Context: an optimization exercise on an open-source flow, tuned for small area. The choices shown serve that exercise and are no tape-out recipe.
RTL that was checked went through simulation tests only; none was proved equivalent to the original.
Some runs may be left out. An edit can pass the tests and still lose a function that they never use.
No functional check of the RTL was part of runs 2 to 5.
Power figures rest on the tool's default switching activity, not on a simulated workload.

==> design.v <==
`timescale 1ns / 1ps
module peak_find (
    input  wire        clk,
    input  wire        reset,
    input  wire        in_v,
    input  wire        lower,
    input  wire [6:0]  idx,
    input  wire [31:0] din,
    output reg  [6:0]  peak,
    output wire        cap      
);
    wire [30:0] m;
    sqsum u_sq (.re(din[15:0]), .im(din[31:16]), .m(m));
    reg  [30:0] best;
    wire        gt  = (m > best);
    wire        upd = in_v & lower & gt;
    assign cap = upd | (in_v & lower & (best == 31'd0) & (idx == peak));
    always @(posedge clk) begin
        best <= ~in_v ? 31'd0 : upd ? m : best;
        if (reset)
            peak <= 7'd0;
        else if (upd)
            peak <= idx;
    end
endmodule
module onehot_mux #(parameter N = 32, parameter LN = 5) (
    input  wire [N*32-1:0] d,
    input  wire [LN-1:0]   sel,
    output reg  [31:0]     q
);
    wire [N-1:0] oh = {{(N-1){1'b0}}, 1'b1} << sel;
    integer i;
    always @* begin
        q = 32'd0;
        for (i = 0; i < N; i = i + 1)
            q = q | (d[i*32 +: 32] & {32{oh[i]}});
    end
endmodule
module sqsum(input wire [15:0] re, input wire [15:0] im, output wire [30:0] m);
  wire w1 = (re[0] & re[11]) ^ (re[1] & re[10]);
  wire w2 = (re[0] & re[11]) & (re[1] & re[10]);
  wire w3 = (re[0] & re[13]) ^ (re[1] & re[12]) ^ (re[2] & re[11]);
  wire w4 = ((re[0] & re[13]) & (re[1] & re[12])) | ((re[0] & re[13]) & (re[2] & re[11])) | ((re[1] & re[12]) & (re[2] & re[11]));
  wire w5 = (re[3] & re[10]) ^ (re[4] & re[9]);
  wire w6 = (re[3] & re[10]) & (re[4] & re[9]);
  wire w7 = (re[0] & re[14]) ^ (re[1] & re[13]) ^ (re[2] & re[12]);
  wire w8 = ((re[0] & re[14]) & (re[1] & re[13])) | ((re[0] & re[14]) & (re[2] & re[12])) | ((re[1] & re[13]) & (re[2] & re[12]));
  wire w9 = (re[3] & re[11]) ^ (re[4] & re[10]);
  wire w10 = (re[3] & re[11]) & (re[4] & re[10]);
  wire w11 = ~(re[15] & re[0]) ^ (re[1] & re[14]) ^ (re[2] & re[13]);
  wire w12 = (~(re[15] & re[0]) & (re[1] & re[14])) | (~(re[15] & re[0]) & (re[2] & re[13])) | ((re[1] & re[14]) & (re[2] & re[13]));
  wire w13 = (re[3] & re[12]) ^ (re[4] & re[11]) ^ (re[5] & re[10]);
  wire w14 = ((re[3] & re[12]) & (re[4] & re[11])) | ((re[3] & re[12]) & (re[5] & re[10])) | ((re[4] & re[11]) & (re[5] & re[10]));
  wire w15 = (re[6] & re[9]) ^ (re[7] & re[8]) ^ re[8];
  wire w16 = ((re[6] & re[9]) & (re[7] & re[8])) | ((re[6] & re[9]) & re[8]) | ((re[7] & re[8]) & re[8]);
  wire w17 = ~(im[15] & im[0]) ^ (im[1] & im[14]);
  wire w18 = ~(im[15] & im[0]) & (im[1] & im[14]);
  wire w19 = ~(re[15] & re[1]) ^ (re[2] & re[14]) ^ (re[3] & re[13]);
  wire w20 = (~(re[15] & re[1]) & (re[2] & re[14])) | (~(re[15] & re[1]) & (re[3] & re[13])) | ((re[2] & re[14]) & (re[3] & re[13]));
  wire w21 = (re[4] & re[12]) ^ (re[5] & re[11]) ^ (re[6] & re[10]);
  wire w22 = ((re[4] & re[12]) & (re[5] & re[11])) | ((re[4] & re[12]) & (re[6] & re[10])) | ((re[5] & re[11]) & (re[6] & re[10]));
  wire w23 = (re[7] & re[9]) ^ ~(im[15] & im[1]) ^ (im[2] & im[14]);
  wire w24 = ((re[7] & re[9]) & ~(im[15] & im[1])) | ((re[7] & re[9]) & (im[2] & im[14])) | (~(im[15] & im[1]) & (im[2] & im[14]));
  wire w25 = ~(re[15] & re[2]) ^ (re[3] & re[14]) ^ (re[4] & re[13]);
  wire w26 = (~(re[15] & re[2]) & (re[3] & re[14])) | (~(re[15] & re[2]) & (re[4] & re[13])) | ((re[3] & re[14]) & (re[4] & re[13]));
  wire w27 = (re[5] & re[12]) ^ (re[6] & re[11]) ^ (re[7] & re[10]);
  wire w28 = ((re[5] & re[12]) & (re[6] & re[11])) | ((re[5] & re[12]) & (re[7] & re[10])) | ((re[6] & re[11]) & (re[7] & re[10]));
  wire w29 = (re[8] & re[9]) ^ re[9] ^ ~(im[15] & im[2]);
  wire w30 = ((re[8] & re[9]) & re[9]) | ((re[8] & re[9]) & ~(im[15] & im[2])) | (re[9] & ~(im[15] & im[2]));
  wire w31 = ~(re[15] & re[3]) ^ (re[4] & re[14]) ^ (re[5] & re[13]);
  wire w32 = (~(re[15] & re[3]) & (re[4] & re[14])) | (~(re[15] & re[3]) & (re[5] & re[13])) | ((re[4] & re[14]) & (re[5] & re[13]));
  wire w33 = ~(re[15] & re[4]) ^ (re[5] & re[14]) ^ (re[6] & re[13]);
  wire w34 = (~(re[15] & re[4]) & (re[5] & re[14])) | (~(re[15] & re[4]) & (re[6] & re[13])) | ((re[5] & re[14]) & (re[6] & re[13]));
  wire w35 = (re[0] & re[7]) ^ (re[1] & re[6]);
  wire w36 = (re[0] & re[7]) & (re[1] & re[6]);
  wire w37 = (re[0] & re[9]) ^ (re[1] & re[8]) ^ (re[2] & re[7]);
  wire w38 = ((re[0] & re[9]) & (re[1] & re[8])) | ((re[0] & re[9]) & (re[2] & re[7])) | ((re[1] & re[8]) & (re[2] & re[7]));
  wire w39 = (re[3] & re[6]) ^ (re[4] & re[5]);
  wire w40 = (re[3] & re[6]) & (re[4] & re[5]);
  wire w41 = (re[0] & re[10]) ^ (re[1] & re[9]) ^ (re[2] & re[8]);
  wire w42 = ((re[0] & re[10]) & (re[1] & re[9])) | ((re[0] & re[10]) & (re[2] & re[8])) | ((re[1] & re[9]) & (re[2] & re[8]));
  wire w43 = (re[3] & re[7]) ^ (re[4] & re[6]);
  wire w44 = (re[3] & re[7]) & (re[4] & re[6]);
  wire w45 = (re[2] & re[9]) ^ (re[3] & re[8]) ^ (re[4] & re[7]);
  wire w46 = ((re[2] & re[9]) & (re[3] & re[8])) | ((re[2] & re[9]) & (re[4] & re[7])) | ((re[3] & re[8]) & (re[4] & re[7]));
  wire w47 = (re[5] & re[6]) ^ re[6] ^ (im[0] & im[11]);
  wire w48 = ((re[5] & re[6]) & re[6]) | ((re[5] & re[6]) & (im[0] & im[11])) | (re[6] & (im[0] & im[11]));
  wire w49 = (im[1] & im[10]) ^ (im[2] & im[9]) ^ (im[3] & im[8]);
  wire w50 = ((im[1] & im[10]) & (im[2] & im[9])) | ((im[1] & im[10]) & (im[3] & im[8])) | ((im[2] & im[9]) & (im[3] & im[8]));
  wire w51 = (re[0] & re[12]) ^ (re[1] & re[11]) ^ (re[2] & re[10]);
  wire w52 = ((re[0] & re[12]) & (re[1] & re[11])) | ((re[0] & re[12]) & (re[2] & re[10])) | ((re[1] & re[11]) & (re[2] & re[10]));
  wire w53 = (re[3] & re[9]) ^ (re[4] & re[8]) ^ (re[5] & re[7]);
  wire w54 = ((re[3] & re[9]) & (re[4] & re[8])) | ((re[3] & re[9]) & (re[5] & re[7])) | ((re[4] & re[8]) & (re[5] & re[7]));
  wire w55 = (im[0] & im[12]) ^ (im[1] & im[11]) ^ (im[2] & im[10]);
  wire w56 = ((im[0] & im[12]) & (im[1] & im[11])) | ((im[0] & im[12]) & (im[2] & im[10])) | ((im[1] & im[11]) & (im[2] & im[10]));
  wire w57 = (im[3] & im[9]) ^ (im[4] & im[8]);
  wire w58 = (im[3] & im[9]) & (im[4] & im[8]);
  wire w59 = (re[5] & re[8]) ^ (re[6] & re[7]) ^ re[7];
  wire w60 = ((re[5] & re[8]) & (re[6] & re[7])) | ((re[5] & re[8]) & re[7]) | ((re[6] & re[7]) & re[7]);
  wire w61 = (im[0] & im[13]) ^ (im[1] & im[12]) ^ (im[2] & im[11]);
  wire w62 = ((im[0] & im[13]) & (im[1] & im[12])) | ((im[0] & im[13]) & (im[2] & im[11])) | ((im[1] & im[12]) & (im[2] & im[11]));
  wire w63 = (im[3] & im[10]) ^ (im[4] & im[9]) ^ (im[5] & im[8]);
  wire w64 = ((im[3] & im[10]) & (im[4] & im[9])) | ((im[3] & im[10]) & (im[5] & im[8])) | ((im[4] & im[9]) & (im[5] & im[8]));
  wire w65 = (im[6] & im[7]) ^ im[7] ^ w3;
  wire w66 = ((im[6] & im[7]) & im[7]) | ((im[6] & im[7]) & w3) | (im[7] & w3);
  wire w67 = (re[5] & re[9]) ^ (re[6] & re[8]) ^ (im[0] & im[14]);
  wire w68 = ((re[5] & re[9]) & (re[6] & re[8])) | ((re[5] & re[9]) & (im[0] & im[14])) | ((re[6] & re[8]) & (im[0] & im[14]));
  wire w69 = (im[1] & im[13]) ^ (im[2] & im[12]) ^ (im[3] & im[11]);
  wire w70 = ((im[1] & im[13]) & (im[2] & im[12])) | ((im[1] & im[13]) & (im[3] & im[11])) | ((im[2] & im[12]) & (im[3] & im[11]));
  wire w71 = (im[4] & im[10]) ^ (im[5] & im[9]) ^ (im[6] & im[8]);
  wire w72 = ((im[4] & im[10]) & (im[5] & im[9])) | ((im[4] & im[10]) & (im[6] & im[8])) | ((im[5] & im[9]) & (im[6] & im[8]));
  wire w73 = w7 ^ w9 ^ w4;
  wire w74 = (w7 & w9) | (w7 & w4) | (w9 & w4);
  wire w75 = (im[2] & im[13]) ^ (im[3] & im[12]) ^ (im[4] & im[11]);
  wire w76 = ((im[2] & im[13]) & (im[3] & im[12])) | ((im[2] & im[13]) & (im[4] & im[11])) | ((im[3] & im[12]) & (im[4] & im[11]));
  wire w77 = (im[5] & im[10]) ^ (im[6] & im[9]) ^ (im[7] & im[8]);
  wire w78 = ((im[5] & im[10]) & (im[6] & im[9])) | ((im[5] & im[10]) & (im[7] & im[8])) | ((im[6] & im[9]) & (im[7] & im[8]));
  wire w79 = im[8] ^ w11 ^ w13;
  wire w80 = (im[8] & w11) | (im[8] & w13) | (w11 & w13);
  wire w81 = w15 ^ w17 ^ w8;
  wire w82 = (w15 & w17) | (w15 & w8) | (w17 & w8);
  wire w83 = (im[3] & im[13]) ^ (im[4] & im[12]) ^ (im[5] & im[11]);
  wire w84 = ((im[3] & im[13]) & (im[4] & im[12])) | ((im[3] & im[13]) & (im[5] & im[11])) | ((im[4] & im[12]) & (im[5] & im[11]));
  wire w85 = (im[6] & im[10]) ^ (im[7] & im[9]) ^ 1'b1;
  wire w86 = ((im[6] & im[10]) & (im[7] & im[9])) | ((im[6] & im[10]) & 1'b1) | ((im[7] & im[9]) & 1'b1);
  wire w87 = w19 ^ w21 ^ w23;
  wire w88 = (w19 & w21) | (w19 & w23) | (w21 & w23);
  wire w89 = w12 ^ w14 ^ w16;
  wire w90 = (w12 & w14) | (w12 & w16) | (w14 & w16);
  wire w91 = (im[3] & im[14]) ^ (im[4] & im[13]) ^ (im[5] & im[12]);
  wire w92 = ((im[3] & im[14]) & (im[4] & im[13])) | ((im[3] & im[14]) & (im[5] & im[12])) | ((im[4] & im[13]) & (im[5] & im[12]));
  wire w93 = (im[6] & im[11]) ^ (im[7] & im[10]) ^ (im[8] & im[9]);
  wire w94 = ((im[6] & im[11]) & (im[7] & im[10])) | ((im[6] & im[11]) & (im[8] & im[9])) | ((im[7] & im[10]) & (im[8] & im[9]));
  wire w95 = im[9] ^ w25 ^ w27;
  wire w96 = (im[9] & w25) | (im[9] & w27) | (w25 & w27);
  wire w97 = w29 ^ w20 ^ w22;
  wire w98 = (w29 & w20) | (w29 & w22) | (w20 & w22);
  wire w99 = (re[6] & re[12]) ^ (re[7] & re[11]) ^ (re[8] & re[10]);
  wire w100 = ((re[6] & re[12]) & (re[7] & re[11])) | ((re[6] & re[12]) & (re[8] & re[10])) | ((re[7] & re[11]) & (re[8] & re[10]));
  wire w101 = ~(im[15] & im[3]) ^ (im[4] & im[14]) ^ (im[5] & im[13]);
  wire w102 = (~(im[15] & im[3]) & (im[4] & im[14])) | (~(im[15] & im[3]) & (im[5] & im[13])) | ((im[4] & im[14]) & (im[5] & im[13]));
  wire w103 = (im[6] & im[12]) ^ (im[7] & im[11]) ^ (im[8] & im[10]);
  wire w104 = ((im[6] & im[12]) & (im[7] & im[11])) | ((im[6] & im[12]) & (im[8] & im[10])) | ((im[7] & im[11]) & (im[8] & im[10]));
  wire w105 = w31 ^ w26 ^ w28;
  wire w106 = (w31 & w26) | (w31 & w28) | (w26 & w28);
  wire w107 = (re[7] & re[12]) ^ (re[8] & re[11]) ^ (re[9] & re[10]);
  wire w108 = ((re[7] & re[12]) & (re[8] & re[11])) | ((re[7] & re[12]) & (re[9] & re[10])) | ((re[8] & re[11]) & (re[9] & re[10]));
  wire w109 = re[10] ^ ~(im[15] & im[4]) ^ (im[5] & im[14]);
  wire w110 = (re[10] & ~(im[15] & im[4])) | (re[10] & (im[5] & im[14])) | (~(im[15] & im[4]) & (im[5] & im[14]));
  wire w111 = (im[6] & im[13]) ^ (im[7] & im[12]) ^ (im[8] & im[11]);
  wire w112 = ((im[6] & im[13]) & (im[7] & im[12])) | ((im[6] & im[13]) & (im[8] & im[11])) | ((im[7] & im[12]) & (im[8] & im[11]));
  wire w113 = (im[9] & im[10]) ^ im[10] ^ w33;
  wire w114 = ((im[9] & im[10]) & im[10]) | ((im[9] & im[10]) & w33) | (im[10] & w33);
  wire w115 = ~(re[15] & re[5]) ^ (re[6] & re[14]) ^ (re[7] & re[13]);
  wire w116 = (~(re[15] & re[5]) & (re[6] & re[14])) | (~(re[15] & re[5]) & (re[7] & re[13])) | ((re[6] & re[14]) & (re[7] & re[13]));
  wire w117 = (re[8] & re[12]) ^ (re[9] & re[11]) ^ ~(im[15] & im[5]);
  wire w118 = ((re[8] & re[12]) & (re[9] & re[11])) | ((re[8] & re[12]) & ~(im[15] & im[5])) | ((re[9] & re[11]) & ~(im[15] & im[5]));
  wire w119 = (im[6] & im[14]) ^ (im[7] & im[13]) ^ (im[8] & im[12]);
  wire w120 = ((im[6] & im[14]) & (im[7] & im[13])) | ((im[6] & im[14]) & (im[8] & im[12])) | ((im[7] & im[13]) & (im[8] & im[12]));
  wire w121 = ~(re[15] & re[6]) ^ (re[7] & re[14]) ^ (re[8] & re[13]);
  wire w122 = (~(re[15] & re[6]) & (re[7] & re[14])) | (~(re[15] & re[6]) & (re[8] & re[13])) | ((re[7] & re[14]) & (re[8] & re[13]));
  wire w123 = (re[9] & re[12]) ^ (re[10] & re[11]) ^ re[11];
  wire w124 = ((re[9] & re[12]) & (re[10] & re[11])) | ((re[9] & re[12]) & re[11]) | ((re[10] & re[11]) & re[11]);
  wire w125 = ~(im[15] & im[6]) ^ (im[7] & im[14]) ^ (im[8] & im[13]);
  wire w126 = (~(im[15] & im[6]) & (im[7] & im[14])) | (~(im[15] & im[6]) & (im[8] & im[13])) | ((im[7] & im[14]) & (im[8] & im[13]));
  wire w127 = ~(re[15] & re[7]) ^ (re[8] & re[14]) ^ (re[9] & re[13]);
  wire w128 = (~(re[15] & re[7]) & (re[8] & re[14])) | (~(re[15] & re[7]) & (re[9] & re[13])) | ((re[8] & re[14]) & (re[9] & re[13]));
  wire w129 = ~(re[15] & re[8]) ^ (re[9] & re[14]) ^ (re[10] & re[13]);
  wire w130 = (~(re[15] & re[8]) & (re[9] & re[14])) | (~(re[15] & re[8]) & (re[10] & re[13])) | ((re[9] & re[14]) & (re[10] & re[13]));
  wire w131 = (re[0] & re[5]) ^ (re[1] & re[4]) ^ (re[2] & re[3]);
  wire w132 = ((re[0] & re[5]) & (re[1] & re[4])) | ((re[0] & re[5]) & (re[2] & re[3])) | ((re[1] & re[4]) & (re[2] & re[3]));
  wire w133 = (re[0] & re[6]) ^ (re[1] & re[5]);
  wire w134 = (re[0] & re[6]) & (re[1] & re[5]);
  wire w135 = (re[2] & re[5]) ^ (re[3] & re[4]) ^ re[4];
  wire w136 = ((re[2] & re[5]) & (re[3] & re[4])) | ((re[2] & re[5]) & re[4]) | ((re[3] & re[4]) & re[4]);
  wire w137 = (im[0] & im[7]) ^ (im[1] & im[6]) ^ (im[2] & im[5]);
  wire w138 = ((im[0] & im[7]) & (im[1] & im[6])) | ((im[0] & im[7]) & (im[2] & im[5])) | ((im[1] & im[6]) & (im[2] & im[5]));
  wire w139 = (re[0] & re[8]) ^ (re[1] & re[7]) ^ (re[2] & re[6]);
  wire w140 = ((re[0] & re[8]) & (re[1] & re[7])) | ((re[0] & re[8]) & (re[2] & re[6])) | ((re[1] & re[7]) & (re[2] & re[6]));
  wire w141 = (re[3] & re[5]) ^ (im[0] & im[8]) ^ (im[1] & im[7]);
  wire w142 = ((re[3] & re[5]) & (im[0] & im[8])) | ((re[3] & re[5]) & (im[1] & im[7])) | ((im[0] & im[8]) & (im[1] & im[7]));
  wire w143 = (im[2] & im[6]) ^ (im[3] & im[5]);
  wire w144 = (im[2] & im[6]) & (im[3] & im[5]);
  wire w145 = re[5] ^ (im[0] & im[9]) ^ (im[1] & im[8]);
  wire w146 = (re[5] & (im[0] & im[9])) | (re[5] & (im[1] & im[8])) | ((im[0] & im[9]) & (im[1] & im[8]));
  wire w147 = (im[2] & im[7]) ^ (im[3] & im[6]) ^ (im[4] & im[5]);
  wire w148 = ((im[2] & im[7]) & (im[3] & im[6])) | ((im[2] & im[7]) & (im[4] & im[5])) | ((im[3] & im[6]) & (im[4] & im[5]));
  wire w149 = im[5] ^ w37 ^ w39;
  wire w150 = (im[5] & w37) | (im[5] & w39) | (w37 & w39);
  wire w151 = (im[0] & im[10]) ^ (im[1] & im[9]) ^ (im[2] & im[8]);
  wire w152 = ((im[0] & im[10]) & (im[1] & im[9])) | ((im[0] & im[10]) & (im[2] & im[8])) | ((im[1] & im[9]) & (im[2] & im[8]));
  wire w153 = (im[3] & im[7]) ^ (im[4] & im[6]) ^ w41;
  wire w154 = ((im[3] & im[7]) & (im[4] & im[6])) | ((im[3] & im[7]) & w41) | ((im[4] & im[6]) & w41);
  wire w155 = w43 ^ w38 ^ w40;
  wire w156 = (w43 & w38) | (w43 & w40) | (w38 & w40);
  wire w157 = (im[4] & im[7]) ^ (im[5] & im[6]) ^ im[6];
  wire w158 = ((im[4] & im[7]) & (im[5] & im[6])) | ((im[4] & im[7]) & im[6]) | ((im[5] & im[6]) & im[6]);
  wire w159 = w1 ^ w45 ^ w47;
  wire w160 = (w1 & w45) | (w1 & w47) | (w45 & w47);
  wire w161 = w49 ^ w42 ^ w44;
  wire w162 = (w49 & w42) | (w49 & w44) | (w42 & w44);
  wire w163 = (im[5] & im[7]) ^ w2 ^ w51;
  wire w164 = ((im[5] & im[7]) & w2) | ((im[5] & im[7]) & w51) | (w2 & w51);
  wire w165 = w53 ^ w55 ^ w57;
  wire w166 = (w53 & w55) | (w53 & w57) | (w55 & w57);
  wire w167 = w46 ^ w48 ^ w50;
  wire w168 = (w46 & w48) | (w46 & w50) | (w48 & w50);
  wire w169 = w5 ^ w59 ^ w61;
  wire w170 = (w5 & w59) | (w5 & w61) | (w59 & w61);
  wire w171 = w63 ^ w65 ^ w52;
  wire w172 = (w63 & w65) | (w63 & w52) | (w65 & w52);
  wire w173 = w54 ^ w56 ^ w58;
  wire w174 = (w54 & w56) | (w54 & w58) | (w56 & w58);
  wire w175 = w6 ^ w67 ^ w69;
  wire w176 = (w6 & w67) | (w6 & w69) | (w67 & w69);
  wire w177 = w71 ^ w73 ^ w60;
  wire w178 = (w71 & w73) | (w71 & w60) | (w73 & w60);
  wire w179 = w62 ^ w64 ^ w66;
  wire w180 = (w62 & w64) | (w62 & w66) | (w64 & w66);
  wire w181 = w10 ^ w75 ^ w77;
  wire w182 = (w10 & w75) | (w10 & w77) | (w75 & w77);
  wire w183 = w79 ^ w81 ^ w68;
  wire w184 = (w79 & w81) | (w79 & w68) | (w81 & w68);
  wire w185 = w70 ^ w72 ^ w74;
  wire w186 = (w70 & w72) | (w70 & w74) | (w72 & w74);
  wire w187 = w18 ^ w83 ^ w85;
  wire w188 = (w18 & w83) | (w18 & w85) | (w83 & w85);
  wire w189 = w87 ^ w89 ^ w76;
  wire w190 = (w87 & w89) | (w87 & w76) | (w89 & w76);
  wire w191 = w78 ^ w80 ^ w82;
  wire w192 = (w78 & w80) | (w78 & w82) | (w80 & w82);
  wire w193 = w24 ^ w91 ^ w93;
  wire w194 = (w24 & w91) | (w24 & w93) | (w91 & w93);
  wire w195 = w95 ^ w97 ^ w84;
  wire w196 = (w95 & w97) | (w95 & w84) | (w97 & w84);
  wire w197 = w86 ^ w88 ^ w90;
  wire w198 = (w86 & w88) | (w86 & w90) | (w88 & w90);
  wire w199 = w30 ^ w99 ^ w101;
  wire w200 = (w30 & w99) | (w30 & w101) | (w99 & w101);
  wire w201 = w103 ^ w105 ^ w92;
  wire w202 = (w103 & w105) | (w103 & w92) | (w105 & w92);
  wire w203 = w94 ^ w96 ^ w98;
  wire w204 = (w94 & w96) | (w94 & w98) | (w96 & w98);
  wire w205 = w32 ^ w107 ^ w109;
  wire w206 = (w32 & w107) | (w32 & w109) | (w107 & w109);
  wire w207 = w111 ^ w113 ^ w100;
  wire w208 = (w111 & w113) | (w111 & w100) | (w113 & w100);
  wire w209 = w102 ^ w104 ^ w106;
  wire w210 = (w102 & w104) | (w102 & w106) | (w104 & w106);
  wire w211 = (im[9] & im[11]) ^ w34 ^ w115;
  wire w212 = ((im[9] & im[11]) & w34) | ((im[9] & im[11]) & w115) | (w34 & w115);
  wire w213 = w117 ^ w119 ^ w108;
  wire w214 = (w117 & w119) | (w117 & w108) | (w119 & w108);
  wire w215 = w110 ^ w112 ^ w114;
  wire w216 = (w110 & w112) | (w110 & w114) | (w112 & w114);
  wire w217 = (im[9] & im[12]) ^ (im[10] & im[11]) ^ im[11];
  wire w218 = ((im[9] & im[12]) & (im[10] & im[11])) | ((im[9] & im[12]) & im[11]) | ((im[10] & im[11]) & im[11]);
  wire w219 = w121 ^ w123 ^ w125;
  wire w220 = (w121 & w123) | (w121 & w125) | (w123 & w125);
  wire w221 = w116 ^ w118 ^ w120;
  wire w222 = (w116 & w118) | (w116 & w120) | (w118 & w120);
  wire w223 = (re[10] & re[12]) ^ ~(im[15] & im[7]) ^ (im[8] & im[14]);
  wire w224 = ((re[10] & re[12]) & ~(im[15] & im[7])) | ((re[10] & re[12]) & (im[8] & im[14])) | (~(im[15] & im[7]) & (im[8] & im[14]));
  wire w225 = (im[9] & im[13]) ^ (im[10] & im[12]) ^ w127;
  wire w226 = ((im[9] & im[13]) & (im[10] & im[12])) | ((im[9] & im[13]) & w127) | ((im[10] & im[12]) & w127);
  wire w227 = w122 ^ w124 ^ w126;
  wire w228 = (w122 & w124) | (w122 & w126) | (w124 & w126);
  wire w229 = (re[11] & re[12]) ^ re[12] ^ ~(im[15] & im[8]);
  wire w230 = ((re[11] & re[12]) & re[12]) | ((re[11] & re[12]) & ~(im[15] & im[8])) | (re[12] & ~(im[15] & im[8]));
  wire w231 = (im[9] & im[14]) ^ (im[10] & im[13]) ^ (im[11] & im[12]);
  wire w232 = ((im[9] & im[14]) & (im[10] & im[13])) | ((im[9] & im[14]) & (im[11] & im[12])) | ((im[10] & im[13]) & (im[11] & im[12]));
  wire w233 = im[12] ^ w129 ^ w128;
  wire w234 = (im[12] & w129) | (im[12] & w128) | (w129 & w128);
  wire w235 = ~(re[15] & re[9]) ^ (re[10] & re[14]) ^ (re[11] & re[13]);
  wire w236 = (~(re[15] & re[9]) & (re[10] & re[14])) | (~(re[15] & re[9]) & (re[11] & re[13])) | ((re[10] & re[14]) & (re[11] & re[13]));
  wire w237 = ~(im[15] & im[9]) ^ (im[10] & im[14]) ^ (im[11] & im[13]);
  wire w238 = (~(im[15] & im[9]) & (im[10] & im[14])) | (~(im[15] & im[9]) & (im[11] & im[13])) | ((im[10] & im[14]) & (im[11] & im[13]));
  wire w239 = ~(re[15] & re[10]) ^ (re[11] & re[14]) ^ (re[12] & re[13]);
  wire w240 = (~(re[15] & re[10]) & (re[11] & re[14])) | (~(re[15] & re[10]) & (re[12] & re[13])) | ((re[11] & re[14]) & (re[12] & re[13]));
  wire w241 = re[13] ^ ~(im[15] & im[10]) ^ (im[11] & im[14]);
  wire w242 = (re[13] & ~(im[15] & im[10])) | (re[13] & (im[11] & im[14])) | (~(im[15] & im[10]) & (im[11] & im[14]));
  wire w243 = (re[0] & re[3]) ^ (re[1] & re[2]) ^ re[2];
  wire w244 = ((re[0] & re[3]) & (re[1] & re[2])) | ((re[0] & re[3]) & re[2]) | ((re[1] & re[2]) & re[2]);
  wire w245 = (re[0] & re[4]) ^ (re[1] & re[3]);
  wire w246 = (re[0] & re[4]) & (re[1] & re[3]);
  wire w247 = re[3] ^ (im[0] & im[5]) ^ (im[1] & im[4]);
  wire w248 = (re[3] & (im[0] & im[5])) | (re[3] & (im[1] & im[4])) | ((im[0] & im[5]) & (im[1] & im[4]));
  wire w249 = (im[2] & im[3]) ^ im[3];
  wire w250 = (im[2] & im[3]) & im[3];
  wire w251 = (re[2] & re[4]) ^ (im[0] & im[6]) ^ (im[1] & im[5]);
  wire w252 = ((re[2] & re[4]) & (im[0] & im[6])) | ((re[2] & re[4]) & (im[1] & im[5])) | ((im[0] & im[6]) & (im[1] & im[5]));
  wire w253 = (im[2] & im[4]) ^ w133 ^ w132;
  wire w254 = ((im[2] & im[4]) & w133) | ((im[2] & im[4]) & w132) | (w133 & w132);
  wire w255 = (im[3] & im[4]) ^ im[4] ^ w35;
  wire w256 = ((im[3] & im[4]) & im[4]) | ((im[3] & im[4]) & w35) | (im[4] & w35);
  wire w257 = w135 ^ w137 ^ w134;
  wire w258 = (w135 & w137) | (w135 & w134) | (w137 & w134);
  wire w259 = w36 ^ w139 ^ w141;
  wire w260 = (w36 & w139) | (w36 & w141) | (w139 & w141);
  wire w261 = w143 ^ w136 ^ w138;
  wire w262 = (w143 & w136) | (w143 & w138) | (w136 & w138);
  wire w263 = w145 ^ w147 ^ w149;
  wire w264 = (w145 & w147) | (w145 & w149) | (w147 & w149);
  wire w265 = w140 ^ w142 ^ w144;
  wire w266 = (w140 & w142) | (w140 & w144) | (w142 & w144);
  wire w267 = w151 ^ w153 ^ w155;
  wire w268 = (w151 & w153) | (w151 & w155) | (w153 & w155);
  wire w269 = w146 ^ w148 ^ w150;
  wire w270 = (w146 & w148) | (w146 & w150) | (w148 & w150);
  wire w271 = w157 ^ w159 ^ w161;
  wire w272 = (w157 & w159) | (w157 & w161) | (w159 & w161);
  wire w273 = w152 ^ w154 ^ w156;
  wire w274 = (w152 & w154) | (w152 & w156) | (w154 & w156);
  wire w275 = w163 ^ w165 ^ w167;
  wire w276 = (w163 & w165) | (w163 & w167) | (w165 & w167);
  wire w277 = w158 ^ w160 ^ w162;
  wire w278 = (w158 & w160) | (w158 & w162) | (w160 & w162);
  wire w279 = w169 ^ w171 ^ w173;
  wire w280 = (w169 & w171) | (w169 & w173) | (w171 & w173);
  wire w281 = w164 ^ w166 ^ w168;
  wire w282 = (w164 & w166) | (w164 & w168) | (w166 & w168);
  wire w283 = w175 ^ w177 ^ w179;
  wire w284 = (w175 & w177) | (w175 & w179) | (w177 & w179);
  wire w285 = w170 ^ w172 ^ w174;
  wire w286 = (w170 & w172) | (w170 & w174) | (w172 & w174);
  wire w287 = w181 ^ w183 ^ w185;
  wire w288 = (w181 & w183) | (w181 & w185) | (w183 & w185);
  wire w289 = w176 ^ w178 ^ w180;
  wire w290 = (w176 & w178) | (w176 & w180) | (w178 & w180);
  wire w291 = w187 ^ w189 ^ w191;
  wire w292 = (w187 & w189) | (w187 & w191) | (w189 & w191);
  wire w293 = w182 ^ w184 ^ w186;
  wire w294 = (w182 & w184) | (w182 & w186) | (w184 & w186);
  wire w295 = w193 ^ w195 ^ w197;
  wire w296 = (w193 & w195) | (w193 & w197) | (w195 & w197);
  wire w297 = w188 ^ w190 ^ w192;
  wire w298 = (w188 & w190) | (w188 & w192) | (w190 & w192);
  wire w299 = w199 ^ w201 ^ w203;
  wire w300 = (w199 & w201) | (w199 & w203) | (w201 & w203);
  wire w301 = w194 ^ w196 ^ w198;
  wire w302 = (w194 & w196) | (w194 & w198) | (w196 & w198);
  wire w303 = w205 ^ w207 ^ w209;
  wire w304 = (w205 & w207) | (w205 & w209) | (w207 & w209);
  wire w305 = w200 ^ w202 ^ w204;
  wire w306 = (w200 & w202) | (w200 & w204) | (w202 & w204);
  wire w307 = w211 ^ w213 ^ w215;
  wire w308 = (w211 & w213) | (w211 & w215) | (w213 & w215);
  wire w309 = w206 ^ w208 ^ w210;
  wire w310 = (w206 & w208) | (w206 & w210) | (w208 & w210);
  wire w311 = w217 ^ w219 ^ w221;
  wire w312 = (w217 & w219) | (w217 & w221) | (w219 & w221);
  wire w313 = w212 ^ w214 ^ w216;
  wire w314 = (w212 & w214) | (w212 & w216) | (w214 & w216);
  wire w315 = w223 ^ w225 ^ w227;
  wire w316 = (w223 & w225) | (w223 & w227) | (w225 & w227);
  wire w317 = w218 ^ w220 ^ w222;
  wire w318 = (w218 & w220) | (w218 & w222) | (w220 & w222);
  wire w319 = w229 ^ w231 ^ w233;
  wire w320 = (w229 & w231) | (w229 & w233) | (w231 & w233);
  wire w321 = w224 ^ w226 ^ w228;
  wire w322 = (w224 & w226) | (w224 & w228) | (w226 & w228);
  wire w323 = w130 ^ w235 ^ w237;
  wire w324 = (w130 & w235) | (w130 & w237) | (w235 & w237);
  wire w325 = w230 ^ w232 ^ w234;
  wire w326 = (w230 & w232) | (w230 & w234) | (w232 & w234);
  wire w327 = (im[12] & im[13]) ^ im[13] ^ w239;
  wire w328 = ((im[12] & im[13]) & im[13]) | ((im[12] & im[13]) & w239) | (im[13] & w239);
  wire w329 = w241 ^ w236 ^ w238;
  wire w330 = (w241 & w236) | (w241 & w238) | (w236 & w238);
  wire w331 = ~(re[15] & re[11]) ^ (re[12] & re[14]) ^ ~(im[15] & im[11]);
  wire w332 = (~(re[15] & re[11]) & (re[12] & re[14])) | (~(re[15] & re[11]) & ~(im[15] & im[11])) | ((re[12] & re[14]) & ~(im[15] & im[11]));
  wire w333 = (im[12] & im[14]) ^ w240 ^ w242;
  wire w334 = ((im[12] & im[14]) & w240) | ((im[12] & im[14]) & w242) | (w240 & w242);
  wire w335 = ~(re[15] & re[12]) ^ (re[13] & re[14]) ^ re[14];
  wire w336 = (~(re[15] & re[12]) & (re[13] & re[14])) | (~(re[15] & re[12]) & re[14]) | ((re[13] & re[14]) & re[14]);
  wire w337 = ~(im[15] & im[12]) ^ (im[13] & im[14]) ^ im[14];
  wire w338 = (~(im[15] & im[12]) & (im[13] & im[14])) | (~(im[15] & im[12]) & im[14]) | ((im[13] & im[14]) & im[14]);
  wire w339 = (re[0] & re[1]) ^ re[1];
  wire w340 = (re[0] & re[1]) & re[1];
  wire w341 = (im[0] & im[3]) ^ (im[1] & im[2]);
  wire w342 = (im[0] & im[3]) & (im[1] & im[2]);
  wire w343 = (im[0] & im[4]) ^ (im[1] & im[3]) ^ w245;
  wire w344 = ((im[0] & im[4]) & (im[1] & im[3])) | ((im[0] & im[4]) & w245) | ((im[1] & im[3]) & w245);
  wire w345 = w131 ^ w247 ^ w249;
  wire w346 = (w131 & w247) | (w131 & w249) | (w247 & w249);
  wire w347 = w251 ^ w253 ^ w248;
  wire w348 = (w251 & w253) | (w251 & w248) | (w253 & w248);
  wire w349 = w255 ^ w257 ^ w252;
  wire w350 = (w255 & w257) | (w255 & w252) | (w257 & w252);
  wire w351 = w259 ^ w261 ^ w256;
  wire w352 = (w259 & w261) | (w259 & w256) | (w261 & w256);
  wire w353 = w263 ^ w265 ^ w260;
  wire w354 = (w263 & w265) | (w263 & w260) | (w265 & w260);
  wire w355 = w267 ^ w269 ^ w264;
  wire w356 = (w267 & w269) | (w267 & w264) | (w269 & w264);
  wire w357 = w271 ^ w273 ^ w268;
  wire w358 = (w271 & w273) | (w271 & w268) | (w273 & w268);
  wire w359 = w275 ^ w277 ^ w272;
  wire w360 = (w275 & w277) | (w275 & w272) | (w277 & w272);
  wire w361 = w279 ^ w281 ^ w276;
  wire w362 = (w279 & w281) | (w279 & w276) | (w281 & w276);
  wire w363 = w283 ^ w285 ^ w280;
  wire w364 = (w283 & w285) | (w283 & w280) | (w285 & w280);
  wire w365 = w287 ^ w289 ^ w284;
  wire w366 = (w287 & w289) | (w287 & w284) | (w289 & w284);
  wire w367 = w291 ^ w293 ^ w288;
  wire w368 = (w291 & w293) | (w291 & w288) | (w293 & w288);
  wire w369 = w295 ^ w297 ^ w292;
  wire w370 = (w295 & w297) | (w295 & w292) | (w297 & w292);
  wire w371 = w299 ^ w301 ^ w296;
  wire w372 = (w299 & w301) | (w299 & w296) | (w301 & w296);
  wire w373 = w303 ^ w305 ^ w300;
  wire w374 = (w303 & w305) | (w303 & w300) | (w305 & w300);
  wire w375 = w307 ^ w309 ^ w304;
  wire w376 = (w307 & w309) | (w307 & w304) | (w309 & w304);
  wire w377 = w311 ^ w313 ^ w308;
  wire w378 = (w311 & w313) | (w311 & w308) | (w313 & w308);
  wire w379 = w315 ^ w317 ^ w312;
  wire w380 = (w315 & w317) | (w315 & w312) | (w317 & w312);
  wire w381 = w319 ^ w321 ^ w316;
  wire w382 = (w319 & w321) | (w319 & w316) | (w321 & w316);
  wire w383 = w323 ^ w325 ^ w320;
  wire w384 = (w323 & w325) | (w323 & w320) | (w325 & w320);
  wire w385 = w327 ^ w329 ^ w324;
  wire w386 = (w327 & w329) | (w327 & w324) | (w329 & w324);
  wire w387 = w331 ^ w333 ^ w328;
  wire w388 = (w331 & w333) | (w331 & w328) | (w333 & w328);
  wire w389 = w335 ^ w337 ^ w332;
  wire w390 = (w335 & w337) | (w335 & w332) | (w337 & w332);
  wire w391 = ~(re[15] & re[13]) ^ ~(im[15] & im[13]) ^ w336;
  wire w392 = (~(re[15] & re[13]) & ~(im[15] & im[13])) | (~(re[15] & re[13]) & w336) | (~(im[15] & im[13]) & w336);
  wire w393 = ~(re[15] & re[14]) ^ re[15] ^ ~(im[15] & im[14]);
  wire w394 = (~(re[15] & re[14]) & re[15]) | (~(re[15] & re[14]) & ~(im[15] & im[14])) | (re[15] & ~(im[15] & im[14]));
  wire w395 = (im[0] & im[1]) ^ im[1];
  wire w396 = (im[0] & im[1]) & im[1];
  wire w397 = (re[0] & re[2]) ^ (im[0] & im[2]) ^ w340;
  wire w398 = ((re[0] & re[2]) & (im[0] & im[2])) | ((re[0] & re[2]) & w340) | ((im[0] & im[2]) & w340);
  wire w399 = im[2] ^ w243 ^ w341;
  wire w400 = (im[2] & w243) | (im[2] & w341) | (w243 & w341);
  wire w401 = w244 ^ w343 ^ w342;
  wire w402 = (w244 & w343) | (w244 & w342) | (w343 & w342);
  wire w403 = w246 ^ w345 ^ w344;
  wire w404 = (w246 & w345) | (w246 & w344) | (w345 & w344);
  wire w405 = w250 ^ w347 ^ w346;
  wire w406 = (w250 & w347) | (w250 & w346) | (w347 & w346);
  wire w407 = w254 ^ w349 ^ w348;
  wire w408 = (w254 & w349) | (w254 & w348) | (w349 & w348);
  wire w409 = w258 ^ w351 ^ w350;
  wire w410 = (w258 & w351) | (w258 & w350) | (w351 & w350);
  wire w411 = w262 ^ w353 ^ w352;
  wire w412 = (w262 & w353) | (w262 & w352) | (w353 & w352);
  wire w413 = w266 ^ w355 ^ w354;
  wire w414 = (w266 & w355) | (w266 & w354) | (w355 & w354);
  wire w415 = w270 ^ w357 ^ w356;
  wire w416 = (w270 & w357) | (w270 & w356) | (w357 & w356);
  wire w417 = w274 ^ w359 ^ w358;
  wire w418 = (w274 & w359) | (w274 & w358) | (w359 & w358);
  wire w419 = w278 ^ w361 ^ w360;
  wire w420 = (w278 & w361) | (w278 & w360) | (w361 & w360);
  wire w421 = w282 ^ w363 ^ w362;
  wire w422 = (w282 & w363) | (w282 & w362) | (w363 & w362);
  wire w423 = w286 ^ w365 ^ w364;
  wire w424 = (w286 & w365) | (w286 & w364) | (w365 & w364);
  wire w425 = w290 ^ w367 ^ w366;
  wire w426 = (w290 & w367) | (w290 & w366) | (w367 & w366);
  wire w427 = w294 ^ w369 ^ w368;
  wire w428 = (w294 & w369) | (w294 & w368) | (w369 & w368);
  wire w429 = w298 ^ w371 ^ w370;
  wire w430 = (w298 & w371) | (w298 & w370) | (w371 & w370);
  wire w431 = w302 ^ w373 ^ w372;
  wire w432 = (w302 & w373) | (w302 & w372) | (w373 & w372);
  wire w433 = w306 ^ w375 ^ w374;
  wire w434 = (w306 & w375) | (w306 & w374) | (w375 & w374);
  wire w435 = w310 ^ w377 ^ w376;
  wire w436 = (w310 & w377) | (w310 & w376) | (w377 & w376);
  wire w437 = w314 ^ w379 ^ w378;
  wire w438 = (w314 & w379) | (w314 & w378) | (w379 & w378);
  wire w439 = w318 ^ w381 ^ w380;
  wire w440 = (w318 & w381) | (w318 & w380) | (w381 & w380);
  wire w441 = w322 ^ w383 ^ w382;
  wire w442 = (w322 & w383) | (w322 & w382) | (w383 & w382);
  wire w443 = w326 ^ w385 ^ w384;
  wire w444 = (w326 & w385) | (w326 & w384) | (w385 & w384);
  wire w445 = w330 ^ w387 ^ w386;
  wire w446 = (w330 & w387) | (w330 & w386) | (w387 & w386);
  wire w447 = w334 ^ w389 ^ w388;
  wire w448 = (w334 & w389) | (w334 & w388) | (w389 & w388);
  wire w449 = w338 ^ w391 ^ w390;
  wire w450 = (w338 & w391) | (w338 & w390) | (w391 & w390);
  wire w451 = im[15] ^ w393 ^ w392;
  wire w452 = (im[15] & w393) | (im[15] & w392) | (w393 & w392);
  wire [30:0] ra = {w451, w449, w447, w445, w443, w441, w439, w437, w435, w433, w431, w429, w427, w425, w423, w421, w419, w417, w415, w413, w411, w409, w407, w405, w403, w401, w399, w397, w339, 1'b0, re[0]};
  wire [30:0] rb = {w450, w448, w446, w444, w442, w440, w438, w436, w434, w432, w430, w428, w426, w424, w422, w420, w418, w416, w414, w412, w410, w408, w406, w404, w402, w400, w398, w396, w395, 1'b0, im[0]};
  assign m = ra + rb;
endmodule
`timescale 1ns / 1ps
module pitch_correction(
    input wire clk,
    input wire reset,
    input wire [31:0] S_AXIS_DATA_0_tdata,
    input wire  S_AXIS_DATA_0_tlast,
    output wire S_AXIS_DATA_0_tready,
    input wire  S_AXIS_DATA_0_tvalid,
    output wire [31:0] m_axis_data_tdata,
    output wire        m_axis_data_tlast,
    input  wire        m_axis_data_tready,
    output wire        m_axis_data_tvalid,
    output wire [15:0] m_axis_config_tdata,
    input  wire m_axis_config_tready,
    output wire m_axis_config_tvalid,
    output wire [31:0] monitor_fft_out,
    output wire monitor_fft_vld,
    output wire [31:0] monitor_pitch_out,
    output wire monitor_pitch_vld,
    input wire pitch_enable
    );
    localparam LS = 3;               
    localparam S  = 1 << LS;
    localparam F  = S - 1;           
    localparam NT = 256 / S;         
    wire        in_v = S_AXIS_DATA_0_tvalid;
    wire [31:0] din  = S_AXIS_DATA_0_tdata;
    reg rst_d, cfg_v;
    always @(posedge clk) begin
        rst_d <= reset;
        cfg_v <= rst_d;
    end
    assign m_axis_config_tvalid = cfg_v;
    assign m_axis_config_tdata  = 16'h0001;
    assign m_axis_data_tlast    = 1'b0;
    assign monitor_fft_out      = din;
    assign monitor_fft_vld      = in_v;
    localparam FILLING = 2'd0, READY = 2'd1, EMPTYING = 2'd2;
    reg  [1:0] state;
    reg  [7:0] wp;        
    reg  [7:0] rp;        
    reg        ovld;
    wire       acc     = ovld & m_axis_data_tready;
    wire       lastacc = acc & (rp == 8'd255);
    always @(posedge clk) begin
        if (reset) begin
            state <= FILLING;
            wp    <= 8'd0;
            rp    <= 8'd0;
            ovld  <= 1'b0;
        end else begin
            if (in_v)
                wp <= wp + 8'd1;
            case (state)
                FILLING:  if (wp == 8'd255) state <= READY;
                READY:    if (acc) state <= EMPTYING;
                EMPTYING: if (lastacc) state <= FILLING;
                default:  state <= state;
            endcase
            if (state == READY)
                ovld <= 1'b1;
            else if (state == FILLING || lastacc)
                ovld <= 1'b0;
            if (acc)
                rp <= rp + 8'd1;
            else if (state == FILLING)
                rp <= 8'd0;
        end
    end
    wire [6:0] peak;
    wire       cap_p;
    peak_find u_peak (
        .clk(clk), .reset(reset), .in_v(in_v), .lower(~wp[7]),
        .idx(wp[6:0]), .din(din), .peak(peak), .cap(cap_p)
    );
    wire [31:0] dconj = {(~din[31:16]) + 16'd1, din[15:0]};
    reg [31:0] c_p, c_10, c_128p, c_138;
    always @(posedge clk) begin
        if (cap_p)
            c_p <= dconj;
        if (in_v && wp == 8'd10)
            c_10 <= dconj;
        if (in_v && wp == 8'd138)
            c_138 <= dconj;
        if (in_v && wp == {1'b1, peak})
            c_128p <= dconj;
    end
    reg  [8191:0] ring;
    always @(posedge clk)
        ring <= {ring[8159:0], in_v ? dconj : ring[8191:8160]};
    wire [NT*32-1:0] taps;
    genvar g;
    generate
        for (g = 0; g < NT; g = g + 1) begin : g_tap
            assign taps[g*32 +: 32] = ring[g*S*32 +: 32];
        end
    endgenerate
    reg  [7:0]    pf;
    reg  [LS-1:0] n;
    reg  [31:0]   q [0:F-1];
    wire          aligned = (pf[LS-1:0] == {LS{1'b0}});
    wire          empty   = (n == {LS{1'b0}});
    wire          fetch   = aligned & ((n != F[LS-1:0]) | acc);
    wire          push    = fetch & ~(empty & acc);
    wire          pop     = acc & ~empty;
    wire [LS-1:0] wpos    = n - {{(LS-1){1'b0}}, pop};
    wire [31:0]   tap;
    onehot_mux #(.N(NT), .LN(8-LS)) u_tap (.d(taps), .sel(pf[7:LS]), .q(tap));
    always @(posedge clk) begin
        if (!ovld) begin
            pf <= 8'd0;
            n  <= {LS{1'b0}};
        end else begin
            pf <= pf + {7'd0, ~fetch};
            n  <= n + {{(LS-1){1'b0}}, push} - {{(LS-1){1'b0}}, pop};
        end
    end
    generate
        for (g = 0; g < F; g = g + 1) begin : g_q
            if (g < F - 1) begin : g_mid
                always @(posedge clk)
                    if (push && wpos == g)
                        q[g] <= tap;
                    else if (pop)
                        q[g] <= q[g + 1];
            end else begin : g_last
                always @(posedge clk)
                    if (push && wpos == g)
                        q[g] <= tap;
            end
        end
    endgenerate
    wire [31:0] stream = empty ? tap : q[0];
    wire        swap_a = (rp[6:0] == 7'd10);
    wire        swap_b = (rp[6:0] == peak);
    wire [31:0] rd = swap_a ? (rp[7] ? c_128p : c_p) :
                     swap_b ? (rp[7] ? c_138  : c_10) : stream;
    assign m_axis_data_tdata    = pitch_enable ? rd : din;
    assign m_axis_data_tvalid   = pitch_enable ? ovld : in_v;
    assign S_AXIS_DATA_0_tready = pitch_enable | m_axis_data_tready;
    assign monitor_pitch_out    = rd;
    assign monitor_pitch_vld    = ovld;
endmodule
==> run.sh <==
#!/bin/bash
# synth_recipe.tcl (not shown) runs the flow's synth.tcl, then flattens the netlist and writes it again
# the make line also repeats each setting of config.mk as NAME=value (left out here)
make -C /OpenROAD-flow-scripts/flow DESIGN_CONFIG=/design/flow/config.mk WORK_HOME=/design/flow/orfs CLKGATE_MAP_FILE= SYNTH_SCRIPT=/design/flow/synth_recipe.tcl finish
==> config.mk <==
export PLATFORM = sky130hd
export DESIGN_NAME = pitch_correction
export DESIGN_NICKNAME = pitch_correction
export VERILOG_FILES = /design/flow/design.v
export SDC_FILE = /design/flow/constraint.sdc
export NUM_CORES = 8
export LEC_CHECK = 0
export CAP_MARGIN = 40
export CORE_MARGIN = 2
export CORE_UTILIZATION = 40
export SLEW_MARGIN = 50
==> constraint.sdc <==
create_clock -name core_clock -period 15.0 [get_ports {clk}]
set_input_delay 3.0000 -clock core_clock [delete_from_list [all_inputs] [get_ports {clk}]]
set_output_delay 3.0000 -clock core_clock [all_outputs]
set_load 0.01 [all_outputs]
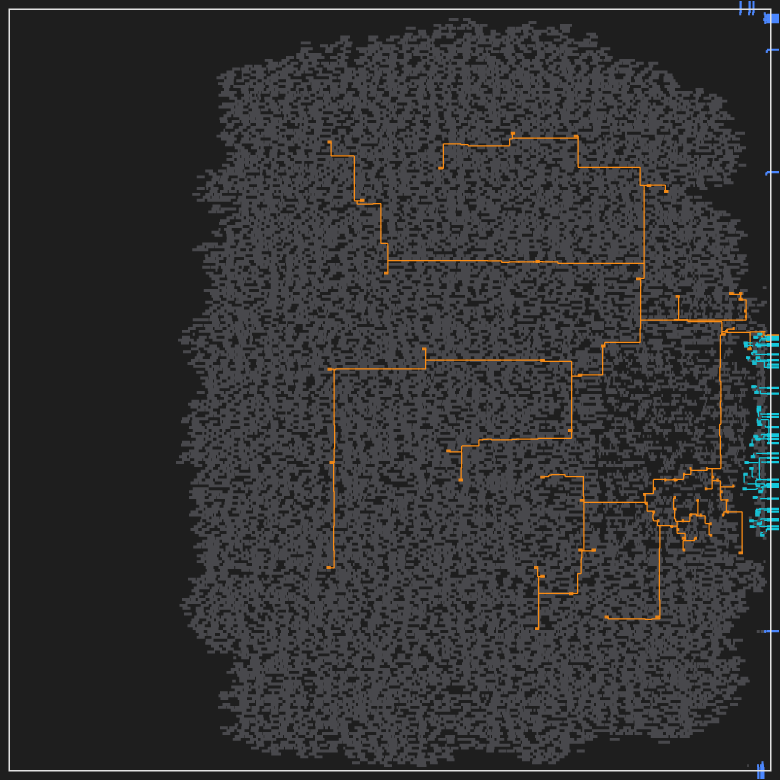
Figure 1: run 1, wires at chosen ports, followed through buffers.
`S_AXIS_DATA_0_tvalid`: marked orange, bits 1, direction input, edge right, end cells 74, buffers 3, wire 2990 um. `m_axis_data_tdata`: marked cyan, bits 32, direction output, edge right, end cells 32, buffers 32, wire 555 um. `m_axis_config_tdata`: marked blue, bits 16, direction output, edge 9 right, 4 bottom, 3 top, end cells 16, buffers 0, wire 59.2 um.
# port buffers: 137
boundary pin count: 157

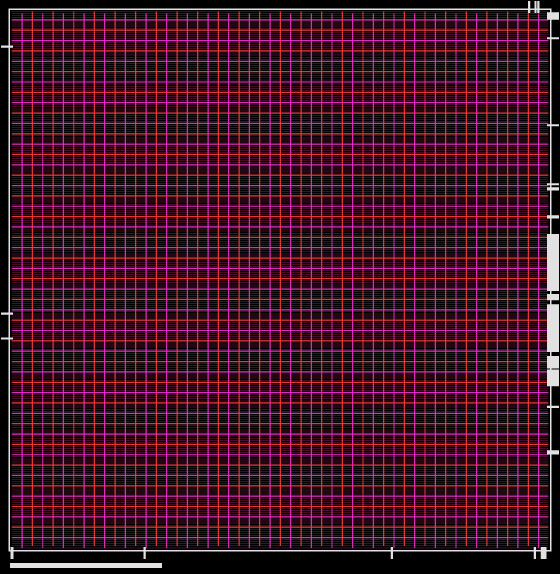
Figure 2: run 1, supply network.
Scale bar: 200 um. Pins as bars on the die edge.
VDD: marked red. VSS: marked magenta.
51 straps on met5. 157 signal pins sit on the boundary.
Die Wd: 709 um
core area: 496000 sq um
Die H: 709 um
Max IR drop VDD: 0.341 mV

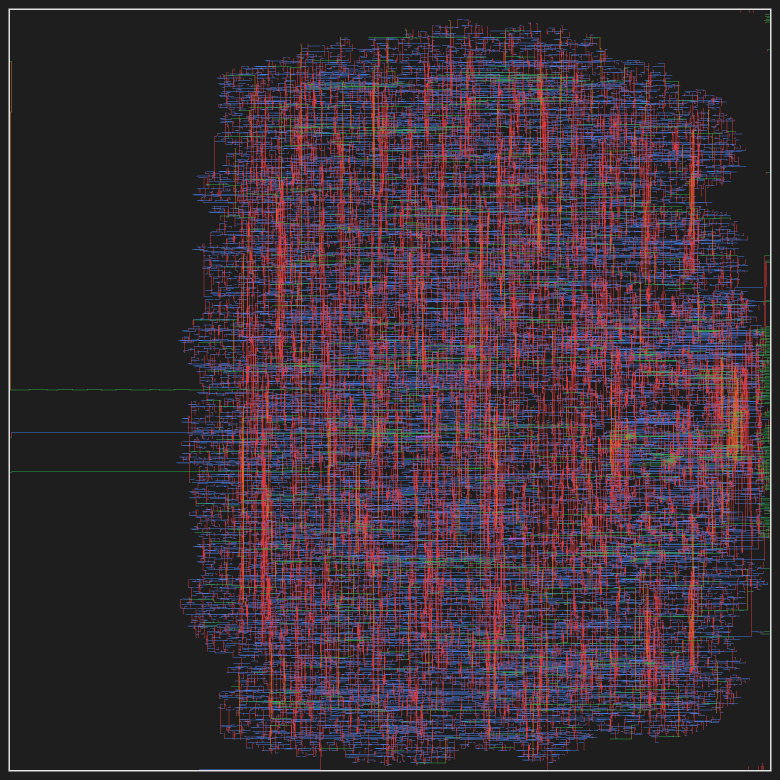
Figure 3: run 1, wiring by layer.
metal 4: marked orange, wire length 9960 um. metal 3: marked green, wire length 19400 um. metal 5: marked purple, wire length 28.5 um. metal 2: marked red, wire length 160 mm. metal 1: marked blue, wire length 184 mm.
final wirelength: 373 mm
GRT Overall Usage: 0.146
drt wl/cell: 19.0 um
total number of vias: 82610

==> flow_metrics.env, run 1 <==
export IMPL_cts_tree="built"
export IMPL_area_delta_synth_final_pct=17.1
export IMPL_initial_core_util=0.401
export IMPL_cts_buffers=711
export IMPL_grt_max_degree=67
export IMPL_end_kind="flip-flop"
export IMPL_final_setup_skew_ns=0.0588
export IMPL_crit_path_max_fanout=32
export IMPL_min_path_type="flip-flop to flip-flop"
export IMPL_rrSetupSlack_ns=10.22
export IMPL_fin_util=0.470
export IMPL_seq_power_share=0.501
export IMPL_synth_top_cell_area_share=0.831
export IMPL_grt_pass1_wl_mm=541
export IMPL_p_total_mw=47.0
export IMPL_maxCapViolCount=0
export IMPL_yosys_warnings=4
export IMPL_min_path_cells=0
export IMPL_start_kind="input pin"
export IMPL_synth_top_cells_by_count="dfxtp_1, edfxtp_1, mux2_2"
export IMPL_ys_seq_area_frac=0.884
export IMPL_first_pass_iters=7
export IMPL_worst_slack_ns=3.95
export IMPL_worst_ep_required_time_ns=15.68
export IMPL_criticalPathCategory="input pin to flip-flop"
export IMPL_startpoint="S_AXIS_DATA_0_tdata[9]"
export IMPL_ys_flop_type="dfxtp_1"
export IMPL_p_sw_mw=11.1
export IMPL_dp_cells=18252
export IMPL_worstHoldEndpoint="ring[3561]"
export IMPL_pwr_share_comb=0.104
export IMPL_relSlewSlack=0.468
export IMPL_final_design_area_no_fill_sq_um=233000
export IMPL_hpwl_mm=221
export IMPL_r2r_cells=10
export IMPL_swShare=0.236
export IMPL_rsz0062_at_grt="no"
export IMPL_grt_overflow=0
export IMPL_vias_per_cell=4.22
export IMPL_min_period_over_period=0.737
export IMPL_grt_pass1_vias=81724
export IMPL_synthCells=11669
export IMPL_synth_most_common_cell="dfxtp_1"
export IMPL_p_int_mw=35.9
export IMPL_cts_sinks=8614
export IMPL_status="complete, no violations"
export IMPL_worst_pin_slew_ns=0.794
export IMPL_power_top_group="sequential cells"
export IMPL_finalNetCount=12644
==> run 1: layout make-up <==
class / count / area [sq um]
diodes: 21 / 52.6
clock buffers: 1033 / 20800
clock inverters: 260 / 3440
fillers: 41972 / 263000
inverters: 244 / 916
multi-input cells: 2467 / 20800
flip-flops and latches: 8614 / 176000
well taps: 6655 / 8330
repair buffers: 274 / 2730
==> run 1: layout by cell type, fill, tap and decap left out, drive strengths merged, types with 39 or more instances in the layout <==
cell type      count
and3             168
nand3            147
a2111oi           56
and2             183
a211oi            40
nand2            173
clkinv           169
xnor2             57
a32oi             73
clkbuf          1033
o21ai             67
dfxtp           8262
clkdlybuf4s50    129
nor2             143
nor2b             74
nand4             91
bufinv            44
edfxtp           352
fa               194
a22oi            272
a31oi             39
mux2             290
buf              145
inv              275
ha                99
==> run 1: critical path, cell delays in order <==
cell	delay, ns
clkdlybuf4s50_1	0.97
nand2_1	0.17
fa_1	0.56
inv_1	0.05
fa_1	0.49
inv_1	0.07
fa_1	0.54
inv_1	0.06
fa_1	0.50
fa_1	0.59
fa_1	0.46
ha_1	0.36
nand2_1	0.12
nor2_1	0.12
and3_1	0.19
a21bo_2	0.28
a311o_1	0.31
o41a_1	0.33
xnor2_1	0.40
ha_1	0.23
nand3_1	0.10
nor3_1	0.34
nand3_1	0.16
nor2_1	0.24
a2111oi_1	0.17
a211oi_4	0.26
a21o_1	0.12
buf_4	0.48
==> run 1: sequential cells by signal (all words and copies together), names as in the netlist, 2 cells and up <==
signal,count
c_10,32
c_128p,32
c_138,32
c_p,32
n,3
pf,8
q,224
ring,8192
rp,8
state,2
u_peak.best,31
u_peak.peak,7
wp,8
==> run 1: per-layer routing <==
| layer | up-vias | global-route usage | share of wire |
|---|---|---|---|
| li1 | 39301 | - | - |
| met1 | 40878 | 0.214 | 0.49 |
| met2 | 1791 | 0.220 | 0.43 |
| met3 | 636 | 0.0245 | 0.052 |
| met4 | 4 | 0.0444 | 0.027 |
| met5 | - | 0 | 0.000075 |
==> run 1: kinds of logic (layout without fill, tap and decap cells) <==
family,count (synthesis),count (layout),share of synthesized area
other,2,38,0.0000377
XOR/XNOR,87,87,0.00383
flip-flops,8614,8614,0.884
multiplexers,321,321,0.0180
AO/OA/AOI/OAI,664,664,0.0251
AND/OR/NAND/NOR,1085,1085,0.0296
adder cells (fa/ha/maj),293,293,0.0257
buffers and inverters,603,1811,0.0134
Figure 4. The clock tree on the layout (run 1).
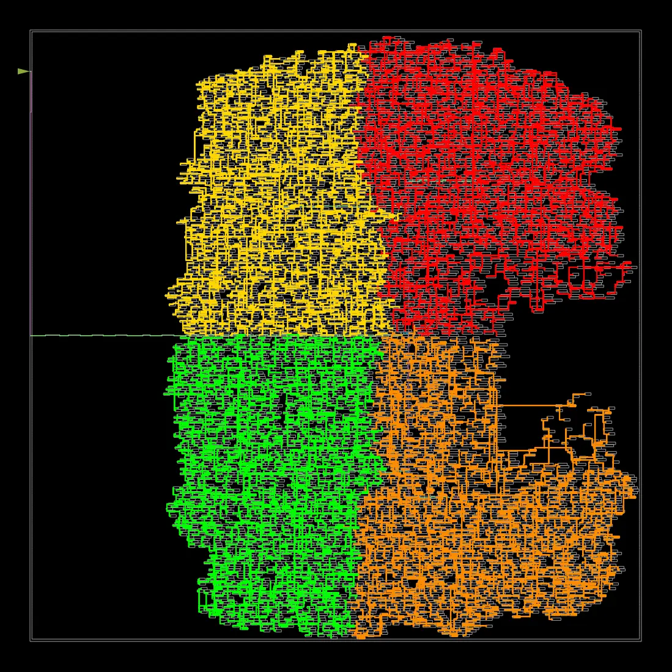

==> run 2: changes to the inputs <==
--- a/design.v
+++ b/design.v
@@ -1,40 +1,43 @@
 `timescale 1ns / 1ps
-module peak_find (
-    input  wire        clk,
-    input  wire        reset,
-    input  wire        in_v,
-    input  wire        lower,
-    input  wire [6:0]  idx,
-    input  wire [31:0] din,
-    output reg  [6:0]  peak,
-    output wire        cap      
+module aomux #(parameter N = 32) (
+    input  wire [N*32-1:0] d,
+    input  wire [N-1:0]    s,
+    output wire [31:0]     q
 );
-    wire [30:0] m;
-    sqsum u_sq (.re(din[15:0]), .im(din[31:16]), .m(m));
-    reg  [30:0] best;
-    wire        gt  = (m > best);
-    wire        upd = in_v & lower & gt;
-    assign cap = upd | (in_v & lower & (best == 31'd0) & (idx == peak));
-    always @(posedge clk) begin
-        best <= ~in_v ? 31'd0 : upd ? m : best;
-        if (reset)
-            peak <= 7'd0;
-        else if (upd)
-            peak <= idx;
-    end
+    localparam G = (N + 2) / 3;
+    wire [G*3*32-1:0] dd = {{(G*3-N)*32{1'b0}}, d};
+    wire [G*3-1:0]    ss = {{(G*3-N){1'b0}}, s};
+    genvar b, k;
+    generate
+        for (b = 0; b < 32; b = b + 1) begin : g_bit
+            wire [G-1:0] t;
+            for (k = 0; k < G; k = k + 1) begin : g_grp
+                if (3*k + 2 < N) begin : g3
+                    ao3n u (.a1(dd[(3*k)*32+b]),   .a2(ss[3*k]),
+                            .b1(dd[(3*k+1)*32+b]), .b2(ss[3*k+1]),
+                            .c1(dd[(3*k+2)*32+b]), .c2(ss[3*k+2]), .y(t[k]));
+                end else if (3*k + 1 < N) begin : g2
+                    ao2n u (.a1(dd[(3*k)*32+b]),   .a2(ss[3*k]),
+                            .b1(dd[(3*k+1)*32+b]), .b2(ss[3*k+1]), .y(t[k]));
+                end else begin : g1
+                    assign t[k] = ~(dd[(3*k)*32+b] & ss[3*k]);
+                end
+            end
+            assign q[b] = ~&t;
+        end
+    endgenerate
 endmodule
-module onehot_mux #(parameter N = 32, parameter LN = 5) (
-    input  wire [N*32-1:0] d,
-    input  wire [LN-1:0]   sel,
-    output reg  [31:0]     q
+module ao3n (
+    input  wire a1, a2, b1, b2, c1, c2,
+    output wire y
 );
-    wire [N-1:0] oh = {{(N-1){1'b0}}, 1'b1} << sel;
-    integer i;
-    always @* begin
-        q = 32'd0;
-        for (i = 0; i < N; i = i + 1)
-            q = q | (d[i*32 +: 32] & {32{oh[i]}});
-    end
+    assign y = ~((a1 & a2) | (b1 & b2) | (c1 & c2));
+endmodule
+module ao2n (
+    input  wire a1, a2, b1, b2,
+    output wire y
+);
+    assign y = ~((a1 & a2) | (b1 & b2));
 endmodule
 module sqsum(input wire [15:0] re, input wire [15:0] im, output wire [30:0] m);
   wire w1 = (re[0] & re[11]) ^ (re[1] & re[10]);
@@ -562,24 +565,23 @@
                 rp <= 8'd0;
         end
     end
-    wire [6:0] peak;
-    wire       cap_p;
-    peak_find u_peak (
-        .clk(clk), .reset(reset), .in_v(in_v), .lower(~wp[7]),
-        .idx(wp[6:0]), .din(din), .peak(peak), .cap(cap_p)
-    );
-    wire [31:0] dconj = {(~din[31:16]) + 16'd1, din[15:0]};
-    reg [31:0] c_p, c_10, c_128p, c_138;
+    wire        lower = ~wp[7];
+    wire [30:0] msq;
+    sqsum u_sq (.re(din[15:0]), .im(din[31:16]), .m(msq));
+    reg  [30:0] best;
+    reg  [6:0]  peak;
+    wire        upd = in_v & lower & (msq > best);
+    wire        cap_x = in_v & lower & ((msq > best) | (wp[6:0] == 7'd10) |
+                                        ((best == 31'd0) & (wp[6:0] == peak)));
+    wire        cap_y = in_v & wp[7] & ((wp[6:0] == 7'd10) | (wp[6:0] == peak));
     always @(posedge clk) begin
-        if (cap_p)
-            c_p <= dconj;
-        if (in_v && wp == 8'd10)
-            c_10 <= dconj;
-        if (in_v && wp == 8'd138)
-            c_138 <= dconj;
-        if (in_v && wp == {1'b1, peak})
-            c_128p <= dconj;
+        best <= ~in_v ? 31'd0 : upd ? msq : best;
+        if (reset)
+            peak <= 7'd0;
+        else if (upd)
+            peak <= wp[6:0];
     end
+    wire [31:0]   dconj = {(~din[31:16]) + 16'd1, din[15:0]};
     reg  [8191:0] ring;
     always @(posedge clk)
         ring <= {ring[8159:0], in_v ? dconj : ring[8191:8160]};
@@ -591,46 +593,59 @@
         end
     endgenerate
     reg  [7:0]    pf;
-    reg  [LS-1:0] n;
-    reg  [31:0]   q [0:F-1];
+    reg  [LS-1:0] n, hd, tl;
+    reg  [F*32-1:0] q;
     wire          aligned = (pf[LS-1:0] == {LS{1'b0}});
     wire          empty   = (n == {LS{1'b0}});
     wire          fetch   = aligned & ((n != F[LS-1:0]) | acc);
     wire          push    = fetch & ~(empty & acc);
     wire          pop     = acc & ~empty;
-    wire [LS-1:0] wpos    = n - {{(LS-1){1'b0}}, pop};
+    wire [NT-1:0] tsel    = {{(NT-1){1'b0}}, 1'b1} << pf[7:LS];
     wire [31:0]   tap;
-    onehot_mux #(.N(NT), .LN(8-LS)) u_tap (.d(taps), .sel(pf[7:LS]), .q(tap));
+    aomux #(.N(NT)) u_tap (.d(taps), .s(tsel), .q(tap));
     always @(posedge clk) begin
         if (!ovld) begin
             pf <= 8'd0;
             n  <= {LS{1'b0}};
+            hd <= {LS{1'b0}};
+            tl <= {LS{1'b0}};
         end else begin
             pf <= pf + {7'd0, ~fetch};
             n  <= n + {{(LS-1){1'b0}}, push} - {{(LS-1){1'b0}}, pop};
+            if (pop)
+                hd <= (hd == F - 1) ? {LS{1'b0}} : hd + 1'b1;
+            if (push)
+                tl <= (tl == F - 1) ? {LS{1'b0}} : tl + 1'b1;
         end
     end
     generate
         for (g = 0; g < F; g = g + 1) begin : g_q
-            if (g < F - 1) begin : g_mid
-                always @(posedge clk)
-                    if (push && wpos == g)
-                        q[g] <= tap;
-                    else if (pop)
-                        q[g] <= q[g + 1];
-            end else begin : g_last
-                always @(posedge clk)
-                    if (push && wpos == g)
-                        q[g] <= tap;
-            end
+            always @(posedge clk)
+                if (push && tl == g)
+                    q[g*32 +: 32] <= tap;
         end
     endgenerate
-    wire [31:0] stream = empty ? tap : q[0];
-    wire        swap_a = (rp[6:0] == 7'd10);
-    wire        swap_b = (rp[6:0] == peak);
-    wire [31:0] rd = swap_a ? (rp[7] ? c_128p : c_p) :
-                     swap_b ? (rp[7] ? c_138  : c_10) : stream;
-    assign m_axis_data_tdata    = pitch_enable ? rd : din;
+    wire [F:0]  ssel = {empty, {{(F-1){1'b0}}, ~empty} << hd};
+    wire [31:0] stream;
+    aomux #(.N(F + 1)) u_stream (.d({tap, q}), .s(ssel), .q(stream));
+    reg         cap_xd, cap_yd;
+    reg  [31:0] cx, cy;
+    wire        swp = (rp[6:0] == 7'd10) | (rp[6:0] == peak);
+    always @(posedge clk) begin
+        cap_xd <= cap_x;
+        cap_yd <= cap_y;
+        if (cap_xd | (acc & swp & ~rp[7]))
+            cx <= stream;
+        if (cap_yd | (acc & swp & rp[7]))
+            cy <= stream;
+    end
+    wire [3:0]  osel = {~pitch_enable,
+                        pitch_enable & swp & rp[7],
+                        pitch_enable & swp & ~rp[7],
+                        pitch_enable & ~swp};
+    wire [31:0] rd;
+    aomux #(.N(4)) u_out (.d({din, cy, cx, stream}), .s(osel), .q(rd));
+    assign m_axis_data_tdata    = rd;
     assign m_axis_data_tvalid   = pitch_enable ? ovld : in_v;
     assign S_AXIS_DATA_0_tready = pitch_enable | m_axis_data_tready;
     assign monitor_pitch_out    = rd;
--- a/config.mk
+++ b/config.mk
@@ -8,4 +8,8 @@
 export CAP_MARGIN = 40
 export CORE_MARGIN = 2
 export CORE_UTILIZATION = 40
+export CTS_BUF_LIST = sky130_fd_sc_hd__clkbuf_8
+export CTS_CLUSTER_DIAMETER = 40
+export CTS_CLUSTER_SIZE = 18
 export SLEW_MARGIN = 50
+export SYNTH_HIERARCHICAL = 1
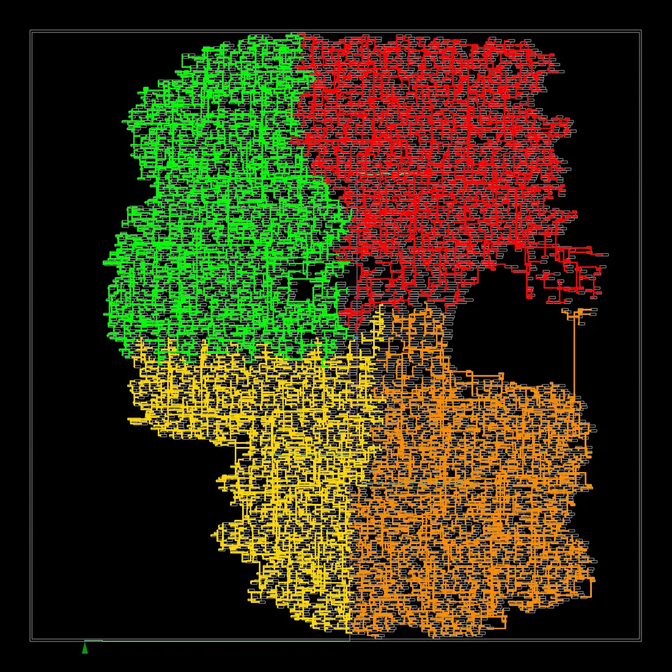
Figure 5: run 2, the clock tree on the layout.
FFs & Latches: 8558
cts bufs inserted: 624
clock tree root buffer cell: clkbuf_8

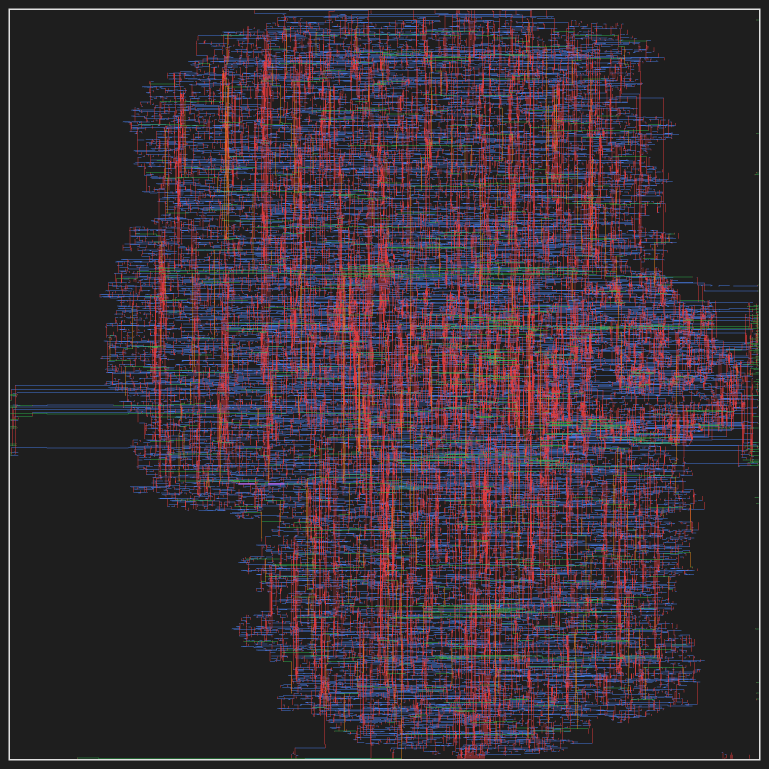
Figure 6: run 2, wiring by layer.
metal 3: marked green, wire length 18100 um. metal 2: marked red, wire length 140 mm. metal 4: marked orange, wire length 7920 um. metal 5: marked purple, wire length 27.6 um. metal 1: marked blue, wire length 170 mm.
total number of vias: 77671
GRT Overall Usage: 0.134

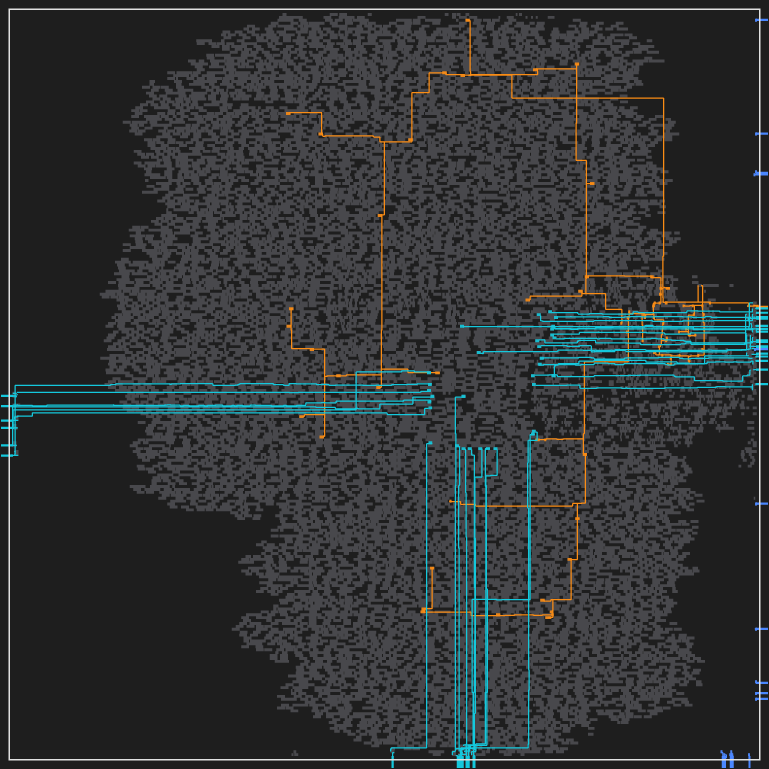
Figure 7: run 2, wires at chosen ports, followed through buffers.
`S_AXIS_DATA_0_tvalid`: marked orange, bits 1, direction input, edge right, end cells 75, buffers 4, wire 2990 um. `m_axis_data_tdata`: marked cyan, bits 32, direction output, edge 16 right, 10 bottom, 6 left, end cells 32, buffers 32, wire 9440 um. `m_axis_config_tdata`: marked blue, bits 16, direction output, edge 10 right, 6 bottom, end cells 16, buffers 0, wire 57.2 um.

==> run 2 against run 1 <==
  * Maximum frequency rose by 8.5%
  * Cell area fell by 7.5%
  * Global-route usage fell by 1.1 points
  * Die area fell by 2.9%
  * Combinational power rose by 2%
  * Clock skew rose by 0.039 ns
  * Highest routed layer unchanged
==> flow_metrics.env, run 2 <==
export IMPL_status="complete, no violations"
export IMPL_yosys_area_top_type="dfxtp_1"
export IMPL_rsz0062_at_grt="no"
export IMPL_max_flop_register="ring"
export IMPL_arrival_ns=11.25
export IMPL_antenna_found_initial=50
export IMPL_critPathSlowestCell="fa_1"
export IMPL_synth_top_cell_area_share=0.857
export IMPL_coreArea_sq_um=482000
export IMPL_worst_slack_ns=4.81
export IMPL_layout_common_cells="dfxtp_1, clkbuf_8, a222oi_1"
export IMPL_cts_sinks=8558
export IMPL_ys_seq_area_frac=0.901
export IMPL_final_design_area_no_fill_sq_um=216000
export IMPL_min_period_over_period=0.679
export IMPL_cpPeakStageDelay_ns=0.54
export IMPL_die_h_um=699
export IMPL_wl_mm=336
export IMPL_yosys_warnings=7
export IMPL_cts_hold_buf=0
export IMPL_synthCells=10891
export IMPL_dp_cells=17445
export IMPL_ys_ff_latch=8558
export IMPL_holdWs_ns=0.271
export IMPL_grt_pass1_wl_mm=488
export IMPL_crit_path_frequent_cell="fa_1"
export IMPL_end_kind="flip-flop"
export IMPL_numPortBuffers=137
export IMPL_min_path_type="flip-flop to flip-flop"
export IMPL_relSlewSlack=0.486
export IMPL_synthesis_area_sq_um=193000
export IMPL_cts_tree="built"
export IMPL_reg_top3="ring: 8192 flops, q: 224 flops"
export IMPL_start_kind="input pin"
export IMPL_period_minus_slack_ns=10.19
export IMPL_worst_ep_required_time_ns=16.06
export IMPL_final_common_cell="dfxtp_1"
export IMPL_postSynthAreaPerCell_sq_um=17.7
export IMPL_fin_util=0.448
export IMPL_layout_cells_non_filler=18453
export IMPL_worst_pin_slew_ns=0.771
export IMPL_clock_latency_ns=1.23
export IMPL_synth_most_common_cell="dfxtp_1"
export IMPL_synth_top_cells_by_count="dfxtp_1, a222oi_1, edfxtp_1"
export IMPL_vias_per_cell=4.21
export IMPL_h_tree_depth=6
export IMPL_hpwl_mm=202
export IMPL_first_pass_iters=10
export IMPL_cts_setup_buffers=0
export IMPL_ios=157
export IMPL_grt_pass1_vias=75046
export IMPL_grt_max_degree=53
export IMPL_async_flop_share=0
export IMPL_wl_per_cell_um=18.2
export IMPL_ant_nets=0
export IMPL_finalNetCount=11975
export IMPL_p_total_mw=40.2
export IMPL_grt_overflow=0
export IMPL_yosys_top_cells_area="dfxtp_1, edfxtp_1, a222oi_1"
export IMPL_final_setup_skew_ns=0.0980
export IMPL_num_rows=255
export IMPL_area_delta_synth_final_pct=11.6
export IMPL_setup_violations=0
export IMPL_crit_buf_inv=7
export IMPL_criticalPathCategory="input pin to flip-flop"
export IMPL_ys_flop_type="dfxtp_1"
export IMPL_vdd_ir_drop_max_mv=0.306
export IMPL_die_x_um=699
export IMPL_cp_top_family="adder cells"
export IMPL_maxCapViolCount=0
export IMPL_initial_core_util=0.401
export IMPL_largest_reg_flops=8192
export IMPL_crit_path_max_fanout=24
run 2: cell types whose count changed in the layout (fill, tap and decap cells not counted), moves of 70 or more:
cell and change:
clkbuf_8 +524, a32oi_1 -72, clkbuf_1 -151, clkbuf_16 -720
clkinv_2 -70, mux2_2 -260, a222oi_1 +414, inv_1 +90
nor2_1 -83, and3_1 -159, a22oi_1 -271
run 2: cell type report:
| class | instances | area [sq um] |
|---|---|---|
| clock inverters | 308 | 3040 |
| flip-flops and latches | 8558 | 174000 |
| fillers | 41690 | 266000 |
| repair buffers | 272 | 2430 |
| multi-input cells | 1915 | 17500 |
| well taps | 6425 | 8040 |
| clock buffers | 686 | 9440 |
| diodes | 14 | 35.0 |
| inverters | 275 | 1030 |
run 2: final timing paths:
| kind | to | slack [ns] | start | cells after the start |
|---|---|---|---|---|
| hold / removal | ring[1139] | 0.27 | ring[1107] | 0 |
| hold reg to reg | ring[1139] | 0.27 | ring[1107] | 0 |
| setup reg to reg | cx[28] | 10.85 | pf[7] | 10 |
| setup / recovery | best[28] | 4.81 | S_AXIS_DATA_0_tdata[5] | 26 |
run 2: kinds of logic (layout without fill, tap and decap cells):
kind of cell / Yosys count / count (layout) / share of synthesized area
and+or+nand+nor: 760 / 760 / 0.0209
AOI/OAI and AO/OA: 698 / 698 / 0.0336
adders and majority gates: 290 / 290 / 0.0263
muxes: 73 / 73 / 0.00400
DFF: 8558 / 8558 / 0.901
xor gates and xnor gates: 77 / 77 / 0.00349
other: 2 / 31 / 0.0000389
buffers and inverters: 433 / 1541 / 0.0103
run 2: per-module statistics from Yosys (local to each module, per instance), a selection:
module	cells	flops+latches
ao2n	1	0
ao3n	1	0
pitch_correction	9244	8558
sqsum	972	0
run 2: where the power goes:
| group | leakage (nW) | internal [mW] | total, mW | switching (mW) |
|---|---|---|---|---|
| combinational | 8.73 | 2.01 | 4.99 | 2.98 |
| sequential | 70.0 | 23.2 | 23.3 | 0.106 |
| clock | 6.53 | 4.89 | 11.9 | 7.06 |
| total | 85.3 | 30.1 | 40.2 | 10.1 |
run 2: layer usage:
metal  global-route usage  part of all wire  vias to the layer above
met1                0.203              0.51                    38206
met3               0.0221             0.054                      516
li1                     -                 -                    37257
met4               0.0380             0.024                        4
met5                    0          0.000080                        -
met2                0.198              0.42                     1688
==> run 3: changes to the inputs <==
--- a/config.mk
+++ b/config.mk
@@ -8,8 +8,8 @@
 export CAP_MARGIN = 40
 export CORE_MARGIN = 2
 export CORE_UTILIZATION = 40
-export CTS_BUF_LIST = sky130_fd_sc_hd__clkbuf_8
-export CTS_CLUSTER_DIAMETER = 40
-export CTS_CLUSTER_SIZE = 18
+export CTS_BUF_LIST = sky130_fd_sc_hd__clkbuf_4
+export CTS_CLUSTER_DIAMETER = 30
+export CTS_CLUSTER_SIZE = 10
 export SLEW_MARGIN = 50
 export SYNTH_HIERARCHICAL = 1
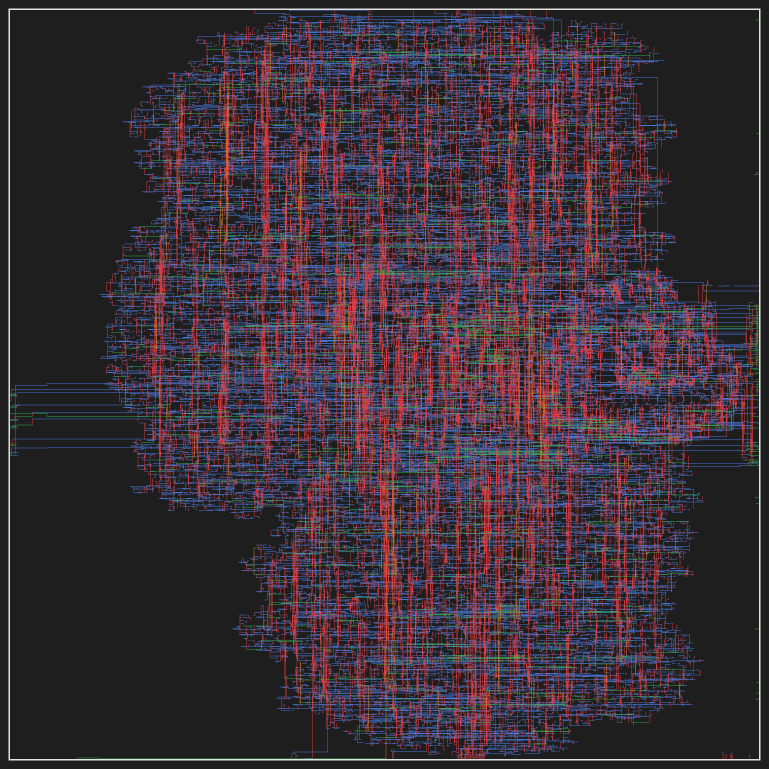
Figure 8: run 3, wiring by layer.
metal 3: marked green, wire length 19500 um. metal 4: marked orange, wire length 6340 um. metal 1: marked blue, wire length 170 mm. metal 2: marked red, wire length 144 mm.
final wirelength: 340 mm
total number of vias: 80819
GRT Overall Usage: 0.140
drt wl/cell: 17.8 um

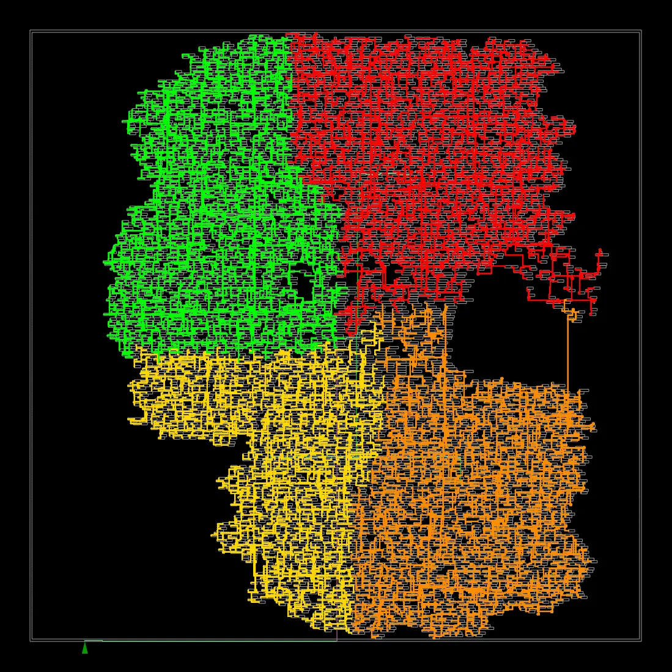
Figure 9: run 3, the clock tree on the layout.
CTS sink cnt: 8558
cts bufs inserted: 1168
H-Tree Depth: 7
clock tree root buffer cell: clkbuf_4

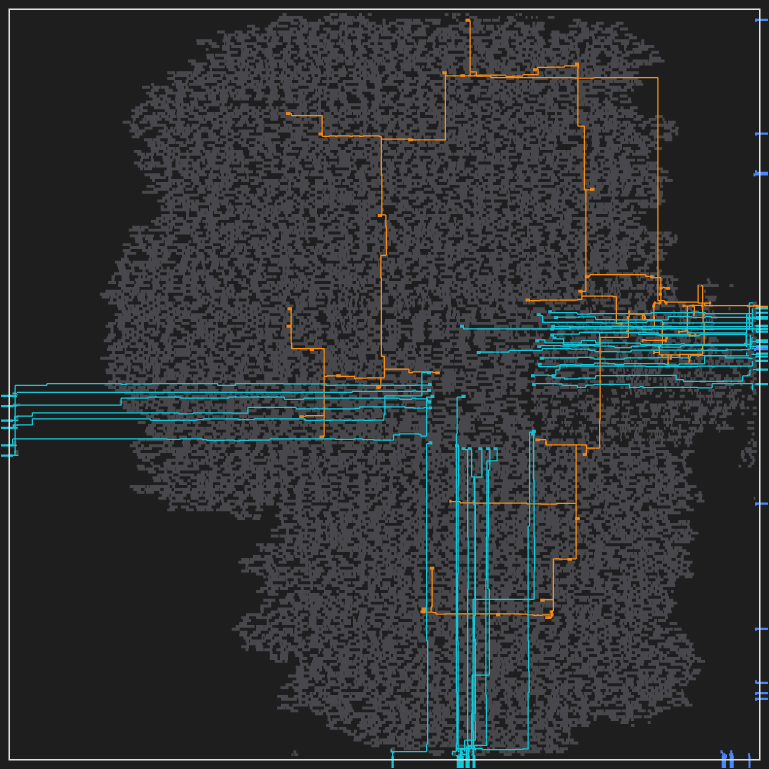
Figure 10: run 3, wires at chosen ports, followed through buffers.
`m_axis_data_tdata`: marked cyan, bits 32, direction output, edge 16 right, 10 bottom, 6 left, end cells 32, buffers 32, wire 9490 um. `m_axis_config_tdata`: marked blue, bits 16, direction output, edge 10 right, 6 bottom, end cells 16, buffers 0, wire 57.2 um. `S_AXIS_DATA_0_tvalid`: marked orange, bits 1, direction input, edge right, end cells 75, buffers 4, wire 3000 um.

==> run 3 against run 2 <==
  * Sequential power about the same
  * Non-clock buffer count unchanged
  * Area after synthesis unchanged
  * Flip-flop and latch count unchanged
  * Still clean
  * First-iteration DRC count decreased by 1.4%
  * Largest power group unchanged
  * Synthesized cell count unchanged
  * Clock power increased by 3%
  * Global-route usage increased by 0.54 points
  * Hold slack got worse by 0.089 ns
  * Clock skew increased by 0.11 ns
==> flow_metrics.env, run 3 <==
export IMPL_status="complete, no violations"
export IMPL_ios=157
export IMPL_finalNetCount=12519
export IMPL_crit_path_max_fanout=16
export IMPL_maxCapViolCount=0
export IMPL_cts_max_path_buffers=5
export IMPL_dp_cells=17445
export IMPL_ctsResizeCount=0
export IMPL_async_flop_share=0
export IMPL_met1Wirelength_mm=170
export IMPL_wl_met3_mm=19.5
export IMPL_cts_tree="built"
export IMPL_start_kind="flip-flop"
export IMPL_final_setup_skew_ns=0.204
export IMPL_vias_per_cell=4.24
export IMPL_reg_top3="ring: 8192 flops, q: 224 flops"
export IMPL_min_path_type="flip-flop to flip-flop"
export IMPL_p_total_mw=40.5
export IMPL_ys_ff_latch=8558
export IMPL_setup_tns_ns=0
export IMPL_end_kind="primary output"
export IMPL_r2r_cells=10
export IMPL_worstHoldEndpoint="ring[915]"
export IMPL_final_common_cell="dfxtp_1"
export IMPL_coreArea_sq_um=482000
export IMPL_setup_violations=0
export IMPL_yosys_top_cells_area="dfxtp_1, edfxtp_1, a222oi_1"
export IMPL_slew_viol_final=0
export IMPL_hold_viol=0
export IMPL_num_rows=255
export IMPL_fill_cells=42048
export IMPL_largest_reg_flops=8192
export IMPL_vdd_ir_drop_max_mv=0.305
export IMPL_power_density_nw_per_um2=187
export IMPL_min_path_cells=0
export IMPL_synthCells=10891
export IMPL_grt_overflow=0
export IMPL_gp_congestion=0.773
export IMPL_area_delta_synth_final_pct=11.9
export IMPL_grt_max_degree=53
export IMPL_worst_ep_required_time_ns=12.00
export IMPL_worst_pin_slew_ns=0.758
export IMPL_min_period_over_period=0.667
export IMPL_ys_flop_type="dfxtp_1"
export IMPL_synthesis_area_sq_um=193000
export IMPL_layout_common_cells="dfxtp_1, clkbuf_4, a222oi_1"
export IMPL_highest_layer="met4"
export IMPL_final_design_area_no_fill_sq_um=216000
export IMPL_worst_slack_ns=5.00
export IMPL_drc=0
export IMPL_rrSetupSlack_ns=10.76
export IMPL_die_h_um=699
export IMPL_clkTransAtPathRegs_ns=0.11
export IMPL_r2r_start="pf[7]"
export IMPL_fin_util=0.449
export IMPL_worstHoldStart="ring[883]"
export IMPL_antenna_found_initial=52
export IMPL_route_met2_wl_mm=144
export IMPL_leakage_nw=86.2
export IMPL_grt_pass1_vias=80117
export IMPL_synth_top_cell_area_share=0.857
export IMPL_relSlewSlack=0.495
export IMPL_fmax_mhz=100
export IMPL_grt_pass1_wl_mm=500
export IMPL_yosys_area_top_type="dfxtp_1"
export IMPL_period_minus_slack_ns=10.00
export IMPL_rsz0062_at_grt="no"
export IMPL_ys_types=80
export IMPL_numPortBuffers=137
export IMPL_drive_gt1_frac=0.145
export IMPL_initial_core_util=0.401
export IMPL_drt_iter0_drc=6132
export IMPL_max_flop_register="ring"
export IMPL_synth_most_common_cell="dfxtp_1"
export IMPL_die_area_sq_um=489000
export IMPL_layout_cells_non_filler=19054
export IMPL_clock_latency_ns=1.68
export IMPL_holdWs_ns=0.182
export IMPL_first_pass_iters=10
export IMPL_criticalPathCategory="flip-flop to primary output"
export IMPL_cts_setup_buffers=0
export IMPL_detailed_place_area_sq_um=203000
export IMPL_reg2reg_to="cy[19]"
export IMPL_synth_edf_count=288
export IMPL_arrival_ns=7.00
export IMPL_postSynthAreaPerCell_sq_um=17.7
export IMPL_hpwl_mm=202
export IMPL_cts_hold_buf=0
export IMPL_post_place_ws_ns=3.61
export IMPL_die_x_um=699
export IMPL_ys_seq_area_frac=0.901
export IMPL_ant_nets=0
export IMPL_yosys_warnings=7
export IMPL_synth_top_cells_by_count="dfxtp_1, a222oi_1, edfxtp_1"
## run 3: per-module statistics from Yosys (local to each module, per instance), a selection
module	flip-flops and latches	cell area, sq um
ao2n	0	12.5
pitch_correction	8558	179000
sqsum	0	8330
ao3n	0	10.0
## run 3: cells by family (layout without fill, tap and decap cells)
group,Yosys count,in the layout,synth area share
AOI/OAI and AO/OA,698,698,0.0336
xor gates and xnor gates,77,77,0.00349
adders and majority gates,290,290,0.0263
buffers and inverters,433,2124,0.0103
DFF,8558,8558,0.901
muxes,73,73,0.00400
other,2,49,0.0000389
and+or+nand+nor,760,760,0.0209
## run 3: critical path, stage by stage, from the launching register on
cell and delay, ns:
dfxtp_1 0.55, inv_1 0.18, or3_1 0.58, nor2_4 0.34, buf_4 0.52, buf_4 0.50, a222oi_1 0.26, nand3_1 0.21
or3_1 0.46, a22oi_2 0.10, nand3_1 0.18, a222oi_1 0.12, a21bo_1 0.63, clkdlybuf4s50_1 0.66
## run 3: metal layers
layer  vias up  track usage
met3       441       0.0374
li1      38831            -
met5         -            0
met4         0       0.0526
met2      2063        0.200
met1     39484        0.202
## run 3: worst max-delay path by stage
stage,startpoint,slack (ns),end,depth (start not counted)
2_1_floorplan,S_AXIS_DATA_0_tdata[11],5.37,best[10],24
3_3_place_gp,S_AXIS_DATA_0_tdata[13],3.33,best[10],25
3_5_place_dp,S_AXIS_DATA_0_tdata[5],3.61,best[22],26
4_1_cts,pf[7],4.64,monitor_pitch_out[19],13
5_1_grt,pf[7],4.59,monitor_pitch_out[19],13
6_report,pf[7],5.00,monitor_pitch_out[19],13
## run 3: power by group
| group | internal (mW) | switching, mW | leakage [nW] | total [mW] |
|---|---|---|---|---|
| clock network | 5.31 | 6.97 | 7.47 | 12.3 |
| registers | 23.2 | 0.106 | 70.0 | 23.3 |
| logic | 2.02 | 2.98 | 8.73 | 4.99 |
## run 3: area by class of cell
class / instances / area [sq um] / share of cell area
sequential: 8558 / 174000 / 0.806
multi-input combinational: 1915 / 17500 / 0.0808
clock buffer: 1260 / 9460 / 0.0437
tap: 6425 / 8040 / 0.0372
clock inverter: 317 / 3530 / 0.0163
timing repair buffer: 272 / 2430 / 0.0112
inverter: 275 / 1030 / 0.00477
antenna: 32 / 80.1 / 0.000370
Figure 11. Supply network (run 3).
Scale bar: 200 um. Pins as bars on the die edge.
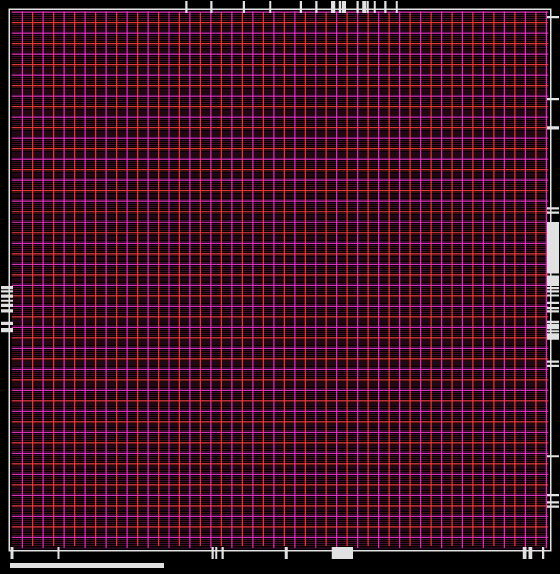

==> run 4: changes to the inputs <==
==> flow/run.sh (new file) <==
#!/bin/bash
# Own layout flow: the standard flow (standard.sh, standard synthesis
# included), with clock tree synthesis run without dummy loads and the port
# buffers made with the smallest buffer.  Each tool's full output stays in
# orfs/logs/; make's output goes to flow_make.log.
set -euo pipefail
export CTS_ARGS="-sink_clustering_enable -repair_clock_nets -dont_use_dummy_load -buf_list sky130_fd_sc_hd__clkbuf_4 -sink_clustering_size 12 -sink_clustering_max_diameter 40"
export BUFFER_PORTS_ARGS="-buffer_cell sky130_fd_sc_hd__buf_1"
export RECOVER_POWER=100
bash standard.sh finish > flow_make.log 2>&1
==> standard.sh (new file) <==
#!/bin/bash
# synth_recipe.tcl (not shown) runs the flow's synth.tcl, then flattens the netlist and writes it again
# the make line also repeats each setting of config.mk as NAME=value (left out here)
make -C /OpenROAD-flow-scripts/flow DESIGN_CONFIG=/design/flow/config.mk WORK_HOME=/design/flow/orfs CLKGATE_MAP_FILE= SYNTH_SCRIPT=/design/flow/synth_recipe.tcl "${@:-finish}"
==> config.mk (replaced) <==
export PLATFORM = sky130hd
export DESIGN_NAME = pitch_correction
export DESIGN_NICKNAME = pitch_correction
export VERILOG_FILES = /design/flow/design.v
export SDC_FILE = /design/flow/constraint.sdc
export NUM_CORES = 8
export LEC_CHECK = 0
export CAP_MARGIN = 20
export CORE_MARGIN = 2
export CORE_UTILIZATION = 65
export SLEW_MARGIN = 20
export SYNTH_HIERARCHICAL = 1
removed: run.sh
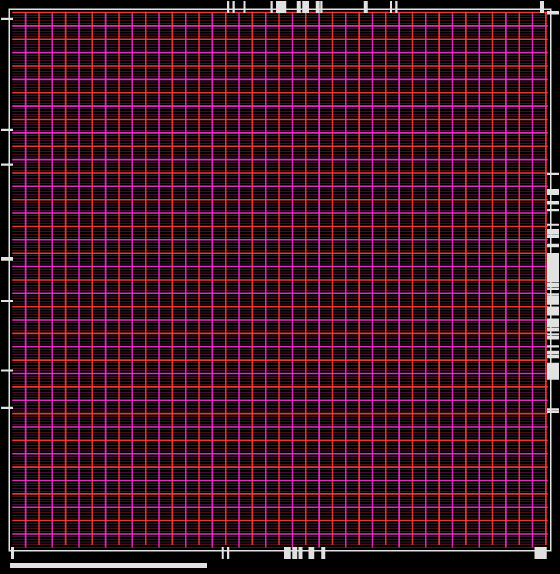
Figure 12: run 4, supply network.
Scale bar: 200 um. Pins as bars on the die edge.
VDD: marked red. VSS: marked magenta.
157 signal pins sit on the boundary. 40 straps on met5. The core has 200 rows. 201 met1 rails follow the rows. 40 straps on met4.
Max IR drop VDD: 0.378 mV
Die Wd: 549 um
Die H: 549 um
core area: 296000 sq um

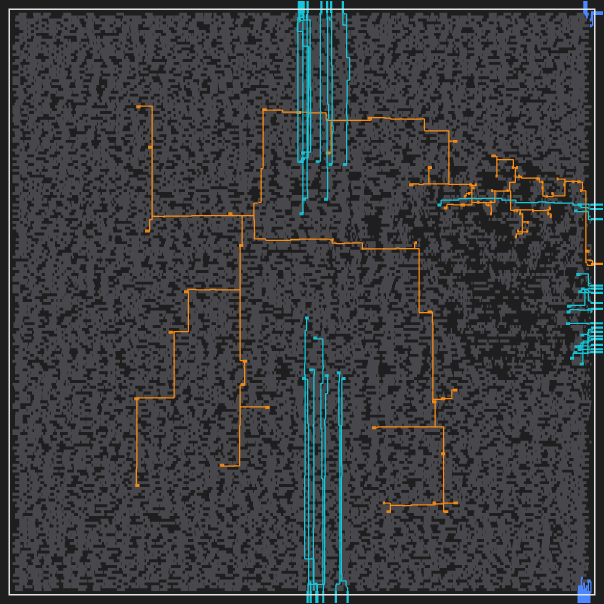
Figure 13: run 4, wires at chosen ports, followed through buffers.
`m_axis_data_tdata`: marked cyan, bits 32, direction output, edge 16 right, 9 top, 7 bottom, end cells 32, buffers 32, wire 3600 um. `m_axis_config_tdata`: marked blue, bits 16, direction output, edge 11 bottom, 3 top, 2 right, end cells 16, buffers 0, wire 130 um. `S_AXIS_DATA_0_tvalid`: marked orange, bits 1, direction input, edge right, end cells 75, buffers 4, wire 2470 um.

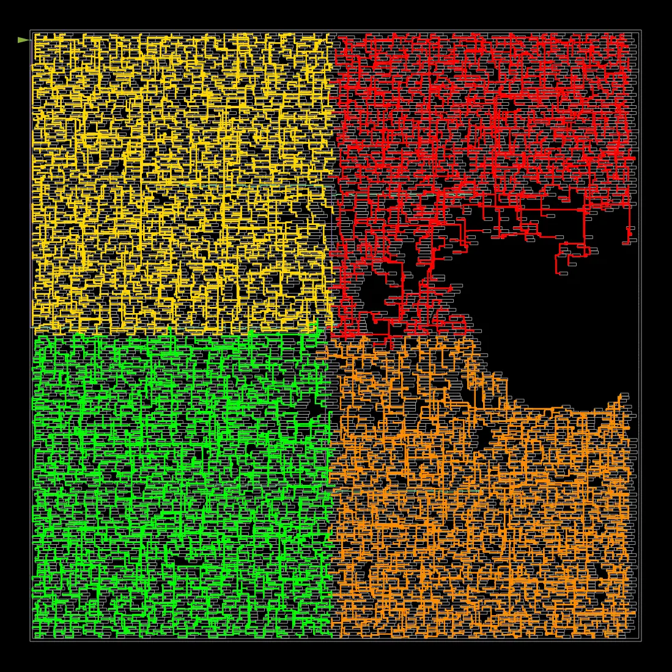
Figure 14: run 4, the clock tree on the layout.
H-Tree Depth: 6
cts bufs inserted: 803

==> run 4 against run 3 <==
  * Critical endpoint is now monitor_pitch_out[20]
  * Synthesized cell count is the same
  * Now fails the layout checks on capacitance limit, slew limit
  * Area after synthesis is the same
  * Highest routed layer is now met5
  * Core utilization grew 24 points
  * Sequential power is essentially flat
  * Hold slack gained 0.036 ns
==> flow_metrics.env, run 4 <==
export IMPL_arrival_ns=9.48
export IMPL_pwr_share_comb=0.137
export IMPL_holdWs_ns=0.217
export IMPL_layout_common_cells="dfxtp_1, clkbuf_4, a222oi_1"
export IMPL_setup_violations=0
export IMPL_finalNetCount=12143
export IMPL_synth_top_cell_area_share=0.857
export IMPL_ios=157
export IMPL_gp_congestion=0.816
export IMPL_yosys_top_cells_area="dfxtp_1, edfxtp_1, a222oi_1"
export IMPL_maxCapViolCount=36
export IMPL_wl_per_cell_um=21.9
export IMPL_synth_top_cells_by_count="dfxtp_1, a222oi_1, edfxtp_1"
export IMPL_worst_ep_required_time_ns=12.00
export IMPL_dp_cells=14947
export IMPL_criticalPathCategory="flip-flop to primary output"
export IMPL_fmax_mhz=80.2
export IMPL_wl_mm=346
export IMPL_initial_core_util=0.652
export IMPL_final_design_area_no_fill_sq_um=205000
export IMPL_cts_tree="built"
export IMPL_end_kind="primary output"
export IMPL_swShare=0.253
export IMPL_dr_total_vias=79191
export IMPL_status="complete, but fails checks"
export IMPL_ys_flop_type="dfxtp_1"
export IMPL_max_flop_register="ring"
export IMPL_cts_max_path_buffers=4
export IMPL_cts_root_buf="clkbuf_4"
export IMPL_start_kind="flip-flop"
export IMPL_crit_path_max_fanout=17
export IMPL_min_path_type="flip-flop to flip-flop"
export IMPL_yosys_warnings=7
export IMPL_synth_most_common_cell="dfxtp_1"
export IMPL_power_density_nw_per_um2=180
export IMPL_cts_hold_buf=0
export IMPL_detailed_place_area_sq_um=199000
export IMPL_leakage_nw=81.9
export IMPL_rsz0062_at_grt="no"
export IMPL_ant_nets=0
export IMPL_period_minus_slack_ns=12.48
export IMPL_numPortBuffers=137
export IMPL_synthCells=10891
export IMPL_clkTransAtPathRegs_ns=0.11
export IMPL_yosys_area_top_type="dfxtp_1"
export IMPL_relSlewSlack=-1.31
export IMPL_fin_util=0.692
export IMPL_synthesis_area_sq_um=193000
export IMPL_first_pass_iters=8
export IMPL_ctsResizeCount=0
export IMPL_pwr_share_clk=0.233
export IMPL_drc=0
export IMPL_num_rows=200
export IMPL_antenna_found_initial=32
export IMPL_hpwl_mm=205
export IMPL_r2r_cells=10
export IMPL_grt_overflow=0
export IMPL_area_delta_synth_final_pct=6.06
export IMPL_so_violations="capacitance limit, slew limit"
export IMPL_synth_edf_count=288
export IMPL_grt_usage=0.230
export IMPL_hold_viol=0
export IMPL_drive_gt1_frac=0.0875
export IMPL_min_path_cells=0
export IMPL_async_flop_share=0
export IMPL_drt_iter0_drc=6562
export IMPL_p_sw_mw=9.36
export IMPL_final_common_cell="dfxtp_1"
export IMPL_layout_cells_non_filler=15771
export IMPL_reg_top3="ring: 8192 flops, q: 224 flops"
export IMPL_ys_seq_area_frac=0.901
export IMPL_cts_setup_buffers=0
export IMPL_p_int_mw=27.6
export IMPL_grt_max_degree=52
export IMPL_postSynthAreaPerCell_sq_um=17.7
export IMPL_worst_pin_slew_ns=3.46
export IMPL_die_area_sq_um=302000
export IMPL_vias_per_cell=5.02
export IMPL_cts_sinks=8558
export IMPL_largest_reg_flops=8192
export IMPL_seq_power_share=0.630
export IMPL_ys_types=80
export IMPL_min_period_over_period=0.832
export IMPL_clock_latency_ns=1.62
export IMPL_setup_tns_ns=0
export IMPL_grt_pass1_wl_mm=509
export IMPL_final_setup_skew_ns=0.194
export IMPL_grt_pass1_vias=80296
export IMPL_ys_ff_latch=8558
export IMPL_slew_viol_final=817
## run 4: cell counts after synthesis
No cell type changed its count.
## run 4: path summary, 6_finish.rpt
check	startpoint	endpoint	slack, ns
max reg2reg	pf[7]	cx[12]	7.55
min reg2reg	ring[2369]	ring[2401]	0.22
min	ring[2369]	ring[2401]	0.22
max	pf[7]	monitor_pitch_out[20]	2.52
## run 4: worst max-delay path, cell delays in order, from the launching register on
cell	delay, ns
dfxtp_1	0.55
inv_1	0.18
or3_1	0.58
nor2_4	0.13
clkbuf_1	1.84
clkbuf_1	2.16
a222oi_1	0.62
nand4_1	0.32
or3_1	0.39
a22oi_2	0.09
nand3_1	0.18
a222oi_1	0.29
a21bo_1	0.35
buf_1	0.15
## run 4: layout make-up
type	instances	area, sq um
diodes	20	50.0
repair buffers	261	1410
multi-input cells	1915	17300
well taps	3939	4930
inverters	275	1030
clock buffers	803	6030
fillers	19926	91300
flip-flops and latches	8558	174000
## run 4: power by group through the flow
stage	combinational, mW	sequential (mW)	clock (mW)
4_1_cts	5.10	23.3	8.92
5_1_grt	5.68	23.3	9.79
3_5_place_dp	5.07	23.8	0
6_report	5.05	23.3	8.62
3_3_place_gp	5.02	23.8	0
2_1_floorplan	3.73	23.7	0
## run 4: logic make-up after synthesis
family,count (synthesis),share of synthesized area
AOI/OAI and AO/OA,698,0.0336
xor gates and xnor gates,77,0.00349
adders and majority gates,290,0.0263
buffers and inverters,433,0.0103
DFF,8558,0.901
muxes,73,0.00400
other,2,0.0000389
and+or+nand+nor,760,0.0209
## run 4: stage by stage
stage               total power [mW]  setup WS [ns]
global placement                28.8           3.84
floorplan                       27.5           5.37
finish                          36.9           2.52
detailed placement              28.9           3.76
CTS                             37.3           4.52
global route                    38.8           2.40
## run 4: routing by layer
| metal | GRT usage | wire length (um) | vias up |
|---|---|---|---|
| met2 | 0.344 | 150000 | 2137 |
| met1 | 0.346 | 167000 | 38912 |
| li1 | - | - | 37499 |
| met4 | 0.0684 | 9140 | 6 |
| met3 | 0.0407 | 19900 | 637 |
| met5 | 0 | 28 | - |
## run 4: Yosys stat by module (local to each module, per instance), a selection
module / flops+latches / times used / cells
ao3n: 0 / 416 / 1
ao2n: 0 / 64 / 1
pitch_correction: 8558 / 1 / 9244
sqsum: 0 / 1 / 972
Figure 15. Wiring by layer (run 4).
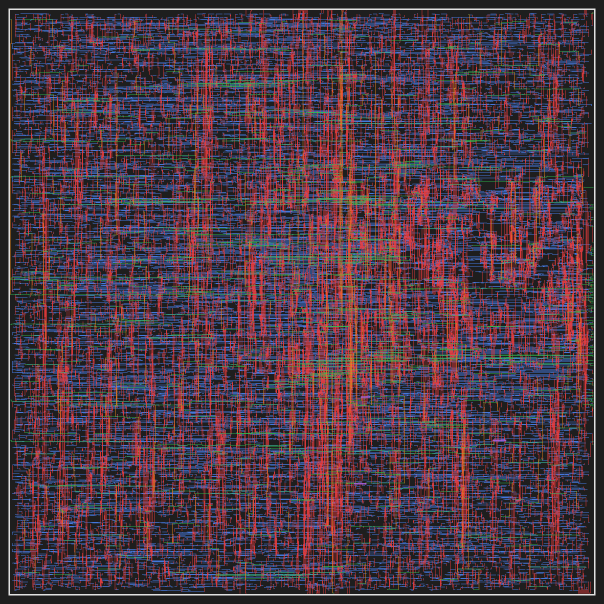

## Run 5: files that changed since run 4, shown whole
==> design.v <==
`timescale 1ns / 1ps
module aomux #(parameter N = 32) (
    input  wire [N*32-1:0] d,
    input  wire [N-1:0]    s,
    output wire [31:0]     q
);
    localparam G = (N + 2) / 3;
    wire [G*3*32-1:0] dd = {{(G*3-N)*32{1'b0}}, d};
    wire [G*3-1:0]    ss = {{(G*3-N){1'b0}}, s};
    genvar b, k;
    generate
        for (b = 0; b < 32; b = b + 1) begin : g_bit
            wire [G-1:0] t;
            for (k = 0; k < G; k = k + 1) begin : g_grp
                if (3*k + 2 < N) begin : g3
                    ao3n u (.a1(dd[(3*k)*32+b]),   .a2(ss[3*k]),
                            .b1(dd[(3*k+1)*32+b]), .b2(ss[3*k+1]),
                            .c1(dd[(3*k+2)*32+b]), .c2(ss[3*k+2]), .y(t[k]));
                end else if (3*k + 1 < N) begin : g2
                    ao2n u (.a1(dd[(3*k)*32+b]),   .a2(ss[3*k]),
                            .b1(dd[(3*k+1)*32+b]), .b2(ss[3*k+1]), .y(t[k]));
                end else begin : g1
                    assign t[k] = ~(dd[(3*k)*32+b] & ss[3*k]);
                end
            end
            assign q[b] = ~&t;
        end
    endgenerate
endmodule
module ao3n (
    input  wire a1, a2, b1, b2, c1, c2,
    output wire y
);
    assign y = ~((a1 & a2) | (b1 & b2) | (c1 & c2));
endmodule
module ao2n (
    input  wire a1, a2, b1, b2,
    output wire y
);
    assign y = ~((a1 & a2) | (b1 & b2));
endmodule
module sqsum (
    input  wire [15:0] re,
    input  wire [15:0] im,
    output wire [30:0] x
);
    wire w1 = ~(~(re[15] & ~re[0]) ^ ~(re[1] & re[14]));
    wire w2 = ~(re[15] & ~re[0]) | ~(re[1] & re[14]);
    wire w3 = ~(~(re[0] & re[11]) ^ ~(re[1] & re[10]));
    wire w4 = ~(re[0] & re[11]) | ~(re[1] & re[10]);
    wire w5, w6;
    fadd u_w5 (.a(~(re[0] & re[13])), .b(~(re[1] & re[12])), .c(~(re[2] & re[11])), .s(w5), .co(w6));
    wire w7 = ~(~(re[3] & re[10]) ^ ~(re[4] & re[9]));
    wire w8 = ~(re[3] & re[10]) | ~(re[4] & re[9]);
    wire w9, w10;
    fadd u_w9 (.a(~(re[0] & re[14])), .b(~(re[1] & re[13])), .c(~(re[2] & re[12])), .s(w9), .co(w10));
    wire w11 = ~(~(re[3] & re[11]) ^ ~(re[4] & re[10]));
    wire w12 = ~(re[3] & re[11]) | ~(re[4] & re[10]);
    wire w13, w14;
    fadd u_w13 (.a(~(re[2] & re[13])), .b(~(re[3] & re[12])), .c(~(re[4] & re[11])), .s(w13), .co(w14));
    wire w15, w16;
    fadd u_w15 (.a(~(re[5] & re[10])), .b(~(re[6] & re[9])), .c(~(re[7] & re[8])), .s(w15), .co(w16));
    wire w17, w18;
    fadd u_w17 (.a(~re[8]), .b(~re[15]), .c(~(im[15] & ~im[0])), .s(w17), .co(w18));
    wire w19, w20;
    fadd u_w19 (.a(~(im[1] & im[14])), .b(~(im[2] & im[13])), .c(~(im[3] & im[12])), .s(w19), .co(w20));
    wire w21, w22;
    fadd u_w21 (.a(~(re[15] & ~re[1])), .b(~(re[2] & re[14])), .c(~(re[3] & re[13])), .s(w21), .co(w22));
    wire w23, w24;
    fadd u_w23 (.a(~(re[4] & re[12])), .b(~(re[5] & re[11])), .c(~(re[6] & re[10])), .s(w23), .co(w24));
    wire w25, w26;
    fadd u_w25 (.a(~(re[7] & re[9])), .b(~(im[15] & ~im[1])), .c(~(im[2] & im[14])), .s(w25), .co(w26));
    wire w27, w28;
    fadd u_w27 (.a(~(re[15] & ~re[2])), .b(~(re[3] & re[14])), .c(~(re[4] & re[13])), .s(w27), .co(w28));
    wire w29, w30;
    fadd u_w29 (.a(~(re[5] & re[12])), .b(~(re[6] & re[11])), .c(~(re[7] & re[10])), .s(w29), .co(w30));
    wire w31, w32;
    fadd u_w31 (.a(~(re[8] & re[9])), .b(~re[9]), .c(~(im[15] & ~im[2])), .s(w31), .co(w32));
    wire w33, w34;
    fadd u_w33 (.a(~(re[15] & ~re[3])), .b(~(re[4] & re[14])), .c(~(re[5] & re[13])), .s(w33), .co(w34));
    wire w35, w36;
    fadd u_w35 (.a(~(re[15] & ~re[4])), .b(~(re[5] & re[14])), .c(~(re[6] & re[13])), .s(w35), .co(w36));
    wire w37 = ~(~(re[0] & re[7]) ^ ~(re[1] & re[6]));
    wire w38 = ~(re[0] & re[7]) | ~(re[1] & re[6]);
    wire w39, w40;
    fadd u_w39 (.a(~(re[0] & re[9])), .b(~(re[1] & re[8])), .c(~(re[2] & re[7])), .s(w39), .co(w40));
    wire w41 = ~(~(re[3] & re[6]) ^ ~(re[4] & re[5]));
    wire w42 = ~(re[3] & re[6]) | ~(re[4] & re[5]);
    wire w43, w44;
    fadd u_w43 (.a(~(re[0] & re[10])), .b(~(re[1] & re[9])), .c(~(re[2] & re[8])), .s(w43), .co(w44));
    wire w45 = ~(~(re[3] & re[7]) ^ ~(re[4] & re[6]));
    wire w46 = ~(re[3] & re[7]) | ~(re[4] & re[6]);
    wire w47, w48;
    fadd u_w47 (.a(~(re[2] & re[9])), .b(~(re[3] & re[8])), .c(~(re[4] & re[7])), .s(w47), .co(w48));
    wire w49, w50;
    fadd u_w49 (.a(~(re[5] & re[6])), .b(~re[6]), .c(~(im[0] & im[11])), .s(w49), .co(w50));
    wire w51, w52;
    fadd u_w51 (.a(~(im[1] & im[10])), .b(~(im[2] & im[9])), .c(~(im[3] & im[8])), .s(w51), .co(w52));
    wire w53, w54;
    fadd u_w53 (.a(~(re[0] & re[12])), .b(~(re[1] & re[11])), .c(~(re[2] & re[10])), .s(w53), .co(w54));
    wire w55, w56;
    fadd u_w55 (.a(~(re[3] & re[9])), .b(~(re[4] & re[8])), .c(~(re[5] & re[7])), .s(w55), .co(w56));
    wire w57, w58;
    fadd u_w57 (.a(~(im[0] & im[12])), .b(~(im[1] & im[11])), .c(~(im[2] & im[10])), .s(w57), .co(w58));
    wire w59 = ~(~(im[3] & im[9]) ^ ~(im[4] & im[8]));
    wire w60 = ~(im[3] & im[9]) | ~(im[4] & im[8]);
    wire w61, w62;
    fadd u_w61 (.a(~(re[5] & re[8])), .b(~(re[6] & re[7])), .c(~re[7]), .s(w61), .co(w62));
    wire w63, w64;
    fadd u_w63 (.a(~(im[0] & im[13])), .b(~(im[1] & im[12])), .c(~(im[2] & im[11])), .s(w63), .co(w64));
    wire w65, w66;
    fadd u_w65 (.a(~(im[3] & im[10])), .b(~(im[4] & im[9])), .c(~(im[5] & im[8])), .s(w65), .co(w66));
    wire w67, w68;
    fadd u_w67 (.a(~(im[6] & im[7])), .b(~im[7]), .c(w5), .s(w67), .co(w68));
    wire w69, w70;
    fadd u_w69 (.a(~(re[5] & re[9])), .b(~(re[6] & re[8])), .c(~(im[0] & im[14])), .s(w69), .co(w70));
    wire w71, w72;
    fadd u_w71 (.a(~(im[1] & im[13])), .b(~(im[2] & im[12])), .c(~(im[3] & im[11])), .s(w71), .co(w72));
    wire w73, w74;
    fadd u_w73 (.a(~(im[4] & im[10])), .b(~(im[5] & im[9])), .c(~(im[6] & im[8])), .s(w73), .co(w74));
    wire w75, w76;
    fadd u_w75 (.a(w9), .b(w11), .c(w6), .s(w75), .co(w76));
    wire w77, w78;
    fadd u_w77 (.a(~(im[4] & im[11])), .b(~(im[5] & im[10])), .c(~(im[6] & im[9])), .s(w77), .co(w78));
    wire w79, w80;
    fadd u_w79 (.a(~(im[7] & im[8])), .b(~im[8]), .c(~im[15]), .s(w79), .co(w80));
    wire w81, w82;
    fadd u_w81 (.a(w1), .b(w13), .c(w15), .s(w81), .co(w82));
    wire w83, w84;
    fadd u_w83 (.a(w17), .b(w19), .c(w10), .s(w83), .co(w84));
    wire w85, w86;
    fadd u_w85 (.a(~(im[3] & im[13])), .b(~(im[4] & im[12])), .c(~(im[5] & im[11])), .s(w85), .co(w86));
    wire w87, w88;
    fadd u_w87 (.a(~(im[6] & im[10])), .b(~(im[7] & im[9])), .c(w2), .s(w87), .co(w88));
    wire w89, w90;
    fadd u_w89 (.a(w21), .b(w23), .c(w25), .s(w89), .co(w90));
    wire w91, w92;
    fadd u_w91 (.a(w14), .b(w16), .c(w18), .s(w91), .co(w92));
    wire w93, w94;
    fadd u_w93 (.a(~(im[3] & im[14])), .b(~(im[4] & im[13])), .c(~(im[5] & im[12])), .s(w93), .co(w94));
    wire w95, w96;
    fadd u_w95 (.a(~(im[6] & im[11])), .b(~(im[7] & im[10])), .c(~(im[8] & im[9])), .s(w95), .co(w96));
    wire w97, w98;
    fadd u_w97 (.a(~im[9]), .b(w27), .c(w29), .s(w97), .co(w98));
    wire w99, w100;
    fadd u_w99 (.a(w31), .b(w22), .c(w24), .s(w99), .co(w100));
    wire w101, w102;
    fadd u_w101 (.a(~(re[6] & re[12])), .b(~(re[7] & re[11])), .c(~(re[8] & re[10])), .s(w101), .co(w102));
    wire w103, w104;
    fadd u_w103 (.a(~(im[15] & ~im[3])), .b(~(im[4] & im[14])), .c(~(im[5] & im[13])), .s(w103), .co(w104));
    wire w105, w106;
    fadd u_w105 (.a(~(im[6] & im[12])), .b(~(im[7] & im[11])), .c(~(im[8] & im[10])), .s(w105), .co(w106));
    wire w107, w108;
    fadd u_w107 (.a(w33), .b(w28), .c(w30), .s(w107), .co(w108));
    wire w109, w110;
    fadd u_w109 (.a(~(re[7] & re[12])), .b(~(re[8] & re[11])), .c(~(re[9] & re[10])), .s(w109), .co(w110));
    wire w111, w112;
    fadd u_w111 (.a(~re[10]), .b(~(im[15] & ~im[4])), .c(~(im[5] & im[14])), .s(w111), .co(w112));
    wire w113, w114;
    fadd u_w113 (.a(~(im[6] & im[13])), .b(~(im[7] & im[12])), .c(~(im[8] & im[11])), .s(w113), .co(w114));
    wire w115, w116;
    fadd u_w115 (.a(~(im[9] & im[10])), .b(~im[10]), .c(w35), .s(w115), .co(w116));
    wire w117, w118;
    fadd u_w117 (.a(~(re[15] & ~re[5])), .b(~(re[6] & re[14])), .c(~(re[7] & re[13])), .s(w117), .co(w118));
    wire w119, w120;
    fadd u_w119 (.a(~(re[8] & re[12])), .b(~(re[9] & re[11])), .c(~(im[15] & ~im[5])), .s(w119), .co(w120));
    wire w121, w122;
    fadd u_w121 (.a(~(im[6] & im[14])), .b(~(im[7] & im[13])), .c(~(im[8] & im[12])), .s(w121), .co(w122));
    wire w123, w124;
    fadd u_w123 (.a(~(re[15] & ~re[6])), .b(~(re[7] & re[14])), .c(~(re[8] & re[13])), .s(w123), .co(w124));
    wire w125, w126;
    fadd u_w125 (.a(~(re[9] & re[12])), .b(~(re[10] & re[11])), .c(~re[11]), .s(w125), .co(w126));
    wire w127, w128;
    fadd u_w127 (.a(~(im[15] & ~im[6])), .b(~(im[7] & im[14])), .c(~(im[8] & im[13])), .s(w127), .co(w128));
    wire w129, w130;
    fadd u_w129 (.a(~(re[15] & ~re[7])), .b(~(re[8] & re[14])), .c(~(re[9] & re[13])), .s(w129), .co(w130));
    wire w131, w132;
    fadd u_w131 (.a(~(re[15] & ~re[8])), .b(~(re[9] & re[14])), .c(~(re[10] & re[13])), .s(w131), .co(w132));
    wire w133, w134;
    fadd u_w133 (.a(~(re[0] & re[5])), .b(~(re[1] & re[4])), .c(~(re[2] & re[3])), .s(w133), .co(w134));
    wire w135 = ~(~(re[0] & re[6]) ^ ~(re[1] & re[5]));
    wire w136 = ~(re[0] & re[6]) | ~(re[1] & re[5]);
    wire w137, w138;
    fadd u_w137 (.a(~(re[2] & re[5])), .b(~(re[3] & re[4])), .c(~re[4]), .s(w137), .co(w138));
    wire w139, w140;
    fadd u_w139 (.a(~(im[0] & im[7])), .b(~(im[1] & im[6])), .c(~(im[2] & im[5])), .s(w139), .co(w140));
    wire w141, w142;
    fadd u_w141 (.a(~(re[0] & re[8])), .b(~(re[1] & re[7])), .c(~(re[2] & re[6])), .s(w141), .co(w142));
    wire w143, w144;
    fadd u_w143 (.a(~(re[3] & re[5])), .b(~(im[0] & im[8])), .c(~(im[1] & im[7])), .s(w143), .co(w144));
    wire w145 = ~(~(im[2] & im[6]) ^ ~(im[3] & im[5]));
    wire w146 = ~(im[2] & im[6]) | ~(im[3] & im[5]);
    wire w147, w148;
    fadd u_w147 (.a(~re[5]), .b(~(im[0] & im[9])), .c(~(im[1] & im[8])), .s(w147), .co(w148));
    wire w149, w150;
    fadd u_w149 (.a(~(im[2] & im[7])), .b(~(im[3] & im[6])), .c(~(im[4] & im[5])), .s(w149), .co(w150));
    wire w151, w152;
    fadd u_w151 (.a(~im[5]), .b(w39), .c(w41), .s(w151), .co(w152));
    wire w153, w154;
    fadd u_w153 (.a(~(im[0] & im[10])), .b(~(im[1] & im[9])), .c(~(im[2] & im[8])), .s(w153), .co(w154));
    wire w155, w156;
    fadd u_w155 (.a(~(im[3] & im[7])), .b(~(im[4] & im[6])), .c(w43), .s(w155), .co(w156));
    wire w157, w158;
    fadd u_w157 (.a(w45), .b(w40), .c(w42), .s(w157), .co(w158));
    wire w159, w160;
    fadd u_w159 (.a(~(im[4] & im[7])), .b(~(im[5] & im[6])), .c(~im[6]), .s(w159), .co(w160));
    wire w161, w162;
    fadd u_w161 (.a(w3), .b(w47), .c(w49), .s(w161), .co(w162));
    wire w163, w164;
    fadd u_w163 (.a(w51), .b(w44), .c(w46), .s(w163), .co(w164));
    wire w165, w166;
    fadd u_w165 (.a(~(im[5] & im[7])), .b(w4), .c(w53), .s(w165), .co(w166));
    wire w167, w168;
    fadd u_w167 (.a(w55), .b(w57), .c(w59), .s(w167), .co(w168));
    wire w169, w170;
    fadd u_w169 (.a(w48), .b(w50), .c(w52), .s(w169), .co(w170));
    wire w171, w172;
    fadd u_w171 (.a(w7), .b(w61), .c(w63), .s(w171), .co(w172));
    wire w173, w174;
    fadd u_w173 (.a(w65), .b(w67), .c(w54), .s(w173), .co(w174));
    wire w175, w176;
    fadd u_w175 (.a(w56), .b(w58), .c(w60), .s(w175), .co(w176));
    wire w177, w178;
    fadd u_w177 (.a(w8), .b(w69), .c(w71), .s(w177), .co(w178));
    wire w179, w180;
    fadd u_w179 (.a(w73), .b(w75), .c(w62), .s(w179), .co(w180));
    wire w181, w182;
    fadd u_w181 (.a(w64), .b(w66), .c(w68), .s(w181), .co(w182));
    wire w183, w184;
    fadd u_w183 (.a(w12), .b(w77), .c(w79), .s(w183), .co(w184));
    wire w185, w186;
    fadd u_w185 (.a(w81), .b(w83), .c(w70), .s(w185), .co(w186));
    wire w187, w188;
    fadd u_w187 (.a(w72), .b(w74), .c(w76), .s(w187), .co(w188));
    wire w189, w190;
    fadd u_w189 (.a(w20), .b(w85), .c(w87), .s(w189), .co(w190));
    wire w191, w192;
    fadd u_w191 (.a(w89), .b(w91), .c(w78), .s(w191), .co(w192));
    wire w193, w194;
    fadd u_w193 (.a(w80), .b(w82), .c(w84), .s(w193), .co(w194));
    wire w195, w196;
    fadd u_w195 (.a(w26), .b(w93), .c(w95), .s(w195), .co(w196));
    wire w197, w198;
    fadd u_w197 (.a(w97), .b(w99), .c(w86), .s(w197), .co(w198));
    wire w199, w200;
    fadd u_w199 (.a(w88), .b(w90), .c(w92), .s(w199), .co(w200));
    wire w201, w202;
    fadd u_w201 (.a(w32), .b(w101), .c(w103), .s(w201), .co(w202));
    wire w203, w204;
    fadd u_w203 (.a(w105), .b(w107), .c(w94), .s(w203), .co(w204));
    wire w205, w206;
    fadd u_w205 (.a(w96), .b(w98), .c(w100), .s(w205), .co(w206));
    wire w207, w208;
    fadd u_w207 (.a(w34), .b(w109), .c(w111), .s(w207), .co(w208));
    wire w209, w210;
    fadd u_w209 (.a(w113), .b(w115), .c(w102), .s(w209), .co(w210));
    wire w211, w212;
    fadd u_w211 (.a(w104), .b(w106), .c(w108), .s(w211), .co(w212));
    wire w213, w214;
    fadd u_w213 (.a(~(im[9] & im[11])), .b(w36), .c(w117), .s(w213), .co(w214));
    wire w215, w216;
    fadd u_w215 (.a(w119), .b(w121), .c(w110), .s(w215), .co(w216));
    wire w217, w218;
    fadd u_w217 (.a(w112), .b(w114), .c(w116), .s(w217), .co(w218));
    wire w219, w220;
    fadd u_w219 (.a(~(im[9] & im[12])), .b(~(im[10] & im[11])), .c(~im[11]), .s(w219), .co(w220));
    wire w221, w222;
    fadd u_w221 (.a(w123), .b(w125), .c(w127), .s(w221), .co(w222));
    wire w223, w224;
    fadd u_w223 (.a(w118), .b(w120), .c(w122), .s(w223), .co(w224));
    wire w225, w226;
    fadd u_w225 (.a(~(re[10] & re[12])), .b(~(im[15] & ~im[7])), .c(~(im[8] & im[14])), .s(w225), .co(w226));
    wire w227, w228;
    fadd u_w227 (.a(~(im[9] & im[13])), .b(~(im[10] & im[12])), .c(w129), .s(w227), .co(w228));
    wire w229, w230;
    fadd u_w229 (.a(w124), .b(w126), .c(w128), .s(w229), .co(w230));
    wire w231, w232;
    fadd u_w231 (.a(~(re[11] & re[12])), .b(~re[12]), .c(~(im[15] & ~im[8])), .s(w231), .co(w232));
    wire w233, w234;
    fadd u_w233 (.a(~(im[9] & im[14])), .b(~(im[10] & im[13])), .c(~(im[11] & im[12])), .s(w233), .co(w234));
    wire w235, w236;
    fadd u_w235 (.a(~im[12]), .b(w131), .c(w130), .s(w235), .co(w236));
    wire w237, w238;
    fadd u_w237 (.a(~(re[15] & ~re[9])), .b(~(re[10] & re[14])), .c(~(re[11] & re[13])), .s(w237), .co(w238));
    wire w239, w240;
    fadd u_w239 (.a(~(im[15] & ~im[9])), .b(~(im[10] & im[14])), .c(~(im[11] & im[13])), .s(w239), .co(w240));
    wire w241, w242;
    fadd u_w241 (.a(~(re[15] & ~re[10])), .b(~(re[11] & re[14])), .c(~(re[12] & re[13])), .s(w241), .co(w242));
    wire w243, w244;
    fadd u_w243 (.a(~re[13]), .b(~(im[15] & ~im[10])), .c(~(im[11] & im[14])), .s(w243), .co(w244));
    wire w245, w246;
    fadd u_w245 (.a(~(re[0] & re[3])), .b(~(re[1] & re[2])), .c(~re[2]), .s(w245), .co(w246));
    wire w247 = ~(~(re[0] & re[4]) ^ ~(re[1] & re[3]));
    wire w248 = ~(re[0] & re[4]) | ~(re[1] & re[3]);
    wire w249, w250;
    fadd u_w249 (.a(~re[3]), .b(~(im[0] & im[5])), .c(~(im[1] & im[4])), .s(w249), .co(w250));
    wire w251 = ~(~(im[2] & im[3]) ^ ~im[3]);
    wire w252 = ~(im[2] & im[3]) | ~im[3];
    wire w253, w254;
    fadd u_w253 (.a(~(re[2] & re[4])), .b(~(im[0] & im[6])), .c(~(im[1] & im[5])), .s(w253), .co(w254));
    wire w255, w256;
    fadd u_w255 (.a(~(im[2] & im[4])), .b(w135), .c(w134), .s(w255), .co(w256));
    wire w257, w258;
    fadd u_w257 (.a(~(im[3] & im[4])), .b(~im[4]), .c(w37), .s(w257), .co(w258));
    wire w259, w260;
    fadd u_w259 (.a(w137), .b(w139), .c(w136), .s(w259), .co(w260));
    wire w261, w262;
    fadd u_w261 (.a(w38), .b(w141), .c(w143), .s(w261), .co(w262));
    wire w263, w264;
    fadd u_w263 (.a(w145), .b(w138), .c(w140), .s(w263), .co(w264));
    wire w265, w266;
    fadd u_w265 (.a(w147), .b(w149), .c(w151), .s(w265), .co(w266));
    wire w267, w268;
    fadd u_w267 (.a(w142), .b(w144), .c(w146), .s(w267), .co(w268));
    wire w269, w270;
    fadd u_w269 (.a(w153), .b(w155), .c(w157), .s(w269), .co(w270));
    wire w271, w272;
    fadd u_w271 (.a(w148), .b(w150), .c(w152), .s(w271), .co(w272));
    wire w273, w274;
    fadd u_w273 (.a(w159), .b(w161), .c(w163), .s(w273), .co(w274));
    wire w275, w276;
    fadd u_w275 (.a(w154), .b(w156), .c(w158), .s(w275), .co(w276));
    wire w277, w278;
    fadd u_w277 (.a(w165), .b(w167), .c(w169), .s(w277), .co(w278));
    wire w279, w280;
    fadd u_w279 (.a(w160), .b(w162), .c(w164), .s(w279), .co(w280));
    wire w281, w282;
    fadd u_w281 (.a(w171), .b(w173), .c(w175), .s(w281), .co(w282));
    wire w283, w284;
    fadd u_w283 (.a(w166), .b(w168), .c(w170), .s(w283), .co(w284));
    wire w285, w286;
    fadd u_w285 (.a(w177), .b(w179), .c(w181), .s(w285), .co(w286));
    wire w287, w288;
    fadd u_w287 (.a(w172), .b(w174), .c(w176), .s(w287), .co(w288));
    wire w289, w290;
    fadd u_w289 (.a(w183), .b(w185), .c(w187), .s(w289), .co(w290));
    wire w291, w292;
    fadd u_w291 (.a(w178), .b(w180), .c(w182), .s(w291), .co(w292));
    wire w293, w294;
    fadd u_w293 (.a(w189), .b(w191), .c(w193), .s(w293), .co(w294));
    wire w295, w296;
    fadd u_w295 (.a(w184), .b(w186), .c(w188), .s(w295), .co(w296));
    wire w297, w298;
    fadd u_w297 (.a(w195), .b(w197), .c(w199), .s(w297), .co(w298));
    wire w299, w300;
    fadd u_w299 (.a(w190), .b(w192), .c(w194), .s(w299), .co(w300));
    wire w301, w302;
    fadd u_w301 (.a(w201), .b(w203), .c(w205), .s(w301), .co(w302));
    wire w303, w304;
    fadd u_w303 (.a(w196), .b(w198), .c(w200), .s(w303), .co(w304));
    wire w305, w306;
    fadd u_w305 (.a(w207), .b(w209), .c(w211), .s(w305), .co(w306));
    wire w307, w308;
    fadd u_w307 (.a(w202), .b(w204), .c(w206), .s(w307), .co(w308));
    wire w309, w310;
    fadd u_w309 (.a(w213), .b(w215), .c(w217), .s(w309), .co(w310));
    wire w311, w312;
    fadd u_w311 (.a(w208), .b(w210), .c(w212), .s(w311), .co(w312));
    wire w313, w314;
    fadd u_w313 (.a(w219), .b(w221), .c(w223), .s(w313), .co(w314));
    wire w315, w316;
    fadd u_w315 (.a(w214), .b(w216), .c(w218), .s(w315), .co(w316));
    wire w317, w318;
    fadd u_w317 (.a(w225), .b(w227), .c(w229), .s(w317), .co(w318));
    wire w319, w320;
    fadd u_w319 (.a(w220), .b(w222), .c(w224), .s(w319), .co(w320));
    wire w321, w322;
    fadd u_w321 (.a(w231), .b(w233), .c(w235), .s(w321), .co(w322));
    wire w323, w324;
    fadd u_w323 (.a(w226), .b(w228), .c(w230), .s(w323), .co(w324));
    wire w325, w326;
    fadd u_w325 (.a(w132), .b(w237), .c(w239), .s(w325), .co(w326));
    wire w327, w328;
    fadd u_w327 (.a(w232), .b(w234), .c(w236), .s(w327), .co(w328));
    wire w329, w330;
    fadd u_w329 (.a(~(im[12] & im[13])), .b(~im[13]), .c(w241), .s(w329), .co(w330));
    wire w331, w332;
    fadd u_w331 (.a(w243), .b(w238), .c(w240), .s(w331), .co(w332));
    wire w333, w334;
    fadd u_w333 (.a(~(re[15] & ~re[11])), .b(~(re[12] & re[14])), .c(~(im[15] & ~im[11])), .s(w333), .co(w334));
    wire w335, w336;
    fadd u_w335 (.a(~(im[12] & im[14])), .b(w242), .c(w244), .s(w335), .co(w336));
    wire w337, w338;
    fadd u_w337 (.a(~(re[15] & ~re[12])), .b(~(re[13] & re[14])), .c(~re[14]), .s(w337), .co(w338));
    wire w339, w340;
    fadd u_w339 (.a(~(im[15] & ~im[12])), .b(~(im[13] & im[14])), .c(~im[14]), .s(w339), .co(w340));
    wire w341 = ~(~(re[0] & re[1]) ^ ~re[1]);
    wire w342 = ~(re[0] & re[1]) | ~re[1];
    wire w343 = ~(~(im[0] & im[3]) ^ ~(im[1] & im[2]));
    wire w344 = ~(im[0] & im[3]) | ~(im[1] & im[2]);
    wire w345, w346;
    fadd u_w345 (.a(~(im[0] & im[4])), .b(~(im[1] & im[3])), .c(w247), .s(w345), .co(w346));
    wire w347, w348;
    fadd u_w347 (.a(w133), .b(w249), .c(w251), .s(w347), .co(w348));
    wire w349, w350;
    fadd u_w349 (.a(w253), .b(w255), .c(w250), .s(w349), .co(w350));
    wire w351, w352;
    fadd u_w351 (.a(w257), .b(w259), .c(w254), .s(w351), .co(w352));
    wire w353, w354;
    fadd u_w353 (.a(w261), .b(w263), .c(w258), .s(w353), .co(w354));
    wire w355, w356;
    fadd u_w355 (.a(w265), .b(w267), .c(w262), .s(w355), .co(w356));
    wire w357, w358;
    fadd u_w357 (.a(w269), .b(w271), .c(w266), .s(w357), .co(w358));
    wire w359, w360;
    fadd u_w359 (.a(w273), .b(w275), .c(w270), .s(w359), .co(w360));
    wire w361, w362;
    fadd u_w361 (.a(w277), .b(w279), .c(w274), .s(w361), .co(w362));
    wire w363, w364;
    fadd u_w363 (.a(w281), .b(w283), .c(w278), .s(w363), .co(w364));
    wire w365, w366;
    fadd u_w365 (.a(w285), .b(w287), .c(w282), .s(w365), .co(w366));
    wire w367, w368;
    fadd u_w367 (.a(w289), .b(w291), .c(w286), .s(w367), .co(w368));
    wire w369, w370;
    fadd u_w369 (.a(w293), .b(w295), .c(w290), .s(w369), .co(w370));
    wire w371, w372;
    fadd u_w371 (.a(w297), .b(w299), .c(w294), .s(w371), .co(w372));
    wire w373, w374;
    fadd u_w373 (.a(w301), .b(w303), .c(w298), .s(w373), .co(w374));
    wire w375, w376;
    fadd u_w375 (.a(w305), .b(w307), .c(w302), .s(w375), .co(w376));
    wire w377, w378;
    fadd u_w377 (.a(w309), .b(w311), .c(w306), .s(w377), .co(w378));
    wire w379, w380;
    fadd u_w379 (.a(w313), .b(w315), .c(w310), .s(w379), .co(w380));
    wire w381, w382;
    fadd u_w381 (.a(w317), .b(w319), .c(w314), .s(w381), .co(w382));
    wire w383, w384;
    fadd u_w383 (.a(w321), .b(w323), .c(w318), .s(w383), .co(w384));
    wire w385, w386;
    fadd u_w385 (.a(w325), .b(w327), .c(w322), .s(w385), .co(w386));
    wire w387, w388;
    fadd u_w387 (.a(w329), .b(w331), .c(w326), .s(w387), .co(w388));
    wire w389, w390;
    fadd u_w389 (.a(w333), .b(w335), .c(w330), .s(w389), .co(w390));
    wire w391, w392;
    fadd u_w391 (.a(w337), .b(w339), .c(w334), .s(w391), .co(w392));
    wire w393, w394;
    fadd u_w393 (.a(~(re[15] & ~re[13])), .b(~(im[15] & ~im[13])), .c(w338), .s(w393), .co(w394));
    wire w395, w396;
    fadd u_w395 (.a(~(re[15] & ~re[14])), .b(~re[15]), .c(~(im[15] & ~im[14])), .s(w395), .co(w396));
    wire w397 = ~(~(im[0] & im[1]) ^ ~im[1]);
    wire w398 = ~(im[0] & im[1]) | ~im[1];
    wire w399, w400;
    fadd u_w399 (.a(~(re[0] & re[2])), .b(~(im[0] & im[2])), .c(w342), .s(w399), .co(w400));
    wire w401, w402;
    fadd u_w401 (.a(~im[2]), .b(w245), .c(w343), .s(w401), .co(w402));
    wire w403, w404;
    fadd u_w403 (.a(w246), .b(w345), .c(w344), .s(w403), .co(w404));
    wire w405, w406;
    fadd u_w405 (.a(w248), .b(w347), .c(w346), .s(w405), .co(w406));
    wire w407, w408;
    fadd u_w407 (.a(w252), .b(w349), .c(w348), .s(w407), .co(w408));
    wire w409, w410;
    fadd u_w409 (.a(w256), .b(w351), .c(w350), .s(w409), .co(w410));
    wire w411, w412;
    fadd u_w411 (.a(w260), .b(w353), .c(w352), .s(w411), .co(w412));
    wire w413, w414;
    fadd u_w413 (.a(w264), .b(w355), .c(w354), .s(w413), .co(w414));
    wire w415, w416;
    fadd u_w415 (.a(w268), .b(w357), .c(w356), .s(w415), .co(w416));
    wire w417, w418;
    fadd u_w417 (.a(w272), .b(w359), .c(w358), .s(w417), .co(w418));
    wire w419, w420;
    fadd u_w419 (.a(w276), .b(w361), .c(w360), .s(w419), .co(w420));
    wire w421, w422;
    fadd u_w421 (.a(w280), .b(w363), .c(w362), .s(w421), .co(w422));
    wire w423, w424;
    fadd u_w423 (.a(w284), .b(w365), .c(w364), .s(w423), .co(w424));
    wire w425, w426;
    fadd u_w425 (.a(w288), .b(w367), .c(w366), .s(w425), .co(w426));
    wire w427, w428;
    fadd u_w427 (.a(w292), .b(w369), .c(w368), .s(w427), .co(w428));
    wire w429, w430;
    fadd u_w429 (.a(w296), .b(w371), .c(w370), .s(w429), .co(w430));
    wire w431, w432;
    fadd u_w431 (.a(w300), .b(w373), .c(w372), .s(w431), .co(w432));
    wire w433, w434;
    fadd u_w433 (.a(w304), .b(w375), .c(w374), .s(w433), .co(w434));
    wire w435, w436;
    fadd u_w435 (.a(w308), .b(w377), .c(w376), .s(w435), .co(w436));
    wire w437, w438;
    fadd u_w437 (.a(w312), .b(w379), .c(w378), .s(w437), .co(w438));
    wire w439, w440;
    fadd u_w439 (.a(w316), .b(w381), .c(w380), .s(w439), .co(w440));
    wire w441, w442;
    fadd u_w441 (.a(w320), .b(w383), .c(w382), .s(w441), .co(w442));
    wire w443, w444;
    fadd u_w443 (.a(w324), .b(w385), .c(w384), .s(w443), .co(w444));
    wire w445, w446;
    fadd u_w445 (.a(w328), .b(w387), .c(w386), .s(w445), .co(w446));
    wire w447, w448;
    fadd u_w447 (.a(w332), .b(w389), .c(w388), .s(w447), .co(w448));
    wire w449, w450;
    fadd u_w449 (.a(w336), .b(w391), .c(w390), .s(w449), .co(w450));
    wire w451, w452;
    fadd u_w451 (.a(w340), .b(w393), .c(w392), .s(w451), .co(w452));
    wire w453, w454;
    fadd u_w453 (.a(~im[15]), .b(w395), .c(w394), .s(w453), .co(w454));
    wire [30:0] ra = {w453, w451, w449, w447, w445, w443, w441, w439, w437, w435, w433, w431, w429, w427, w425, w423, w421, w419, w417, w415, w413, w411, w409, w407, w405, w403, w401, w399, w341, 1'b1, ~re[0]};
    wire [30:0] rb = {w452, w450, w448, w446, w444, w442, w440, w438, w436, w434, w432, w430, w428, w426, w424, w422, w420, w418, w416, w414, w412, w410, w408, w406, w404, w402, w400, w398, w397, 1'b1, ~im[0]};
    assign x = ra + rb + 31'd1;
endmodule
module fadd (
    input  wire a, b, c,
    output wire s, co
);
    assign s  = a ^ b ^ c;
    assign co = (a & b) | (a & c) | (b & c);
endmodule
`timescale 1ns / 1ps
module pitch_correction(
    input wire clk,
    input wire reset,
    input wire [31:0] S_AXIS_DATA_0_tdata,
    input wire  S_AXIS_DATA_0_tlast,
    output wire S_AXIS_DATA_0_tready,
    input wire  S_AXIS_DATA_0_tvalid,
    output wire [31:0] m_axis_data_tdata,
    output wire        m_axis_data_tlast,
    input  wire        m_axis_data_tready,
    output wire        m_axis_data_tvalid,
    output wire [15:0] m_axis_config_tdata,
    input  wire m_axis_config_tready,
    output wire m_axis_config_tvalid,
    output wire [31:0] monitor_fft_out,
    output wire monitor_fft_vld,
    output wire [31:0] monitor_pitch_out,
    output wire monitor_pitch_vld,
    input wire pitch_enable
    );
    localparam S  = 6;               
    localparam NT = 43;              
    localparam F  = S - 1;           
    localparam LF = 3;               
    wire        in_v = S_AXIS_DATA_0_tvalid;
    wire [31:0] din  = S_AXIS_DATA_0_tdata;
    reg rst_d, cfg_v;
    always @(posedge clk) begin
        rst_d <= reset;
        cfg_v <= rst_d;
    end
    assign m_axis_config_tvalid = cfg_v;
    assign m_axis_config_tdata  = 16'h0001;
    assign m_axis_data_tlast    = 1'b0;
    assign monitor_fft_out      = din;
    assign monitor_fft_vld      = in_v;
    localparam FILLING = 2'd0, READY = 2'd1, EMPTYING = 2'd2;
    reg  [1:0] state;
    reg  [7:0] wp;        
    reg  [7:0] rp;        
    reg        ovld;
    wire       acc     = ovld & m_axis_data_tready;
    wire       lastacc = acc & (rp == 8'd255);
    always @(posedge clk) begin
        if (reset) begin
            state <= FILLING;
            wp    <= 8'd0;
            rp    <= 8'd0;
            ovld  <= 1'b0;
        end else begin
            if (in_v)
                wp <= wp + 8'd1;
            case (state)
                FILLING:  if (wp == 8'd255) state <= READY;
                READY:    if (acc) state <= EMPTYING;
                EMPTYING: if (lastacc) state <= FILLING;
                default:  state <= state;
            endcase
            if (state == READY)
                ovld <= 1'b1;
            else if (state == FILLING || lastacc)
                ovld <= 1'b0;
            if (acc)
                rp <= rp + 8'd1;
            else if (state == FILLING)
                rp <= 8'd0;
        end
    end
    wire        lower = ~wp[7];
    wire [30:0] xsq;
    sqsum u_sq (.re(din[15:0]), .im(din[31:16]), .x(xsq));
    reg  [30:0] nb;
    reg  [6:0]  peak;
    wire        gt  = (xsq < nb);
    wire        upd = in_v & lower & gt;
    wire        cap_x = in_v & lower & (gt | (wp[6:0] == 7'd10) |
                                        ((&nb) & (wp[6:0] == peak)));
    wire        cap_y = in_v & wp[7] & ((wp[6:0] == 7'd10) | (wp[6:0] == peak));
    always @(posedge clk) begin
        nb <= ~in_v ? {31{1'b1}} : upd ? xsq : nb;
        if (reset)
            peak <= 7'd0;
        else if (upd)
            peak <= wp[6:0];
    end
    wire [31:0]   dconj = {(~din[31:16]) + 16'd1, din[15:0]};
    reg  [8191:0] ring;
    always @(posedge clk)
        ring <= {ring[8159:0], in_v ? dconj : ring[8191:8160]};
    wire [NT*32-1:0] taps;
    genvar g;
    generate
        for (g = 0; g < NT; g = g + 1) begin : g_tap
            assign taps[g*32 +: 32] = ring[g*S*32 +: 32];
        end
    endgenerate
    reg  [5:0]    pt;
    reg  [2:0]    ph;
    reg  [LF-1:0] n, hd, tl;
    reg  [F*32-1:0] q;
    wire          aligned = (ph == 3'd0);
    wire          empty   = (n == {LF{1'b0}});
    wire          fetch   = aligned & ((n != F[LF-1:0]) | acc);
    wire          push    = fetch & ~(empty & acc);
    wire          pop     = acc & ~empty;
    wire [NT-1:0] tsel    = {{(NT-1){1'b0}}, 1'b1} << pt;
    wire [31:0]   tap;
    aomux #(.N(NT)) u_tap (.d(taps), .s(tsel), .q(tap));
    always @(posedge clk) begin
        if (!ovld) begin
            pt <= 6'd0;
            ph <= 3'd0;
            n  <= {LF{1'b0}};
            hd <= {LF{1'b0}};
            tl <= {LF{1'b0}};
        end else begin
            if (!fetch) begin
                if (pt == NT - 1 && ph == 3'd3) begin
                    pt <= 6'd0;
                    ph <= 3'd0;
                end else if (ph == S - 1) begin
                    pt <= pt + 6'd1;
                    ph <= 3'd0;
                end else
                    ph <= ph + 3'd1;
            end
            n  <= n + {{(LF-1){1'b0}}, push} - {{(LF-1){1'b0}}, pop};
            if (pop)
                hd <= (hd == F - 1) ? {LF{1'b0}} : hd + 1'b1;
            if (push)
                tl <= (tl == F - 1) ? {LF{1'b0}} : tl + 1'b1;
        end
    end
    generate
        for (g = 0; g < F; g = g + 1) begin : g_q
            always @(posedge clk)
                if (push && tl == g)
                    q[g*32 +: 32] <= tap;
        end
    endgenerate
    wire [F:0]  ssel = {empty, {{(F-1){1'b0}}, ~empty} << hd};
    wire [31:0] stream;
    aomux #(.N(F + 1)) u_stream (.d({tap, q}), .s(ssel), .q(stream));
    reg         cap_xd, cap_yd;
    reg  [31:0] cx, cy;
    wire        swp = (rp[6:0] == 7'd10) | (rp[6:0] == peak);
    always @(posedge clk) begin
        cap_xd <= cap_x;
        cap_yd <= cap_y;
        if (cap_xd | (acc & swp & ~rp[7]))
            cx <= stream;
        if (cap_yd | (acc & swp & rp[7]))
            cy <= stream;
    end
    wire [3:0]  osel = {~pitch_enable,
                        pitch_enable & swp & rp[7],
                        pitch_enable & swp & ~rp[7],
                        pitch_enable & ~swp};
    wire [31:0] rd;
    aomux #(.N(4)) u_out (.d({din, cy, cx, stream}), .s(osel), .q(rd));
    assign m_axis_data_tdata    = rd;
    assign m_axis_data_tvalid   = pitch_enable ? ovld : in_v;
    assign S_AXIS_DATA_0_tready = pitch_enable | m_axis_data_tready;
    assign monitor_pitch_out    = rd;
    assign monitor_pitch_vld    = ovld;
endmodule
==> flow/run.sh <==
#!/bin/bash
# Own layout flow: the standard flow (standard.sh, standard synthesis
# included), with clock tree synthesis run without dummy loads and the port
# buffers made with the smallest buffer (repair_design still resizes them).
# Each tool's full output stays in orfs/logs/; make's output goes to
# flow_make.log.
set -euo pipefail
export CTS_ARGS="-sink_clustering_enable -repair_clock_nets -dont_use_dummy_load -buf_list sky130_fd_sc_hd__clkbuf_4 -root_buf sky130_fd_sc_hd__clkbuf_16 -sink_clustering_size 11 -sink_clustering_max_diameter 35"
export BUFFER_PORTS_ARGS="-buffer_cell sky130_fd_sc_hd__buf_1"
bash standard.sh finish > flow_make.log 2>&1
==> config.mk <==
export PLATFORM = sky130hd
export DESIGN_NAME = pitch_correction
export DESIGN_NICKNAME = pitch_correction
export VERILOG_FILES = /design/flow/design.v
export SDC_FILE = /design/flow/constraint.sdc
export NUM_CORES = 8
export LEC_CHECK = 0
export CAP_MARGIN = 40
export CORE_MARGIN = 2
export CORE_UTILIZATION = 55
export SLEW_MARGIN = 50
export SYNTH_HIERARCHICAL = 1
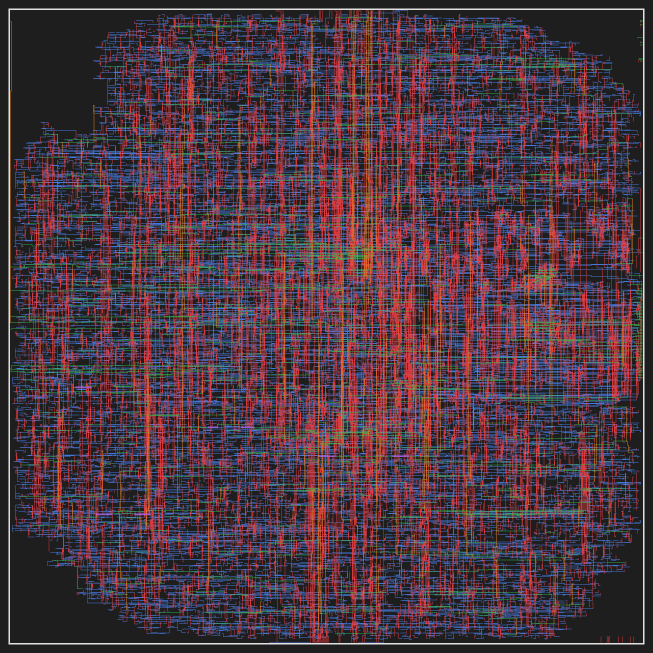
Figure 16: run 5, wiring by layer.
metal 5: marked purple, wire length 87.4 um. metal 3: marked green, wire length 22.5 mm. metal 1: marked blue, wire length 174 mm. metal 2: marked red, wire length 168 mm. metal 4: marked orange, wire length 13000 um.
drt wl/cell: 23.0 um
GRT Overall Usage: 0.212
final wirelength: 377 mm

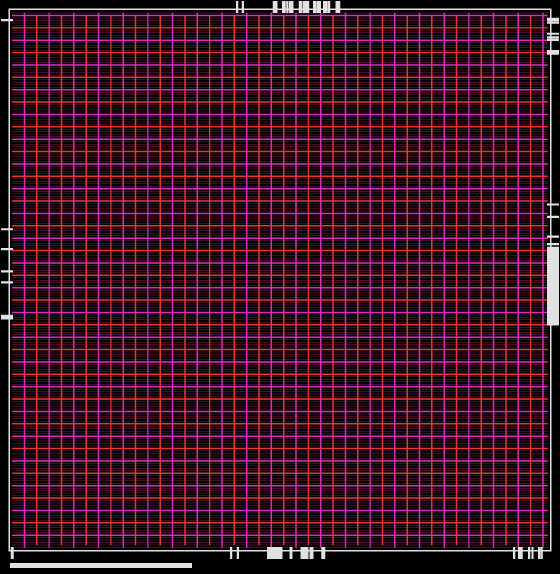
Figure 17: run 5, supply network.
Scale bar: 200 um. Pins as bars on the die edge.
VDD: marked red. VSS: marked magenta.
The core has 216 rows. 217 met1 rails follow the rows.
Max IR drop VDD: 0.378 mV
Die Wd: 594 um
core area: 346000 sq um
Die H: 594 um

==> run 5 against run 4 <==
  * The run now finishes clean
  * Via count grew 1.8%
  * Total power is 0.38% higher
  * Die area grew 17%
  * Critical path type is now input pin to flip-flop
==> flow_metrics.env, run 5 <==
export IMPL_yosys_area_top_type="dfxtp_1"
export IMPL_ios=157
export IMPL_detailed_place_area_sq_um=198000
export IMPL_r2r_cells=10
export IMPL_maxCapViolCount=0
export IMPL_vias_per_cell=4.92
export IMPL_grt_overflow=0
export IMPL_grt_pass1_vias=83152
export IMPL_crit_path_max_fanout=22
export IMPL_drt_iter0_drc=7203
export IMPL_synthCells=10750
export IMPL_final_design_area_no_fill_sq_um=205000
export IMPL_synth_most_common_cell="dfxtp_1"
export IMPL_power_density_nw_per_um2=181
export IMPL_startpoint="S_AXIS_DATA_0_tdata[18]"
export IMPL_min_path_cells=0
export IMPL_drc=0
export IMPL_r2r_start="pt[0]"
export IMPL_ys_flop_type="dfxtp_1"
export IMPL_ys_seq_area_frac=0.901
export IMPL_leakage_nw=80.5
export IMPL_gp_congestion=0.855
export IMPL_crit_path_frequent_cell="fa_1"
export IMPL_hpwl_mm=230
export IMPL_min_path_type="flip-flop to flip-flop"
export IMPL_p_sw_mw=9.36
export IMPL_synth_top_cells_by_count="dfxtp_1, a222oi_1, nand2_1"
export IMPL_ys_ff_latch=8495
export IMPL_numPortBuffers=137
export IMPL_cts_tree="built"
export IMPL_crit_end="nb[20]"
export IMPL_synth_edf_count=224
export IMPL_ctsResizeCount=0
export IMPL_antenna_found_initial=40
export IMPL_largest_reg_flops=8192
export IMPL_pwr_share_comb=0.135
export IMPL_start_kind="input pin"
export IMPL_yosys_top_cells_area="dfxtp_1, edfxtp_1, a222oi_1"
export IMPL_reg2reg_to="cy[27]"
export IMPL_min_period_over_period=0.683
export IMPL_drive_gt1_frac=0.100
export IMPL_max_flop_register="ring"
export IMPL_seq_power_share=0.624
export IMPL_reg_top3="ring: 8192 flops, q: 160 flops"
export IMPL_holdWs_ns=0.205
export IMPL_status="complete, no violations"
export IMPL_finalNetCount=12124
export IMPL_clock_latency_ns=1.34
export IMPL_synth_top_cell_area_share=0.866
export IMPL_cts_setup_buffers=0
export IMPL_yosys_warnings=7
export IMPL_fmax_mhz=97.7
export IMPL_grt_pass1_wl_mm=550
export IMPL_p_total_mw=37.1
export IMPL_worst_ep_required_time_ns=16.15
export IMPL_regArea_sq_um=172000
export IMPL_die_area_sq_um=352000
export IMPL_p_int_mw=27.7
export IMPL_postSynthAreaPerCell_sq_um=17.8
export IMPL_layout_common_cells="dfxtp_1, clkbuf_4, a222oi_1"
export IMPL_multi_input_area_sq_um=17900
export IMPL_async_flop_share=0
export IMPL_criticalPathCategory="input pin to flip-flop"
export IMPL_grt_max_degree=40
export IMPL_end_kind="flip-flop"
export IMPL_cts_max_path_buffers=4
export IMPL_pwr_share_clk=0.242
export IMPL_relSlewSlack=0.472
export IMPL_hold_viol=0
export IMPL_slew_viol_final=0
export IMPL_swShare=0.252
export IMPL_clkTransAtPathRegs_ns=0.09
export IMPL_period_minus_slack_ns=10.24
export IMPL_initial_core_util=0.553
export IMPL_critPathSlowestCell="fa_1"
export IMPL_cts_hold_buf=0
export IMPL_cts_root_buf="clkbuf_16"
export IMPL_area_delta_synth_final_pct=7.27
export IMPL_cts_buffers=891
export IMPL_final_common_cell="dfxtp_1"
export IMPL_fill_cells=25929
export IMPL_rrSetupSlack_ns=10.41
export IMPL_worst_pin_slew_ns=0.792
export IMPL_setup_tns_ns=0
export IMPL_cpPeakStageDelay_ns=0.60
export IMPL_dr_total_vias=80638
export IMPL_num_rows=216
export IMPL_arrival_ns=11.39
export IMPL_setup_violations=0
export IMPL_rsz0062_at_grt="no"
export IMPL_final_setup_skew_ns=0.129
export IMPL_ys_types=66
export IMPL_cts_sinks=8495
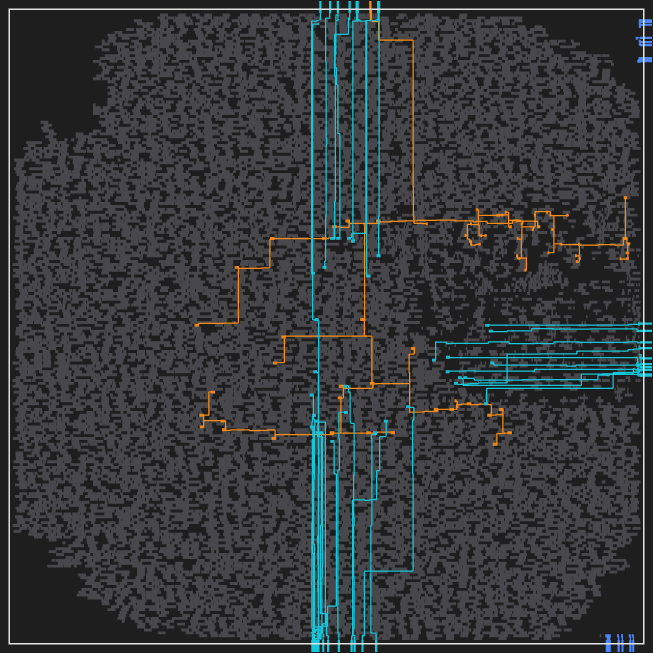
Figure 18: run 5, wires at chosen ports, followed through buffers.
`S_AXIS_DATA_0_tvalid`: marked orange, bits 1, direction input, edge top, end cells 72, buffers 4, wire 2020 um. `m_axis_data_tdata`: marked cyan, bits 32, direction output, edge 14 bottom, 10 right, 8 top, end cells 32, buffers 32, wire 7340 um. `m_axis_config_tdata`: marked blue, bits 16, direction output, edge 9 right, 7 bottom, end cells 16, buffers 0, wire 71.3 um.

## run 5: changes by cell type after synthesis, moves of 31 or more
cell,change
and2_1,-141
nand4_1,+34
or3_1,-36
a222oi_1,+128
mux2_2,+31
nand2_1,+201
nand3_1,-45
inv_1,-159
mux2i_1,-33
edfxtp_1,-64
or4_1,+31
a22oi_2,-64
## run 5: Yosys stat by module (local to each module, per instance), a selection
module	copies in the design	cells	area, sq um
fadd	212	1	20.0
pitch_correction	1	9180	177000
ao3n	544	1	10.0
sqsum	1	552	2950
## run 5: power groups by stage
| stage | Clock (mW) | Combinational [mW] | Sequential (mW) |
|---|---|---|---|
| detailed placement | 0 | 4.92 | 23.6 |
| floorplan | 0 | 3.50 | 23.6 |
| finish | 8.97 | 4.99 | 23.1 |
| CTS | 9.32 | 4.95 | 23.1 |
| global route | 10.2 | 5.48 | 23.2 |
| global placement | 0 | 4.92 | 23.6 |
## run 5: worst min path at each step
stage	startpoint	slack, ns	to
floorplan	rst_d	0.31	cfg_v
global placement	ring[3568]	0.31	ring[3600]
detailed placement	ring[85]	0.31	ring[117]
CTS	ring[7021]	0.19	ring[7053]
global route	ring[7021]	0.19	ring[7053]
finish	ring[7021]	0.21	ring[7053]
## run 5: logic make-up after synthesis
group | synth area share
compound gates | 0.0355
xor+xnor | 0.00279
buf+inv | 0.00712
fa+ha+maj | 0.0287
mux | 0.00406
other cells | 0.0000393
simple gates | 0.0204
flops | 0.901
## run 5: routing by layer
layer | global-route usage | routed length [um]
met5 | 0 | 87
met4 | 0.0834 | 13000
met2 | 0.326 | 168000
met3 | 0.0385 | 22500
met1 | 0.300 | 174000
## run 5: through the flow
stage,std cells,utilization,setup slack (ns)
after floorplan,10765,-,4.80
final,16392,0.593,4.76
after CTS,16349,0.592,4.99
after detailed placement,15458,0.573,3.61
after global placement,15428,0.571,3.03
after global routing,16364,0.593,4.63
## run 5: worst max-delay path, delay by kind of cell
family,cells,cell delay (ns)
and+or+nand+nor,4,0.77
muxes,1,0.35
AOI/OAI and AO/OA,7,1.98
adders and majority gates,8,3.88
xor gates and xnor gates,1,0.34
buffers and inverters,4,1.00
## run 5: layout make-up
type                            instances  share of cell area
Timing Repair Buffer                  269             0.00901
Sequential cell                      8495               0.840
Clock buffer                          891              0.0327
Inverter                              115             0.00211
Multi-Input combinational cell       2003              0.0875
Antenna cell                           41            0.000500
Tap cell                             4578              0.0279
Figure 19. The clock tree on the layout (run 5).
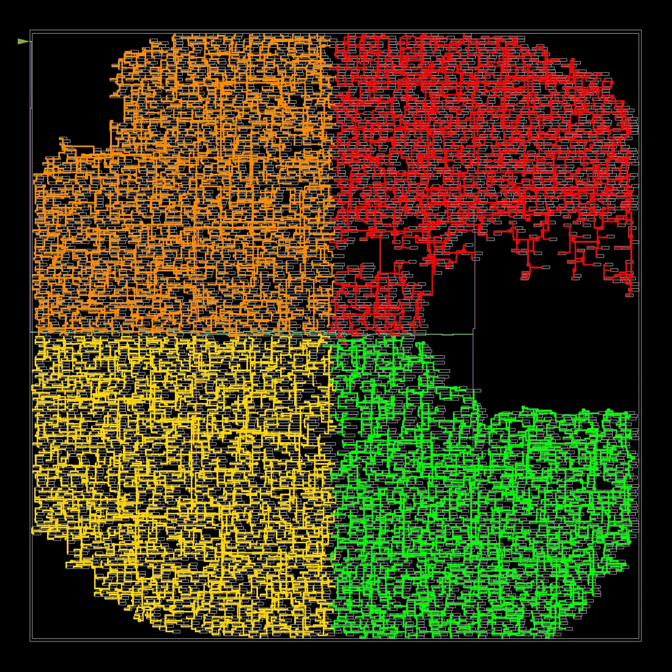

==> run 6: changes to the inputs <==
--- a/design.v
+++ b/design.v
@@ -530,10 +530,10 @@
     output wire monitor_pitch_vld,
     input wire pitch_enable
     );
-    localparam S  = 6;               
-    localparam NT = 43;              
+    localparam LS = 3;               
+    localparam S  = 1 << LS;
     localparam F  = S - 1;           
-    localparam LF = 3;               
+    localparam NT = 256 / S;         
     wire        in_v = S_AXIS_DATA_0_tvalid;
     wire [31:0] din  = S_AXIS_DATA_0_tdata;
     reg rst_d, cfg_v;
@@ -606,41 +606,30 @@
             assign taps[g*32 +: 32] = ring[g*S*32 +: 32];
         end
     endgenerate
-    reg  [5:0]    pt;
-    reg  [2:0]    ph;
-    reg  [LF-1:0] n, hd, tl;
+    reg  [7:0]    pf;
+    reg  [LS-1:0] n, hd, tl;
     reg  [F*32-1:0] q;
-    wire          aligned = (ph == 3'd0);
-    wire          empty   = (n == {LF{1'b0}});
-    wire          fetch   = aligned & ((n != F[LF-1:0]) | acc);
+    wire          aligned = (pf[LS-1:0] == {LS{1'b0}});
+    wire          empty   = (n == {LS{1'b0}});
+    wire          fetch   = aligned & ((n != F[LS-1:0]) | acc);
     wire          push    = fetch & ~(empty & acc);
     wire          pop     = acc & ~empty;
-    wire [NT-1:0] tsel    = {{(NT-1){1'b0}}, 1'b1} << pt;
+    wire [NT-1:0] tsel    = {{(NT-1){1'b0}}, 1'b1} << pf[7:LS];
     wire [31:0]   tap;
     aomux #(.N(NT)) u_tap (.d(taps), .s(tsel), .q(tap));
     always @(posedge clk) begin
         if (!ovld) begin
-            pt <= 6'd0;
-            ph <= 3'd0;
-            n  <= {LF{1'b0}};
-            hd <= {LF{1'b0}};
-            tl <= {LF{1'b0}};
+            pf <= 8'd0;
+            n  <= {LS{1'b0}};
+            hd <= {LS{1'b0}};
+            tl <= {LS{1'b0}};
         end else begin
-            if (!fetch) begin
-                if (pt == NT - 1 && ph == 3'd3) begin
-                    pt <= 6'd0;
-                    ph <= 3'd0;
-                end else if (ph == S - 1) begin
-                    pt <= pt + 6'd1;
-                    ph <= 3'd0;
-                end else
-                    ph <= ph + 3'd1;
-            end
-            n  <= n + {{(LF-1){1'b0}}, push} - {{(LF-1){1'b0}}, pop};
+            pf <= pf + {7'd0, ~fetch};
+            n  <= n + {{(LS-1){1'b0}}, push} - {{(LS-1){1'b0}}, pop};
             if (pop)
-                hd <= (hd == F - 1) ? {LF{1'b0}} : hd + 1'b1;
+                hd <= (hd == F - 1) ? {LS{1'b0}} : hd + 1'b1;
             if (push)
-                tl <= (tl == F - 1) ? {LF{1'b0}} : tl + 1'b1;
+                tl <= (tl == F - 1) ? {LS{1'b0}} : tl + 1'b1;
         end
     end
     generate
--- a/config.mk
+++ b/config.mk
@@ -7,6 +7,6 @@
 export LEC_CHECK = 0
 export CAP_MARGIN = 40
 export CORE_MARGIN = 2
-export CORE_UTILIZATION = 55
+export CORE_UTILIZATION = 40
 export SLEW_MARGIN = 50
 export SYNTH_HIERARCHICAL = 1
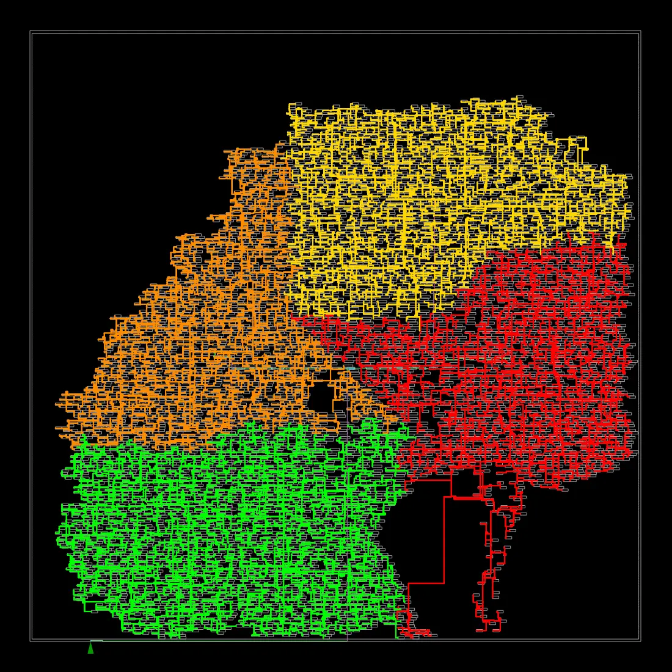
Figure 20: run 6, the clock tree on the layout.
cts bufs inserted: 912
clock tree root buffer cell: clkbuf_16

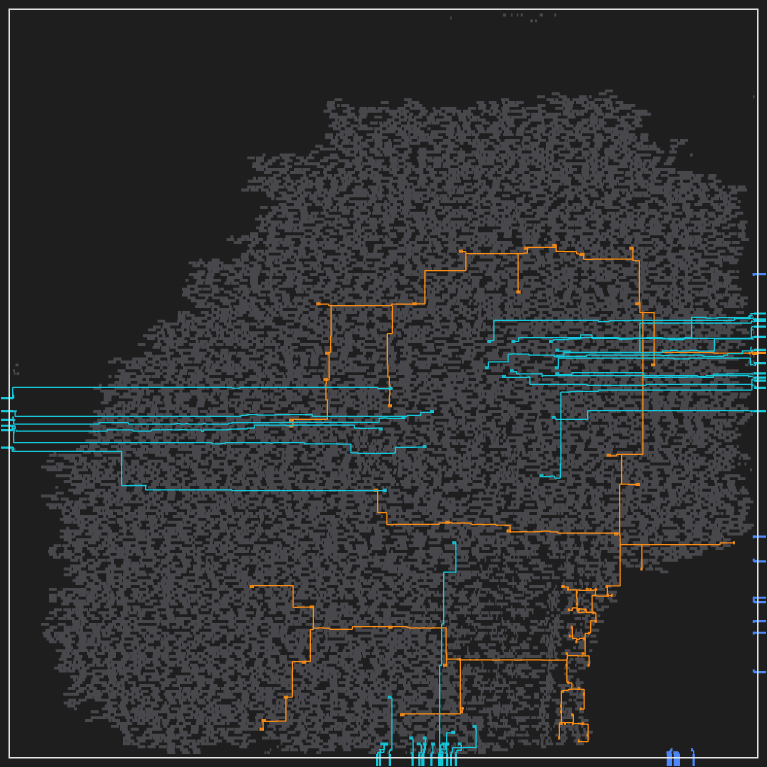
Figure 21: run 6, wires at chosen ports, followed through buffers.
`m_axis_config_tdata`: marked blue, bits 16, direction output, edge 8 right, 8 bottom, end cells 16, buffers 0, wire 60.0 um. `S_AXIS_DATA_0_tvalid`: marked orange, bits 1, direction input, edge right, end cells 74, buffers 4, wire 2720 um. `m_axis_data_tdata`: marked cyan, bits 32, direction output, edge 14 bottom, 12 right, 6 left, end cells 32, buffers 32, wire 5700 um.

==> run 6 against run 5 <==
  * Still clean on timing, DRC and antenna
  * Critical endpoint is now nb[6]
  * Via count is 3.1% lower
  * Largest power group unchanged
  * Sequential power about the same
  * Area after synthesis increased by 0.48%
==> flow_metrics.env, run 6 <==
export IMPL_status="complete, no violations"
export IMPL_reg_top3="ring: 8192 flops, q: 224 flops"
export IMPL_grt_overflow=0
export IMPL_cts_hold_buf=0
export IMPL_startpoint="S_AXIS_DATA_0_tdata[4]"
export IMPL_r2r_start="pf[6]"
export IMPL_rrSetupSlack_ns=10.83
export IMPL_ys_seq_area_frac=0.907
export IMPL_die_area_sq_um=486000
export IMPL_start_kind="input pin"
export IMPL_drive_gt1_frac=0.112
export IMPL_clkTransAtPathRegs_ns=0.10
export IMPL_maxCapViolCount=0
export IMPL_pg_seq_mw=23.3
export IMPL_cts_max_path_buffers=4
export IMPL_gp_congestion=0.787
export IMPL_num_rows=254
export IMPL_fmax_mhz=97.5
export IMPL_p_int_mw=28.0
export IMPL_crit_path_frequent_cell="fa_1"
export IMPL_wl_mm=345
export IMPL_synth_top_cells_by_count="dfxtp_1, a222oi_1, nand2_1"
export IMPL_route_met2_wl_mm=143
export IMPL_yosys_top_cells_area="dfxtp_1, edfxtp_1, fa_1"
export IMPL_drc=0
export IMPL_grt_usage=0.139
export IMPL_ctsResizeCount=0
export IMPL_hpwl_mm=208
export IMPL_antenna_found_initial=46
export IMPL_grt_pass1_wl_mm=500
export IMPL_yosys_area_top_type="dfxtp_1"
export IMPL_pwr_share_comb=0.129
export IMPL_drt_iter0_drc=6219
export IMPL_final_common_cell="dfxtp_1"
export IMPL_cpPeakStageDelay_ns=0.60
export IMPL_wl_per_cell_um=19.0
export IMPL_layout_common_cells="dfxtp_1, clkbuf_4, a222oi_1"
export IMPL_synth_edf_count=288
export IMPL_cts_sinks=8558
export IMPL_crit_path_max_fanout=26
export IMPL_cts_tree="built"
export IMPL_pg_comb_mw=4.79
export IMPL_met1Wirelength_mm=172
export IMPL_setup_tns_ns=0
export IMPL_setup_violations=0
export IMPL_min_period_over_period=0.683
export IMPL_criticalPathCategory="input pin to flip-flop"
export IMPL_max_flop_register="ring"
export IMPL_power_top_group="sequential cells"
export IMPL_min_path_type="flip-flop to flip-flop"
export IMPL_p_sw_mw=9.13
export IMPL_grt_pass1_vias=76614
export IMPL_reg2reg_to="cy[4]"
export IMPL_hold_viol=0
export IMPL_synth_top_cell_area_share=0.862
export IMPL_period_minus_slack_ns=10.25
export IMPL_yosys_warnings=7
export IMPL_finalNetCount=12062
export IMPL_ys_types=72
export IMPL_numPortBuffers=137
export IMPL_power_density_nw_per_um2=178
export IMPL_area_delta_synth_final_pct=8.53
export IMPL_grt_max_degree=48
export IMPL_synthCells=10645
export IMPL_dr_total_vias=78170
export IMPL_critPathSlowestCell="fa_1"
export IMPL_final_setup_skew_ns=0.321
export IMPL_largest_reg_flops=8192
export IMPL_swShare=0.246
export IMPL_synth_most_common_cell="dfxtp_1"
export IMPL_arrival_ns=11.43
export IMPL_async_flop_share=0
export IMPL_ios=157
export IMPL_clk_power_mw=9.06
export IMPL_highest_layer="met5"
export IMPL_vias_per_cell=4.31
export IMPL_seq_power_share=0.627
export IMPL_cts_setup_buffers=0
export IMPL_ys_ff_latch=8558
export IMPL_worst_pin_slew_ns=0.763
export IMPL_pwr_share_clk=0.244
export IMPL_crit_end="nb[6]"
export IMPL_postSynthAreaPerCell_sq_um=18.0
export IMPL_initial_core_util=0.402
export IMPL_wl_met3_mm=21.6
export IMPL_rsz0062_at_grt="no"
export IMPL_slew_viol_final=0
export IMPL_r2r_cells=9
export IMPL_worst_ep_required_time_ns=16.18
export IMPL_end_kind="flip-flop"
export IMPL_ys_flop_type="dfxtp_1"
export IMPL_relSlewSlack=0.488
export IMPL_holdWs_ns=0.112
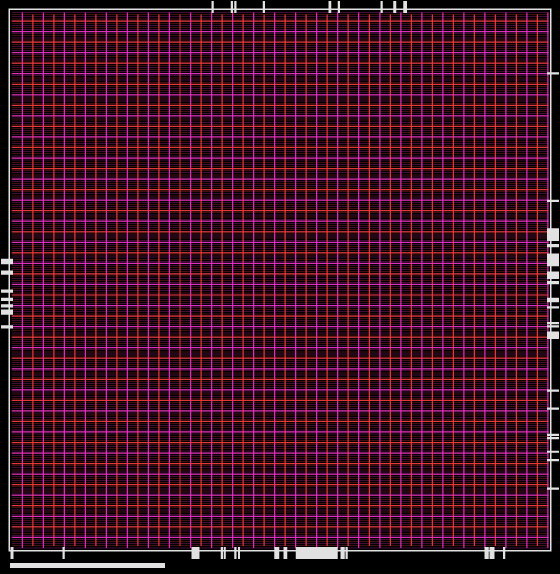
Figure 22: run 6, supply network.
Scale bar: 200 um. Pins as bars on the die edge.
VDD: marked red. VSS: marked magenta.
255 met1 rails follow the rows. The core has 254 rows. 157 signal pins sit on the boundary. 51 straps on met4. 50 straps on met5.
core area: 478000 sq um
Die Wd: 697 um
Die H: 697 um
Max IR drop VDD: 0.290 mV

[run 6: changes by cell type after synthesis, moves of 35 or more]
cell	before	now
edfxtp_1	224	288
nand2_1	373	300
nand3_1	52	91
or3_1	7	42
a222oi_1	544	416
a22oi_2	0	64
[run 6: per-module statistics from Yosys (local to each module, per instance), excerpt]
| module | flip-flops and latches | copies in the design |
|---|---|---|
| fadd | 0 | 212 |
| ao2n | 0 | 64 |
| ao3n | 0 | 416 |
| pitch_correction | 8558 | 1 |
| sqsum | 0 | 1 |
[run 6: final cells by class]
class / count / area, sq um
Fill cell: 41970 / 270000
Sequential cell: 8558 / 174000
Multi-Input combinational cell: 1839 / 16900
Tap cell: 6400 / 8010
Clock buffer: 912 / 6860
Timing Repair Buffer: 303 / 1970
Inverter: 110 / 413
Antenna cell: 21 / 52.6
[run 6: worst max-delay path, delay by kind of cell]
family,cells,cell delay [ns]
AOI/OAI and AO/OA,8,2.08
adders and majority gates,8,3.90
and+or+nand+nor,4,0.45
buffers and inverters,4,1.35
muxes,1,0.39
xor gates and xnor gates,1,0.18
[run 6: cells by family (layout without fill, tap and decap cells)]
logic type      count (synthesis)  in the layout  synth area share
fa+ha+maj                     299            299            0.0278
xor+xnor                       63             63           0.00287
compound gates                670            670            0.0329
mux                            70             70           0.00430
simple gates                  720            720            0.0181
flops                        8558           8558             0.907
buf+inv                       263           1325           0.00699
other cells                     2             38         0.0000391
[run 6: how the worst min path moves through the flow]
stage | startpoint | endpoint | slack (ns) | cells after the start
after CTS | ring[5458] | ring[5490] | 0.12 | 0
final | ring[5458] | ring[5490] | 0.11 | 0
after global routing | ring[5458] | ring[5490] | 0.12 | 0
after global placement | ring[2366] | ring[2398] | 0.31 | 0
after floorplan | rst_d | cfg_v | 0.31 | 0
after detailed placement | ring[1097] | ring[1129] | 0.31 | 0
[run 6: metrics by stage]
step           std cells  utilization  area (sq um)  setup slack [ns]  total power, mW
3_3_place_gp       17178        0.420        201000              3.38             28.6
6_report           18143        0.436        208000              4.75             37.1
2_1_floorplan      10660            -        192000              5.01             27.4
4_1_cts            18119        0.436        208000              4.86             37.6
3_5_place_dp       17207        0.421        201000              3.37             28.6
5_1_grt            18124        0.436        208000              4.46             39.1
[run 6: routing by layer]
layer  GRT usage  up-vias
met5           0        -
met4      0.0414       18
met3      0.0296      585
met2       0.201     2093
met1       0.209    38239
li1            -    37235
Figure 23. Wiring by layer (run 6).
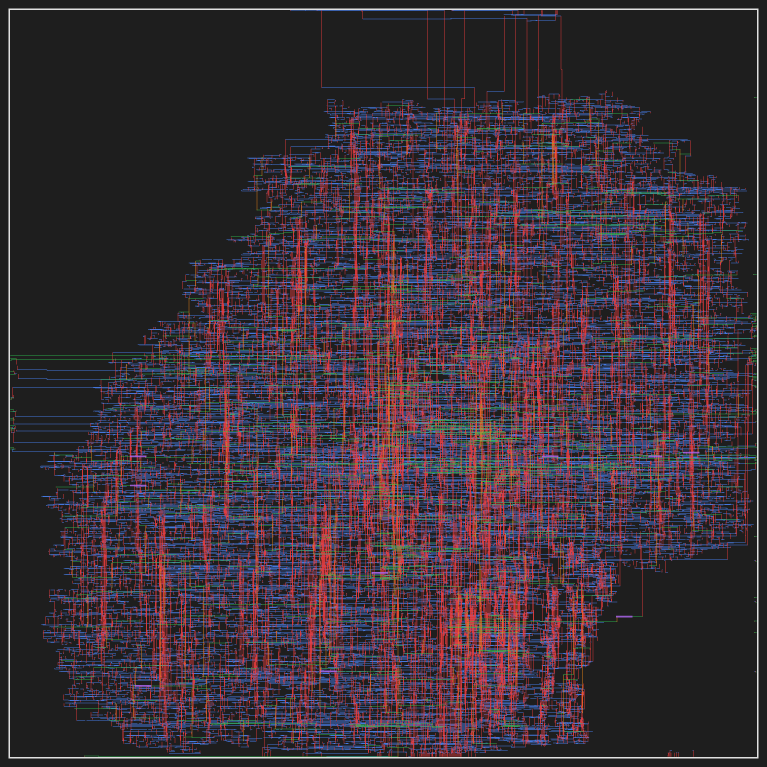

==> run 7: changes to the inputs <==
--- a/design.v
+++ b/design.v
@@ -532,7 +532,6 @@
     );
     localparam LS = 3;               
     localparam S  = 1 << LS;
-    localparam F  = S - 1;           
     localparam NT = 256 / S;         
     wire        in_v = S_AXIS_DATA_0_tvalid;
     wire [31:0] din  = S_AXIS_DATA_0_tdata;
@@ -606,42 +605,18 @@
             assign taps[g*32 +: 32] = ring[g*S*32 +: 32];
         end
     endgenerate
-    reg  [7:0]    pf;
-    reg  [LS-1:0] n, hd, tl;
-    reg  [F*32-1:0] q;
-    wire          aligned = (pf[LS-1:0] == {LS{1'b0}});
-    wire          empty   = (n == {LS{1'b0}});
-    wire          fetch   = aligned & ((n != F[LS-1:0]) | acc);
-    wire          push    = fetch & ~(empty & acc);
-    wire          pop     = acc & ~empty;
-    wire [NT-1:0] tsel    = {{(NT-1){1'b0}}, 1'b1} << pf[7:LS];
-    wire [31:0]   tap;
+    reg  [7:0]      stl;
+    reg  [(S-1)*32-1:0] dl;
+    wire [NT-1:0]   tsel = {{(NT-1){1'b0}}, 1'b1} << stl[7:LS];
+    wire [31:0]     tap;
     aomux #(.N(NT)) u_tap (.d(taps), .s(tsel), .q(tap));
     always @(posedge clk) begin
-        if (!ovld) begin
-            pf <= 8'd0;
-            n  <= {LS{1'b0}};
-            hd <= {LS{1'b0}};
-            tl <= {LS{1'b0}};
-        end else begin
-            pf <= pf + {7'd0, ~fetch};
-            n  <= n + {{(LS-1){1'b0}}, push} - {{(LS-1){1'b0}}, pop};
-            if (pop)
-                hd <= (hd == F - 1) ? {LS{1'b0}} : hd + 1'b1;
-            if (push)
-                tl <= (tl == F - 1) ? {LS{1'b0}} : tl + 1'b1;
-        end
+        stl <= ovld ? stl + {7'd0, ~m_axis_data_tready} : 8'd0;
+        dl  <= {dl[(S-2)*32-1:0], tap};
     end
-    generate
-        for (g = 0; g < F; g = g + 1) begin : g_q
-            always @(posedge clk)
-                if (push && tl == g)
-                    q[g*32 +: 32] <= tap;
-        end
-    endgenerate
-    wire [F:0]  ssel = {empty, {{(F-1){1'b0}}, ~empty} << hd};
-    wire [31:0] stream;
-    aomux #(.N(F + 1)) u_stream (.d({tap, q}), .s(ssel), .q(stream));
+    wire [S-1:0] ssel = {{(S-1){1'b0}}, 1'b1} << stl[LS-1:0];
+    wire [31:0]  stream;
+    aomux #(.N(S)) u_stream (.d({dl, tap}), .s(ssel), .q(stream));
     reg         cap_xd, cap_yd;
     reg  [31:0] cx, cy;
     wire        swp = (rp[6:0] == 7'd10) | (rp[6:0] == peak);
==> flow/run.sh (replaced) <==
#!/bin/bash
# Own layout flow: the standard flow (standard.sh, standard synthesis
# included), with clock tree synthesis run without dummy loads and the port
# buffers made with the smallest buffer (repair_design still resizes them).
# Each tool's full output stays in orfs/logs/; make's output goes to
# flow_make.log.
set -euo pipefail
export CTS_ARGS="-sink_clustering_enable -repair_clock_nets -dont_use_dummy_load -buf_list sky130_fd_sc_hd__clkbuf_4 -root_buf sky130_fd_sc_hd__clkbuf_16 -sink_clustering_size 12 -sink_clustering_max_diameter 30"
export BUFFER_PORTS_ARGS="-buffer_cell sky130_fd_sc_hd__buf_1"
bash standard.sh finish > flow_make.log 2>&1
--- a/config.mk
+++ b/config.mk
@@ -7,6 +7,6 @@
 export LEC_CHECK = 0
 export CAP_MARGIN = 40
 export CORE_MARGIN = 2
-export CORE_UTILIZATION = 40
+export CORE_UTILIZATION = 70
 export SLEW_MARGIN = 50
 export SYNTH_HIERARCHICAL = 1
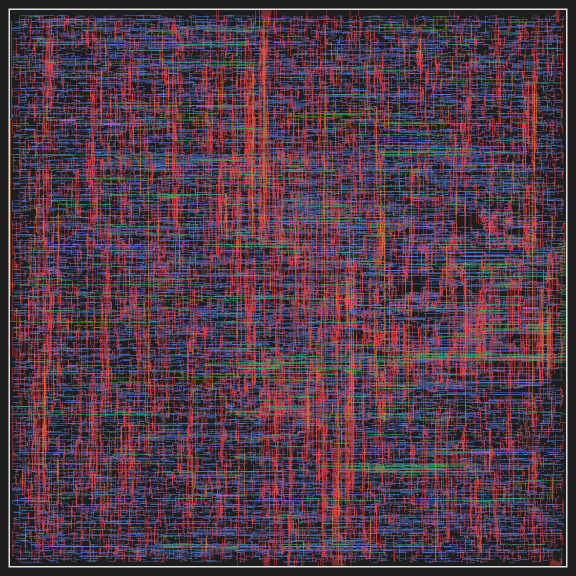
Figure 24: run 7, wiring by layer.
metal 2: marked red, wire length 145 mm. metal 5: marked purple, wire length 98.4 um. metal 3: marked green, wire length 19600 um. metal 1: marked blue, wire length 161 mm. metal 4: marked orange, wire length 8120 um.
drt wl/cell: 22.1 um
final wirelength: 335 mm

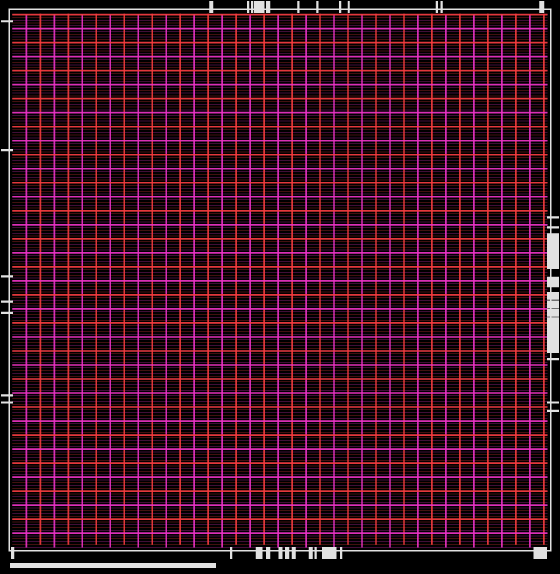
Figure 25: run 7, supply network.
Scale bar: 200 um. Pins as bars on the die edge.
VDD: marked red. VSS: marked magenta.
38 straps on met5. 38 straps on met4. 191 met1 rails follow the rows. The core has 190 rows. 157 signal pins sit on the boundary.
Max IR drop VDD: 0.358 mV
Die Wd: 524 um

==> run 7 against run 6 <==
  * Synthesized cell count shrank 0.52%
  * Sequential share of layout area grew 1.7 points
  * Non-clock buffer count shrank 55
  * Maximum frequency is essentially flat
  * Hold slack gained 0.10 ns
==> flow_metrics.env, run 7 <==
export IMPL_seq_area_frac=0.853
export IMPL_largest_reg_flops=8192
export IMPL_min_path_cells=0
export IMPL_criticalPathCategory="input pin to flip-flop"
export IMPL_synth_edf_count=64
export IMPL_yosys_area_top_type="dfxtp_1"
export IMPL_slew_viol_final=0
export IMPL_maxCapViolCount=0
export IMPL_yosys_top_cells_area="dfxtp_1, fa_1, a222oi_1"
export IMPL_dr_total_vias=77271
export IMPL_final_setup_skew_ns=0.174
export IMPL_ys_flop_type="dfxtp_1"
export IMPL_ys_seq_area_frac=0.908
export IMPL_cts_hold_buf=0
export IMPL_status="complete, no violations"
export IMPL_final_design_area_no_fill_sq_um=201000
export IMPL_worst_slack_ns=4.75
export IMPL_critPathSlowestCell="fa_1"
export IMPL_cts_root_buf="clkbuf_16"
export IMPL_cts_tree="built"
export IMPL_cts_max_path_buffers=4
export IMPL_numPortBuffers=137
export IMPL_drt_iter0_drc=5932
export IMPL_seq_cells=8549
export IMPL_worst_ep_required_time_ns=16.05
export IMPL_diodes=18
export IMPL_final_nonclk_buf_share=0.00808
export IMPL_crit_path_frequent_cell="fa_1"
export IMPL_largestClassByArea="registers"
export IMPL_postSynthAreaPerCell_sq_um=17.9
export IMPL_synthCells=10590
export IMPL_startpoint="S_AXIS_DATA_0_tdata[13]"
export IMPL_setup_violations=0
export IMPL_gp_congestion=0.837
export IMPL_coreArea_sq_um=268000
export IMPL_max_flop_register="ring"
export IMPL_layout_common_cells="dfxtp_1, clkbuf_4, a222oi_1"
export IMPL_antenna_found_initial=33
export IMPL_clkTransAtPathRegs_ns=0.09
export IMPL_final_common_cell="dfxtp_1"
export IMPL_rrSetupSlack_ns=10.88
export IMPL_clockBufferCount=867
export IMPL_async_flop_share=0
export IMPL_synth_most_common_cell="dfxtp_1"
export IMPL_hold_viol=0
export IMPL_ios=157
export IMPL_power_density_nw_per_um2=184
export IMPL_cts_buffers=867
export IMPL_worstHoldEndpoint="ring[7591]"
export IMPL_cts_setup_buffers=0
export IMPL_post_place_ws_ns=3.56
export IMPL_grt_pass1_vias=79478
export IMPL_area_delta_synth_final_pct=6.41
export IMPL_ys_ff_latch=8549
export IMPL_detailed_place_area_sq_um=195000
export IMPL_grt_pass1_wl_mm=495
export IMPL_die_area_sq_um=275000
export IMPL_yosys_warnings=7
export IMPL_cts_sinks=8549
export IMPL_fmax_mhz=97.6
export IMPL_start_kind="input pin"
export IMPL_grt_overflow=0
export IMPL_fin_util=0.750
export IMPL_regArea_sq_um=172000
export IMPL_crit_path_max_fanout=23
export IMPL_multi_input_area_share=0.0822
export IMPL_comb_multi_input_count=1800
export IMPL_cpPeakStageDelay_ns=0.64
export IMPL_rsz0062_at_grt="no"
export IMPL_inverters=105
export IMPL_multi_input_area_sq_um=16600
export IMPL_min_period_over_period=0.683
export IMPL_reg_top3="ring: 8192 flops, dl: 224 flops"
export IMPL_worst_pin_slew_ns=0.764
export IMPL_hpwl_mm=196
export IMPL_p_total_mw=37.1
export IMPL_finalNetCount=11905
export IMPL_reg2reg_to="cx[22]"
export IMPL_crit_buf_inv=4
export IMPL_grt_max_degree=39
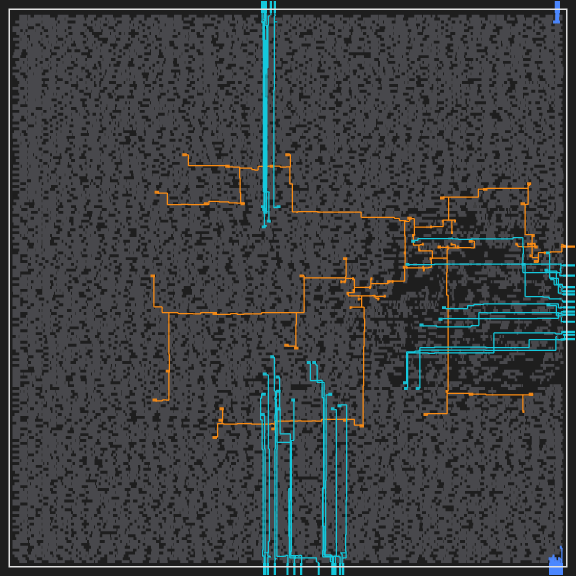
Figure 26: run 7, wires at chosen ports, followed through buffers.
`m_axis_config_tdata`: marked blue, bits 16, direction output, edge 12 bottom, 4 top, end cells 16, buffers 0, wire 125 um. `S_AXIS_DATA_0_tvalid`: marked orange, bits 1, direction input, edge right, end cells 73, buffers 3, wire 2150 um. `m_axis_data_tdata`: marked cyan, bits 32, direction output, edge 13 bottom, 13 right, 6 top, end cells 32, buffers 32, wire 5110 um.

run 7: cell types whose count changed after synthesis, moves of 4 or more:
cell,delta
mux2_2,+13
a21oi_1,-4
nand2b_1,-4
dfxtp_1,+215
a21boi_0,-4
mux2_4,-13
edfxtp_1,-224
nand2_1,-4
nand3_1,-13
xnor2_1,-4
inv_1,-4
a31oi_1,+4
or3_1,-5
run 7: where the power goes:
group | leakage, nW | internal [mW] | switching, mW
clock network | 4.00 | 2.66 | 6.15
logic | 6.66 | 2.03 | 3.02
registers | 69.4 | 23.1 | 0.125
total | 80.1 | 27.8 | 9.30
run 7: logic make-up after synthesis:
group                    Yosys count  synth area share
AO/OA/AOI/OAI                    664            0.0330
buffers and inverters            256           0.00684
multiplexers                      69           0.00405
XOR/XNOR                          62           0.00287
flip-flops                      8549             0.908
other                              2         0.0000397
AND/OR/NAND/NOR                  693            0.0176
adder cells (fa/ha/maj)          295            0.0280
run 7: modules after synthesis (local to each module, per instance), excerpt:
module / times used / area [sq um] / flops+latches / cells inside
ao2n: 64 / 12.5 / 0 / 1
ao3n: 416 / 10.0 / 0 / 1
fadd: 212 / 20.0 / 0 / 1
pitch_correction: 1 / 176000 / 8549 / 9148
sqsum: 1 / 2940 / 0 / 555
run 7: routing by layer:
layer | up-vias | GRT usage | share of wire | wire length (um)
met3 | 548 | 0.0464 | 0.059 | 19600
met5 | - | 0 | 0.00029 | 98
li1 | 36625 | - | - | -
met2 | 2135 | 0.364 | 0.43 | 145000
met4 | 14 | 0.0772 | 0.024 | 8120
met1 | 37949 | 0.367 | 0.48 | 161000
run 7: worst max path at each step:
stage	to	cells past startpoint
6_report	nb[19]	25
5_1_grt	nb[13]	25
4_1_cts	nb[13]	25
3_5_place_dp	nb[11]	25
3_3_place_gp	nb[2]	25
2_1_floorplan	nb[27]	25
run 7: worst reg2reg max path, cell delays in order, from the launching register on:
cell and delay, ns:
dfxtp_1 0.58, or3_1 0.42, nor2_4 0.20, buf_6 0.37, a222oi_1 0.63, nand4_1 0.35
or3_1 0.60, a222oi_1 0.45, nand3_1 0.22
run 7: stage by stage:
stage / cells / hold WS, ns
floorplan: 10605 / 0.310
finish: 15139 / 0.213
global route: 15122 / 0.185
global placement: 14228 / 0.309
detailed placement: 14253 / 0.312
CTS: 15120 / 0.199
Figure 27. The clock tree on the layout (run 7).
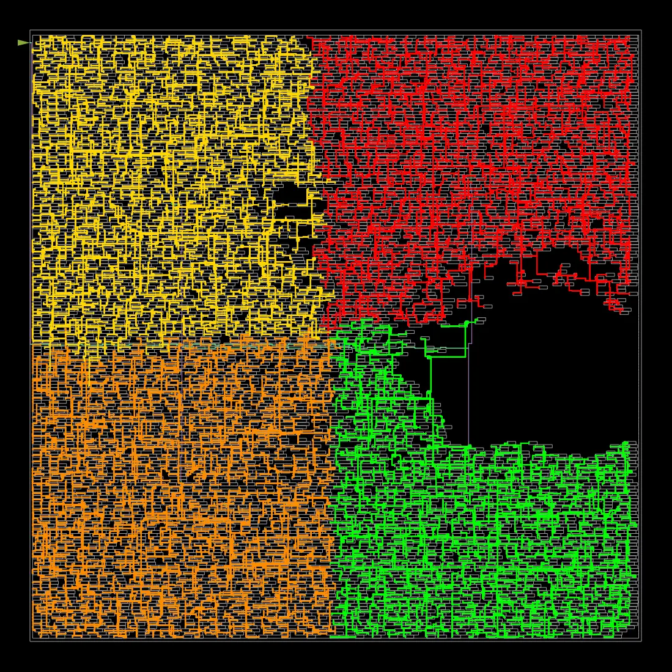

==> run 8: changes to the inputs <==
==> flow/run.sh (replaced) <==
#!/bin/bash
# Own layout flow: the standard flow (standard.sh, standard synthesis
# included), with clock tree synthesis run without dummy loads and the port
# buffers made with the smallest buffer (repair_design still resizes them).
# Each tool's full output stays in orfs/logs/; make's output goes to
# flow_make.log.
set -euo pipefail
export CTS_ARGS="-sink_clustering_enable -repair_clock_nets -dont_use_dummy_load -buf_list sky130_fd_sc_hd__clkbuf_8 -root_buf sky130_fd_sc_hd__clkbuf_16 -sink_clustering_size 20 -sink_clustering_max_diameter 35"
export BUFFER_PORTS_ARGS="-buffer_cell sky130_fd_sc_hd__buf_1"
bash standard.sh finish > flow_make.log 2>&1
--- a/config.mk
+++ b/config.mk
@@ -5,8 +5,8 @@
 export SDC_FILE = /design/flow/constraint.sdc
 export NUM_CORES = 8
 export LEC_CHECK = 0
-export CAP_MARGIN = 40
+export CAP_MARGIN = 20
 export CORE_MARGIN = 2
 export CORE_UTILIZATION = 70
-export SLEW_MARGIN = 50
+export SLEW_MARGIN = 20
 export SYNTH_HIERARCHICAL = 1
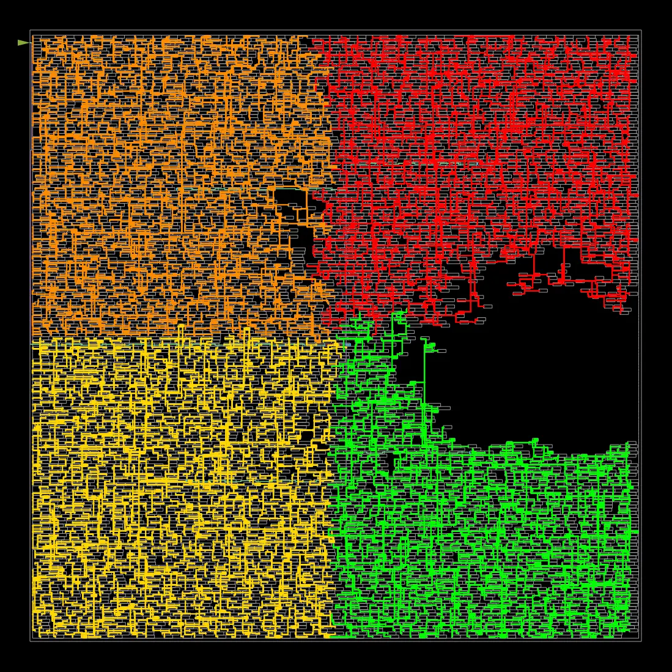
Figure 28: run 8, the clock tree on the layout.
CTS sink cnt: 8549
FFs & Latches: 8549
cts bufs inserted: 661

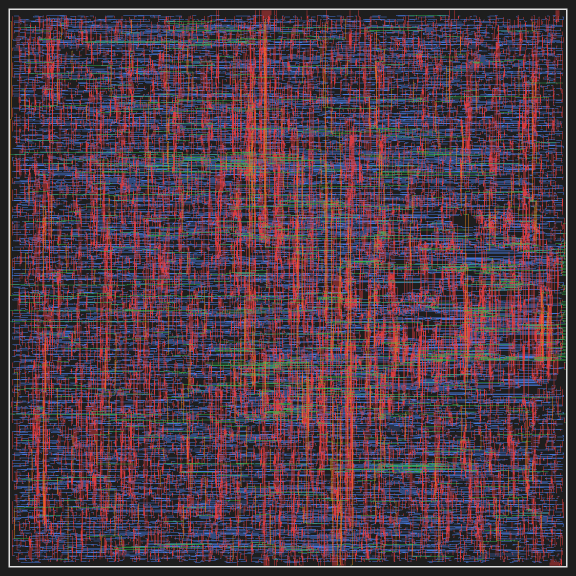
Figure 29: run 8, wiring by layer.
metal 2: marked red, wire length 143 mm. metal 1: marked blue, wire length 162 mm. metal 3: marked green, wire length 20.2 mm. metal 4: marked orange, wire length 9790 um.
final wirelength: 334 mm
drt wl/cell: 22.4 um
GRT Overall Usage: 0.243

==> run 8 against run 7 <==
  * Clock-buffer cell count shrank 206
  * Cell area grew 1.1%
  * Largest power group unchanged
  * Maximum frequency shrank 9.6%
  * Non-clock buffer count shrank 23
  * Critical endpoint is now nb[14]
  * Core utilization grew 0.79 points
  * Setup slack lost 1.1 ns
  * Hold slack gained 0.017 ns
  * Critical path type unchanged
  * Total power grew 3.6%
  * Combinational power shrank 1%
  * Via count shrank 2.2%
  * First-iteration DRC count grew 8.0%
==> flow_metrics.env, run 8 <==
export IMPL_worst_slack_ns=3.67
export IMPL_area_delta_synth_final_pct=7.53
export IMPL_detailed_place_area_sq_um=194000
export IMPL_power_density_nw_per_um2=189
export IMPL_crit_path_max_fanout=23
export IMPL_dr_total_vias=75594
export IMPL_largest_reg_flops=8192
export IMPL_clock_latency_ns=1.10
export IMPL_ctsResizeCount=0
export IMPL_crit_end="nb[14]"
export IMPL_grt_overflow=0
export IMPL_rsz0062_at_grt="no"
export IMPL_cts_setup_buffers=0
export IMPL_cts_root_buf="clkbuf_16"
export IMPL_fin_util=0.758
export IMPL_p_total_mw=38.4
export IMPL_grt_pass1_vias=77119
export IMPL_ys_flop_type="dfxtp_1"
export IMPL_slew_viol_final=0
export IMPL_reg_top3="ring: 8192 flops, dl: 224 flops"
export IMPL_first_pass_iters=9
export IMPL_reg2reg_to="cx[22]"
export IMPL_dp_cells=14230
export IMPL_h_tree_depth=6
export IMPL_fill_cells=15250
export IMPL_status="complete, no violations"
export IMPL_async_flop_share=0
export IMPL_ios=157
export IMPL_leakage_nw=80.7
export IMPL_rrSetupSlack_ns=10.56
export IMPL_setup_violations=0
export IMPL_synthesis_area_sq_um=189000
export IMPL_worst_pin_slew_ns=1.21
export IMPL_r2r_cells=8
export IMPL_criticalPathCategory="input pin to flip-flop"
export IMPL_maxCapViolCount=0
export IMPL_die_area_sq_um=275000
export IMPL_yosys_warnings=7
export IMPL_num_rows=190
export IMPL_grt_pass1_wl_mm=489
export IMPL_period_minus_slack_ns=11.33
export IMPL_yosys_area_top_type="dfxtp_1"
export IMPL_holdWs_ns=0.230
export IMPL_vdd_ir_drop_max_mv=0.334
export IMPL_worst_ep_required_time_ns=15.84
export IMPL_post_place_ws_ns=2.72
export IMPL_arrival_ns=12.17
export IMPL_r2r_start="stl[4]"
export IMPL_ys_seq_area_frac=0.908
export IMPL_gp_congestion=0.837
export IMPL_yosys_top_cells_area="dfxtp_1, fa_1, a222oi_1"
export IMPL_vias_per_cell=5.07
export IMPL_relSlewSlack=0.194
export IMPL_final_setup_skew_ns=0.129
export IMPL_max_flop_register="ring"
export IMPL_die_h_um=524
export IMPL_synth_top_cell_area_share=0.898
export IMPL_layout_common_cells="dfxtp_1, clkbuf_8, a222oi_1"
export IMPL_hold_viol=0
export IMPL_hpwl_mm=194
export IMPL_ant_nets=0
export IMPL_numPortBuffers=137
export IMPL_synth_top_cells_by_count="dfxtp_1, a222oi_1, nand2_1"
export IMPL_finalNetCount=11676
export IMPL_final_common_cell="dfxtp_1"
export IMPL_end_kind="flip-flop"
export IMPL_clkTransAtPathRegs_ns=0.10
export IMPL_cts_tree="built"
export IMPL_cts_max_path_buffers=4
export IMPL_die_x_um=524
export IMPL_drc=0
export IMPL_min_path_type="flip-flop to flip-flop"
export IMPL_ys_types=72
export IMPL_synth_edf_count=64
export IMPL_initial_core_util=0.705
export IMPL_drt_iter0_drc=6408
export IMPL_layout_cells_non_filler=14905
export IMPL_startpoint="S_AXIS_DATA_0_tdata[13]"
export IMPL_fmax_mhz=88.3
export IMPL_antenna_found_initial=33
export IMPL_synth_most_common_cell="dfxtp_1"
export IMPL_setup_tns_ns=0
export IMPL_cts_hold_buf=0
export IMPL_min_path_cells=0
export IMPL_synthCells=10590
export IMPL_drive_gt1_frac=0.0836
export IMPL_grt_max_degree=39
export IMPL_start_kind="input pin"
export IMPL_coreArea_sq_um=268000
export IMPL_ys_ff_latch=8549
export IMPL_final_design_area_no_fill_sq_um=204000
export IMPL_postSynthAreaPerCell_sq_um=17.9
export IMPL_min_period_over_period=0.755
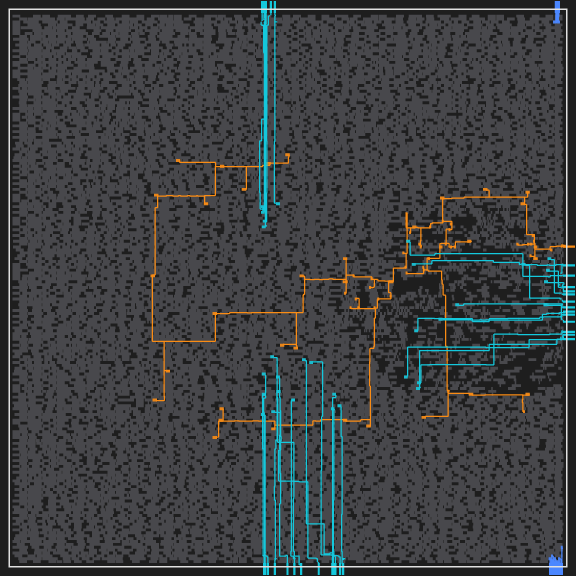
Figure 30: run 8, wires at chosen ports, followed through buffers.
`m_axis_data_tdata`: marked cyan, bits 32, direction output, edge 13 bottom, 13 right, 6 top, end cells 32, buffers 32, wire 5040 um. `m_axis_config_tdata`: marked blue, bits 16, direction output, edge 12 bottom, 4 top, end cells 16, buffers 0, wire 126 um. `S_AXIS_DATA_0_tvalid`: marked orange, bits 1, direction input, edge right, end cells 73, buffers 3, wire 2060 um.

==> run 8: modules after synthesis (local to each module, per instance), a selection <==
module            copies in the design  area (sq um)  flops+latches  cells
fadd                               212          20.0              0      1
pitch_correction                     1        176000           8549   9148
sqsum                                1          2940              0    555
ao3n                               416          10.0              0      1
ao2n                                64          12.5              0      1
==> run 8: where the power goes <==
group          leakage, nW  total, mW  internal (mW)  switching (mW)
clock network         4.76       10.2           3.95            6.28
registers             69.4       23.2           23.1           0.126
logic                 6.49       4.99           2.02            2.96
==> run 8: worst min path at each step <==
stage,from,to,slack (ns)
floorplan,rst_d,cfg_v,0.31
global placement,ring[7657],ring[7689],0.31
detailed placement,ring[1248],ring[1280],0.31
CTS,ring[349],ring[381],0.23
global route,ring[5819],ring[5851],0.24
finish,ring[349],ring[381],0.23
==> run 8: final cells by class <==
cell class	count	area (sq um)	area share
flip-flops and latches	8549	172000	0.844
multi-input cells	1800	16500	0.0813
clock buffers	661	9110	0.0448
well taps	3552	4440	0.0218
repair buffers	225	1210	0.00594
inverters	105	394	0.00194
diodes	13	32.5	0.000160
==> run 8: routing by layer <==
| layer | GRT usage | vias up | share of wire |
|---|---|---|---|
| met5 | 0 | - | 0 |
| met4 | 0.0774 | 0 | 0.029 |
| met3 | 0.0452 | 566 | 0.060 |
| met2 | 0.358 | 2009 | 0.43 |
| met1 | 0.369 | 37226 | 0.48 |
| li1 | - | 35793 | - |
==> run 8: cells by family (layout without fill, tap and decap cells) <==
group           after synthesis  count (layout)  synth area share
flops                      8549            8549             0.908
simple gates                693             693            0.0176
compound gates              664             664            0.0330
fa+ha+maj                   295             295            0.0280
buf+inv                     256             991           0.00684
mux                          69              69           0.00405
xor+xnor                     62              62           0.00287
other cells                   2              30         0.0000397
==> run 8: worst max-delay path, stage by stage <==
cell       delay, ns
buf_1           0.80
buf_4           0.41
nand2_1         0.12
fa_1            0.60
fa_1            0.47
fa_1            0.59
fa_1            0.47
fa_1            0.64
fa_1            0.46
ha_1            0.38
a21oi_1         0.26
o21ai_0         0.17
inv_1           0.08
o311ai_1        0.12
a221o_1         0.42
a311oi_2        0.30
xnor2_1         0.20
ha_1            0.30
nand4_1         0.15
nor4_1          0.12
a221oi_1        0.37
o2111ai_1       0.21
a31oi_4         0.66
buf_4           0.44
mux2_2          0.38
==> run 9: changes to the inputs <==
==> flow/run.sh (replaced) <==
#!/bin/bash
# Own layout flow: the standard flow (standard.sh, standard synthesis
# included), with clock tree synthesis run without dummy loads and the port
# buffers made with the smallest buffer (repair_design still resizes them).
# Each tool's full output stays in orfs/logs/; make's output goes to
# flow_make.log.
set -euo pipefail
export CTS_ARGS="-sink_clustering_enable -repair_clock_nets -dont_use_dummy_load -buf_list sky130_fd_sc_hd__clkbuf_4 -root_buf sky130_fd_sc_hd__clkbuf_16 -sink_clustering_size 11 -sink_clustering_max_diameter 30"
export BUFFER_PORTS_ARGS="-buffer_cell sky130_fd_sc_hd__buf_1"
bash standard.sh finish > flow_make.log 2>&1
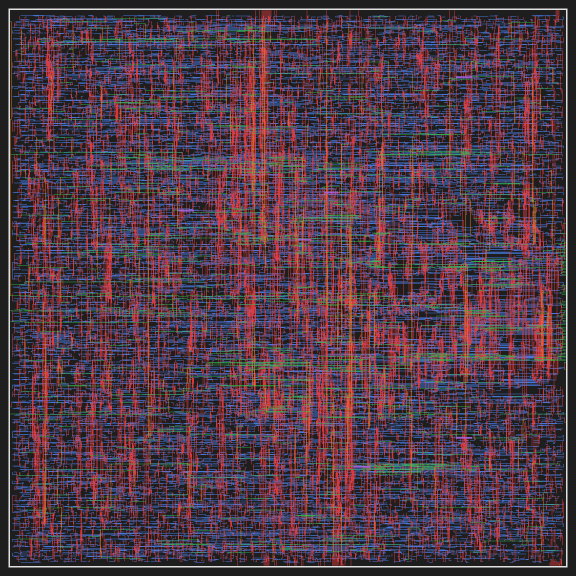
Figure 31: run 9, wiring by layer.
metal 3: marked green, wire length 19800 um. metal 4: marked orange, wire length 8490 um. metal 2: marked red, wire length 143 mm. metal 1: marked blue, wire length 161 mm. metal 5: marked purple, wire length 78.2 um.
total number of vias: 77195
drt wl/cell: 21.9 um
final wirelength: 333 mm

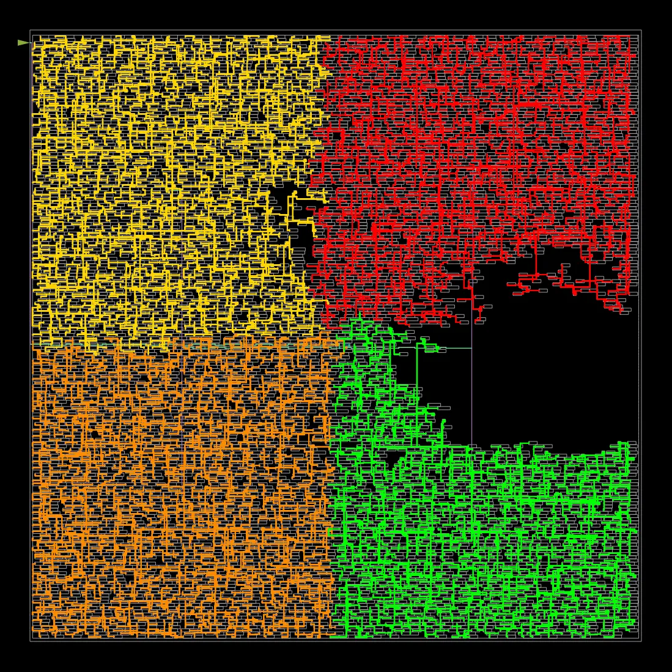
Figure 32: run 9, the clock tree on the layout.
cts bufs inserted: 917

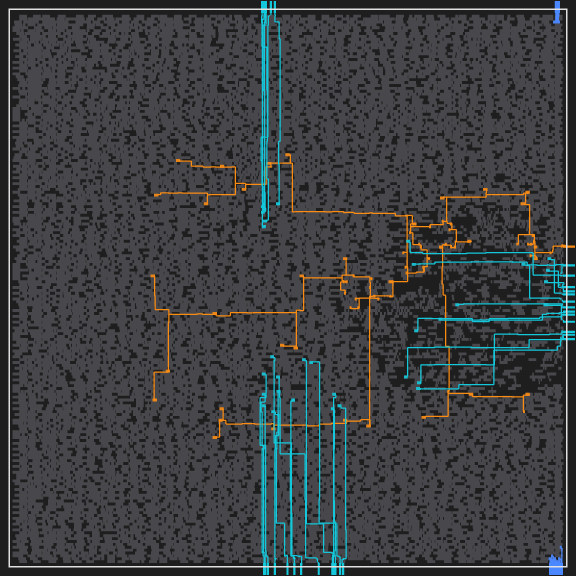
Figure 33: run 9, wires at chosen ports, followed through buffers.
`m_axis_data_tdata`: marked cyan, bits 32, direction output, edge 13 bottom, 13 right, 6 top, end cells 32, buffers 32, wire 5060 um. `m_axis_config_tdata`: marked blue, bits 16, direction output, edge 12 bottom, 4 top, end cells 16, buffers 0, wire 126 um. `S_AXIS_DATA_0_tvalid`: marked orange, bits 1, direction input, edge right, end cells 73, buffers 3, wire 2160 um.

==> run 9 against run 8 <==
  * Still clean on timing, DRC and antenna
  * Synthesized cell count is the same
  * Maximum frequency increased by 5.1%
  * Combinational power about the same
  * Setup slack better by 0.55 ns
  * Clock power is 12% lower
  * Total power fell by 3.2%
  * Flip-flop and latch count unchanged
  * Final cell count is 1.7% higher
  * First-iteration DRC count is 4.2% lower
  * Highest routed layer is now met5
==> flow_metrics.env, run 9 <==
export IMPL_status="complete, no violations"
export IMPL_synth_top_cell_area_share=0.898
export IMPL_fin_util=0.750
export IMPL_rsz0062_at_grt="no"
export IMPL_antenna_found_initial=35
export IMPL_cts_hold_buf=0
export IMPL_final_setup_skew_ns=0.208
export IMPL_ios=157
export IMPL_crit_path_frequent_cell="fa_1"
export IMPL_criticalPathCategory="input pin to flip-flop"
export IMPL_critPathSlowestCell="fa_1"
export IMPL_maxCapViolCount=0
export IMPL_end_kind="flip-flop"
export IMPL_start_kind="input pin"
export IMPL_largest_reg_flops=8192
export IMPL_die_area_sq_um=275000
export IMPL_vdd_ir_drop_max_mv=0.339
export IMPL_num_rows=190
export IMPL_power_density_nw_per_um2=185
export IMPL_yosys_top_cells_area="dfxtp_1, fa_1, a222oi_1"
export IMPL_multi_input_area_sq_um=16500
export IMPL_synth_top_cells_by_count="dfxtp_1, a222oi_1, nand2_1"
export IMPL_grt_overflow=0
export IMPL_die_h_um=524
export IMPL_layout_common_cells="dfxtp_1, clkbuf_4, a222oi_1"
export IMPL_ys_seq_area_frac=0.908
export IMPL_ys_types=72
export IMPL_ant_nets=0
export IMPL_setup_tns_ns=0
export IMPL_gp_congestion=0.837
export IMPL_yosys_warnings=7
export IMPL_regArea_sq_um=172000
export IMPL_top_usage_layer="met1"
export IMPL_async_flop_share=0
export IMPL_cts_sinks=8549
export IMPL_postSynthAreaPerCell_sq_um=17.9
export IMPL_arrival_ns=11.80
export IMPL_clock_latency_ns=1.35
export IMPL_yosys_area_top_type="dfxtp_1"
export IMPL_leakage_nw=80.2
export IMPL_cts_tree="built"
export IMPL_ys_flop_type="dfxtp_1"
export IMPL_initial_core_util=0.705
export IMPL_grt_max_degree=39
export IMPL_final_common_cell="dfxtp_1"
export IMPL_max_flop_register="ring"
export IMPL_cpPeakStageDelay_ns=0.66
export IMPL_first_pass_iters=10
export IMPL_die_x_um=524
export IMPL_hpwl_mm=194
export IMPL_synth_edf_count=64
export IMPL_ctsResizeCount=0
export IMPL_final_design_area_no_fill_sq_um=201000
export IMPL_vias_per_cell=5.09
export IMPL_hold_viol=0
export IMPL_area_delta_synth_final_pct=6.37
export IMPL_period_minus_slack_ns=10.78
export IMPL_finalNetCount=11932
export IMPL_grt_usage=0.243
export IMPL_ys_ff_latch=8549
export IMPL_coreArea_sq_um=268000
export IMPL_fill_cells=15843
export IMPL_min_path_type="flip-flop to flip-flop"
export IMPL_synthesis_area_sq_um=189000
export IMPL_worst_ep_required_time_ns=16.02
export IMPL_drc=0
export IMPL_met1_usage=0.367
export IMPL_grt_pass1_vias=79247
export IMPL_reg_top3="ring: 8192 flops, dl: 224 flops"
export IMPL_clkTransAtPathRegs_ns=0.08
export IMPL_synthCells=10590
export IMPL_cts_setup_buffers=0
export IMPL_h_tree_depth=6
export IMPL_crit_buf_inv=3
export IMPL_setup_violations=0
export IMPL_p_total_mw=37.2
export IMPL_use_met3=0.0472
export IMPL_crit_path_max_fanout=23
==> run 9: cell families (layout without fill, tap and decap cells) <==
kind of cell    Yosys count  count (layout)  synth area share
compound gates          664             664            0.0330
mux                      69              69           0.00405
xor+xnor                 62              62           0.00287
simple gates            693             693            0.0176
buf+inv                 256            1247           0.00684
other cells               2              34         0.0000397
fa+ha+maj               295             295            0.0280
flops                  8549            8549             0.908
==> run 9: area by class of cell <==
type                    instances  area share
clock buffers                 917      0.0343
inverters                     105     0.00196
well taps                    3552      0.0221
multi-input cells            1800      0.0822
flip-flops and latches       8549       0.853
diodes                         17    0.000211
repair buffers                225     0.00601
==> run 9: worst reg2reg max path, delay by kind of cell (launching register included) <==
kind	cells	cell delay, ns
AO/OA/AOI/OAI	2	1.04
buffers and inverters	1	0.49
flip-flops	1	0.44
AND/OR/NAND/NOR	5	2.19
==> run 9: per-layer routing <==
layer  vias to the layer above  part of all wire  routed length [um]
met5                         -           0.00023                  78
met4                        12             0.026                8490
met3                       535             0.060               19800
met2                      2144              0.43              143000
met1                     37832              0.48              161000
li1                      36672                 -                   -
==> run 9: modules after synthesis (local to each module, per instance), excerpt <==
module	cell area [sq um]	flops+latches	times used
sqsum	2940	0	1
ao3n	10.0	0	416
fadd	20.0	0	212
pitch_correction	176000	8549	1
ao2n	12.5	0	64
==> run 9: power breakdown <==
part	switching (mW)	internal [mW]	total (mW)	leakage (nW)
sequential	0.125	23.1	23.2	69.4
combinational	2.98	2.02	5.00	6.49
clock	6.18	2.81	8.99	4.23
==> run 9: worst paths after layout <==
check / start / depth (start not counted) / slack, ns / end
max reg2reg: stl[4] / 8 / 10.51 / cy[22]
max: S_AXIS_DATA_0_tdata[16] / 24 / 4.22 / nb[14]
min reg2reg: ring[5465] / 0 / 0.22 / ring[5497]
min: ring[5465] / 0 / 0.22 / ring[5497]
==> run 9: stage by stage <==
stage | instances | setup slack, ns | hold slack [ns]
final | 15165 | 4.22 | 0.218
after floorplan | 10605 | 4.97 | 0.310
after global routing | 15149 | 3.71 | 0.204
after detailed placement | 14230 | 2.72 | 0.312
after global placement | 14228 | 2.70 | 0.309
after CTS | 15147 | 3.97 | 0.201
==> run 10: changes to the inputs <==
==> flow/run.sh (replaced) <==
#!/bin/bash
# Own layout flow: the standard flow (standard.sh, standard synthesis
# included), with clock tree synthesis run without dummy loads and the port
# buffers made with the smallest buffer (repair_design still resizes them).
# Each tool's full output stays in orfs/logs/; make's output goes to
# flow_make.log.
set -euo pipefail
export CTS_ARGS="-sink_clustering_enable -repair_clock_nets -dont_use_dummy_load -buf_list sky130_fd_sc_hd__clkbuf_4 -root_buf sky130_fd_sc_hd__clkbuf_16 -sink_clustering_size 11 -sink_clustering_max_diameter 35"
export BUFFER_PORTS_ARGS="-buffer_cell sky130_fd_sc_hd__buf_1"
bash standard.sh finish > flow_make.log 2>&1
--- a/config.mk
+++ b/config.mk
@@ -5,8 +5,8 @@
 export SDC_FILE = /design/flow/constraint.sdc
 export NUM_CORES = 8
 export LEC_CHECK = 0
-export CAP_MARGIN = 20
+export CAP_MARGIN = 40
 export CORE_MARGIN = 2
-export CORE_UTILIZATION = 70
-export SLEW_MARGIN = 20
+export CORE_UTILIZATION = 55
+export SLEW_MARGIN = 50
 export SYNTH_HIERARCHICAL = 1
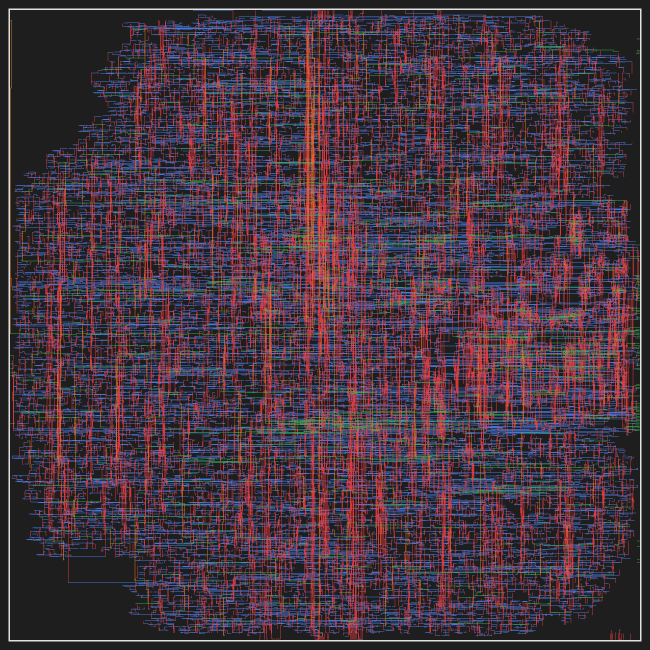
Figure 34: run 10, wiring by layer.
metal 4: marked orange, wire length 9050 um. metal 2: marked red, wire length 144 mm. metal 1: marked blue, wire length 161 mm. metal 3: marked green, wire length 18100 um.
final wirelength: 332 mm
total number of vias: 76857
GRT Overall Usage: 0.190
drt wl/cell: 20.5 um

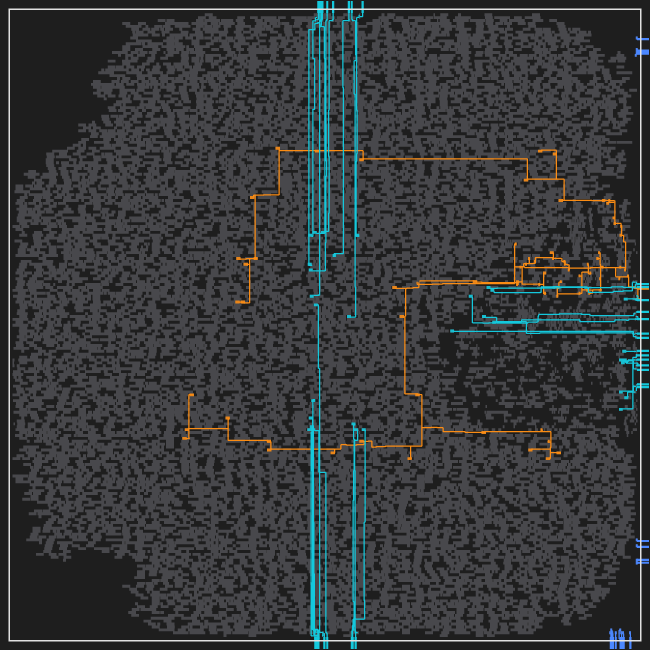
Figure 35: run 10, wires at chosen ports, followed through buffers.
`m_axis_config_tdata`: marked blue, bits 16, direction output, edge 8 bottom, 8 right, end cells 16, buffers 0, wire 76.5 um. `S_AXIS_DATA_0_tvalid`: marked orange, bits 1, direction input, edge right, end cells 73, buffers 3, wire 2100 um. `m_axis_data_tdata`: marked cyan, bits 32, direction output, edge 14 right, 9 top, 9 bottom, end cells 32, buffers 32, wire 5460 um.

==> run 10 against run 9 <==
  * Area after synthesis did not move
  * First-iteration DRC count is 5.0% lower
  * Clock-buffer cell count fell by 26
  * Critical path depth grew 1
  * Non-clock buffer count rose by 50
==> flow_metrics.env, run 10 <==
export IMPL_status="complete, no violations"
export IMPL_rrSetupSlack_ns=10.73
export IMPL_cts_hold_buf=0
export IMPL_grt_pass1_vias=79715
export IMPL_setup_violations=0
export IMPL_fill_cells=25794
export IMPL_end_kind="flip-flop"
export IMPL_layout_common_cells="dfxtp_1, clkbuf_4, a222oi_1"
export IMPL_ys_flop_type="dfxtp_1"
export IMPL_ys_seq_area_frac=0.908
export IMPL_period_minus_slack_ns=10.33
export IMPL_cts_buffers=891
export IMPL_cts_setup_buffers=0
export IMPL_layout_cells_non_filler=16203
export IMPL_max_flop_register="ring"
export IMPL_first_pass_iters=8
export IMPL_maxCapViolCount=0
export IMPL_holdWs_ns=0.208
export IMPL_crit_path_max_fanout=30
export IMPL_ys_types=72
export IMPL_drc=0
export IMPL_worstHoldStart="ring[3648]"
export IMPL_p_sw_mw=9.28
export IMPL_ctsResizeCount=0
export IMPL_yosys_area_top_type="dfxtp_1"
export IMPL_die_area_sq_um=349000
export IMPL_synthesis_area_sq_um=189000
export IMPL_area_delta_synth_final_pct=7.31
export IMPL_synthCells=10590
export IMPL_p_int_mw=27.8
export IMPL_worstHoldEndpoint="ring[3680]"
export IMPL_min_path_cells=0
export IMPL_worst_ep_required_time_ns=16.17
export IMPL_start_kind="input pin"
export IMPL_leakage_nw=80.4
export IMPL_antenna_found_initial=42
export IMPL_hold_viol=0
export IMPL_fin_util=0.593
export IMPL_num_rows=215
export IMPL_reg2reg_to="cx[4]"
export IMPL_p_total_mw=37.1
export IMPL_pwr_share_comb=0.133
export IMPL_postSynthAreaPerCell_sq_um=17.9
export IMPL_initial_core_util=0.552
export IMPL_final_setup_skew_ns=0.173
export IMPL_grt_overflow=0
export IMPL_pwr_share_clk=0.242
export IMPL_startpoint="S_AXIS_DATA_0_tdata[14]"
export IMPL_crit_end="nb[20]"
export IMPL_cts_sinks=8549
export IMPL_clkTransAtPathRegs_ns=0.10
export IMPL_clock_latency_ns=1.39
export IMPL_synth_edf_count=64
export IMPL_async_flop_share=0
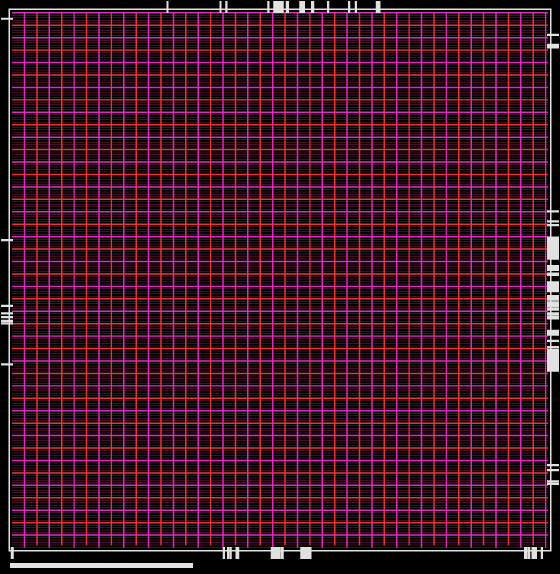
Figure 36: run 10, supply network.
Scale bar: 200 um. Pins as bars on the die edge.
VSS: marked magenta. VDD: marked red.
The core has 215 rows. 216 met1 rails follow the rows. 157 signal pins sit on the boundary. 43 straps on met5. 43 straps on met4.
Max IR drop VDD: 0.291 mV
Die Wd: 591 um
Die H: 591 um

-- run 10: area by class of cell --
| type | count | area (sq um) | share of cell area |
|---|---|---|---|
| well taps | 4557 | 5700 | 0.0281 |
| flip-flops and latches | 8549 | 172000 | 0.846 |
| inverters | 105 | 394 | 0.00194 |
| clock buffers | 891 | 6710 | 0.0330 |
| multi-input cells | 1800 | 16600 | 0.0816 |
| repair buffers | 275 | 1860 | 0.00917 |
| diodes | 26 | 65.1 | 0.000320 |
-- run 10: kinds of logic after synthesis --
logic type,count (synthesis),share of synthesized area
flops,8549,0.908
simple gates,693,0.0176
compound gates,664,0.0330
fa+ha+maj,295,0.0280
buf+inv,256,0.00684
mux,69,0.00405
xor+xnor,62,0.00287
other cells,2,0.0000397
-- run 10: per-module statistics from Yosys, one instance, submodules excluded, a selection --
module / cells / area [sq um]
sqsum: 555 / 2940
pitch_correction: 9148 / 176000
ao2n: 1 / 12.5
fadd: 1 / 20.0
ao3n: 1 / 10.0
-- run 10: per-layer routing --
metal  part of all wire  routed length (um)  global-route usage  up-vias
met4              0.027                9050              0.0618        0
met2               0.43              144000               0.286     1980
li1                   -                   -                   -    36725
met5                  0                   0                   0        -
met1               0.48              161000               0.277    37547
met3              0.055               18100              0.0381      605
-- run 10: per-stage QoR --
| step | setup WS, ns | area (sq um) |
|---|---|---|
| after floorplan | 4.97 | 189000 |
| after global routing | 4.44 | 203000 |
| after CTS | 4.80 | 203000 |
| after global placement | 3.31 | 196000 |
| final | 4.67 | 203000 |
| after detailed placement | 3.36 | 196000 |
-- run 10: power by group through the flow --
stage	combinational [mW]	clock (mW)	sequential, mW
global placement	4.89	0	23.7
floorplan	3.54	0	23.7
CTS	4.92	9.35	23.2
detailed placement	4.88	0	23.7
finish	4.92	8.96	23.2
global route	5.49	10.2	23.3
-- run 10: critical path, cell delays in order --
cell and delay (ns):
clkbuf_2 0.46, buf_4 0.37, nand2_1 0.11, fa_1 0.51
fa_1 0.53, fa_1 0.57, fa_1 0.46, fa_1 0.58
fa_1 0.47, ha_1 0.41, and2_1 0.17, and3_1 0.19
o21ai_0 0.15, a2111oi_0 0.58, a211o_1 0.18, a31oi_1 0.05
xnor2_1 0.26, ha_1 0.29, nand4_1 0.15, nor4_2 0.09
a221oi_1 0.37, o2111ai_1 0.23, a31oi_4 0.41, buf_4 0.47
mux2_2 0.39
==> run 11: changes to the inputs <==
--- a/design.v
+++ b/design.v
@@ -582,13 +582,15 @@
     sqsum u_sq (.re(din[15:0]), .im(din[31:16]), .x(xsq));
     reg  [30:0] nb;
     reg  [6:0]  peak;
-    wire        gt  = (xsq < nb);
-    wire        upd = in_v & lower & gt;
+    wire        first = (wp[6:0] == 7'd0);
+    wire        gt    = first ? ~&xsq : (xsq < nb);
+    wire        upd   = in_v & lower & gt;
     wire        cap_x = in_v & lower & (gt | (wp[6:0] == 7'd10) |
-                                        ((&nb) & (wp[6:0] == peak)));
+                                        (~first & (&nb) & (wp[6:0] == peak)));
     wire        cap_y = in_v & wp[7] & ((wp[6:0] == 7'd10) | (wp[6:0] == peak));
     always @(posedge clk) begin
-        nb <= ~in_v ? {31{1'b1}} : upd ? xsq : nb;
+        if (in_v & lower & (first | gt))
+            nb <= xsq;
         if (reset)
             peak <= 7'd0;
         else if (upd)
==> flow/run.sh (replaced) <==
#!/bin/bash
# Own layout flow: the standard flow (standard.sh, standard synthesis
# included), with clock tree synthesis run without dummy loads and the port
# buffers made with the smallest buffer (repair_design still resizes them).
# Each tool's full output stays in orfs/logs/; make's output goes to
# flow_make.log.
set -euo pipefail
export CTS_ARGS="-sink_clustering_enable -repair_clock_nets -dont_use_dummy_load -buf_list sky130_fd_sc_hd__clkbuf_4 -root_buf sky130_fd_sc_hd__clkbuf_16 -sink_clustering_size 12 -sink_clustering_max_diameter 28"
export BUFFER_PORTS_ARGS="-buffer_cell sky130_fd_sc_hd__buf_1"
bash standard.sh finish > flow_make.log 2>&1
--- a/config.mk
+++ b/config.mk
@@ -5,8 +5,8 @@
 export SDC_FILE = /design/flow/constraint.sdc
 export NUM_CORES = 8
 export LEC_CHECK = 0
-export CAP_MARGIN = 40
+export CAP_MARGIN = 20
 export CORE_MARGIN = 2
-export CORE_UTILIZATION = 55
-export SLEW_MARGIN = 50
+export CORE_UTILIZATION = 80
+export SLEW_MARGIN = 20
 export SYNTH_HIERARCHICAL = 1
==> run 11 against run 10 <==
  * The flow now stops in detailed placement (3_5_place_dp)
  * Synthesized cell count shrank 0.57%
  * Area after synthesis about the same
==> flow_metrics.env, run 11 <==
export IMPL_numPortBuffers=137
export IMPL_postSynthAreaPerCell_sq_um=18.0
export IMPL_yosys_area_top_type="dfxtp_1"
export IMPL_initial_core_util=0.804
export IMPL_ys_seq_area_frac=0.910
export IMPL_die_x_um=490
export IMPL_synth_top_cells_by_count="dfxtp_1, a222oi_1, nand2_1"
export IMPL_synth_edf_count=95
export IMPL_synth_most_common_cell="dfxtp_1"
export IMPL_synthCells=10530
export IMPL_stop_stage="detailed placement (3_5_place_dp)"
export IMPL_gp_congestion=0.877
export IMPL_ys_flop_type="dfxtp_1"
export IMPL_async_flop_share=0
export IMPL_toolErrorMsg="Error: detail_place.tcl, 38 bad optional access"
export IMPL_yosys_top_cells_area="dfxtp_1, fa_1, a222oi_1"
export IMPL_num_rows=178
export IMPL_die_h_um=490
export IMPL_synthesis_area_sq_um=189000
export IMPL_ys_types=73
export IMPL_synth_top_cell_area_share=0.895
export IMPL_ys_ff_latch=8549
export IMPL_yosys_warnings=7
export IMPL_ios=157
export IMPL_status="stopped before the end"
## run 11: cell count changes after synthesis, sizes merged, moves of 28 or more
cell and change:
mux2 -28, nand2 -31, dfxtp -31, edfxtp +31
## run 11: how the worst max path moves through the flow
stage,start,to,slack (ns),depth (start not counted)
global placement,S_AXIS_DATA_0_tdata[12],nb[28],3.57,25
floorplan,S_AXIS_DATA_0_tdata[2],nb[0],3.73,24
## run 11: power by group through the flow
stage / Clock (mW) / Combinational (mW) / Sequential (mW)
after floorplan: 0 / 3.40 / 23.8
after global placement: 0 / 4.60 / 23.9
## run 11: modules after synthesis, one instance, submodules excluded, a selection
module,copies in the design,flops+latches
pitch_correction,1,8549
ao3n,416,0
fadd,212,0
ao2n,64,0
sqsum,1,0
## run 11: cells by family after synthesis
family	count (synthesis)	synth area share
xor+xnor	63	0.00292
buf+inv	246	0.00673
simple gates	677	0.0174
fa+ha+maj	296	0.0280
other cells	2	0.0000397
mux	42	0.00246
compound gates	655	0.0328
flops	8549	0.910
## run 11: stage by stage
step	worst slack (ns)	std cells	hold slack [ns]	instance area (sq um)	power, mW
2_1_floorplan	3.73	10545	0.310	189000	27.2
3_3_place_gp	3.57	13782	0.310	194000	28.5
==> run 12: changes to the inputs <==
==> flow/run.sh (replaced) <==
#!/bin/bash
# Own layout flow: the standard flow (standard.sh, standard synthesis
# included), with clock tree synthesis run without dummy loads and the port
# buffers made with the smallest buffer (repair_design still resizes them).
# Each tool's full output stays in orfs/logs/; make's output goes to
# flow_make.log.
set -euo pipefail
export CTS_ARGS="-sink_clustering_enable -repair_clock_nets -dont_use_dummy_load -buf_list sky130_fd_sc_hd__clkbuf_4 -root_buf sky130_fd_sc_hd__clkbuf_16 -sink_clustering_size 11 -sink_clustering_max_diameter 30"
export BUFFER_PORTS_ARGS="-buffer_cell sky130_fd_sc_hd__buf_1"
bash standard.sh finish > flow_make.log 2>&1
--- a/config.mk
+++ b/config.mk
@@ -7,6 +7,6 @@
 export LEC_CHECK = 0
 export CAP_MARGIN = 20
 export CORE_MARGIN = 2
-export CORE_UTILIZATION = 80
+export CORE_UTILIZATION = 70
 export SLEW_MARGIN = 20
 export SYNTH_HIERARCHICAL = 1
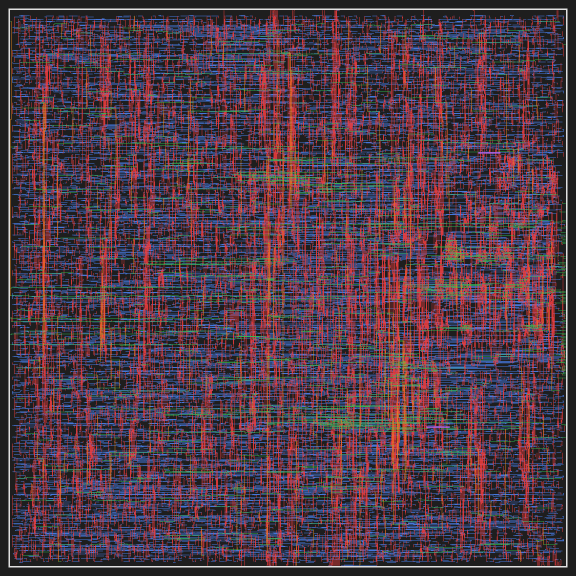
Figure 37: run 12, wiring by layer.
metal 2: marked red, wire length 142 mm. metal 3: marked green, wire length 19900 um. metal 1: marked blue, wire length 159 mm. metal 4: marked orange, wire length 8350 um. metal 5: marked purple, wire length 39.6 um.
final wirelength: 329 mm
total number of vias: 76874

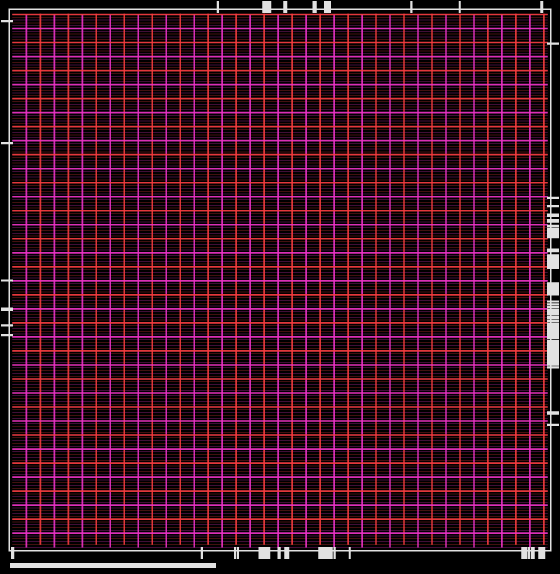
Figure 38: run 12, supply network.
Scale bar: 200 um. Pins as bars on the die edge.
VDD: marked red. VSS: marked magenta.
157 signal pins sit on the boundary. The core has 190 rows. 38 straps on met4.
Die H: 524 um
Max IR drop VDD: 0.435 mV

==> run 12 against run 11 <==
  * Synthesized cell count did not move
  * Area after synthesis did not move
  * Now clean on timing, DRC and antenna
==> flow_metrics.env, run 12 <==
export IMPL_status="complete, no violations"
export IMPL_drt_iter0_drc=5870
export IMPL_synthAdderAreaFrac=0.0280
export IMPL_area_delta_synth_final_pct=6.40
export IMPL_cts_hold_buf=0
export IMPL_finalNetCount=11885
export IMPL_max_flop_register="ring"
export IMPL_grt_overflow=0
export IMPL_grt_pass1_vias=79051
export IMPL_postSynthAreaPerCell_sq_um=18.0
export IMPL_crit_end="nb[27]"
export IMPL_hold_viol=0
export IMPL_criticalPathCategory="input pin to flip-flop"
export IMPL_relSlewSlack=0.234
export IMPL_die_area_sq_um=274000
export IMPL_start_kind="input pin"
export IMPL_dp_cells=14178
export IMPL_h_tree_depth=6
export IMPL_worstHoldStart="ring[5269]"
export IMPL_yosys_area_top_type="dfxtp_1"
export IMPL_synthSimpleGateAreaFrac=0.0174
export IMPL_worst_ep_required_time_ns=15.80
export IMPL_rsz0062_at_grt="no"
export IMPL_r2r_cells=8
export IMPL_final_setup_skew_ns=0.220
export IMPL_clock_latency_ns=1.37
export IMPL_antenna_found_initial=33
export IMPL_grt_max_degree=35
export IMPL_setup_tns_ns=0
export IMPL_synth_xor_area_share=0.00292
export IMPL_largest_reg_flops=8192
export IMPL_synth_top_cells_by_count="dfxtp_1, a222oi_1, nand2_1"
export IMPL_die_x_um=524
export IMPL_min_path_type="flip-flop to flip-flop"
export IMPL_ys_flop_type="dfxtp_1"
export IMPL_ys_types=73
export IMPL_synth_most_common_cell="dfxtp_1"
export IMPL_yosys_warnings=7
export IMPL_numPortBuffers=137
export IMPL_crit_path_max_fanout=31
export IMPL_cts_setup_buffers=0
export IMPL_async_flop_share=0
export IMPL_ios=157
export IMPL_synthMuxAreaShare=0.00246
export IMPL_initial_core_util=0.705
export IMPL_num_rows=190
export IMPL_clkTransAtPathRegs_ns=0.11
export IMPL_fill_cells=15995
export IMPL_final_common_cell="dfxtp_1"
export IMPL_power_density_nw_per_um2=185
export IMPL_synth_top_family_by_area="compound AO/OA/AOI/OAI gates"
export IMPL_gp_congestion=0.860
export IMPL_reg_top3="ring: 8192 flops, dl: 224 flops"
export IMPL_r2r_start="stl[3]"
export IMPL_min_period_over_period=0.722
export IMPL_cts_max_path_buffers=4
export IMPL_synthCells=10530
export IMPL_setup_violations=0
export IMPL_period_minus_slack_ns=10.83
export IMPL_yosys_top_cells_area="dfxtp_1, fa_1, a222oi_1"
export IMPL_drc=0
export IMPL_drive_gt1_frac=0.103
export IMPL_worst_pin_slew_ns=1.14
export IMPL_wl_per_cell_um=21.8
export IMPL_coreArea_sq_um=268000
export IMPL_reg2reg_to="cx[2]"
export IMPL_ys_ff_latch=8549
export IMPL_synth_compound_area_share=0.0328
export IMPL_cts_root_buf="clkbuf_16"
export IMPL_fmax_mhz=92.4
export IMPL_arrival_ns=11.63
export IMPL_end_kind="flip-flop"
export IMPL_synth_edf_count=95
export IMPL_layout_cells_non_filler=15121
export IMPL_rrSetupSlack_ns=10.66
export IMPL_fin_util=0.750
export IMPL_first_pass_iters=7
export IMPL_synthesis_area_sq_um=189000
export IMPL_layout_common_cells="dfxtp_1, clkbuf_4, a222oi_1"
export IMPL_grt_usage=0.241
export IMPL_ys_seq_area_frac=0.910
export IMPL_cts_tree="built"
export IMPL_startpoint="S_AXIS_DATA_0_tdata[5]"
export IMPL_grt_pass1_wl_mm=487
export IMPL_final_design_area_no_fill_sq_um=201000
export IMPL_synth_top_cell_area_share=0.895
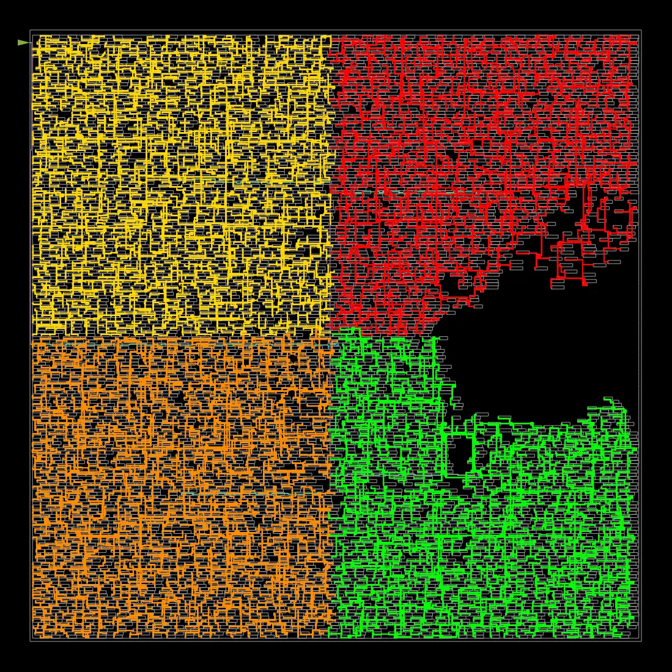
Figure 39: run 12, the clock tree on the layout.
cts bufs inserted: 922

run 12: cell counts after synthesis:
No cell type changed its count.
run 12: through the flow:
| step | setup slack (ns) | hold slack [ns] | power, mW |
|---|---|---|---|
| 2_1_floorplan | 3.73 | 0.310 | 27.2 |
| 4_1_cts | 4.47 | 0.183 | 37.4 |
| 5_1_grt | 4.00 | 0.172 | 38.9 |
| 3_5_place_dp | 3.11 | 0.312 | 28.6 |
| 3_3_place_gp | 3.22 | 0.310 | 28.6 |
| 6_report | 4.17 | 0.206 | 37.2 |
run 12: critical path: stages:
cell	delay (ns)
clkbuf_2	0.68
nand2_1	0.22
fa_1	0.60
fa_1	0.44
fa_1	0.58
fa_1	0.45
fa_1	0.58
fa_1	0.49
ha_1	0.39
a21oi_1	0.27
o21ai_0	0.18
inv_1	0.10
o311ai_1	0.13
a221o_1	0.45
a211oi_1	0.35
xnor2_1	0.27
ha_1	0.32
nand4_1	0.11
nor4_1	0.08
a221oi_1	0.26
or4b_1	0.47
a31o_2	0.28
nor2b_1	0.17
nor2_4	0.70
run 12: power breakdown:
| group | switching, mW | total [mW] | internal (mW) |
|---|---|---|---|
| clock network | 6.18 | 9.01 | 2.82 |
| logic | 2.96 | 4.78 | 1.82 |
| registers | 0.127 | 23.4 | 23.2 |
run 12: worst min-delay path by stage:
stage                            end  slack (ns)  cells after the start
after CTS                 ring[5301]        0.18                      0
after floorplan                cfg_v        0.31                      0
final                     ring[5301]        0.21                      0
after detailed placement  ring[1291]        0.31                      0
after global routing      ring[5301]        0.17                      0
after global placement    ring[3651]        0.31                      0
run 12: final cells by class:
type | count | area (sq um) | area share
antenna | 21 | 52.6 | 0.000261
clock buffer | 922 | 6940 | 0.0345
inverter | 105 | 394 | 0.00196
multi-input combinational | 1750 | 16200 | 0.0806
sequential | 8549 | 172000 | 0.855
tap | 3552 | 4440 | 0.0221
timing repair buffer | 222 | 1170 | 0.00581
run 12: Yosys stat by module, one instance, submodules excluded, excerpt:
module | times used | cell area (sq um)
ao3n | 416 | 10.0
sqsum | 1 | 2940
ao2n | 64 | 12.5
pitch_correction | 1 | 176000
fadd | 212 | 20.0
run 12: routing by layer:
layer / share of wire / track usage
met3: 0.060 / 0.0473
met1: 0.48 / 0.361
met5: 0.00012 / 0
met4: 0.025 / 0.0791
met2: 0.43 / 0.355
Figure 40. Wires at chosen ports, followed through buffers (run 12).
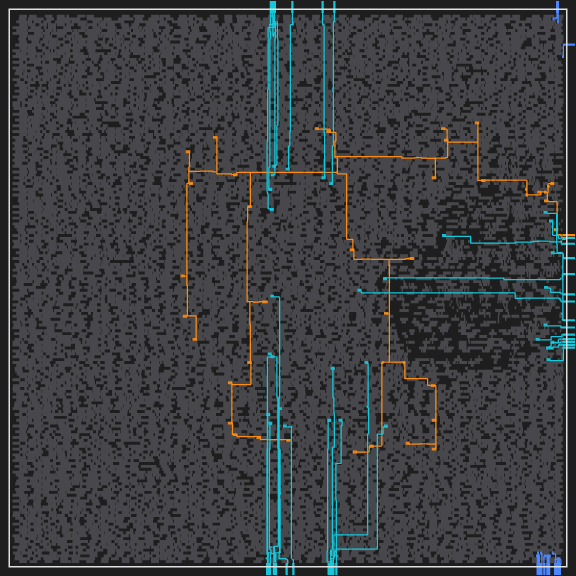

==> run 13: changes to the inputs <==
--- a/design.v
+++ b/design.v
@@ -17,8 +17,9 @@
                             .b1(dd[(3*k+1)*32+b]), .b2(ss[3*k+1]),
                             .c1(dd[(3*k+2)*32+b]), .c2(ss[3*k+2]), .y(t[k]));
                 end else if (3*k + 1 < N) begin : g2
-                    ao2n u (.a1(dd[(3*k)*32+b]),   .a2(ss[3*k]),
-                            .b1(dd[(3*k+1)*32+b]), .b2(ss[3*k+1]), .y(t[k]));
+                    ao3n u (.a1(dd[(3*k)*32+b]),   .a2(ss[3*k]),
+                            .b1(dd[(3*k+1)*32+b]), .b2(ss[3*k+1]),
+                            .c1(dd[(3*k+1)*32+b]), .c2(ss[3*k+1]), .y(t[k]));
                 end else begin : g1
                     assign t[k] = ~(dd[(3*k)*32+b] & ss[3*k]);
                 end
@@ -33,12 +34,6 @@
 );
     assign y = ~((a1 & a2) | (b1 & b2) | (c1 & c2));
 endmodule
-module ao2n (
-    input  wire a1, a2, b1, b2,
-    output wire y
-);
-    assign y = ~((a1 & a2) | (b1 & b2));
-endmodule
 module sqsum (
     input  wire [15:0] re,
     input  wire [15:0] im,
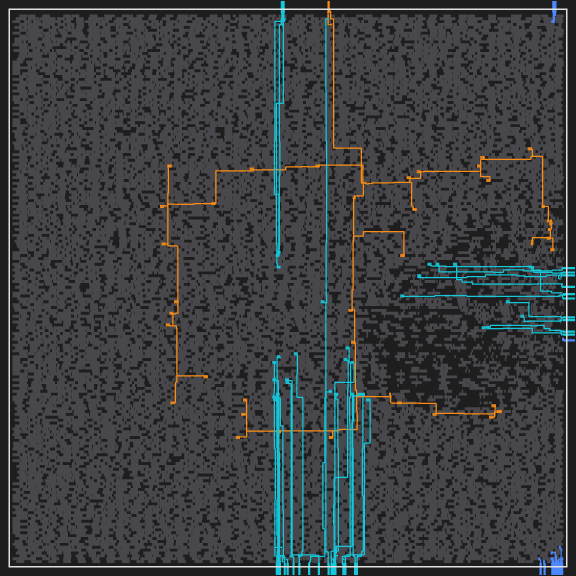
Figure 41: run 13, wires at chosen ports, followed through buffers.
`m_axis_config_tdata`: marked blue, bits 16, direction output, edge 12 bottom, 3 top, 1 right, end cells 16, buffers 0, wire 122 um. `m_axis_data_tdata`: marked cyan, bits 32, direction output, edge 19 bottom, 10 right, 3 top, end cells 32, buffers 32, wire 5700 um. `S_AXIS_DATA_0_tvalid`: marked orange, bits 1, direction input, edge top, end cells 42, buffers 4, wire 1770 um.

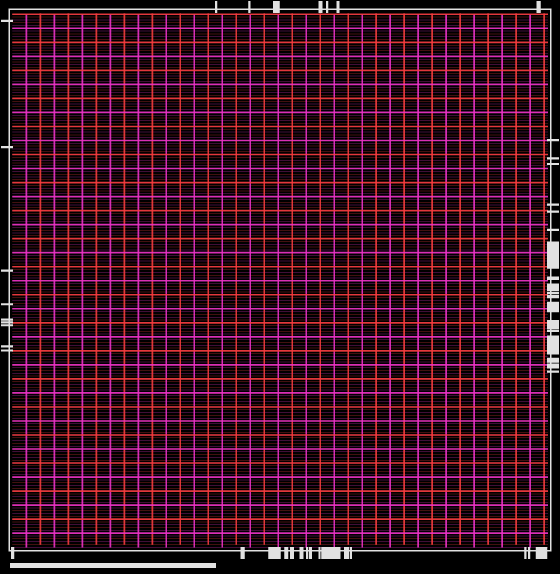
Figure 42: run 13, supply network.
Scale bar: 200 um. Pins as bars on the die edge.
VDD: marked red. VSS: marked magenta.
38 straps on met4. 191 met1 rails follow the rows.
core area: 268000 sq um
Die H: 524 um

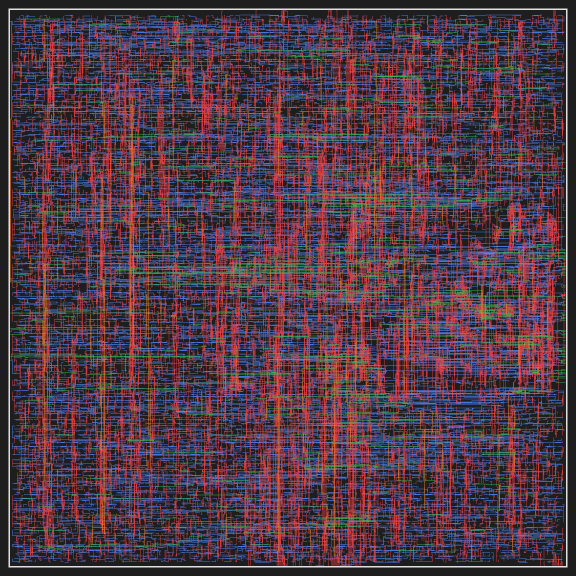
Figure 43: run 13, wiring by layer.
metal 3: marked green, wire length 20.9 mm. metal 4: marked orange, wire length 7520 um. metal 5: marked purple, wire length 22.1 um. metal 1: marked blue, wire length 158 mm. metal 2: marked red, wire length 145 mm.
drt wl/cell: 21.9 um
total number of vias: 77157
final wirelength: 331 mm

==> run 13 against run 12 <==
  * Now fails the layout checks on antenna rules
  * Area after synthesis about the same
  * Clock power is essentially flat
  * Setup slack improved by 0.031 ns
  * Maximum frequency grew 0.29%
  * Flip-flop and latch count unchanged
  * Cell area barely moved
  * Sequential power is essentially flat
  * Register-to-register slack got worse by 0.39 ns
  * Critical path depth is 1 higher
  * Routed wire length is 0.73% higher
  * Final cell count about the same
==> flow_metrics.env, run 13 <==
export IMPL_fin_util=0.749
export IMPL_min_path_cells=0
export IMPL_ys_types=72
export IMPL_h_tree_depth=6
export IMPL_power_density_nw_per_um2=185
export IMPL_final_common_cell="dfxtp_1"
export IMPL_cts_root_buf="clkbuf_16"
export IMPL_synthCells=10530
export IMPL_async_flop_share=0
export IMPL_ys_seq_area_frac=0.910
export IMPL_hold_viol=0
export IMPL_yosys_warnings=7
export IMPL_use_met3=0.0461
export IMPL_grt_max_degree=49
export IMPL_largest_reg_flops=8192
export IMPL_drt_iter0_drc=6454
export IMPL_drive_gt1_frac=0.0970
export IMPL_cts_setup_buffers=0
export IMPL_drc=0
export IMPL_die_x_um=524
export IMPL_hpwl_mm=195
export IMPL_reg_top3="ring: 8192 flops, dl: 224 flops"
export IMPL_num_rows=190
export IMPL_worst_pin_slew_ns=1.10
export IMPL_rrSetupSlack_ns=10.27
export IMPL_period_minus_slack_ns=10.79
export IMPL_grt_pass1_wl_mm=489
export IMPL_end_kind="flip-flop"
export IMPL_rsz0062_at_grt="no"
export IMPL_r2r_start="stl[3]"
export IMPL_max_flop_register="ring"
export IMPL_fmax_mhz=92.6
export IMPL_yosys_top_cells_area="dfxtp_1, a222oi_1, fa_1"
export IMPL_min_period_over_period=0.720
export IMPL_grt_usage=0.243
export IMPL_arrival_ns=11.60
export IMPL_initial_core_util=0.704
export IMPL_cts_buffers=920
export IMPL_postSynthAreaPerCell_sq_um=18.0
export IMPL_numPortBuffers=137
export IMPL_slew_viol_final=0
export IMPL_ys_flop_type="dfxtp_1"
export IMPL_p_total_mw=37.1
export IMPL_finalNetCount=11888
export IMPL_so_violations="antenna rules"
export IMPL_die_area_sq_um=274000
export IMPL_clkTransAtPathRegs_ns=0.10
export IMPL_first_pass_iters=11
export IMPL_ys_ff_latch=8549
export IMPL_min_path_type="flip-flop to flip-flop"
export IMPL_criticalPathCategory="input pin to flip-flop"
export IMPL_antenna_found_initial=41
export IMPL_layout_common_cells="dfxtp_1, clkbuf_4, a222oi_1"
export IMPL_worstHoldStart="ring[1754]"
export IMPL_grt_pass1_vias=79240
export IMPL_ant_nets=1
export IMPL_cts_hold_buf=0
export IMPL_leakage_nw=80.0
export IMPL_top_usage_layer="met1"
export IMPL_clock_latency_ns=1.31
export IMPL_dp_cells=14183
export IMPL_holdWs_ns=0.161
export IMPL_synth_top_cell_area_share=0.895
export IMPL_synth_top_cells_by_count="dfxtp_1, a222oi_1, nand2_1"
export IMPL_worst_ep_required_time_ns=15.80
export IMPL_grt_overflow=0
export IMPL_start_kind="input pin"
export IMPL_setup_tns_ns=0
export IMPL_use_met2=0.361
export IMPL_ios=157
export IMPL_gp_congestion=0.849
export IMPL_synth_most_common_cell="dfxtp_1"
export IMPL_post_place_ws_ns=3.07
export IMPL_layout_cells_non_filler=15123
export IMPL_setup_violations=0
export IMPL_vdd_ir_drop_max_mv=0.401
export IMPL_worst_slack_ns=4.21
export IMPL_detailed_place_area_sq_um=194000
export IMPL_synthesis_area_sq_um=189000
export IMPL_fill_cells=16009
export IMPL_status="complete, but fails checks"
export IMPL_synth_edf_count=95
export IMPL_relSlewSlack=0.270
export IMPL_reg2reg_to="cy[3]"
export IMPL_worstHoldEndpoint="ring[1786]"
export IMPL_crit_path_max_fanout=31
export IMPL_area_delta_synth_final_pct=6.39
export IMPL_yosys_area_top_type="dfxtp_1"
export IMPL_cts_tree="built"
export IMPL_r2r_cells=8
export IMPL_final_design_area_no_fill_sq_um=201000
export IMPL_cts_max_path_buffers=4
export IMPL_met1_usage=0.363
export IMPL_final_setup_skew_ns=0.181
==> run 13: final cells by class <==
class	count	area, sq um	share of cell area
clock buffers	920	6920	0.0344
diodes	20	50.0	0.000249
flip-flops and latches	8549	172000	0.856
inverters	105	394	0.00196
multi-input cells	1750	16000	0.0796
repair buffers	227	1200	0.00597
well taps	3552	4440	0.0221
==> run 13: worst max-delay path by stage <==
stage	to	slack (ns)	start
floorplan	nb[0]	3.73	S_AXIS_DATA_0_tdata[2]
global placement	nb[28]	3.14	S_AXIS_DATA_0_tdata[8]
detailed placement	nb[28]	3.07	S_AXIS_DATA_0_tdata[4]
CTS	nb[14]	4.38	S_AXIS_DATA_0_tdata[8]
global route	nb[14]	3.82	S_AXIS_DATA_0_tdata[4]
finish	nb[14]	4.21	S_AXIS_DATA_0_tdata[4]
==> run 13: layer usage <==
layer  part of all wire  vias up  wire [um]
met5           0.000066        -         22
met4              0.023        4       7520
met3              0.063      500      20900
met2               0.44     2307     145000
met1               0.48    37689     158000
li1                   -    36657          -
==> run 13: logic make-up after synthesis <==
kind of cell / count (synthesis) / share of synthesized area
simple gates: 677 / 0.0174
mux: 42 / 0.00246
buf+inv: 246 / 0.00674
other cells: 2 / 0.0000397
flops: 8549 / 0.910
compound gates: 655 / 0.0320
fa+ha+maj: 296 / 0.0281
xor+xnor: 63 / 0.00292
==> run 13: worst max-delay path, stage by stage <==
cell      delay (ns)
buf_1           0.43
inv_1           0.42
nand2_1         0.21
fa_1            0.43
fa_1            0.57
fa_1            0.46
fa_1            0.50
fa_1            0.58
fa_1            0.49
ha_1            0.45
and2_1          0.18
nand4_1         0.15
a211oi_1        0.26
o21ai_0         0.18
nand3_1         0.21
a31oi_1         0.13
xnor2_1         0.45
ha_1            0.34
nand4_1         0.15
nor4_1          0.10
a221oi_1        0.27
or4b_1          0.46
a31o_2          0.27
nor2b_1         0.17
nor2_4          0.71
==> run 13: where the power goes <==
| part | switching, mW | total [mW] | internal [mW] |
|---|---|---|---|
| clock | 6.19 | 9.01 | 2.82 |
| combinational | 2.96 | 4.77 | 1.81 |
| sequential | 0.127 | 23.4 | 23.2 |
==> run 14: changes to the inputs <==
--- a/config.mk
+++ b/config.mk
@@ -5,8 +5,8 @@
 export SDC_FILE = /design/flow/constraint.sdc
 export NUM_CORES = 8
 export LEC_CHECK = 0
-export CAP_MARGIN = 20
+export CAP_MARGIN = 10
 export CORE_MARGIN = 2
 export CORE_UTILIZATION = 70
-export SLEW_MARGIN = 20
+export SLEW_MARGIN = 10
 export SYNTH_HIERARCHICAL = 1
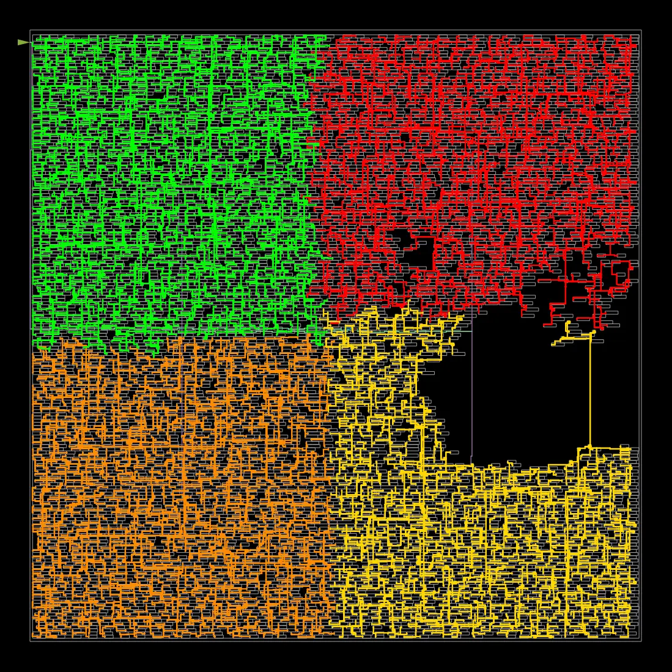
Figure 44: run 14, the clock tree on the layout.
cts bufs inserted: 920

==> run 14 against run 13 <==
  * The layout still fails its checks (antenna rules)
  * Maximum frequency is the same
  * Final cell count is the same
  * Area after synthesis is the same
  * Flip-flop and latch count is the same
==> flow_metrics.env, run 14 <==
export IMPL_ys_flop_type="dfxtp_1"
export IMPL_so_violations="antenna rules"
export IMPL_rsz0062_at_grt="no"
export IMPL_ys_ff_latch=8549
export IMPL_synth_edf_count=95
export IMPL_synthesis_area_sq_um=189000
export IMPL_ys_seq_area_frac=0.910
export IMPL_drt_iter0_drc=6454
export IMPL_cts_hold_buf=0
export IMPL_yosys_area_top_type="dfxtp_1"
export IMPL_arrival_ns=11.60
export IMPL_hpwl_mm=195
export IMPL_grt_max_degree=49
export IMPL_antenna_found_initial=41
export IMPL_cts_root_buf="clkbuf_16"
export IMPL_num_rows=190
export IMPL_critPathSlowestCell="nor2_4"
export IMPL_synth_compound_area_share=0.0320
export IMPL_ant_nets=1
export IMPL_fin_util=0.749
export IMPL_yosys_warnings=7
export IMPL_end_kind="flip-flop"
export IMPL_period_minus_slack_ns=10.79
export IMPL_setup_tns_ns=0
export IMPL_coreArea_sq_um=268000
export IMPL_reg_top3="ring: 8192 flops, dl: 224 flops"
export IMPL_min_period_over_period=0.720
export IMPL_die_x_um=524
export IMPL_h_tree_depth=6
export IMPL_synth_top_family_by_area="compound AO/OA/AOI/OAI gates"
export IMPL_startpoint="S_AXIS_DATA_0_tdata[4]"
export IMPL_relSlewSlack=0.270
export IMPL_die_area_sq_um=274000
export IMPL_largest_reg_flops=8192
export IMPL_clock_latency_ns=1.31
export IMPL_die_h_um=524
export IMPL_detailed_place_area_sq_um=194000
export IMPL_postSynthAreaPerCell_sq_um=18.0
export IMPL_drc=0
export IMPL_grt_overflow=0
export IMPL_start_kind="input pin"
export IMPL_wl_per_cell_um=21.9
export IMPL_drive_gt1_frac=0.0970
export IMPL_yosys_top_cells_area="dfxtp_1, a222oi_1, fa_1"
export IMPL_synthMuxAreaShare=0.00246
export IMPL_synth_top_cells_by_count="dfxtp_1, a222oi_1, nand2_1"
export IMPL_synth_top_cell_area_share=0.895
export IMPL_hold_viol=0
export IMPL_cpPeakStageDelay_ns=0.71
export IMPL_reg2reg_to="cy[3]"
export IMPL_grt_pass1_vias=79240
export IMPL_async_flop_share=0
export IMPL_criticalPathCategory="input pin to flip-flop"
export IMPL_power_density_nw_per_um2=185
export IMPL_final_setup_skew_ns=0.181
export IMPL_status="complete, but fails checks"
export IMPL_max_flop_register="ring"
export IMPL_final_design_area_no_fill_sq_um=201000
export IMPL_synth_most_common_cell="dfxtp_1"
export IMPL_crit_path_max_fanout=31
export IMPL_highest_layer="met5"
export IMPL_synthAdderAreaFrac=0.0281
export IMPL_cts_max_path_buffers=4
export IMPL_r2r_start="stl[3]"
export IMPL_gp_congestion=0.849
export IMPL_initial_core_util=0.704
export IMPL_wl_met3_mm=20.9
export IMPL_worst_ep_required_time_ns=15.80
export IMPL_crit_buf_inv=2
export IMPL_r2r_cells=8
export IMPL_min_path_type="flip-flop to flip-flop"
export IMPL_first_pass_iters=11
export IMPL_synth_xor_area_share=0.00292
export IMPL_area_delta_synth_final_pct=6.39
export IMPL_ys_types=72
export IMPL_slew_viol_final=0
export IMPL_p_total_mw=37.1
export IMPL_crit_end="nb[14]"
export IMPL_rrSetupSlack_ns=10.27
export IMPL_finalNetCount=11888
export IMPL_leakage_nw=80.0
export IMPL_setup_violations=0
export IMPL_grt_pass1_wl_mm=489
export IMPL_worst_pin_slew_ns=1.10
export IMPL_cts_tree="built"
export IMPL_route_met2_wl_mm=145
export IMPL_cts_setup_buffers=0
export IMPL_ios=157
export IMPL_fmax_mhz=92.6
export IMPL_crit_path_frequent_cell="fa_1"
export IMPL_crit_cells=25
export IMPL_wl_mm=331
export IMPL_met1Wirelength_mm=158
export IMPL_final_common_cell="dfxtp_1"
export IMPL_layout_common_cells="dfxtp_1, clkbuf_4, a222oi_1"
export IMPL_synthSimpleGateAreaFrac=0.0174
export IMPL_dr_total_vias=77157
export IMPL_clkTransAtPathRegs_ns=0.10
export IMPL_numPortBuffers=137
export IMPL_grt_usage=0.243
[run 14: cell counts after synthesis]
No cell type changed its count.
[run 14: worst min path at each step]
stage | cells past startpoint | endpoint | startpoint | slack [ns]
after CTS | 0 | ring[1786] | ring[1754] | 0.14
after detailed placement | 0 | ring[1024] | ring[992] | 0.31
after global routing | 0 | ring[1786] | ring[1754] | 0.15
final | 0 | ring[1786] | ring[1754] | 0.16
after global placement | 0 | ring[2141] | ring[2109] | 0.31
after floorplan | 0 | cfg_v | rst_d | 0.31
[run 14: area by class of cell]
class / instances / area (sq um)
tap: 3552 / 4440
timing repair buffer: 227 / 1200
fill: 16009 / 67300
inverter: 105 / 394
sequential: 8549 / 172000
multi-input combinational: 1750 / 16000
clock buffer: 920 / 6920
antenna: 20 / 50.0
[run 14: cells by family (layout without fill, tap and decap cells)]
family          after synthesis  in the layout
fa+ha+maj                   296            296
compound gates              655            655
other cells                   2             37
xor+xnor                     63             63
mux                          42             42
flops                      8549           8549
simple gates                677            677
buf+inv                     246           1252
[run 14: through the flow]
step	hold slack (ns)	instances	setup slack [ns]
after global routing	0.145	15105	3.82
final	0.161	15123	4.21
after detailed placement	0.312	14183	3.07
after global placement	0.309	14183	3.14
after CTS	0.135	15103	4.38
after floorplan	0.310	10545	3.73
[run 14: routing by layer]
layer,up-vias,global-route usage
li1,36657,-
met1,37689,0.363
met2,2307,0.361
met3,500,0.0461
met4,4,0.0794
met5,-,0
[run 14: power breakdown]
part	total [mW]	leakage, nW	switching [mW]	internal (mW)
Combinational	4.77	6.30	2.96	1.81
Sequential	23.4	69.5	0.127	23.2
Clock	9.01	4.24	6.19	2.82
[run 14: worst reg2reg max path: stages (launching register included)]
cell and delay (ns):
dfxtp_1 0.47, nand2b_1 0.77, nor2_4 0.35, buf_4 0.33
a222oi_1 0.59, nand4_1 0.45, or3_1 0.65, a222oi_1 0.51
nand3_1 0.23
[run 14: per-module statistics from Yosys, one instance, submodules excluded, a selection]
module            flip-flops and latches  copies in the design  cells
pitch_correction                    8549                     1   9088
sqsum                                  0                     1    555
fadd                                   0                   212      1
ao3n                                   0                   480      1
==> run 15: changes to the inputs <==
--- a/config.mk
+++ b/config.mk
@@ -5,8 +5,8 @@
 export SDC_FILE = /design/flow/constraint.sdc
 export NUM_CORES = 8
 export LEC_CHECK = 0
-export CAP_MARGIN = 10
+export CAP_MARGIN = 20
 export CORE_MARGIN = 2
-export CORE_UTILIZATION = 70
-export SLEW_MARGIN = 10
+export CORE_UTILIZATION = 68
+export SLEW_MARGIN = 20
 export SYNTH_HIERARCHICAL = 1
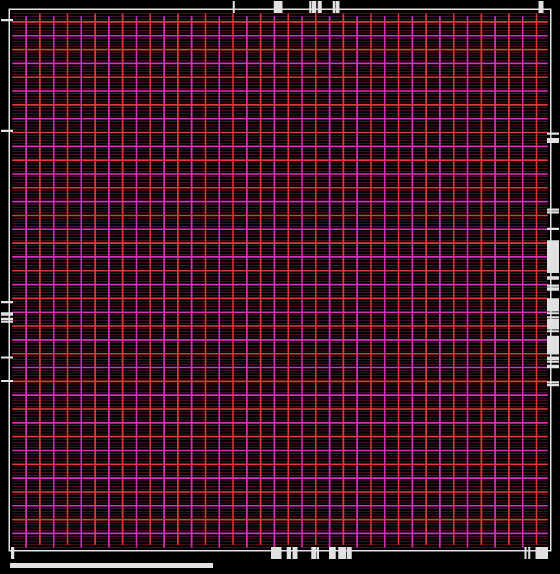
Figure 45: run 15, supply network.
Scale bar: 200 um. Pins as bars on the die edge.
VSS: marked magenta. VDD: marked red.
The core has 193 rows. 38 straps on met5.
Die Wd: 531 um
Die H: 531 um
core area: 276000 sq um
Max IR drop VDD: 0.386 mV

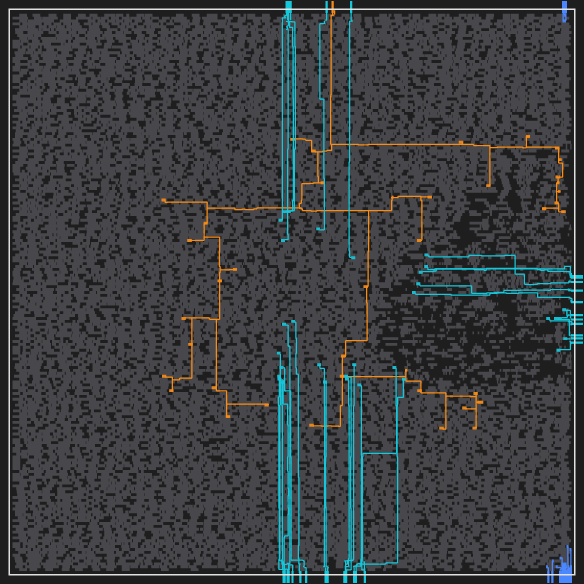
Figure 46: run 15, wires at chosen ports, followed through buffers.
`m_axis_config_tdata`: marked blue, bits 16, direction output, edge 13 bottom, 3 top, end cells 16, buffers 0, wire 172 um. `S_AXIS_DATA_0_tvalid`: marked orange, bits 1, direction input, edge top, end cells 42, buffers 3, wire 1890 um. `m_axis_data_tdata`: marked cyan, bits 32, direction output, edge 15 bottom, 11 right, 6 top, end cells 32, buffers 32, wire 5350 um.

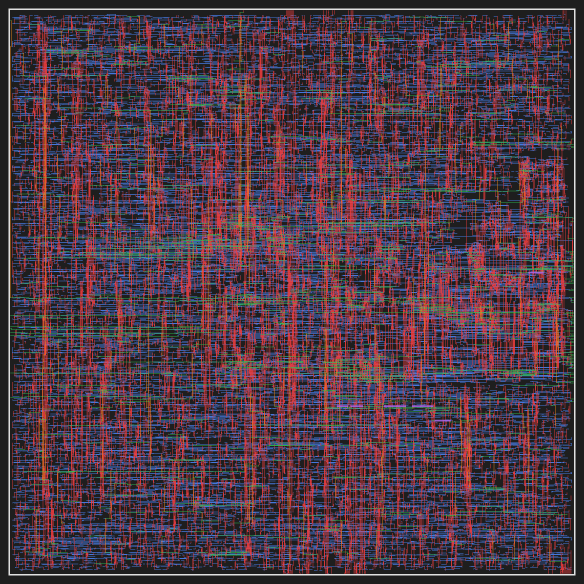
Figure 47: run 15, wiring by layer.
metal 3: marked green, wire length 18900 um. metal 2: marked red, wire length 142 mm. metal 1: marked blue, wire length 157 mm. metal 5: marked purple, wire length 83.7 um. metal 4: marked orange, wire length 7890 um.
GRT Overall Usage: 0.232
final wirelength: 326 mm
drt wl/cell: 21.3 um
total number of vias: 76953

==> run 15 against run 14 <==
  * Now clean on timing, DRC and antenna
  * Setup slack lost 0.071 ns
  * Routed wire length down 1.7%
  * Clock skew grew 0.042 ns
  * Critical path depth is the same
  * Die area up 2.9%
  * Register-to-register slack better by 0.08 ns
  * Combinational power barely moved
  * Clock power is essentially flat
  * Sequential power about the same
  * First-iteration DRC count shrank 4.6%
  * Critical path type unchanged
==> flow_metrics.env, run 15 <==
export IMPL_worstHoldStart="ring[665]"
export IMPL_ys_types=72
export IMPL_synthesis_area_sq_um=189000
export IMPL_yosys_warnings=7
export IMPL_criticalPathCategory="input pin to flip-flop"
export IMPL_r2r_start="stl[3]"
export IMPL_synth_top_cell_area_share=0.895
export IMPL_slew_viol_final=0
export IMPL_area_delta_synth_final_pct=6.61
export IMPL_initial_core_util=0.684
export IMPL_num_rows=193
export IMPL_synth_edf_count=95
export IMPL_async_flop_share=0
export IMPL_die_area_sq_um=282000
export IMPL_power_density_nw_per_um2=184
export IMPL_ys_flop_type="dfxtp_1"
export IMPL_holdWs_ns=0.208
export IMPL_reg_top3="ring: 8192 flops, dl: 224 flops"
export IMPL_grt_pass1_vias=79151
export IMPL_numPortBuffers=137
export IMPL_cts_buffers=928
export IMPL_arrival_ns=11.69
export IMPL_worst_ep_required_time_ns=15.82
export IMPL_antenna_found_initial=23
export IMPL_min_path_type="flip-flop to flip-flop"
export IMPL_synth_top_cells_by_count="dfxtp_1, a222oi_1, nand2_1"
export IMPL_cts_root_buf="clkbuf_16"
export IMPL_final_setup_skew_ns=0.224
export IMPL_p_total_mw=37.1
export IMPL_status="complete, no violations"
export IMPL_setup_tns_ns=0
export IMPL_min_period_over_period=0.724
export IMPL_h_tree_depth=6
export IMPL_setup_violations=0
export IMPL_crit_path_max_fanout=31
export IMPL_yosys_area_top_type="dfxtp_1"
export IMPL_fin_util=0.729
export IMPL_cts_setup_buffers=0
export IMPL_hold_viol=0
export IMPL_drive_gt1_frac=0.0985
export IMPL_end_kind="flip-flop"
export IMPL_first_pass_iters=14
export IMPL_drc=0
export IMPL_rsz0062_at_grt="no"
export IMPL_gp_congestion=0.842
export IMPL_hpwl_mm=196
export IMPL_yosys_top_cells_area="dfxtp_1, a222oi_1, fa_1"
export IMPL_fmax_mhz=92.0
export IMPL_final_common_cell="dfxtp_1"
export IMPL_grt_overflow=0
export IMPL_finalNetCount=11904
export IMPL_startpoint="S_AXIS_DATA_0_tdata[30]"
export IMPL_cts_max_path_buffers=4
export IMPL_rrSetupSlack_ns=10.35
export IMPL_layout_common_cells="dfxtp_1, clkbuf_4, a222oi_1"
export IMPL_relSlewSlack=0.199
run 15: cell types whose count changed in the layout (fill, tap and decap cells not counted), sizes merged:
cell	delta
buf	+2
diode	+3
clkbuf	+14
run 15: critical path, stage by stage:
cell,delay (ns)
buf_1,0.72
buf_4,0.33
nand2_1,0.10
fa_1,0.58
fa_1,0.45
fa_1,0.50
fa_1,0.51
fa_1,0.59
fa_1,0.43
ha_1,0.39
a21oi_1,0.30
o21ai_0,0.17
inv_1,0.09
o311ai_1,0.12
a221o_1,0.43
a311oi_2,0.29
xnor2_1,0.24
ha_1,0.31
nand4_1,0.15
nor4_1,0.10
a221oi_1,0.26
or4b_1,0.47
a31o_2,0.27
nor2b_1,0.16
nor2_4,0.69
run 15: worst paths after layout:
check | to | cells past startpoint
worst max-delay path | nb[27] | 25
worst min-delay path | ring[697] | 0
worst max register to register | cx[26] | 8
worst min register to register | ring[697] | 0
run 15: cells by family after synthesis:
group,share of synthesized area
flip-flops,0.910
AND/OR/NAND/NOR,0.0174
AO/OA/AOI/OAI,0.0320
adder cells (fa/ha/maj),0.0281
buffers and inverters,0.00674
XOR/XNOR,0.00292
multiplexers,0.00246
other,0.0000397
run 15: stage by stage:
stage                     instance area [sq um]  instances  worst slack, ns
after floorplan                          189000      10545             3.73
after global placement                   194000      14335             2.93
after detailed placement                 194000      14342             2.98
after CTS                                201000      15270             4.28
after global routing                     201000      15273             3.82
final                                    202000      15295             4.13
run 15: layout make-up:
cell class / count / area, sq um
antenna: 23 / 57.6
clock buffer: 928 / 6980
fill: 17205 / 75000
inverter: 105 / 394
multi-input combinational: 1750 / 16000
sequential: 8549 / 172000
tap: 3705 / 4640
timing repair buffer: 235 / 1350
run 15: per-layer routing:
metal,track usage,share of wire,vias to the layer above
met5,0,0.00025,-
met4,0.0762,0.024,12
met3,0.0458,0.058,547
met2,0.345,0.44,2102
met1,0.344,0.48,37588
li1,-,-,36704
run 15: where the power goes:
group | internal, mW | switching, mW | leakage, nW
clock | 2.84 | 6.17 | 4.28
combinational | 1.81 | 2.94 | 6.37
sequential | 23.2 | 0.124 | 69.5
run 15: modules after synthesis (local to each module, per instance), excerpt:
module,cells,copies in the design
ao3n,1,480
pitch_correction,9088,1
fadd,1,212
sqsum,555,1

-- what the ideal ports hide --
In the flow no input, the clock included, has a driving cell. The finished layouts below were timed again as built, in two steps.
Step 1 assumes that a clkbuf_16 drives the clock port and a buf_2 every other input.
Step 2 times the ports against the registers' clock, not the clock port: input delays grow and output delays shrink by t, the midpoint of the rising clock arrivals with the driver on.
Slacks: no drivers / after step 1 / after step 2; pairs: no drivers / after step 1.
run | t (ns) | setup slack, ns | worst slew at a driven data input, ns | cell pins on the clock port's net
run 1 | 1.178 | 3.949 / 4.038 / 2.860 | 0.04 | 1
run 2 | 1.281 | 4.813 / 4.891 / 3.609 | 0.06 | 1
run 3 | 1.677 | 4.996 / 4.886 / 3.616 | 0.06 | 1
run 4 | 1.623 | 2.525 / 2.431 / 1.833 | 0.05 | 1
run 5 | 1.378 | 4.761 / 4.833 / 3.455 | 0.17 | 1
run 6 | 1.379 | 4.748 / 4.831 / 3.451 | 0.20 | 1
run 7 | 1.356 | 4.752 / 4.819 / 3.463 | 0.05 | 1
run 8 | 1.127 | 3.670 / 3.733 / 2.605 | 0.05 | 1
run 9 | 1.357 | 4.224 / 4.289 / 2.932 | 0.05 | 1
run 10 | 1.409 | 4.667 / 4.739 / 3.330 | 0.05 | 1
run 12 | 1.360 | 4.175 / 4.243 / 2.883 | 0.13 | 1
run 13 | 1.336 | 4.206 / 4.270 / 2.934 | 0.10 | 1
run 14 | 1.336 | 4.206 / 4.270 / 2.934 | 0.10 | 1
run 15 | 1.353 | 4.135 / 4.202 / 2.849 | 0.08 | 1
The setup slack of run 3, which loses most, moves by -0.110 ns with the drivers and by -1.380 ns with both steps.
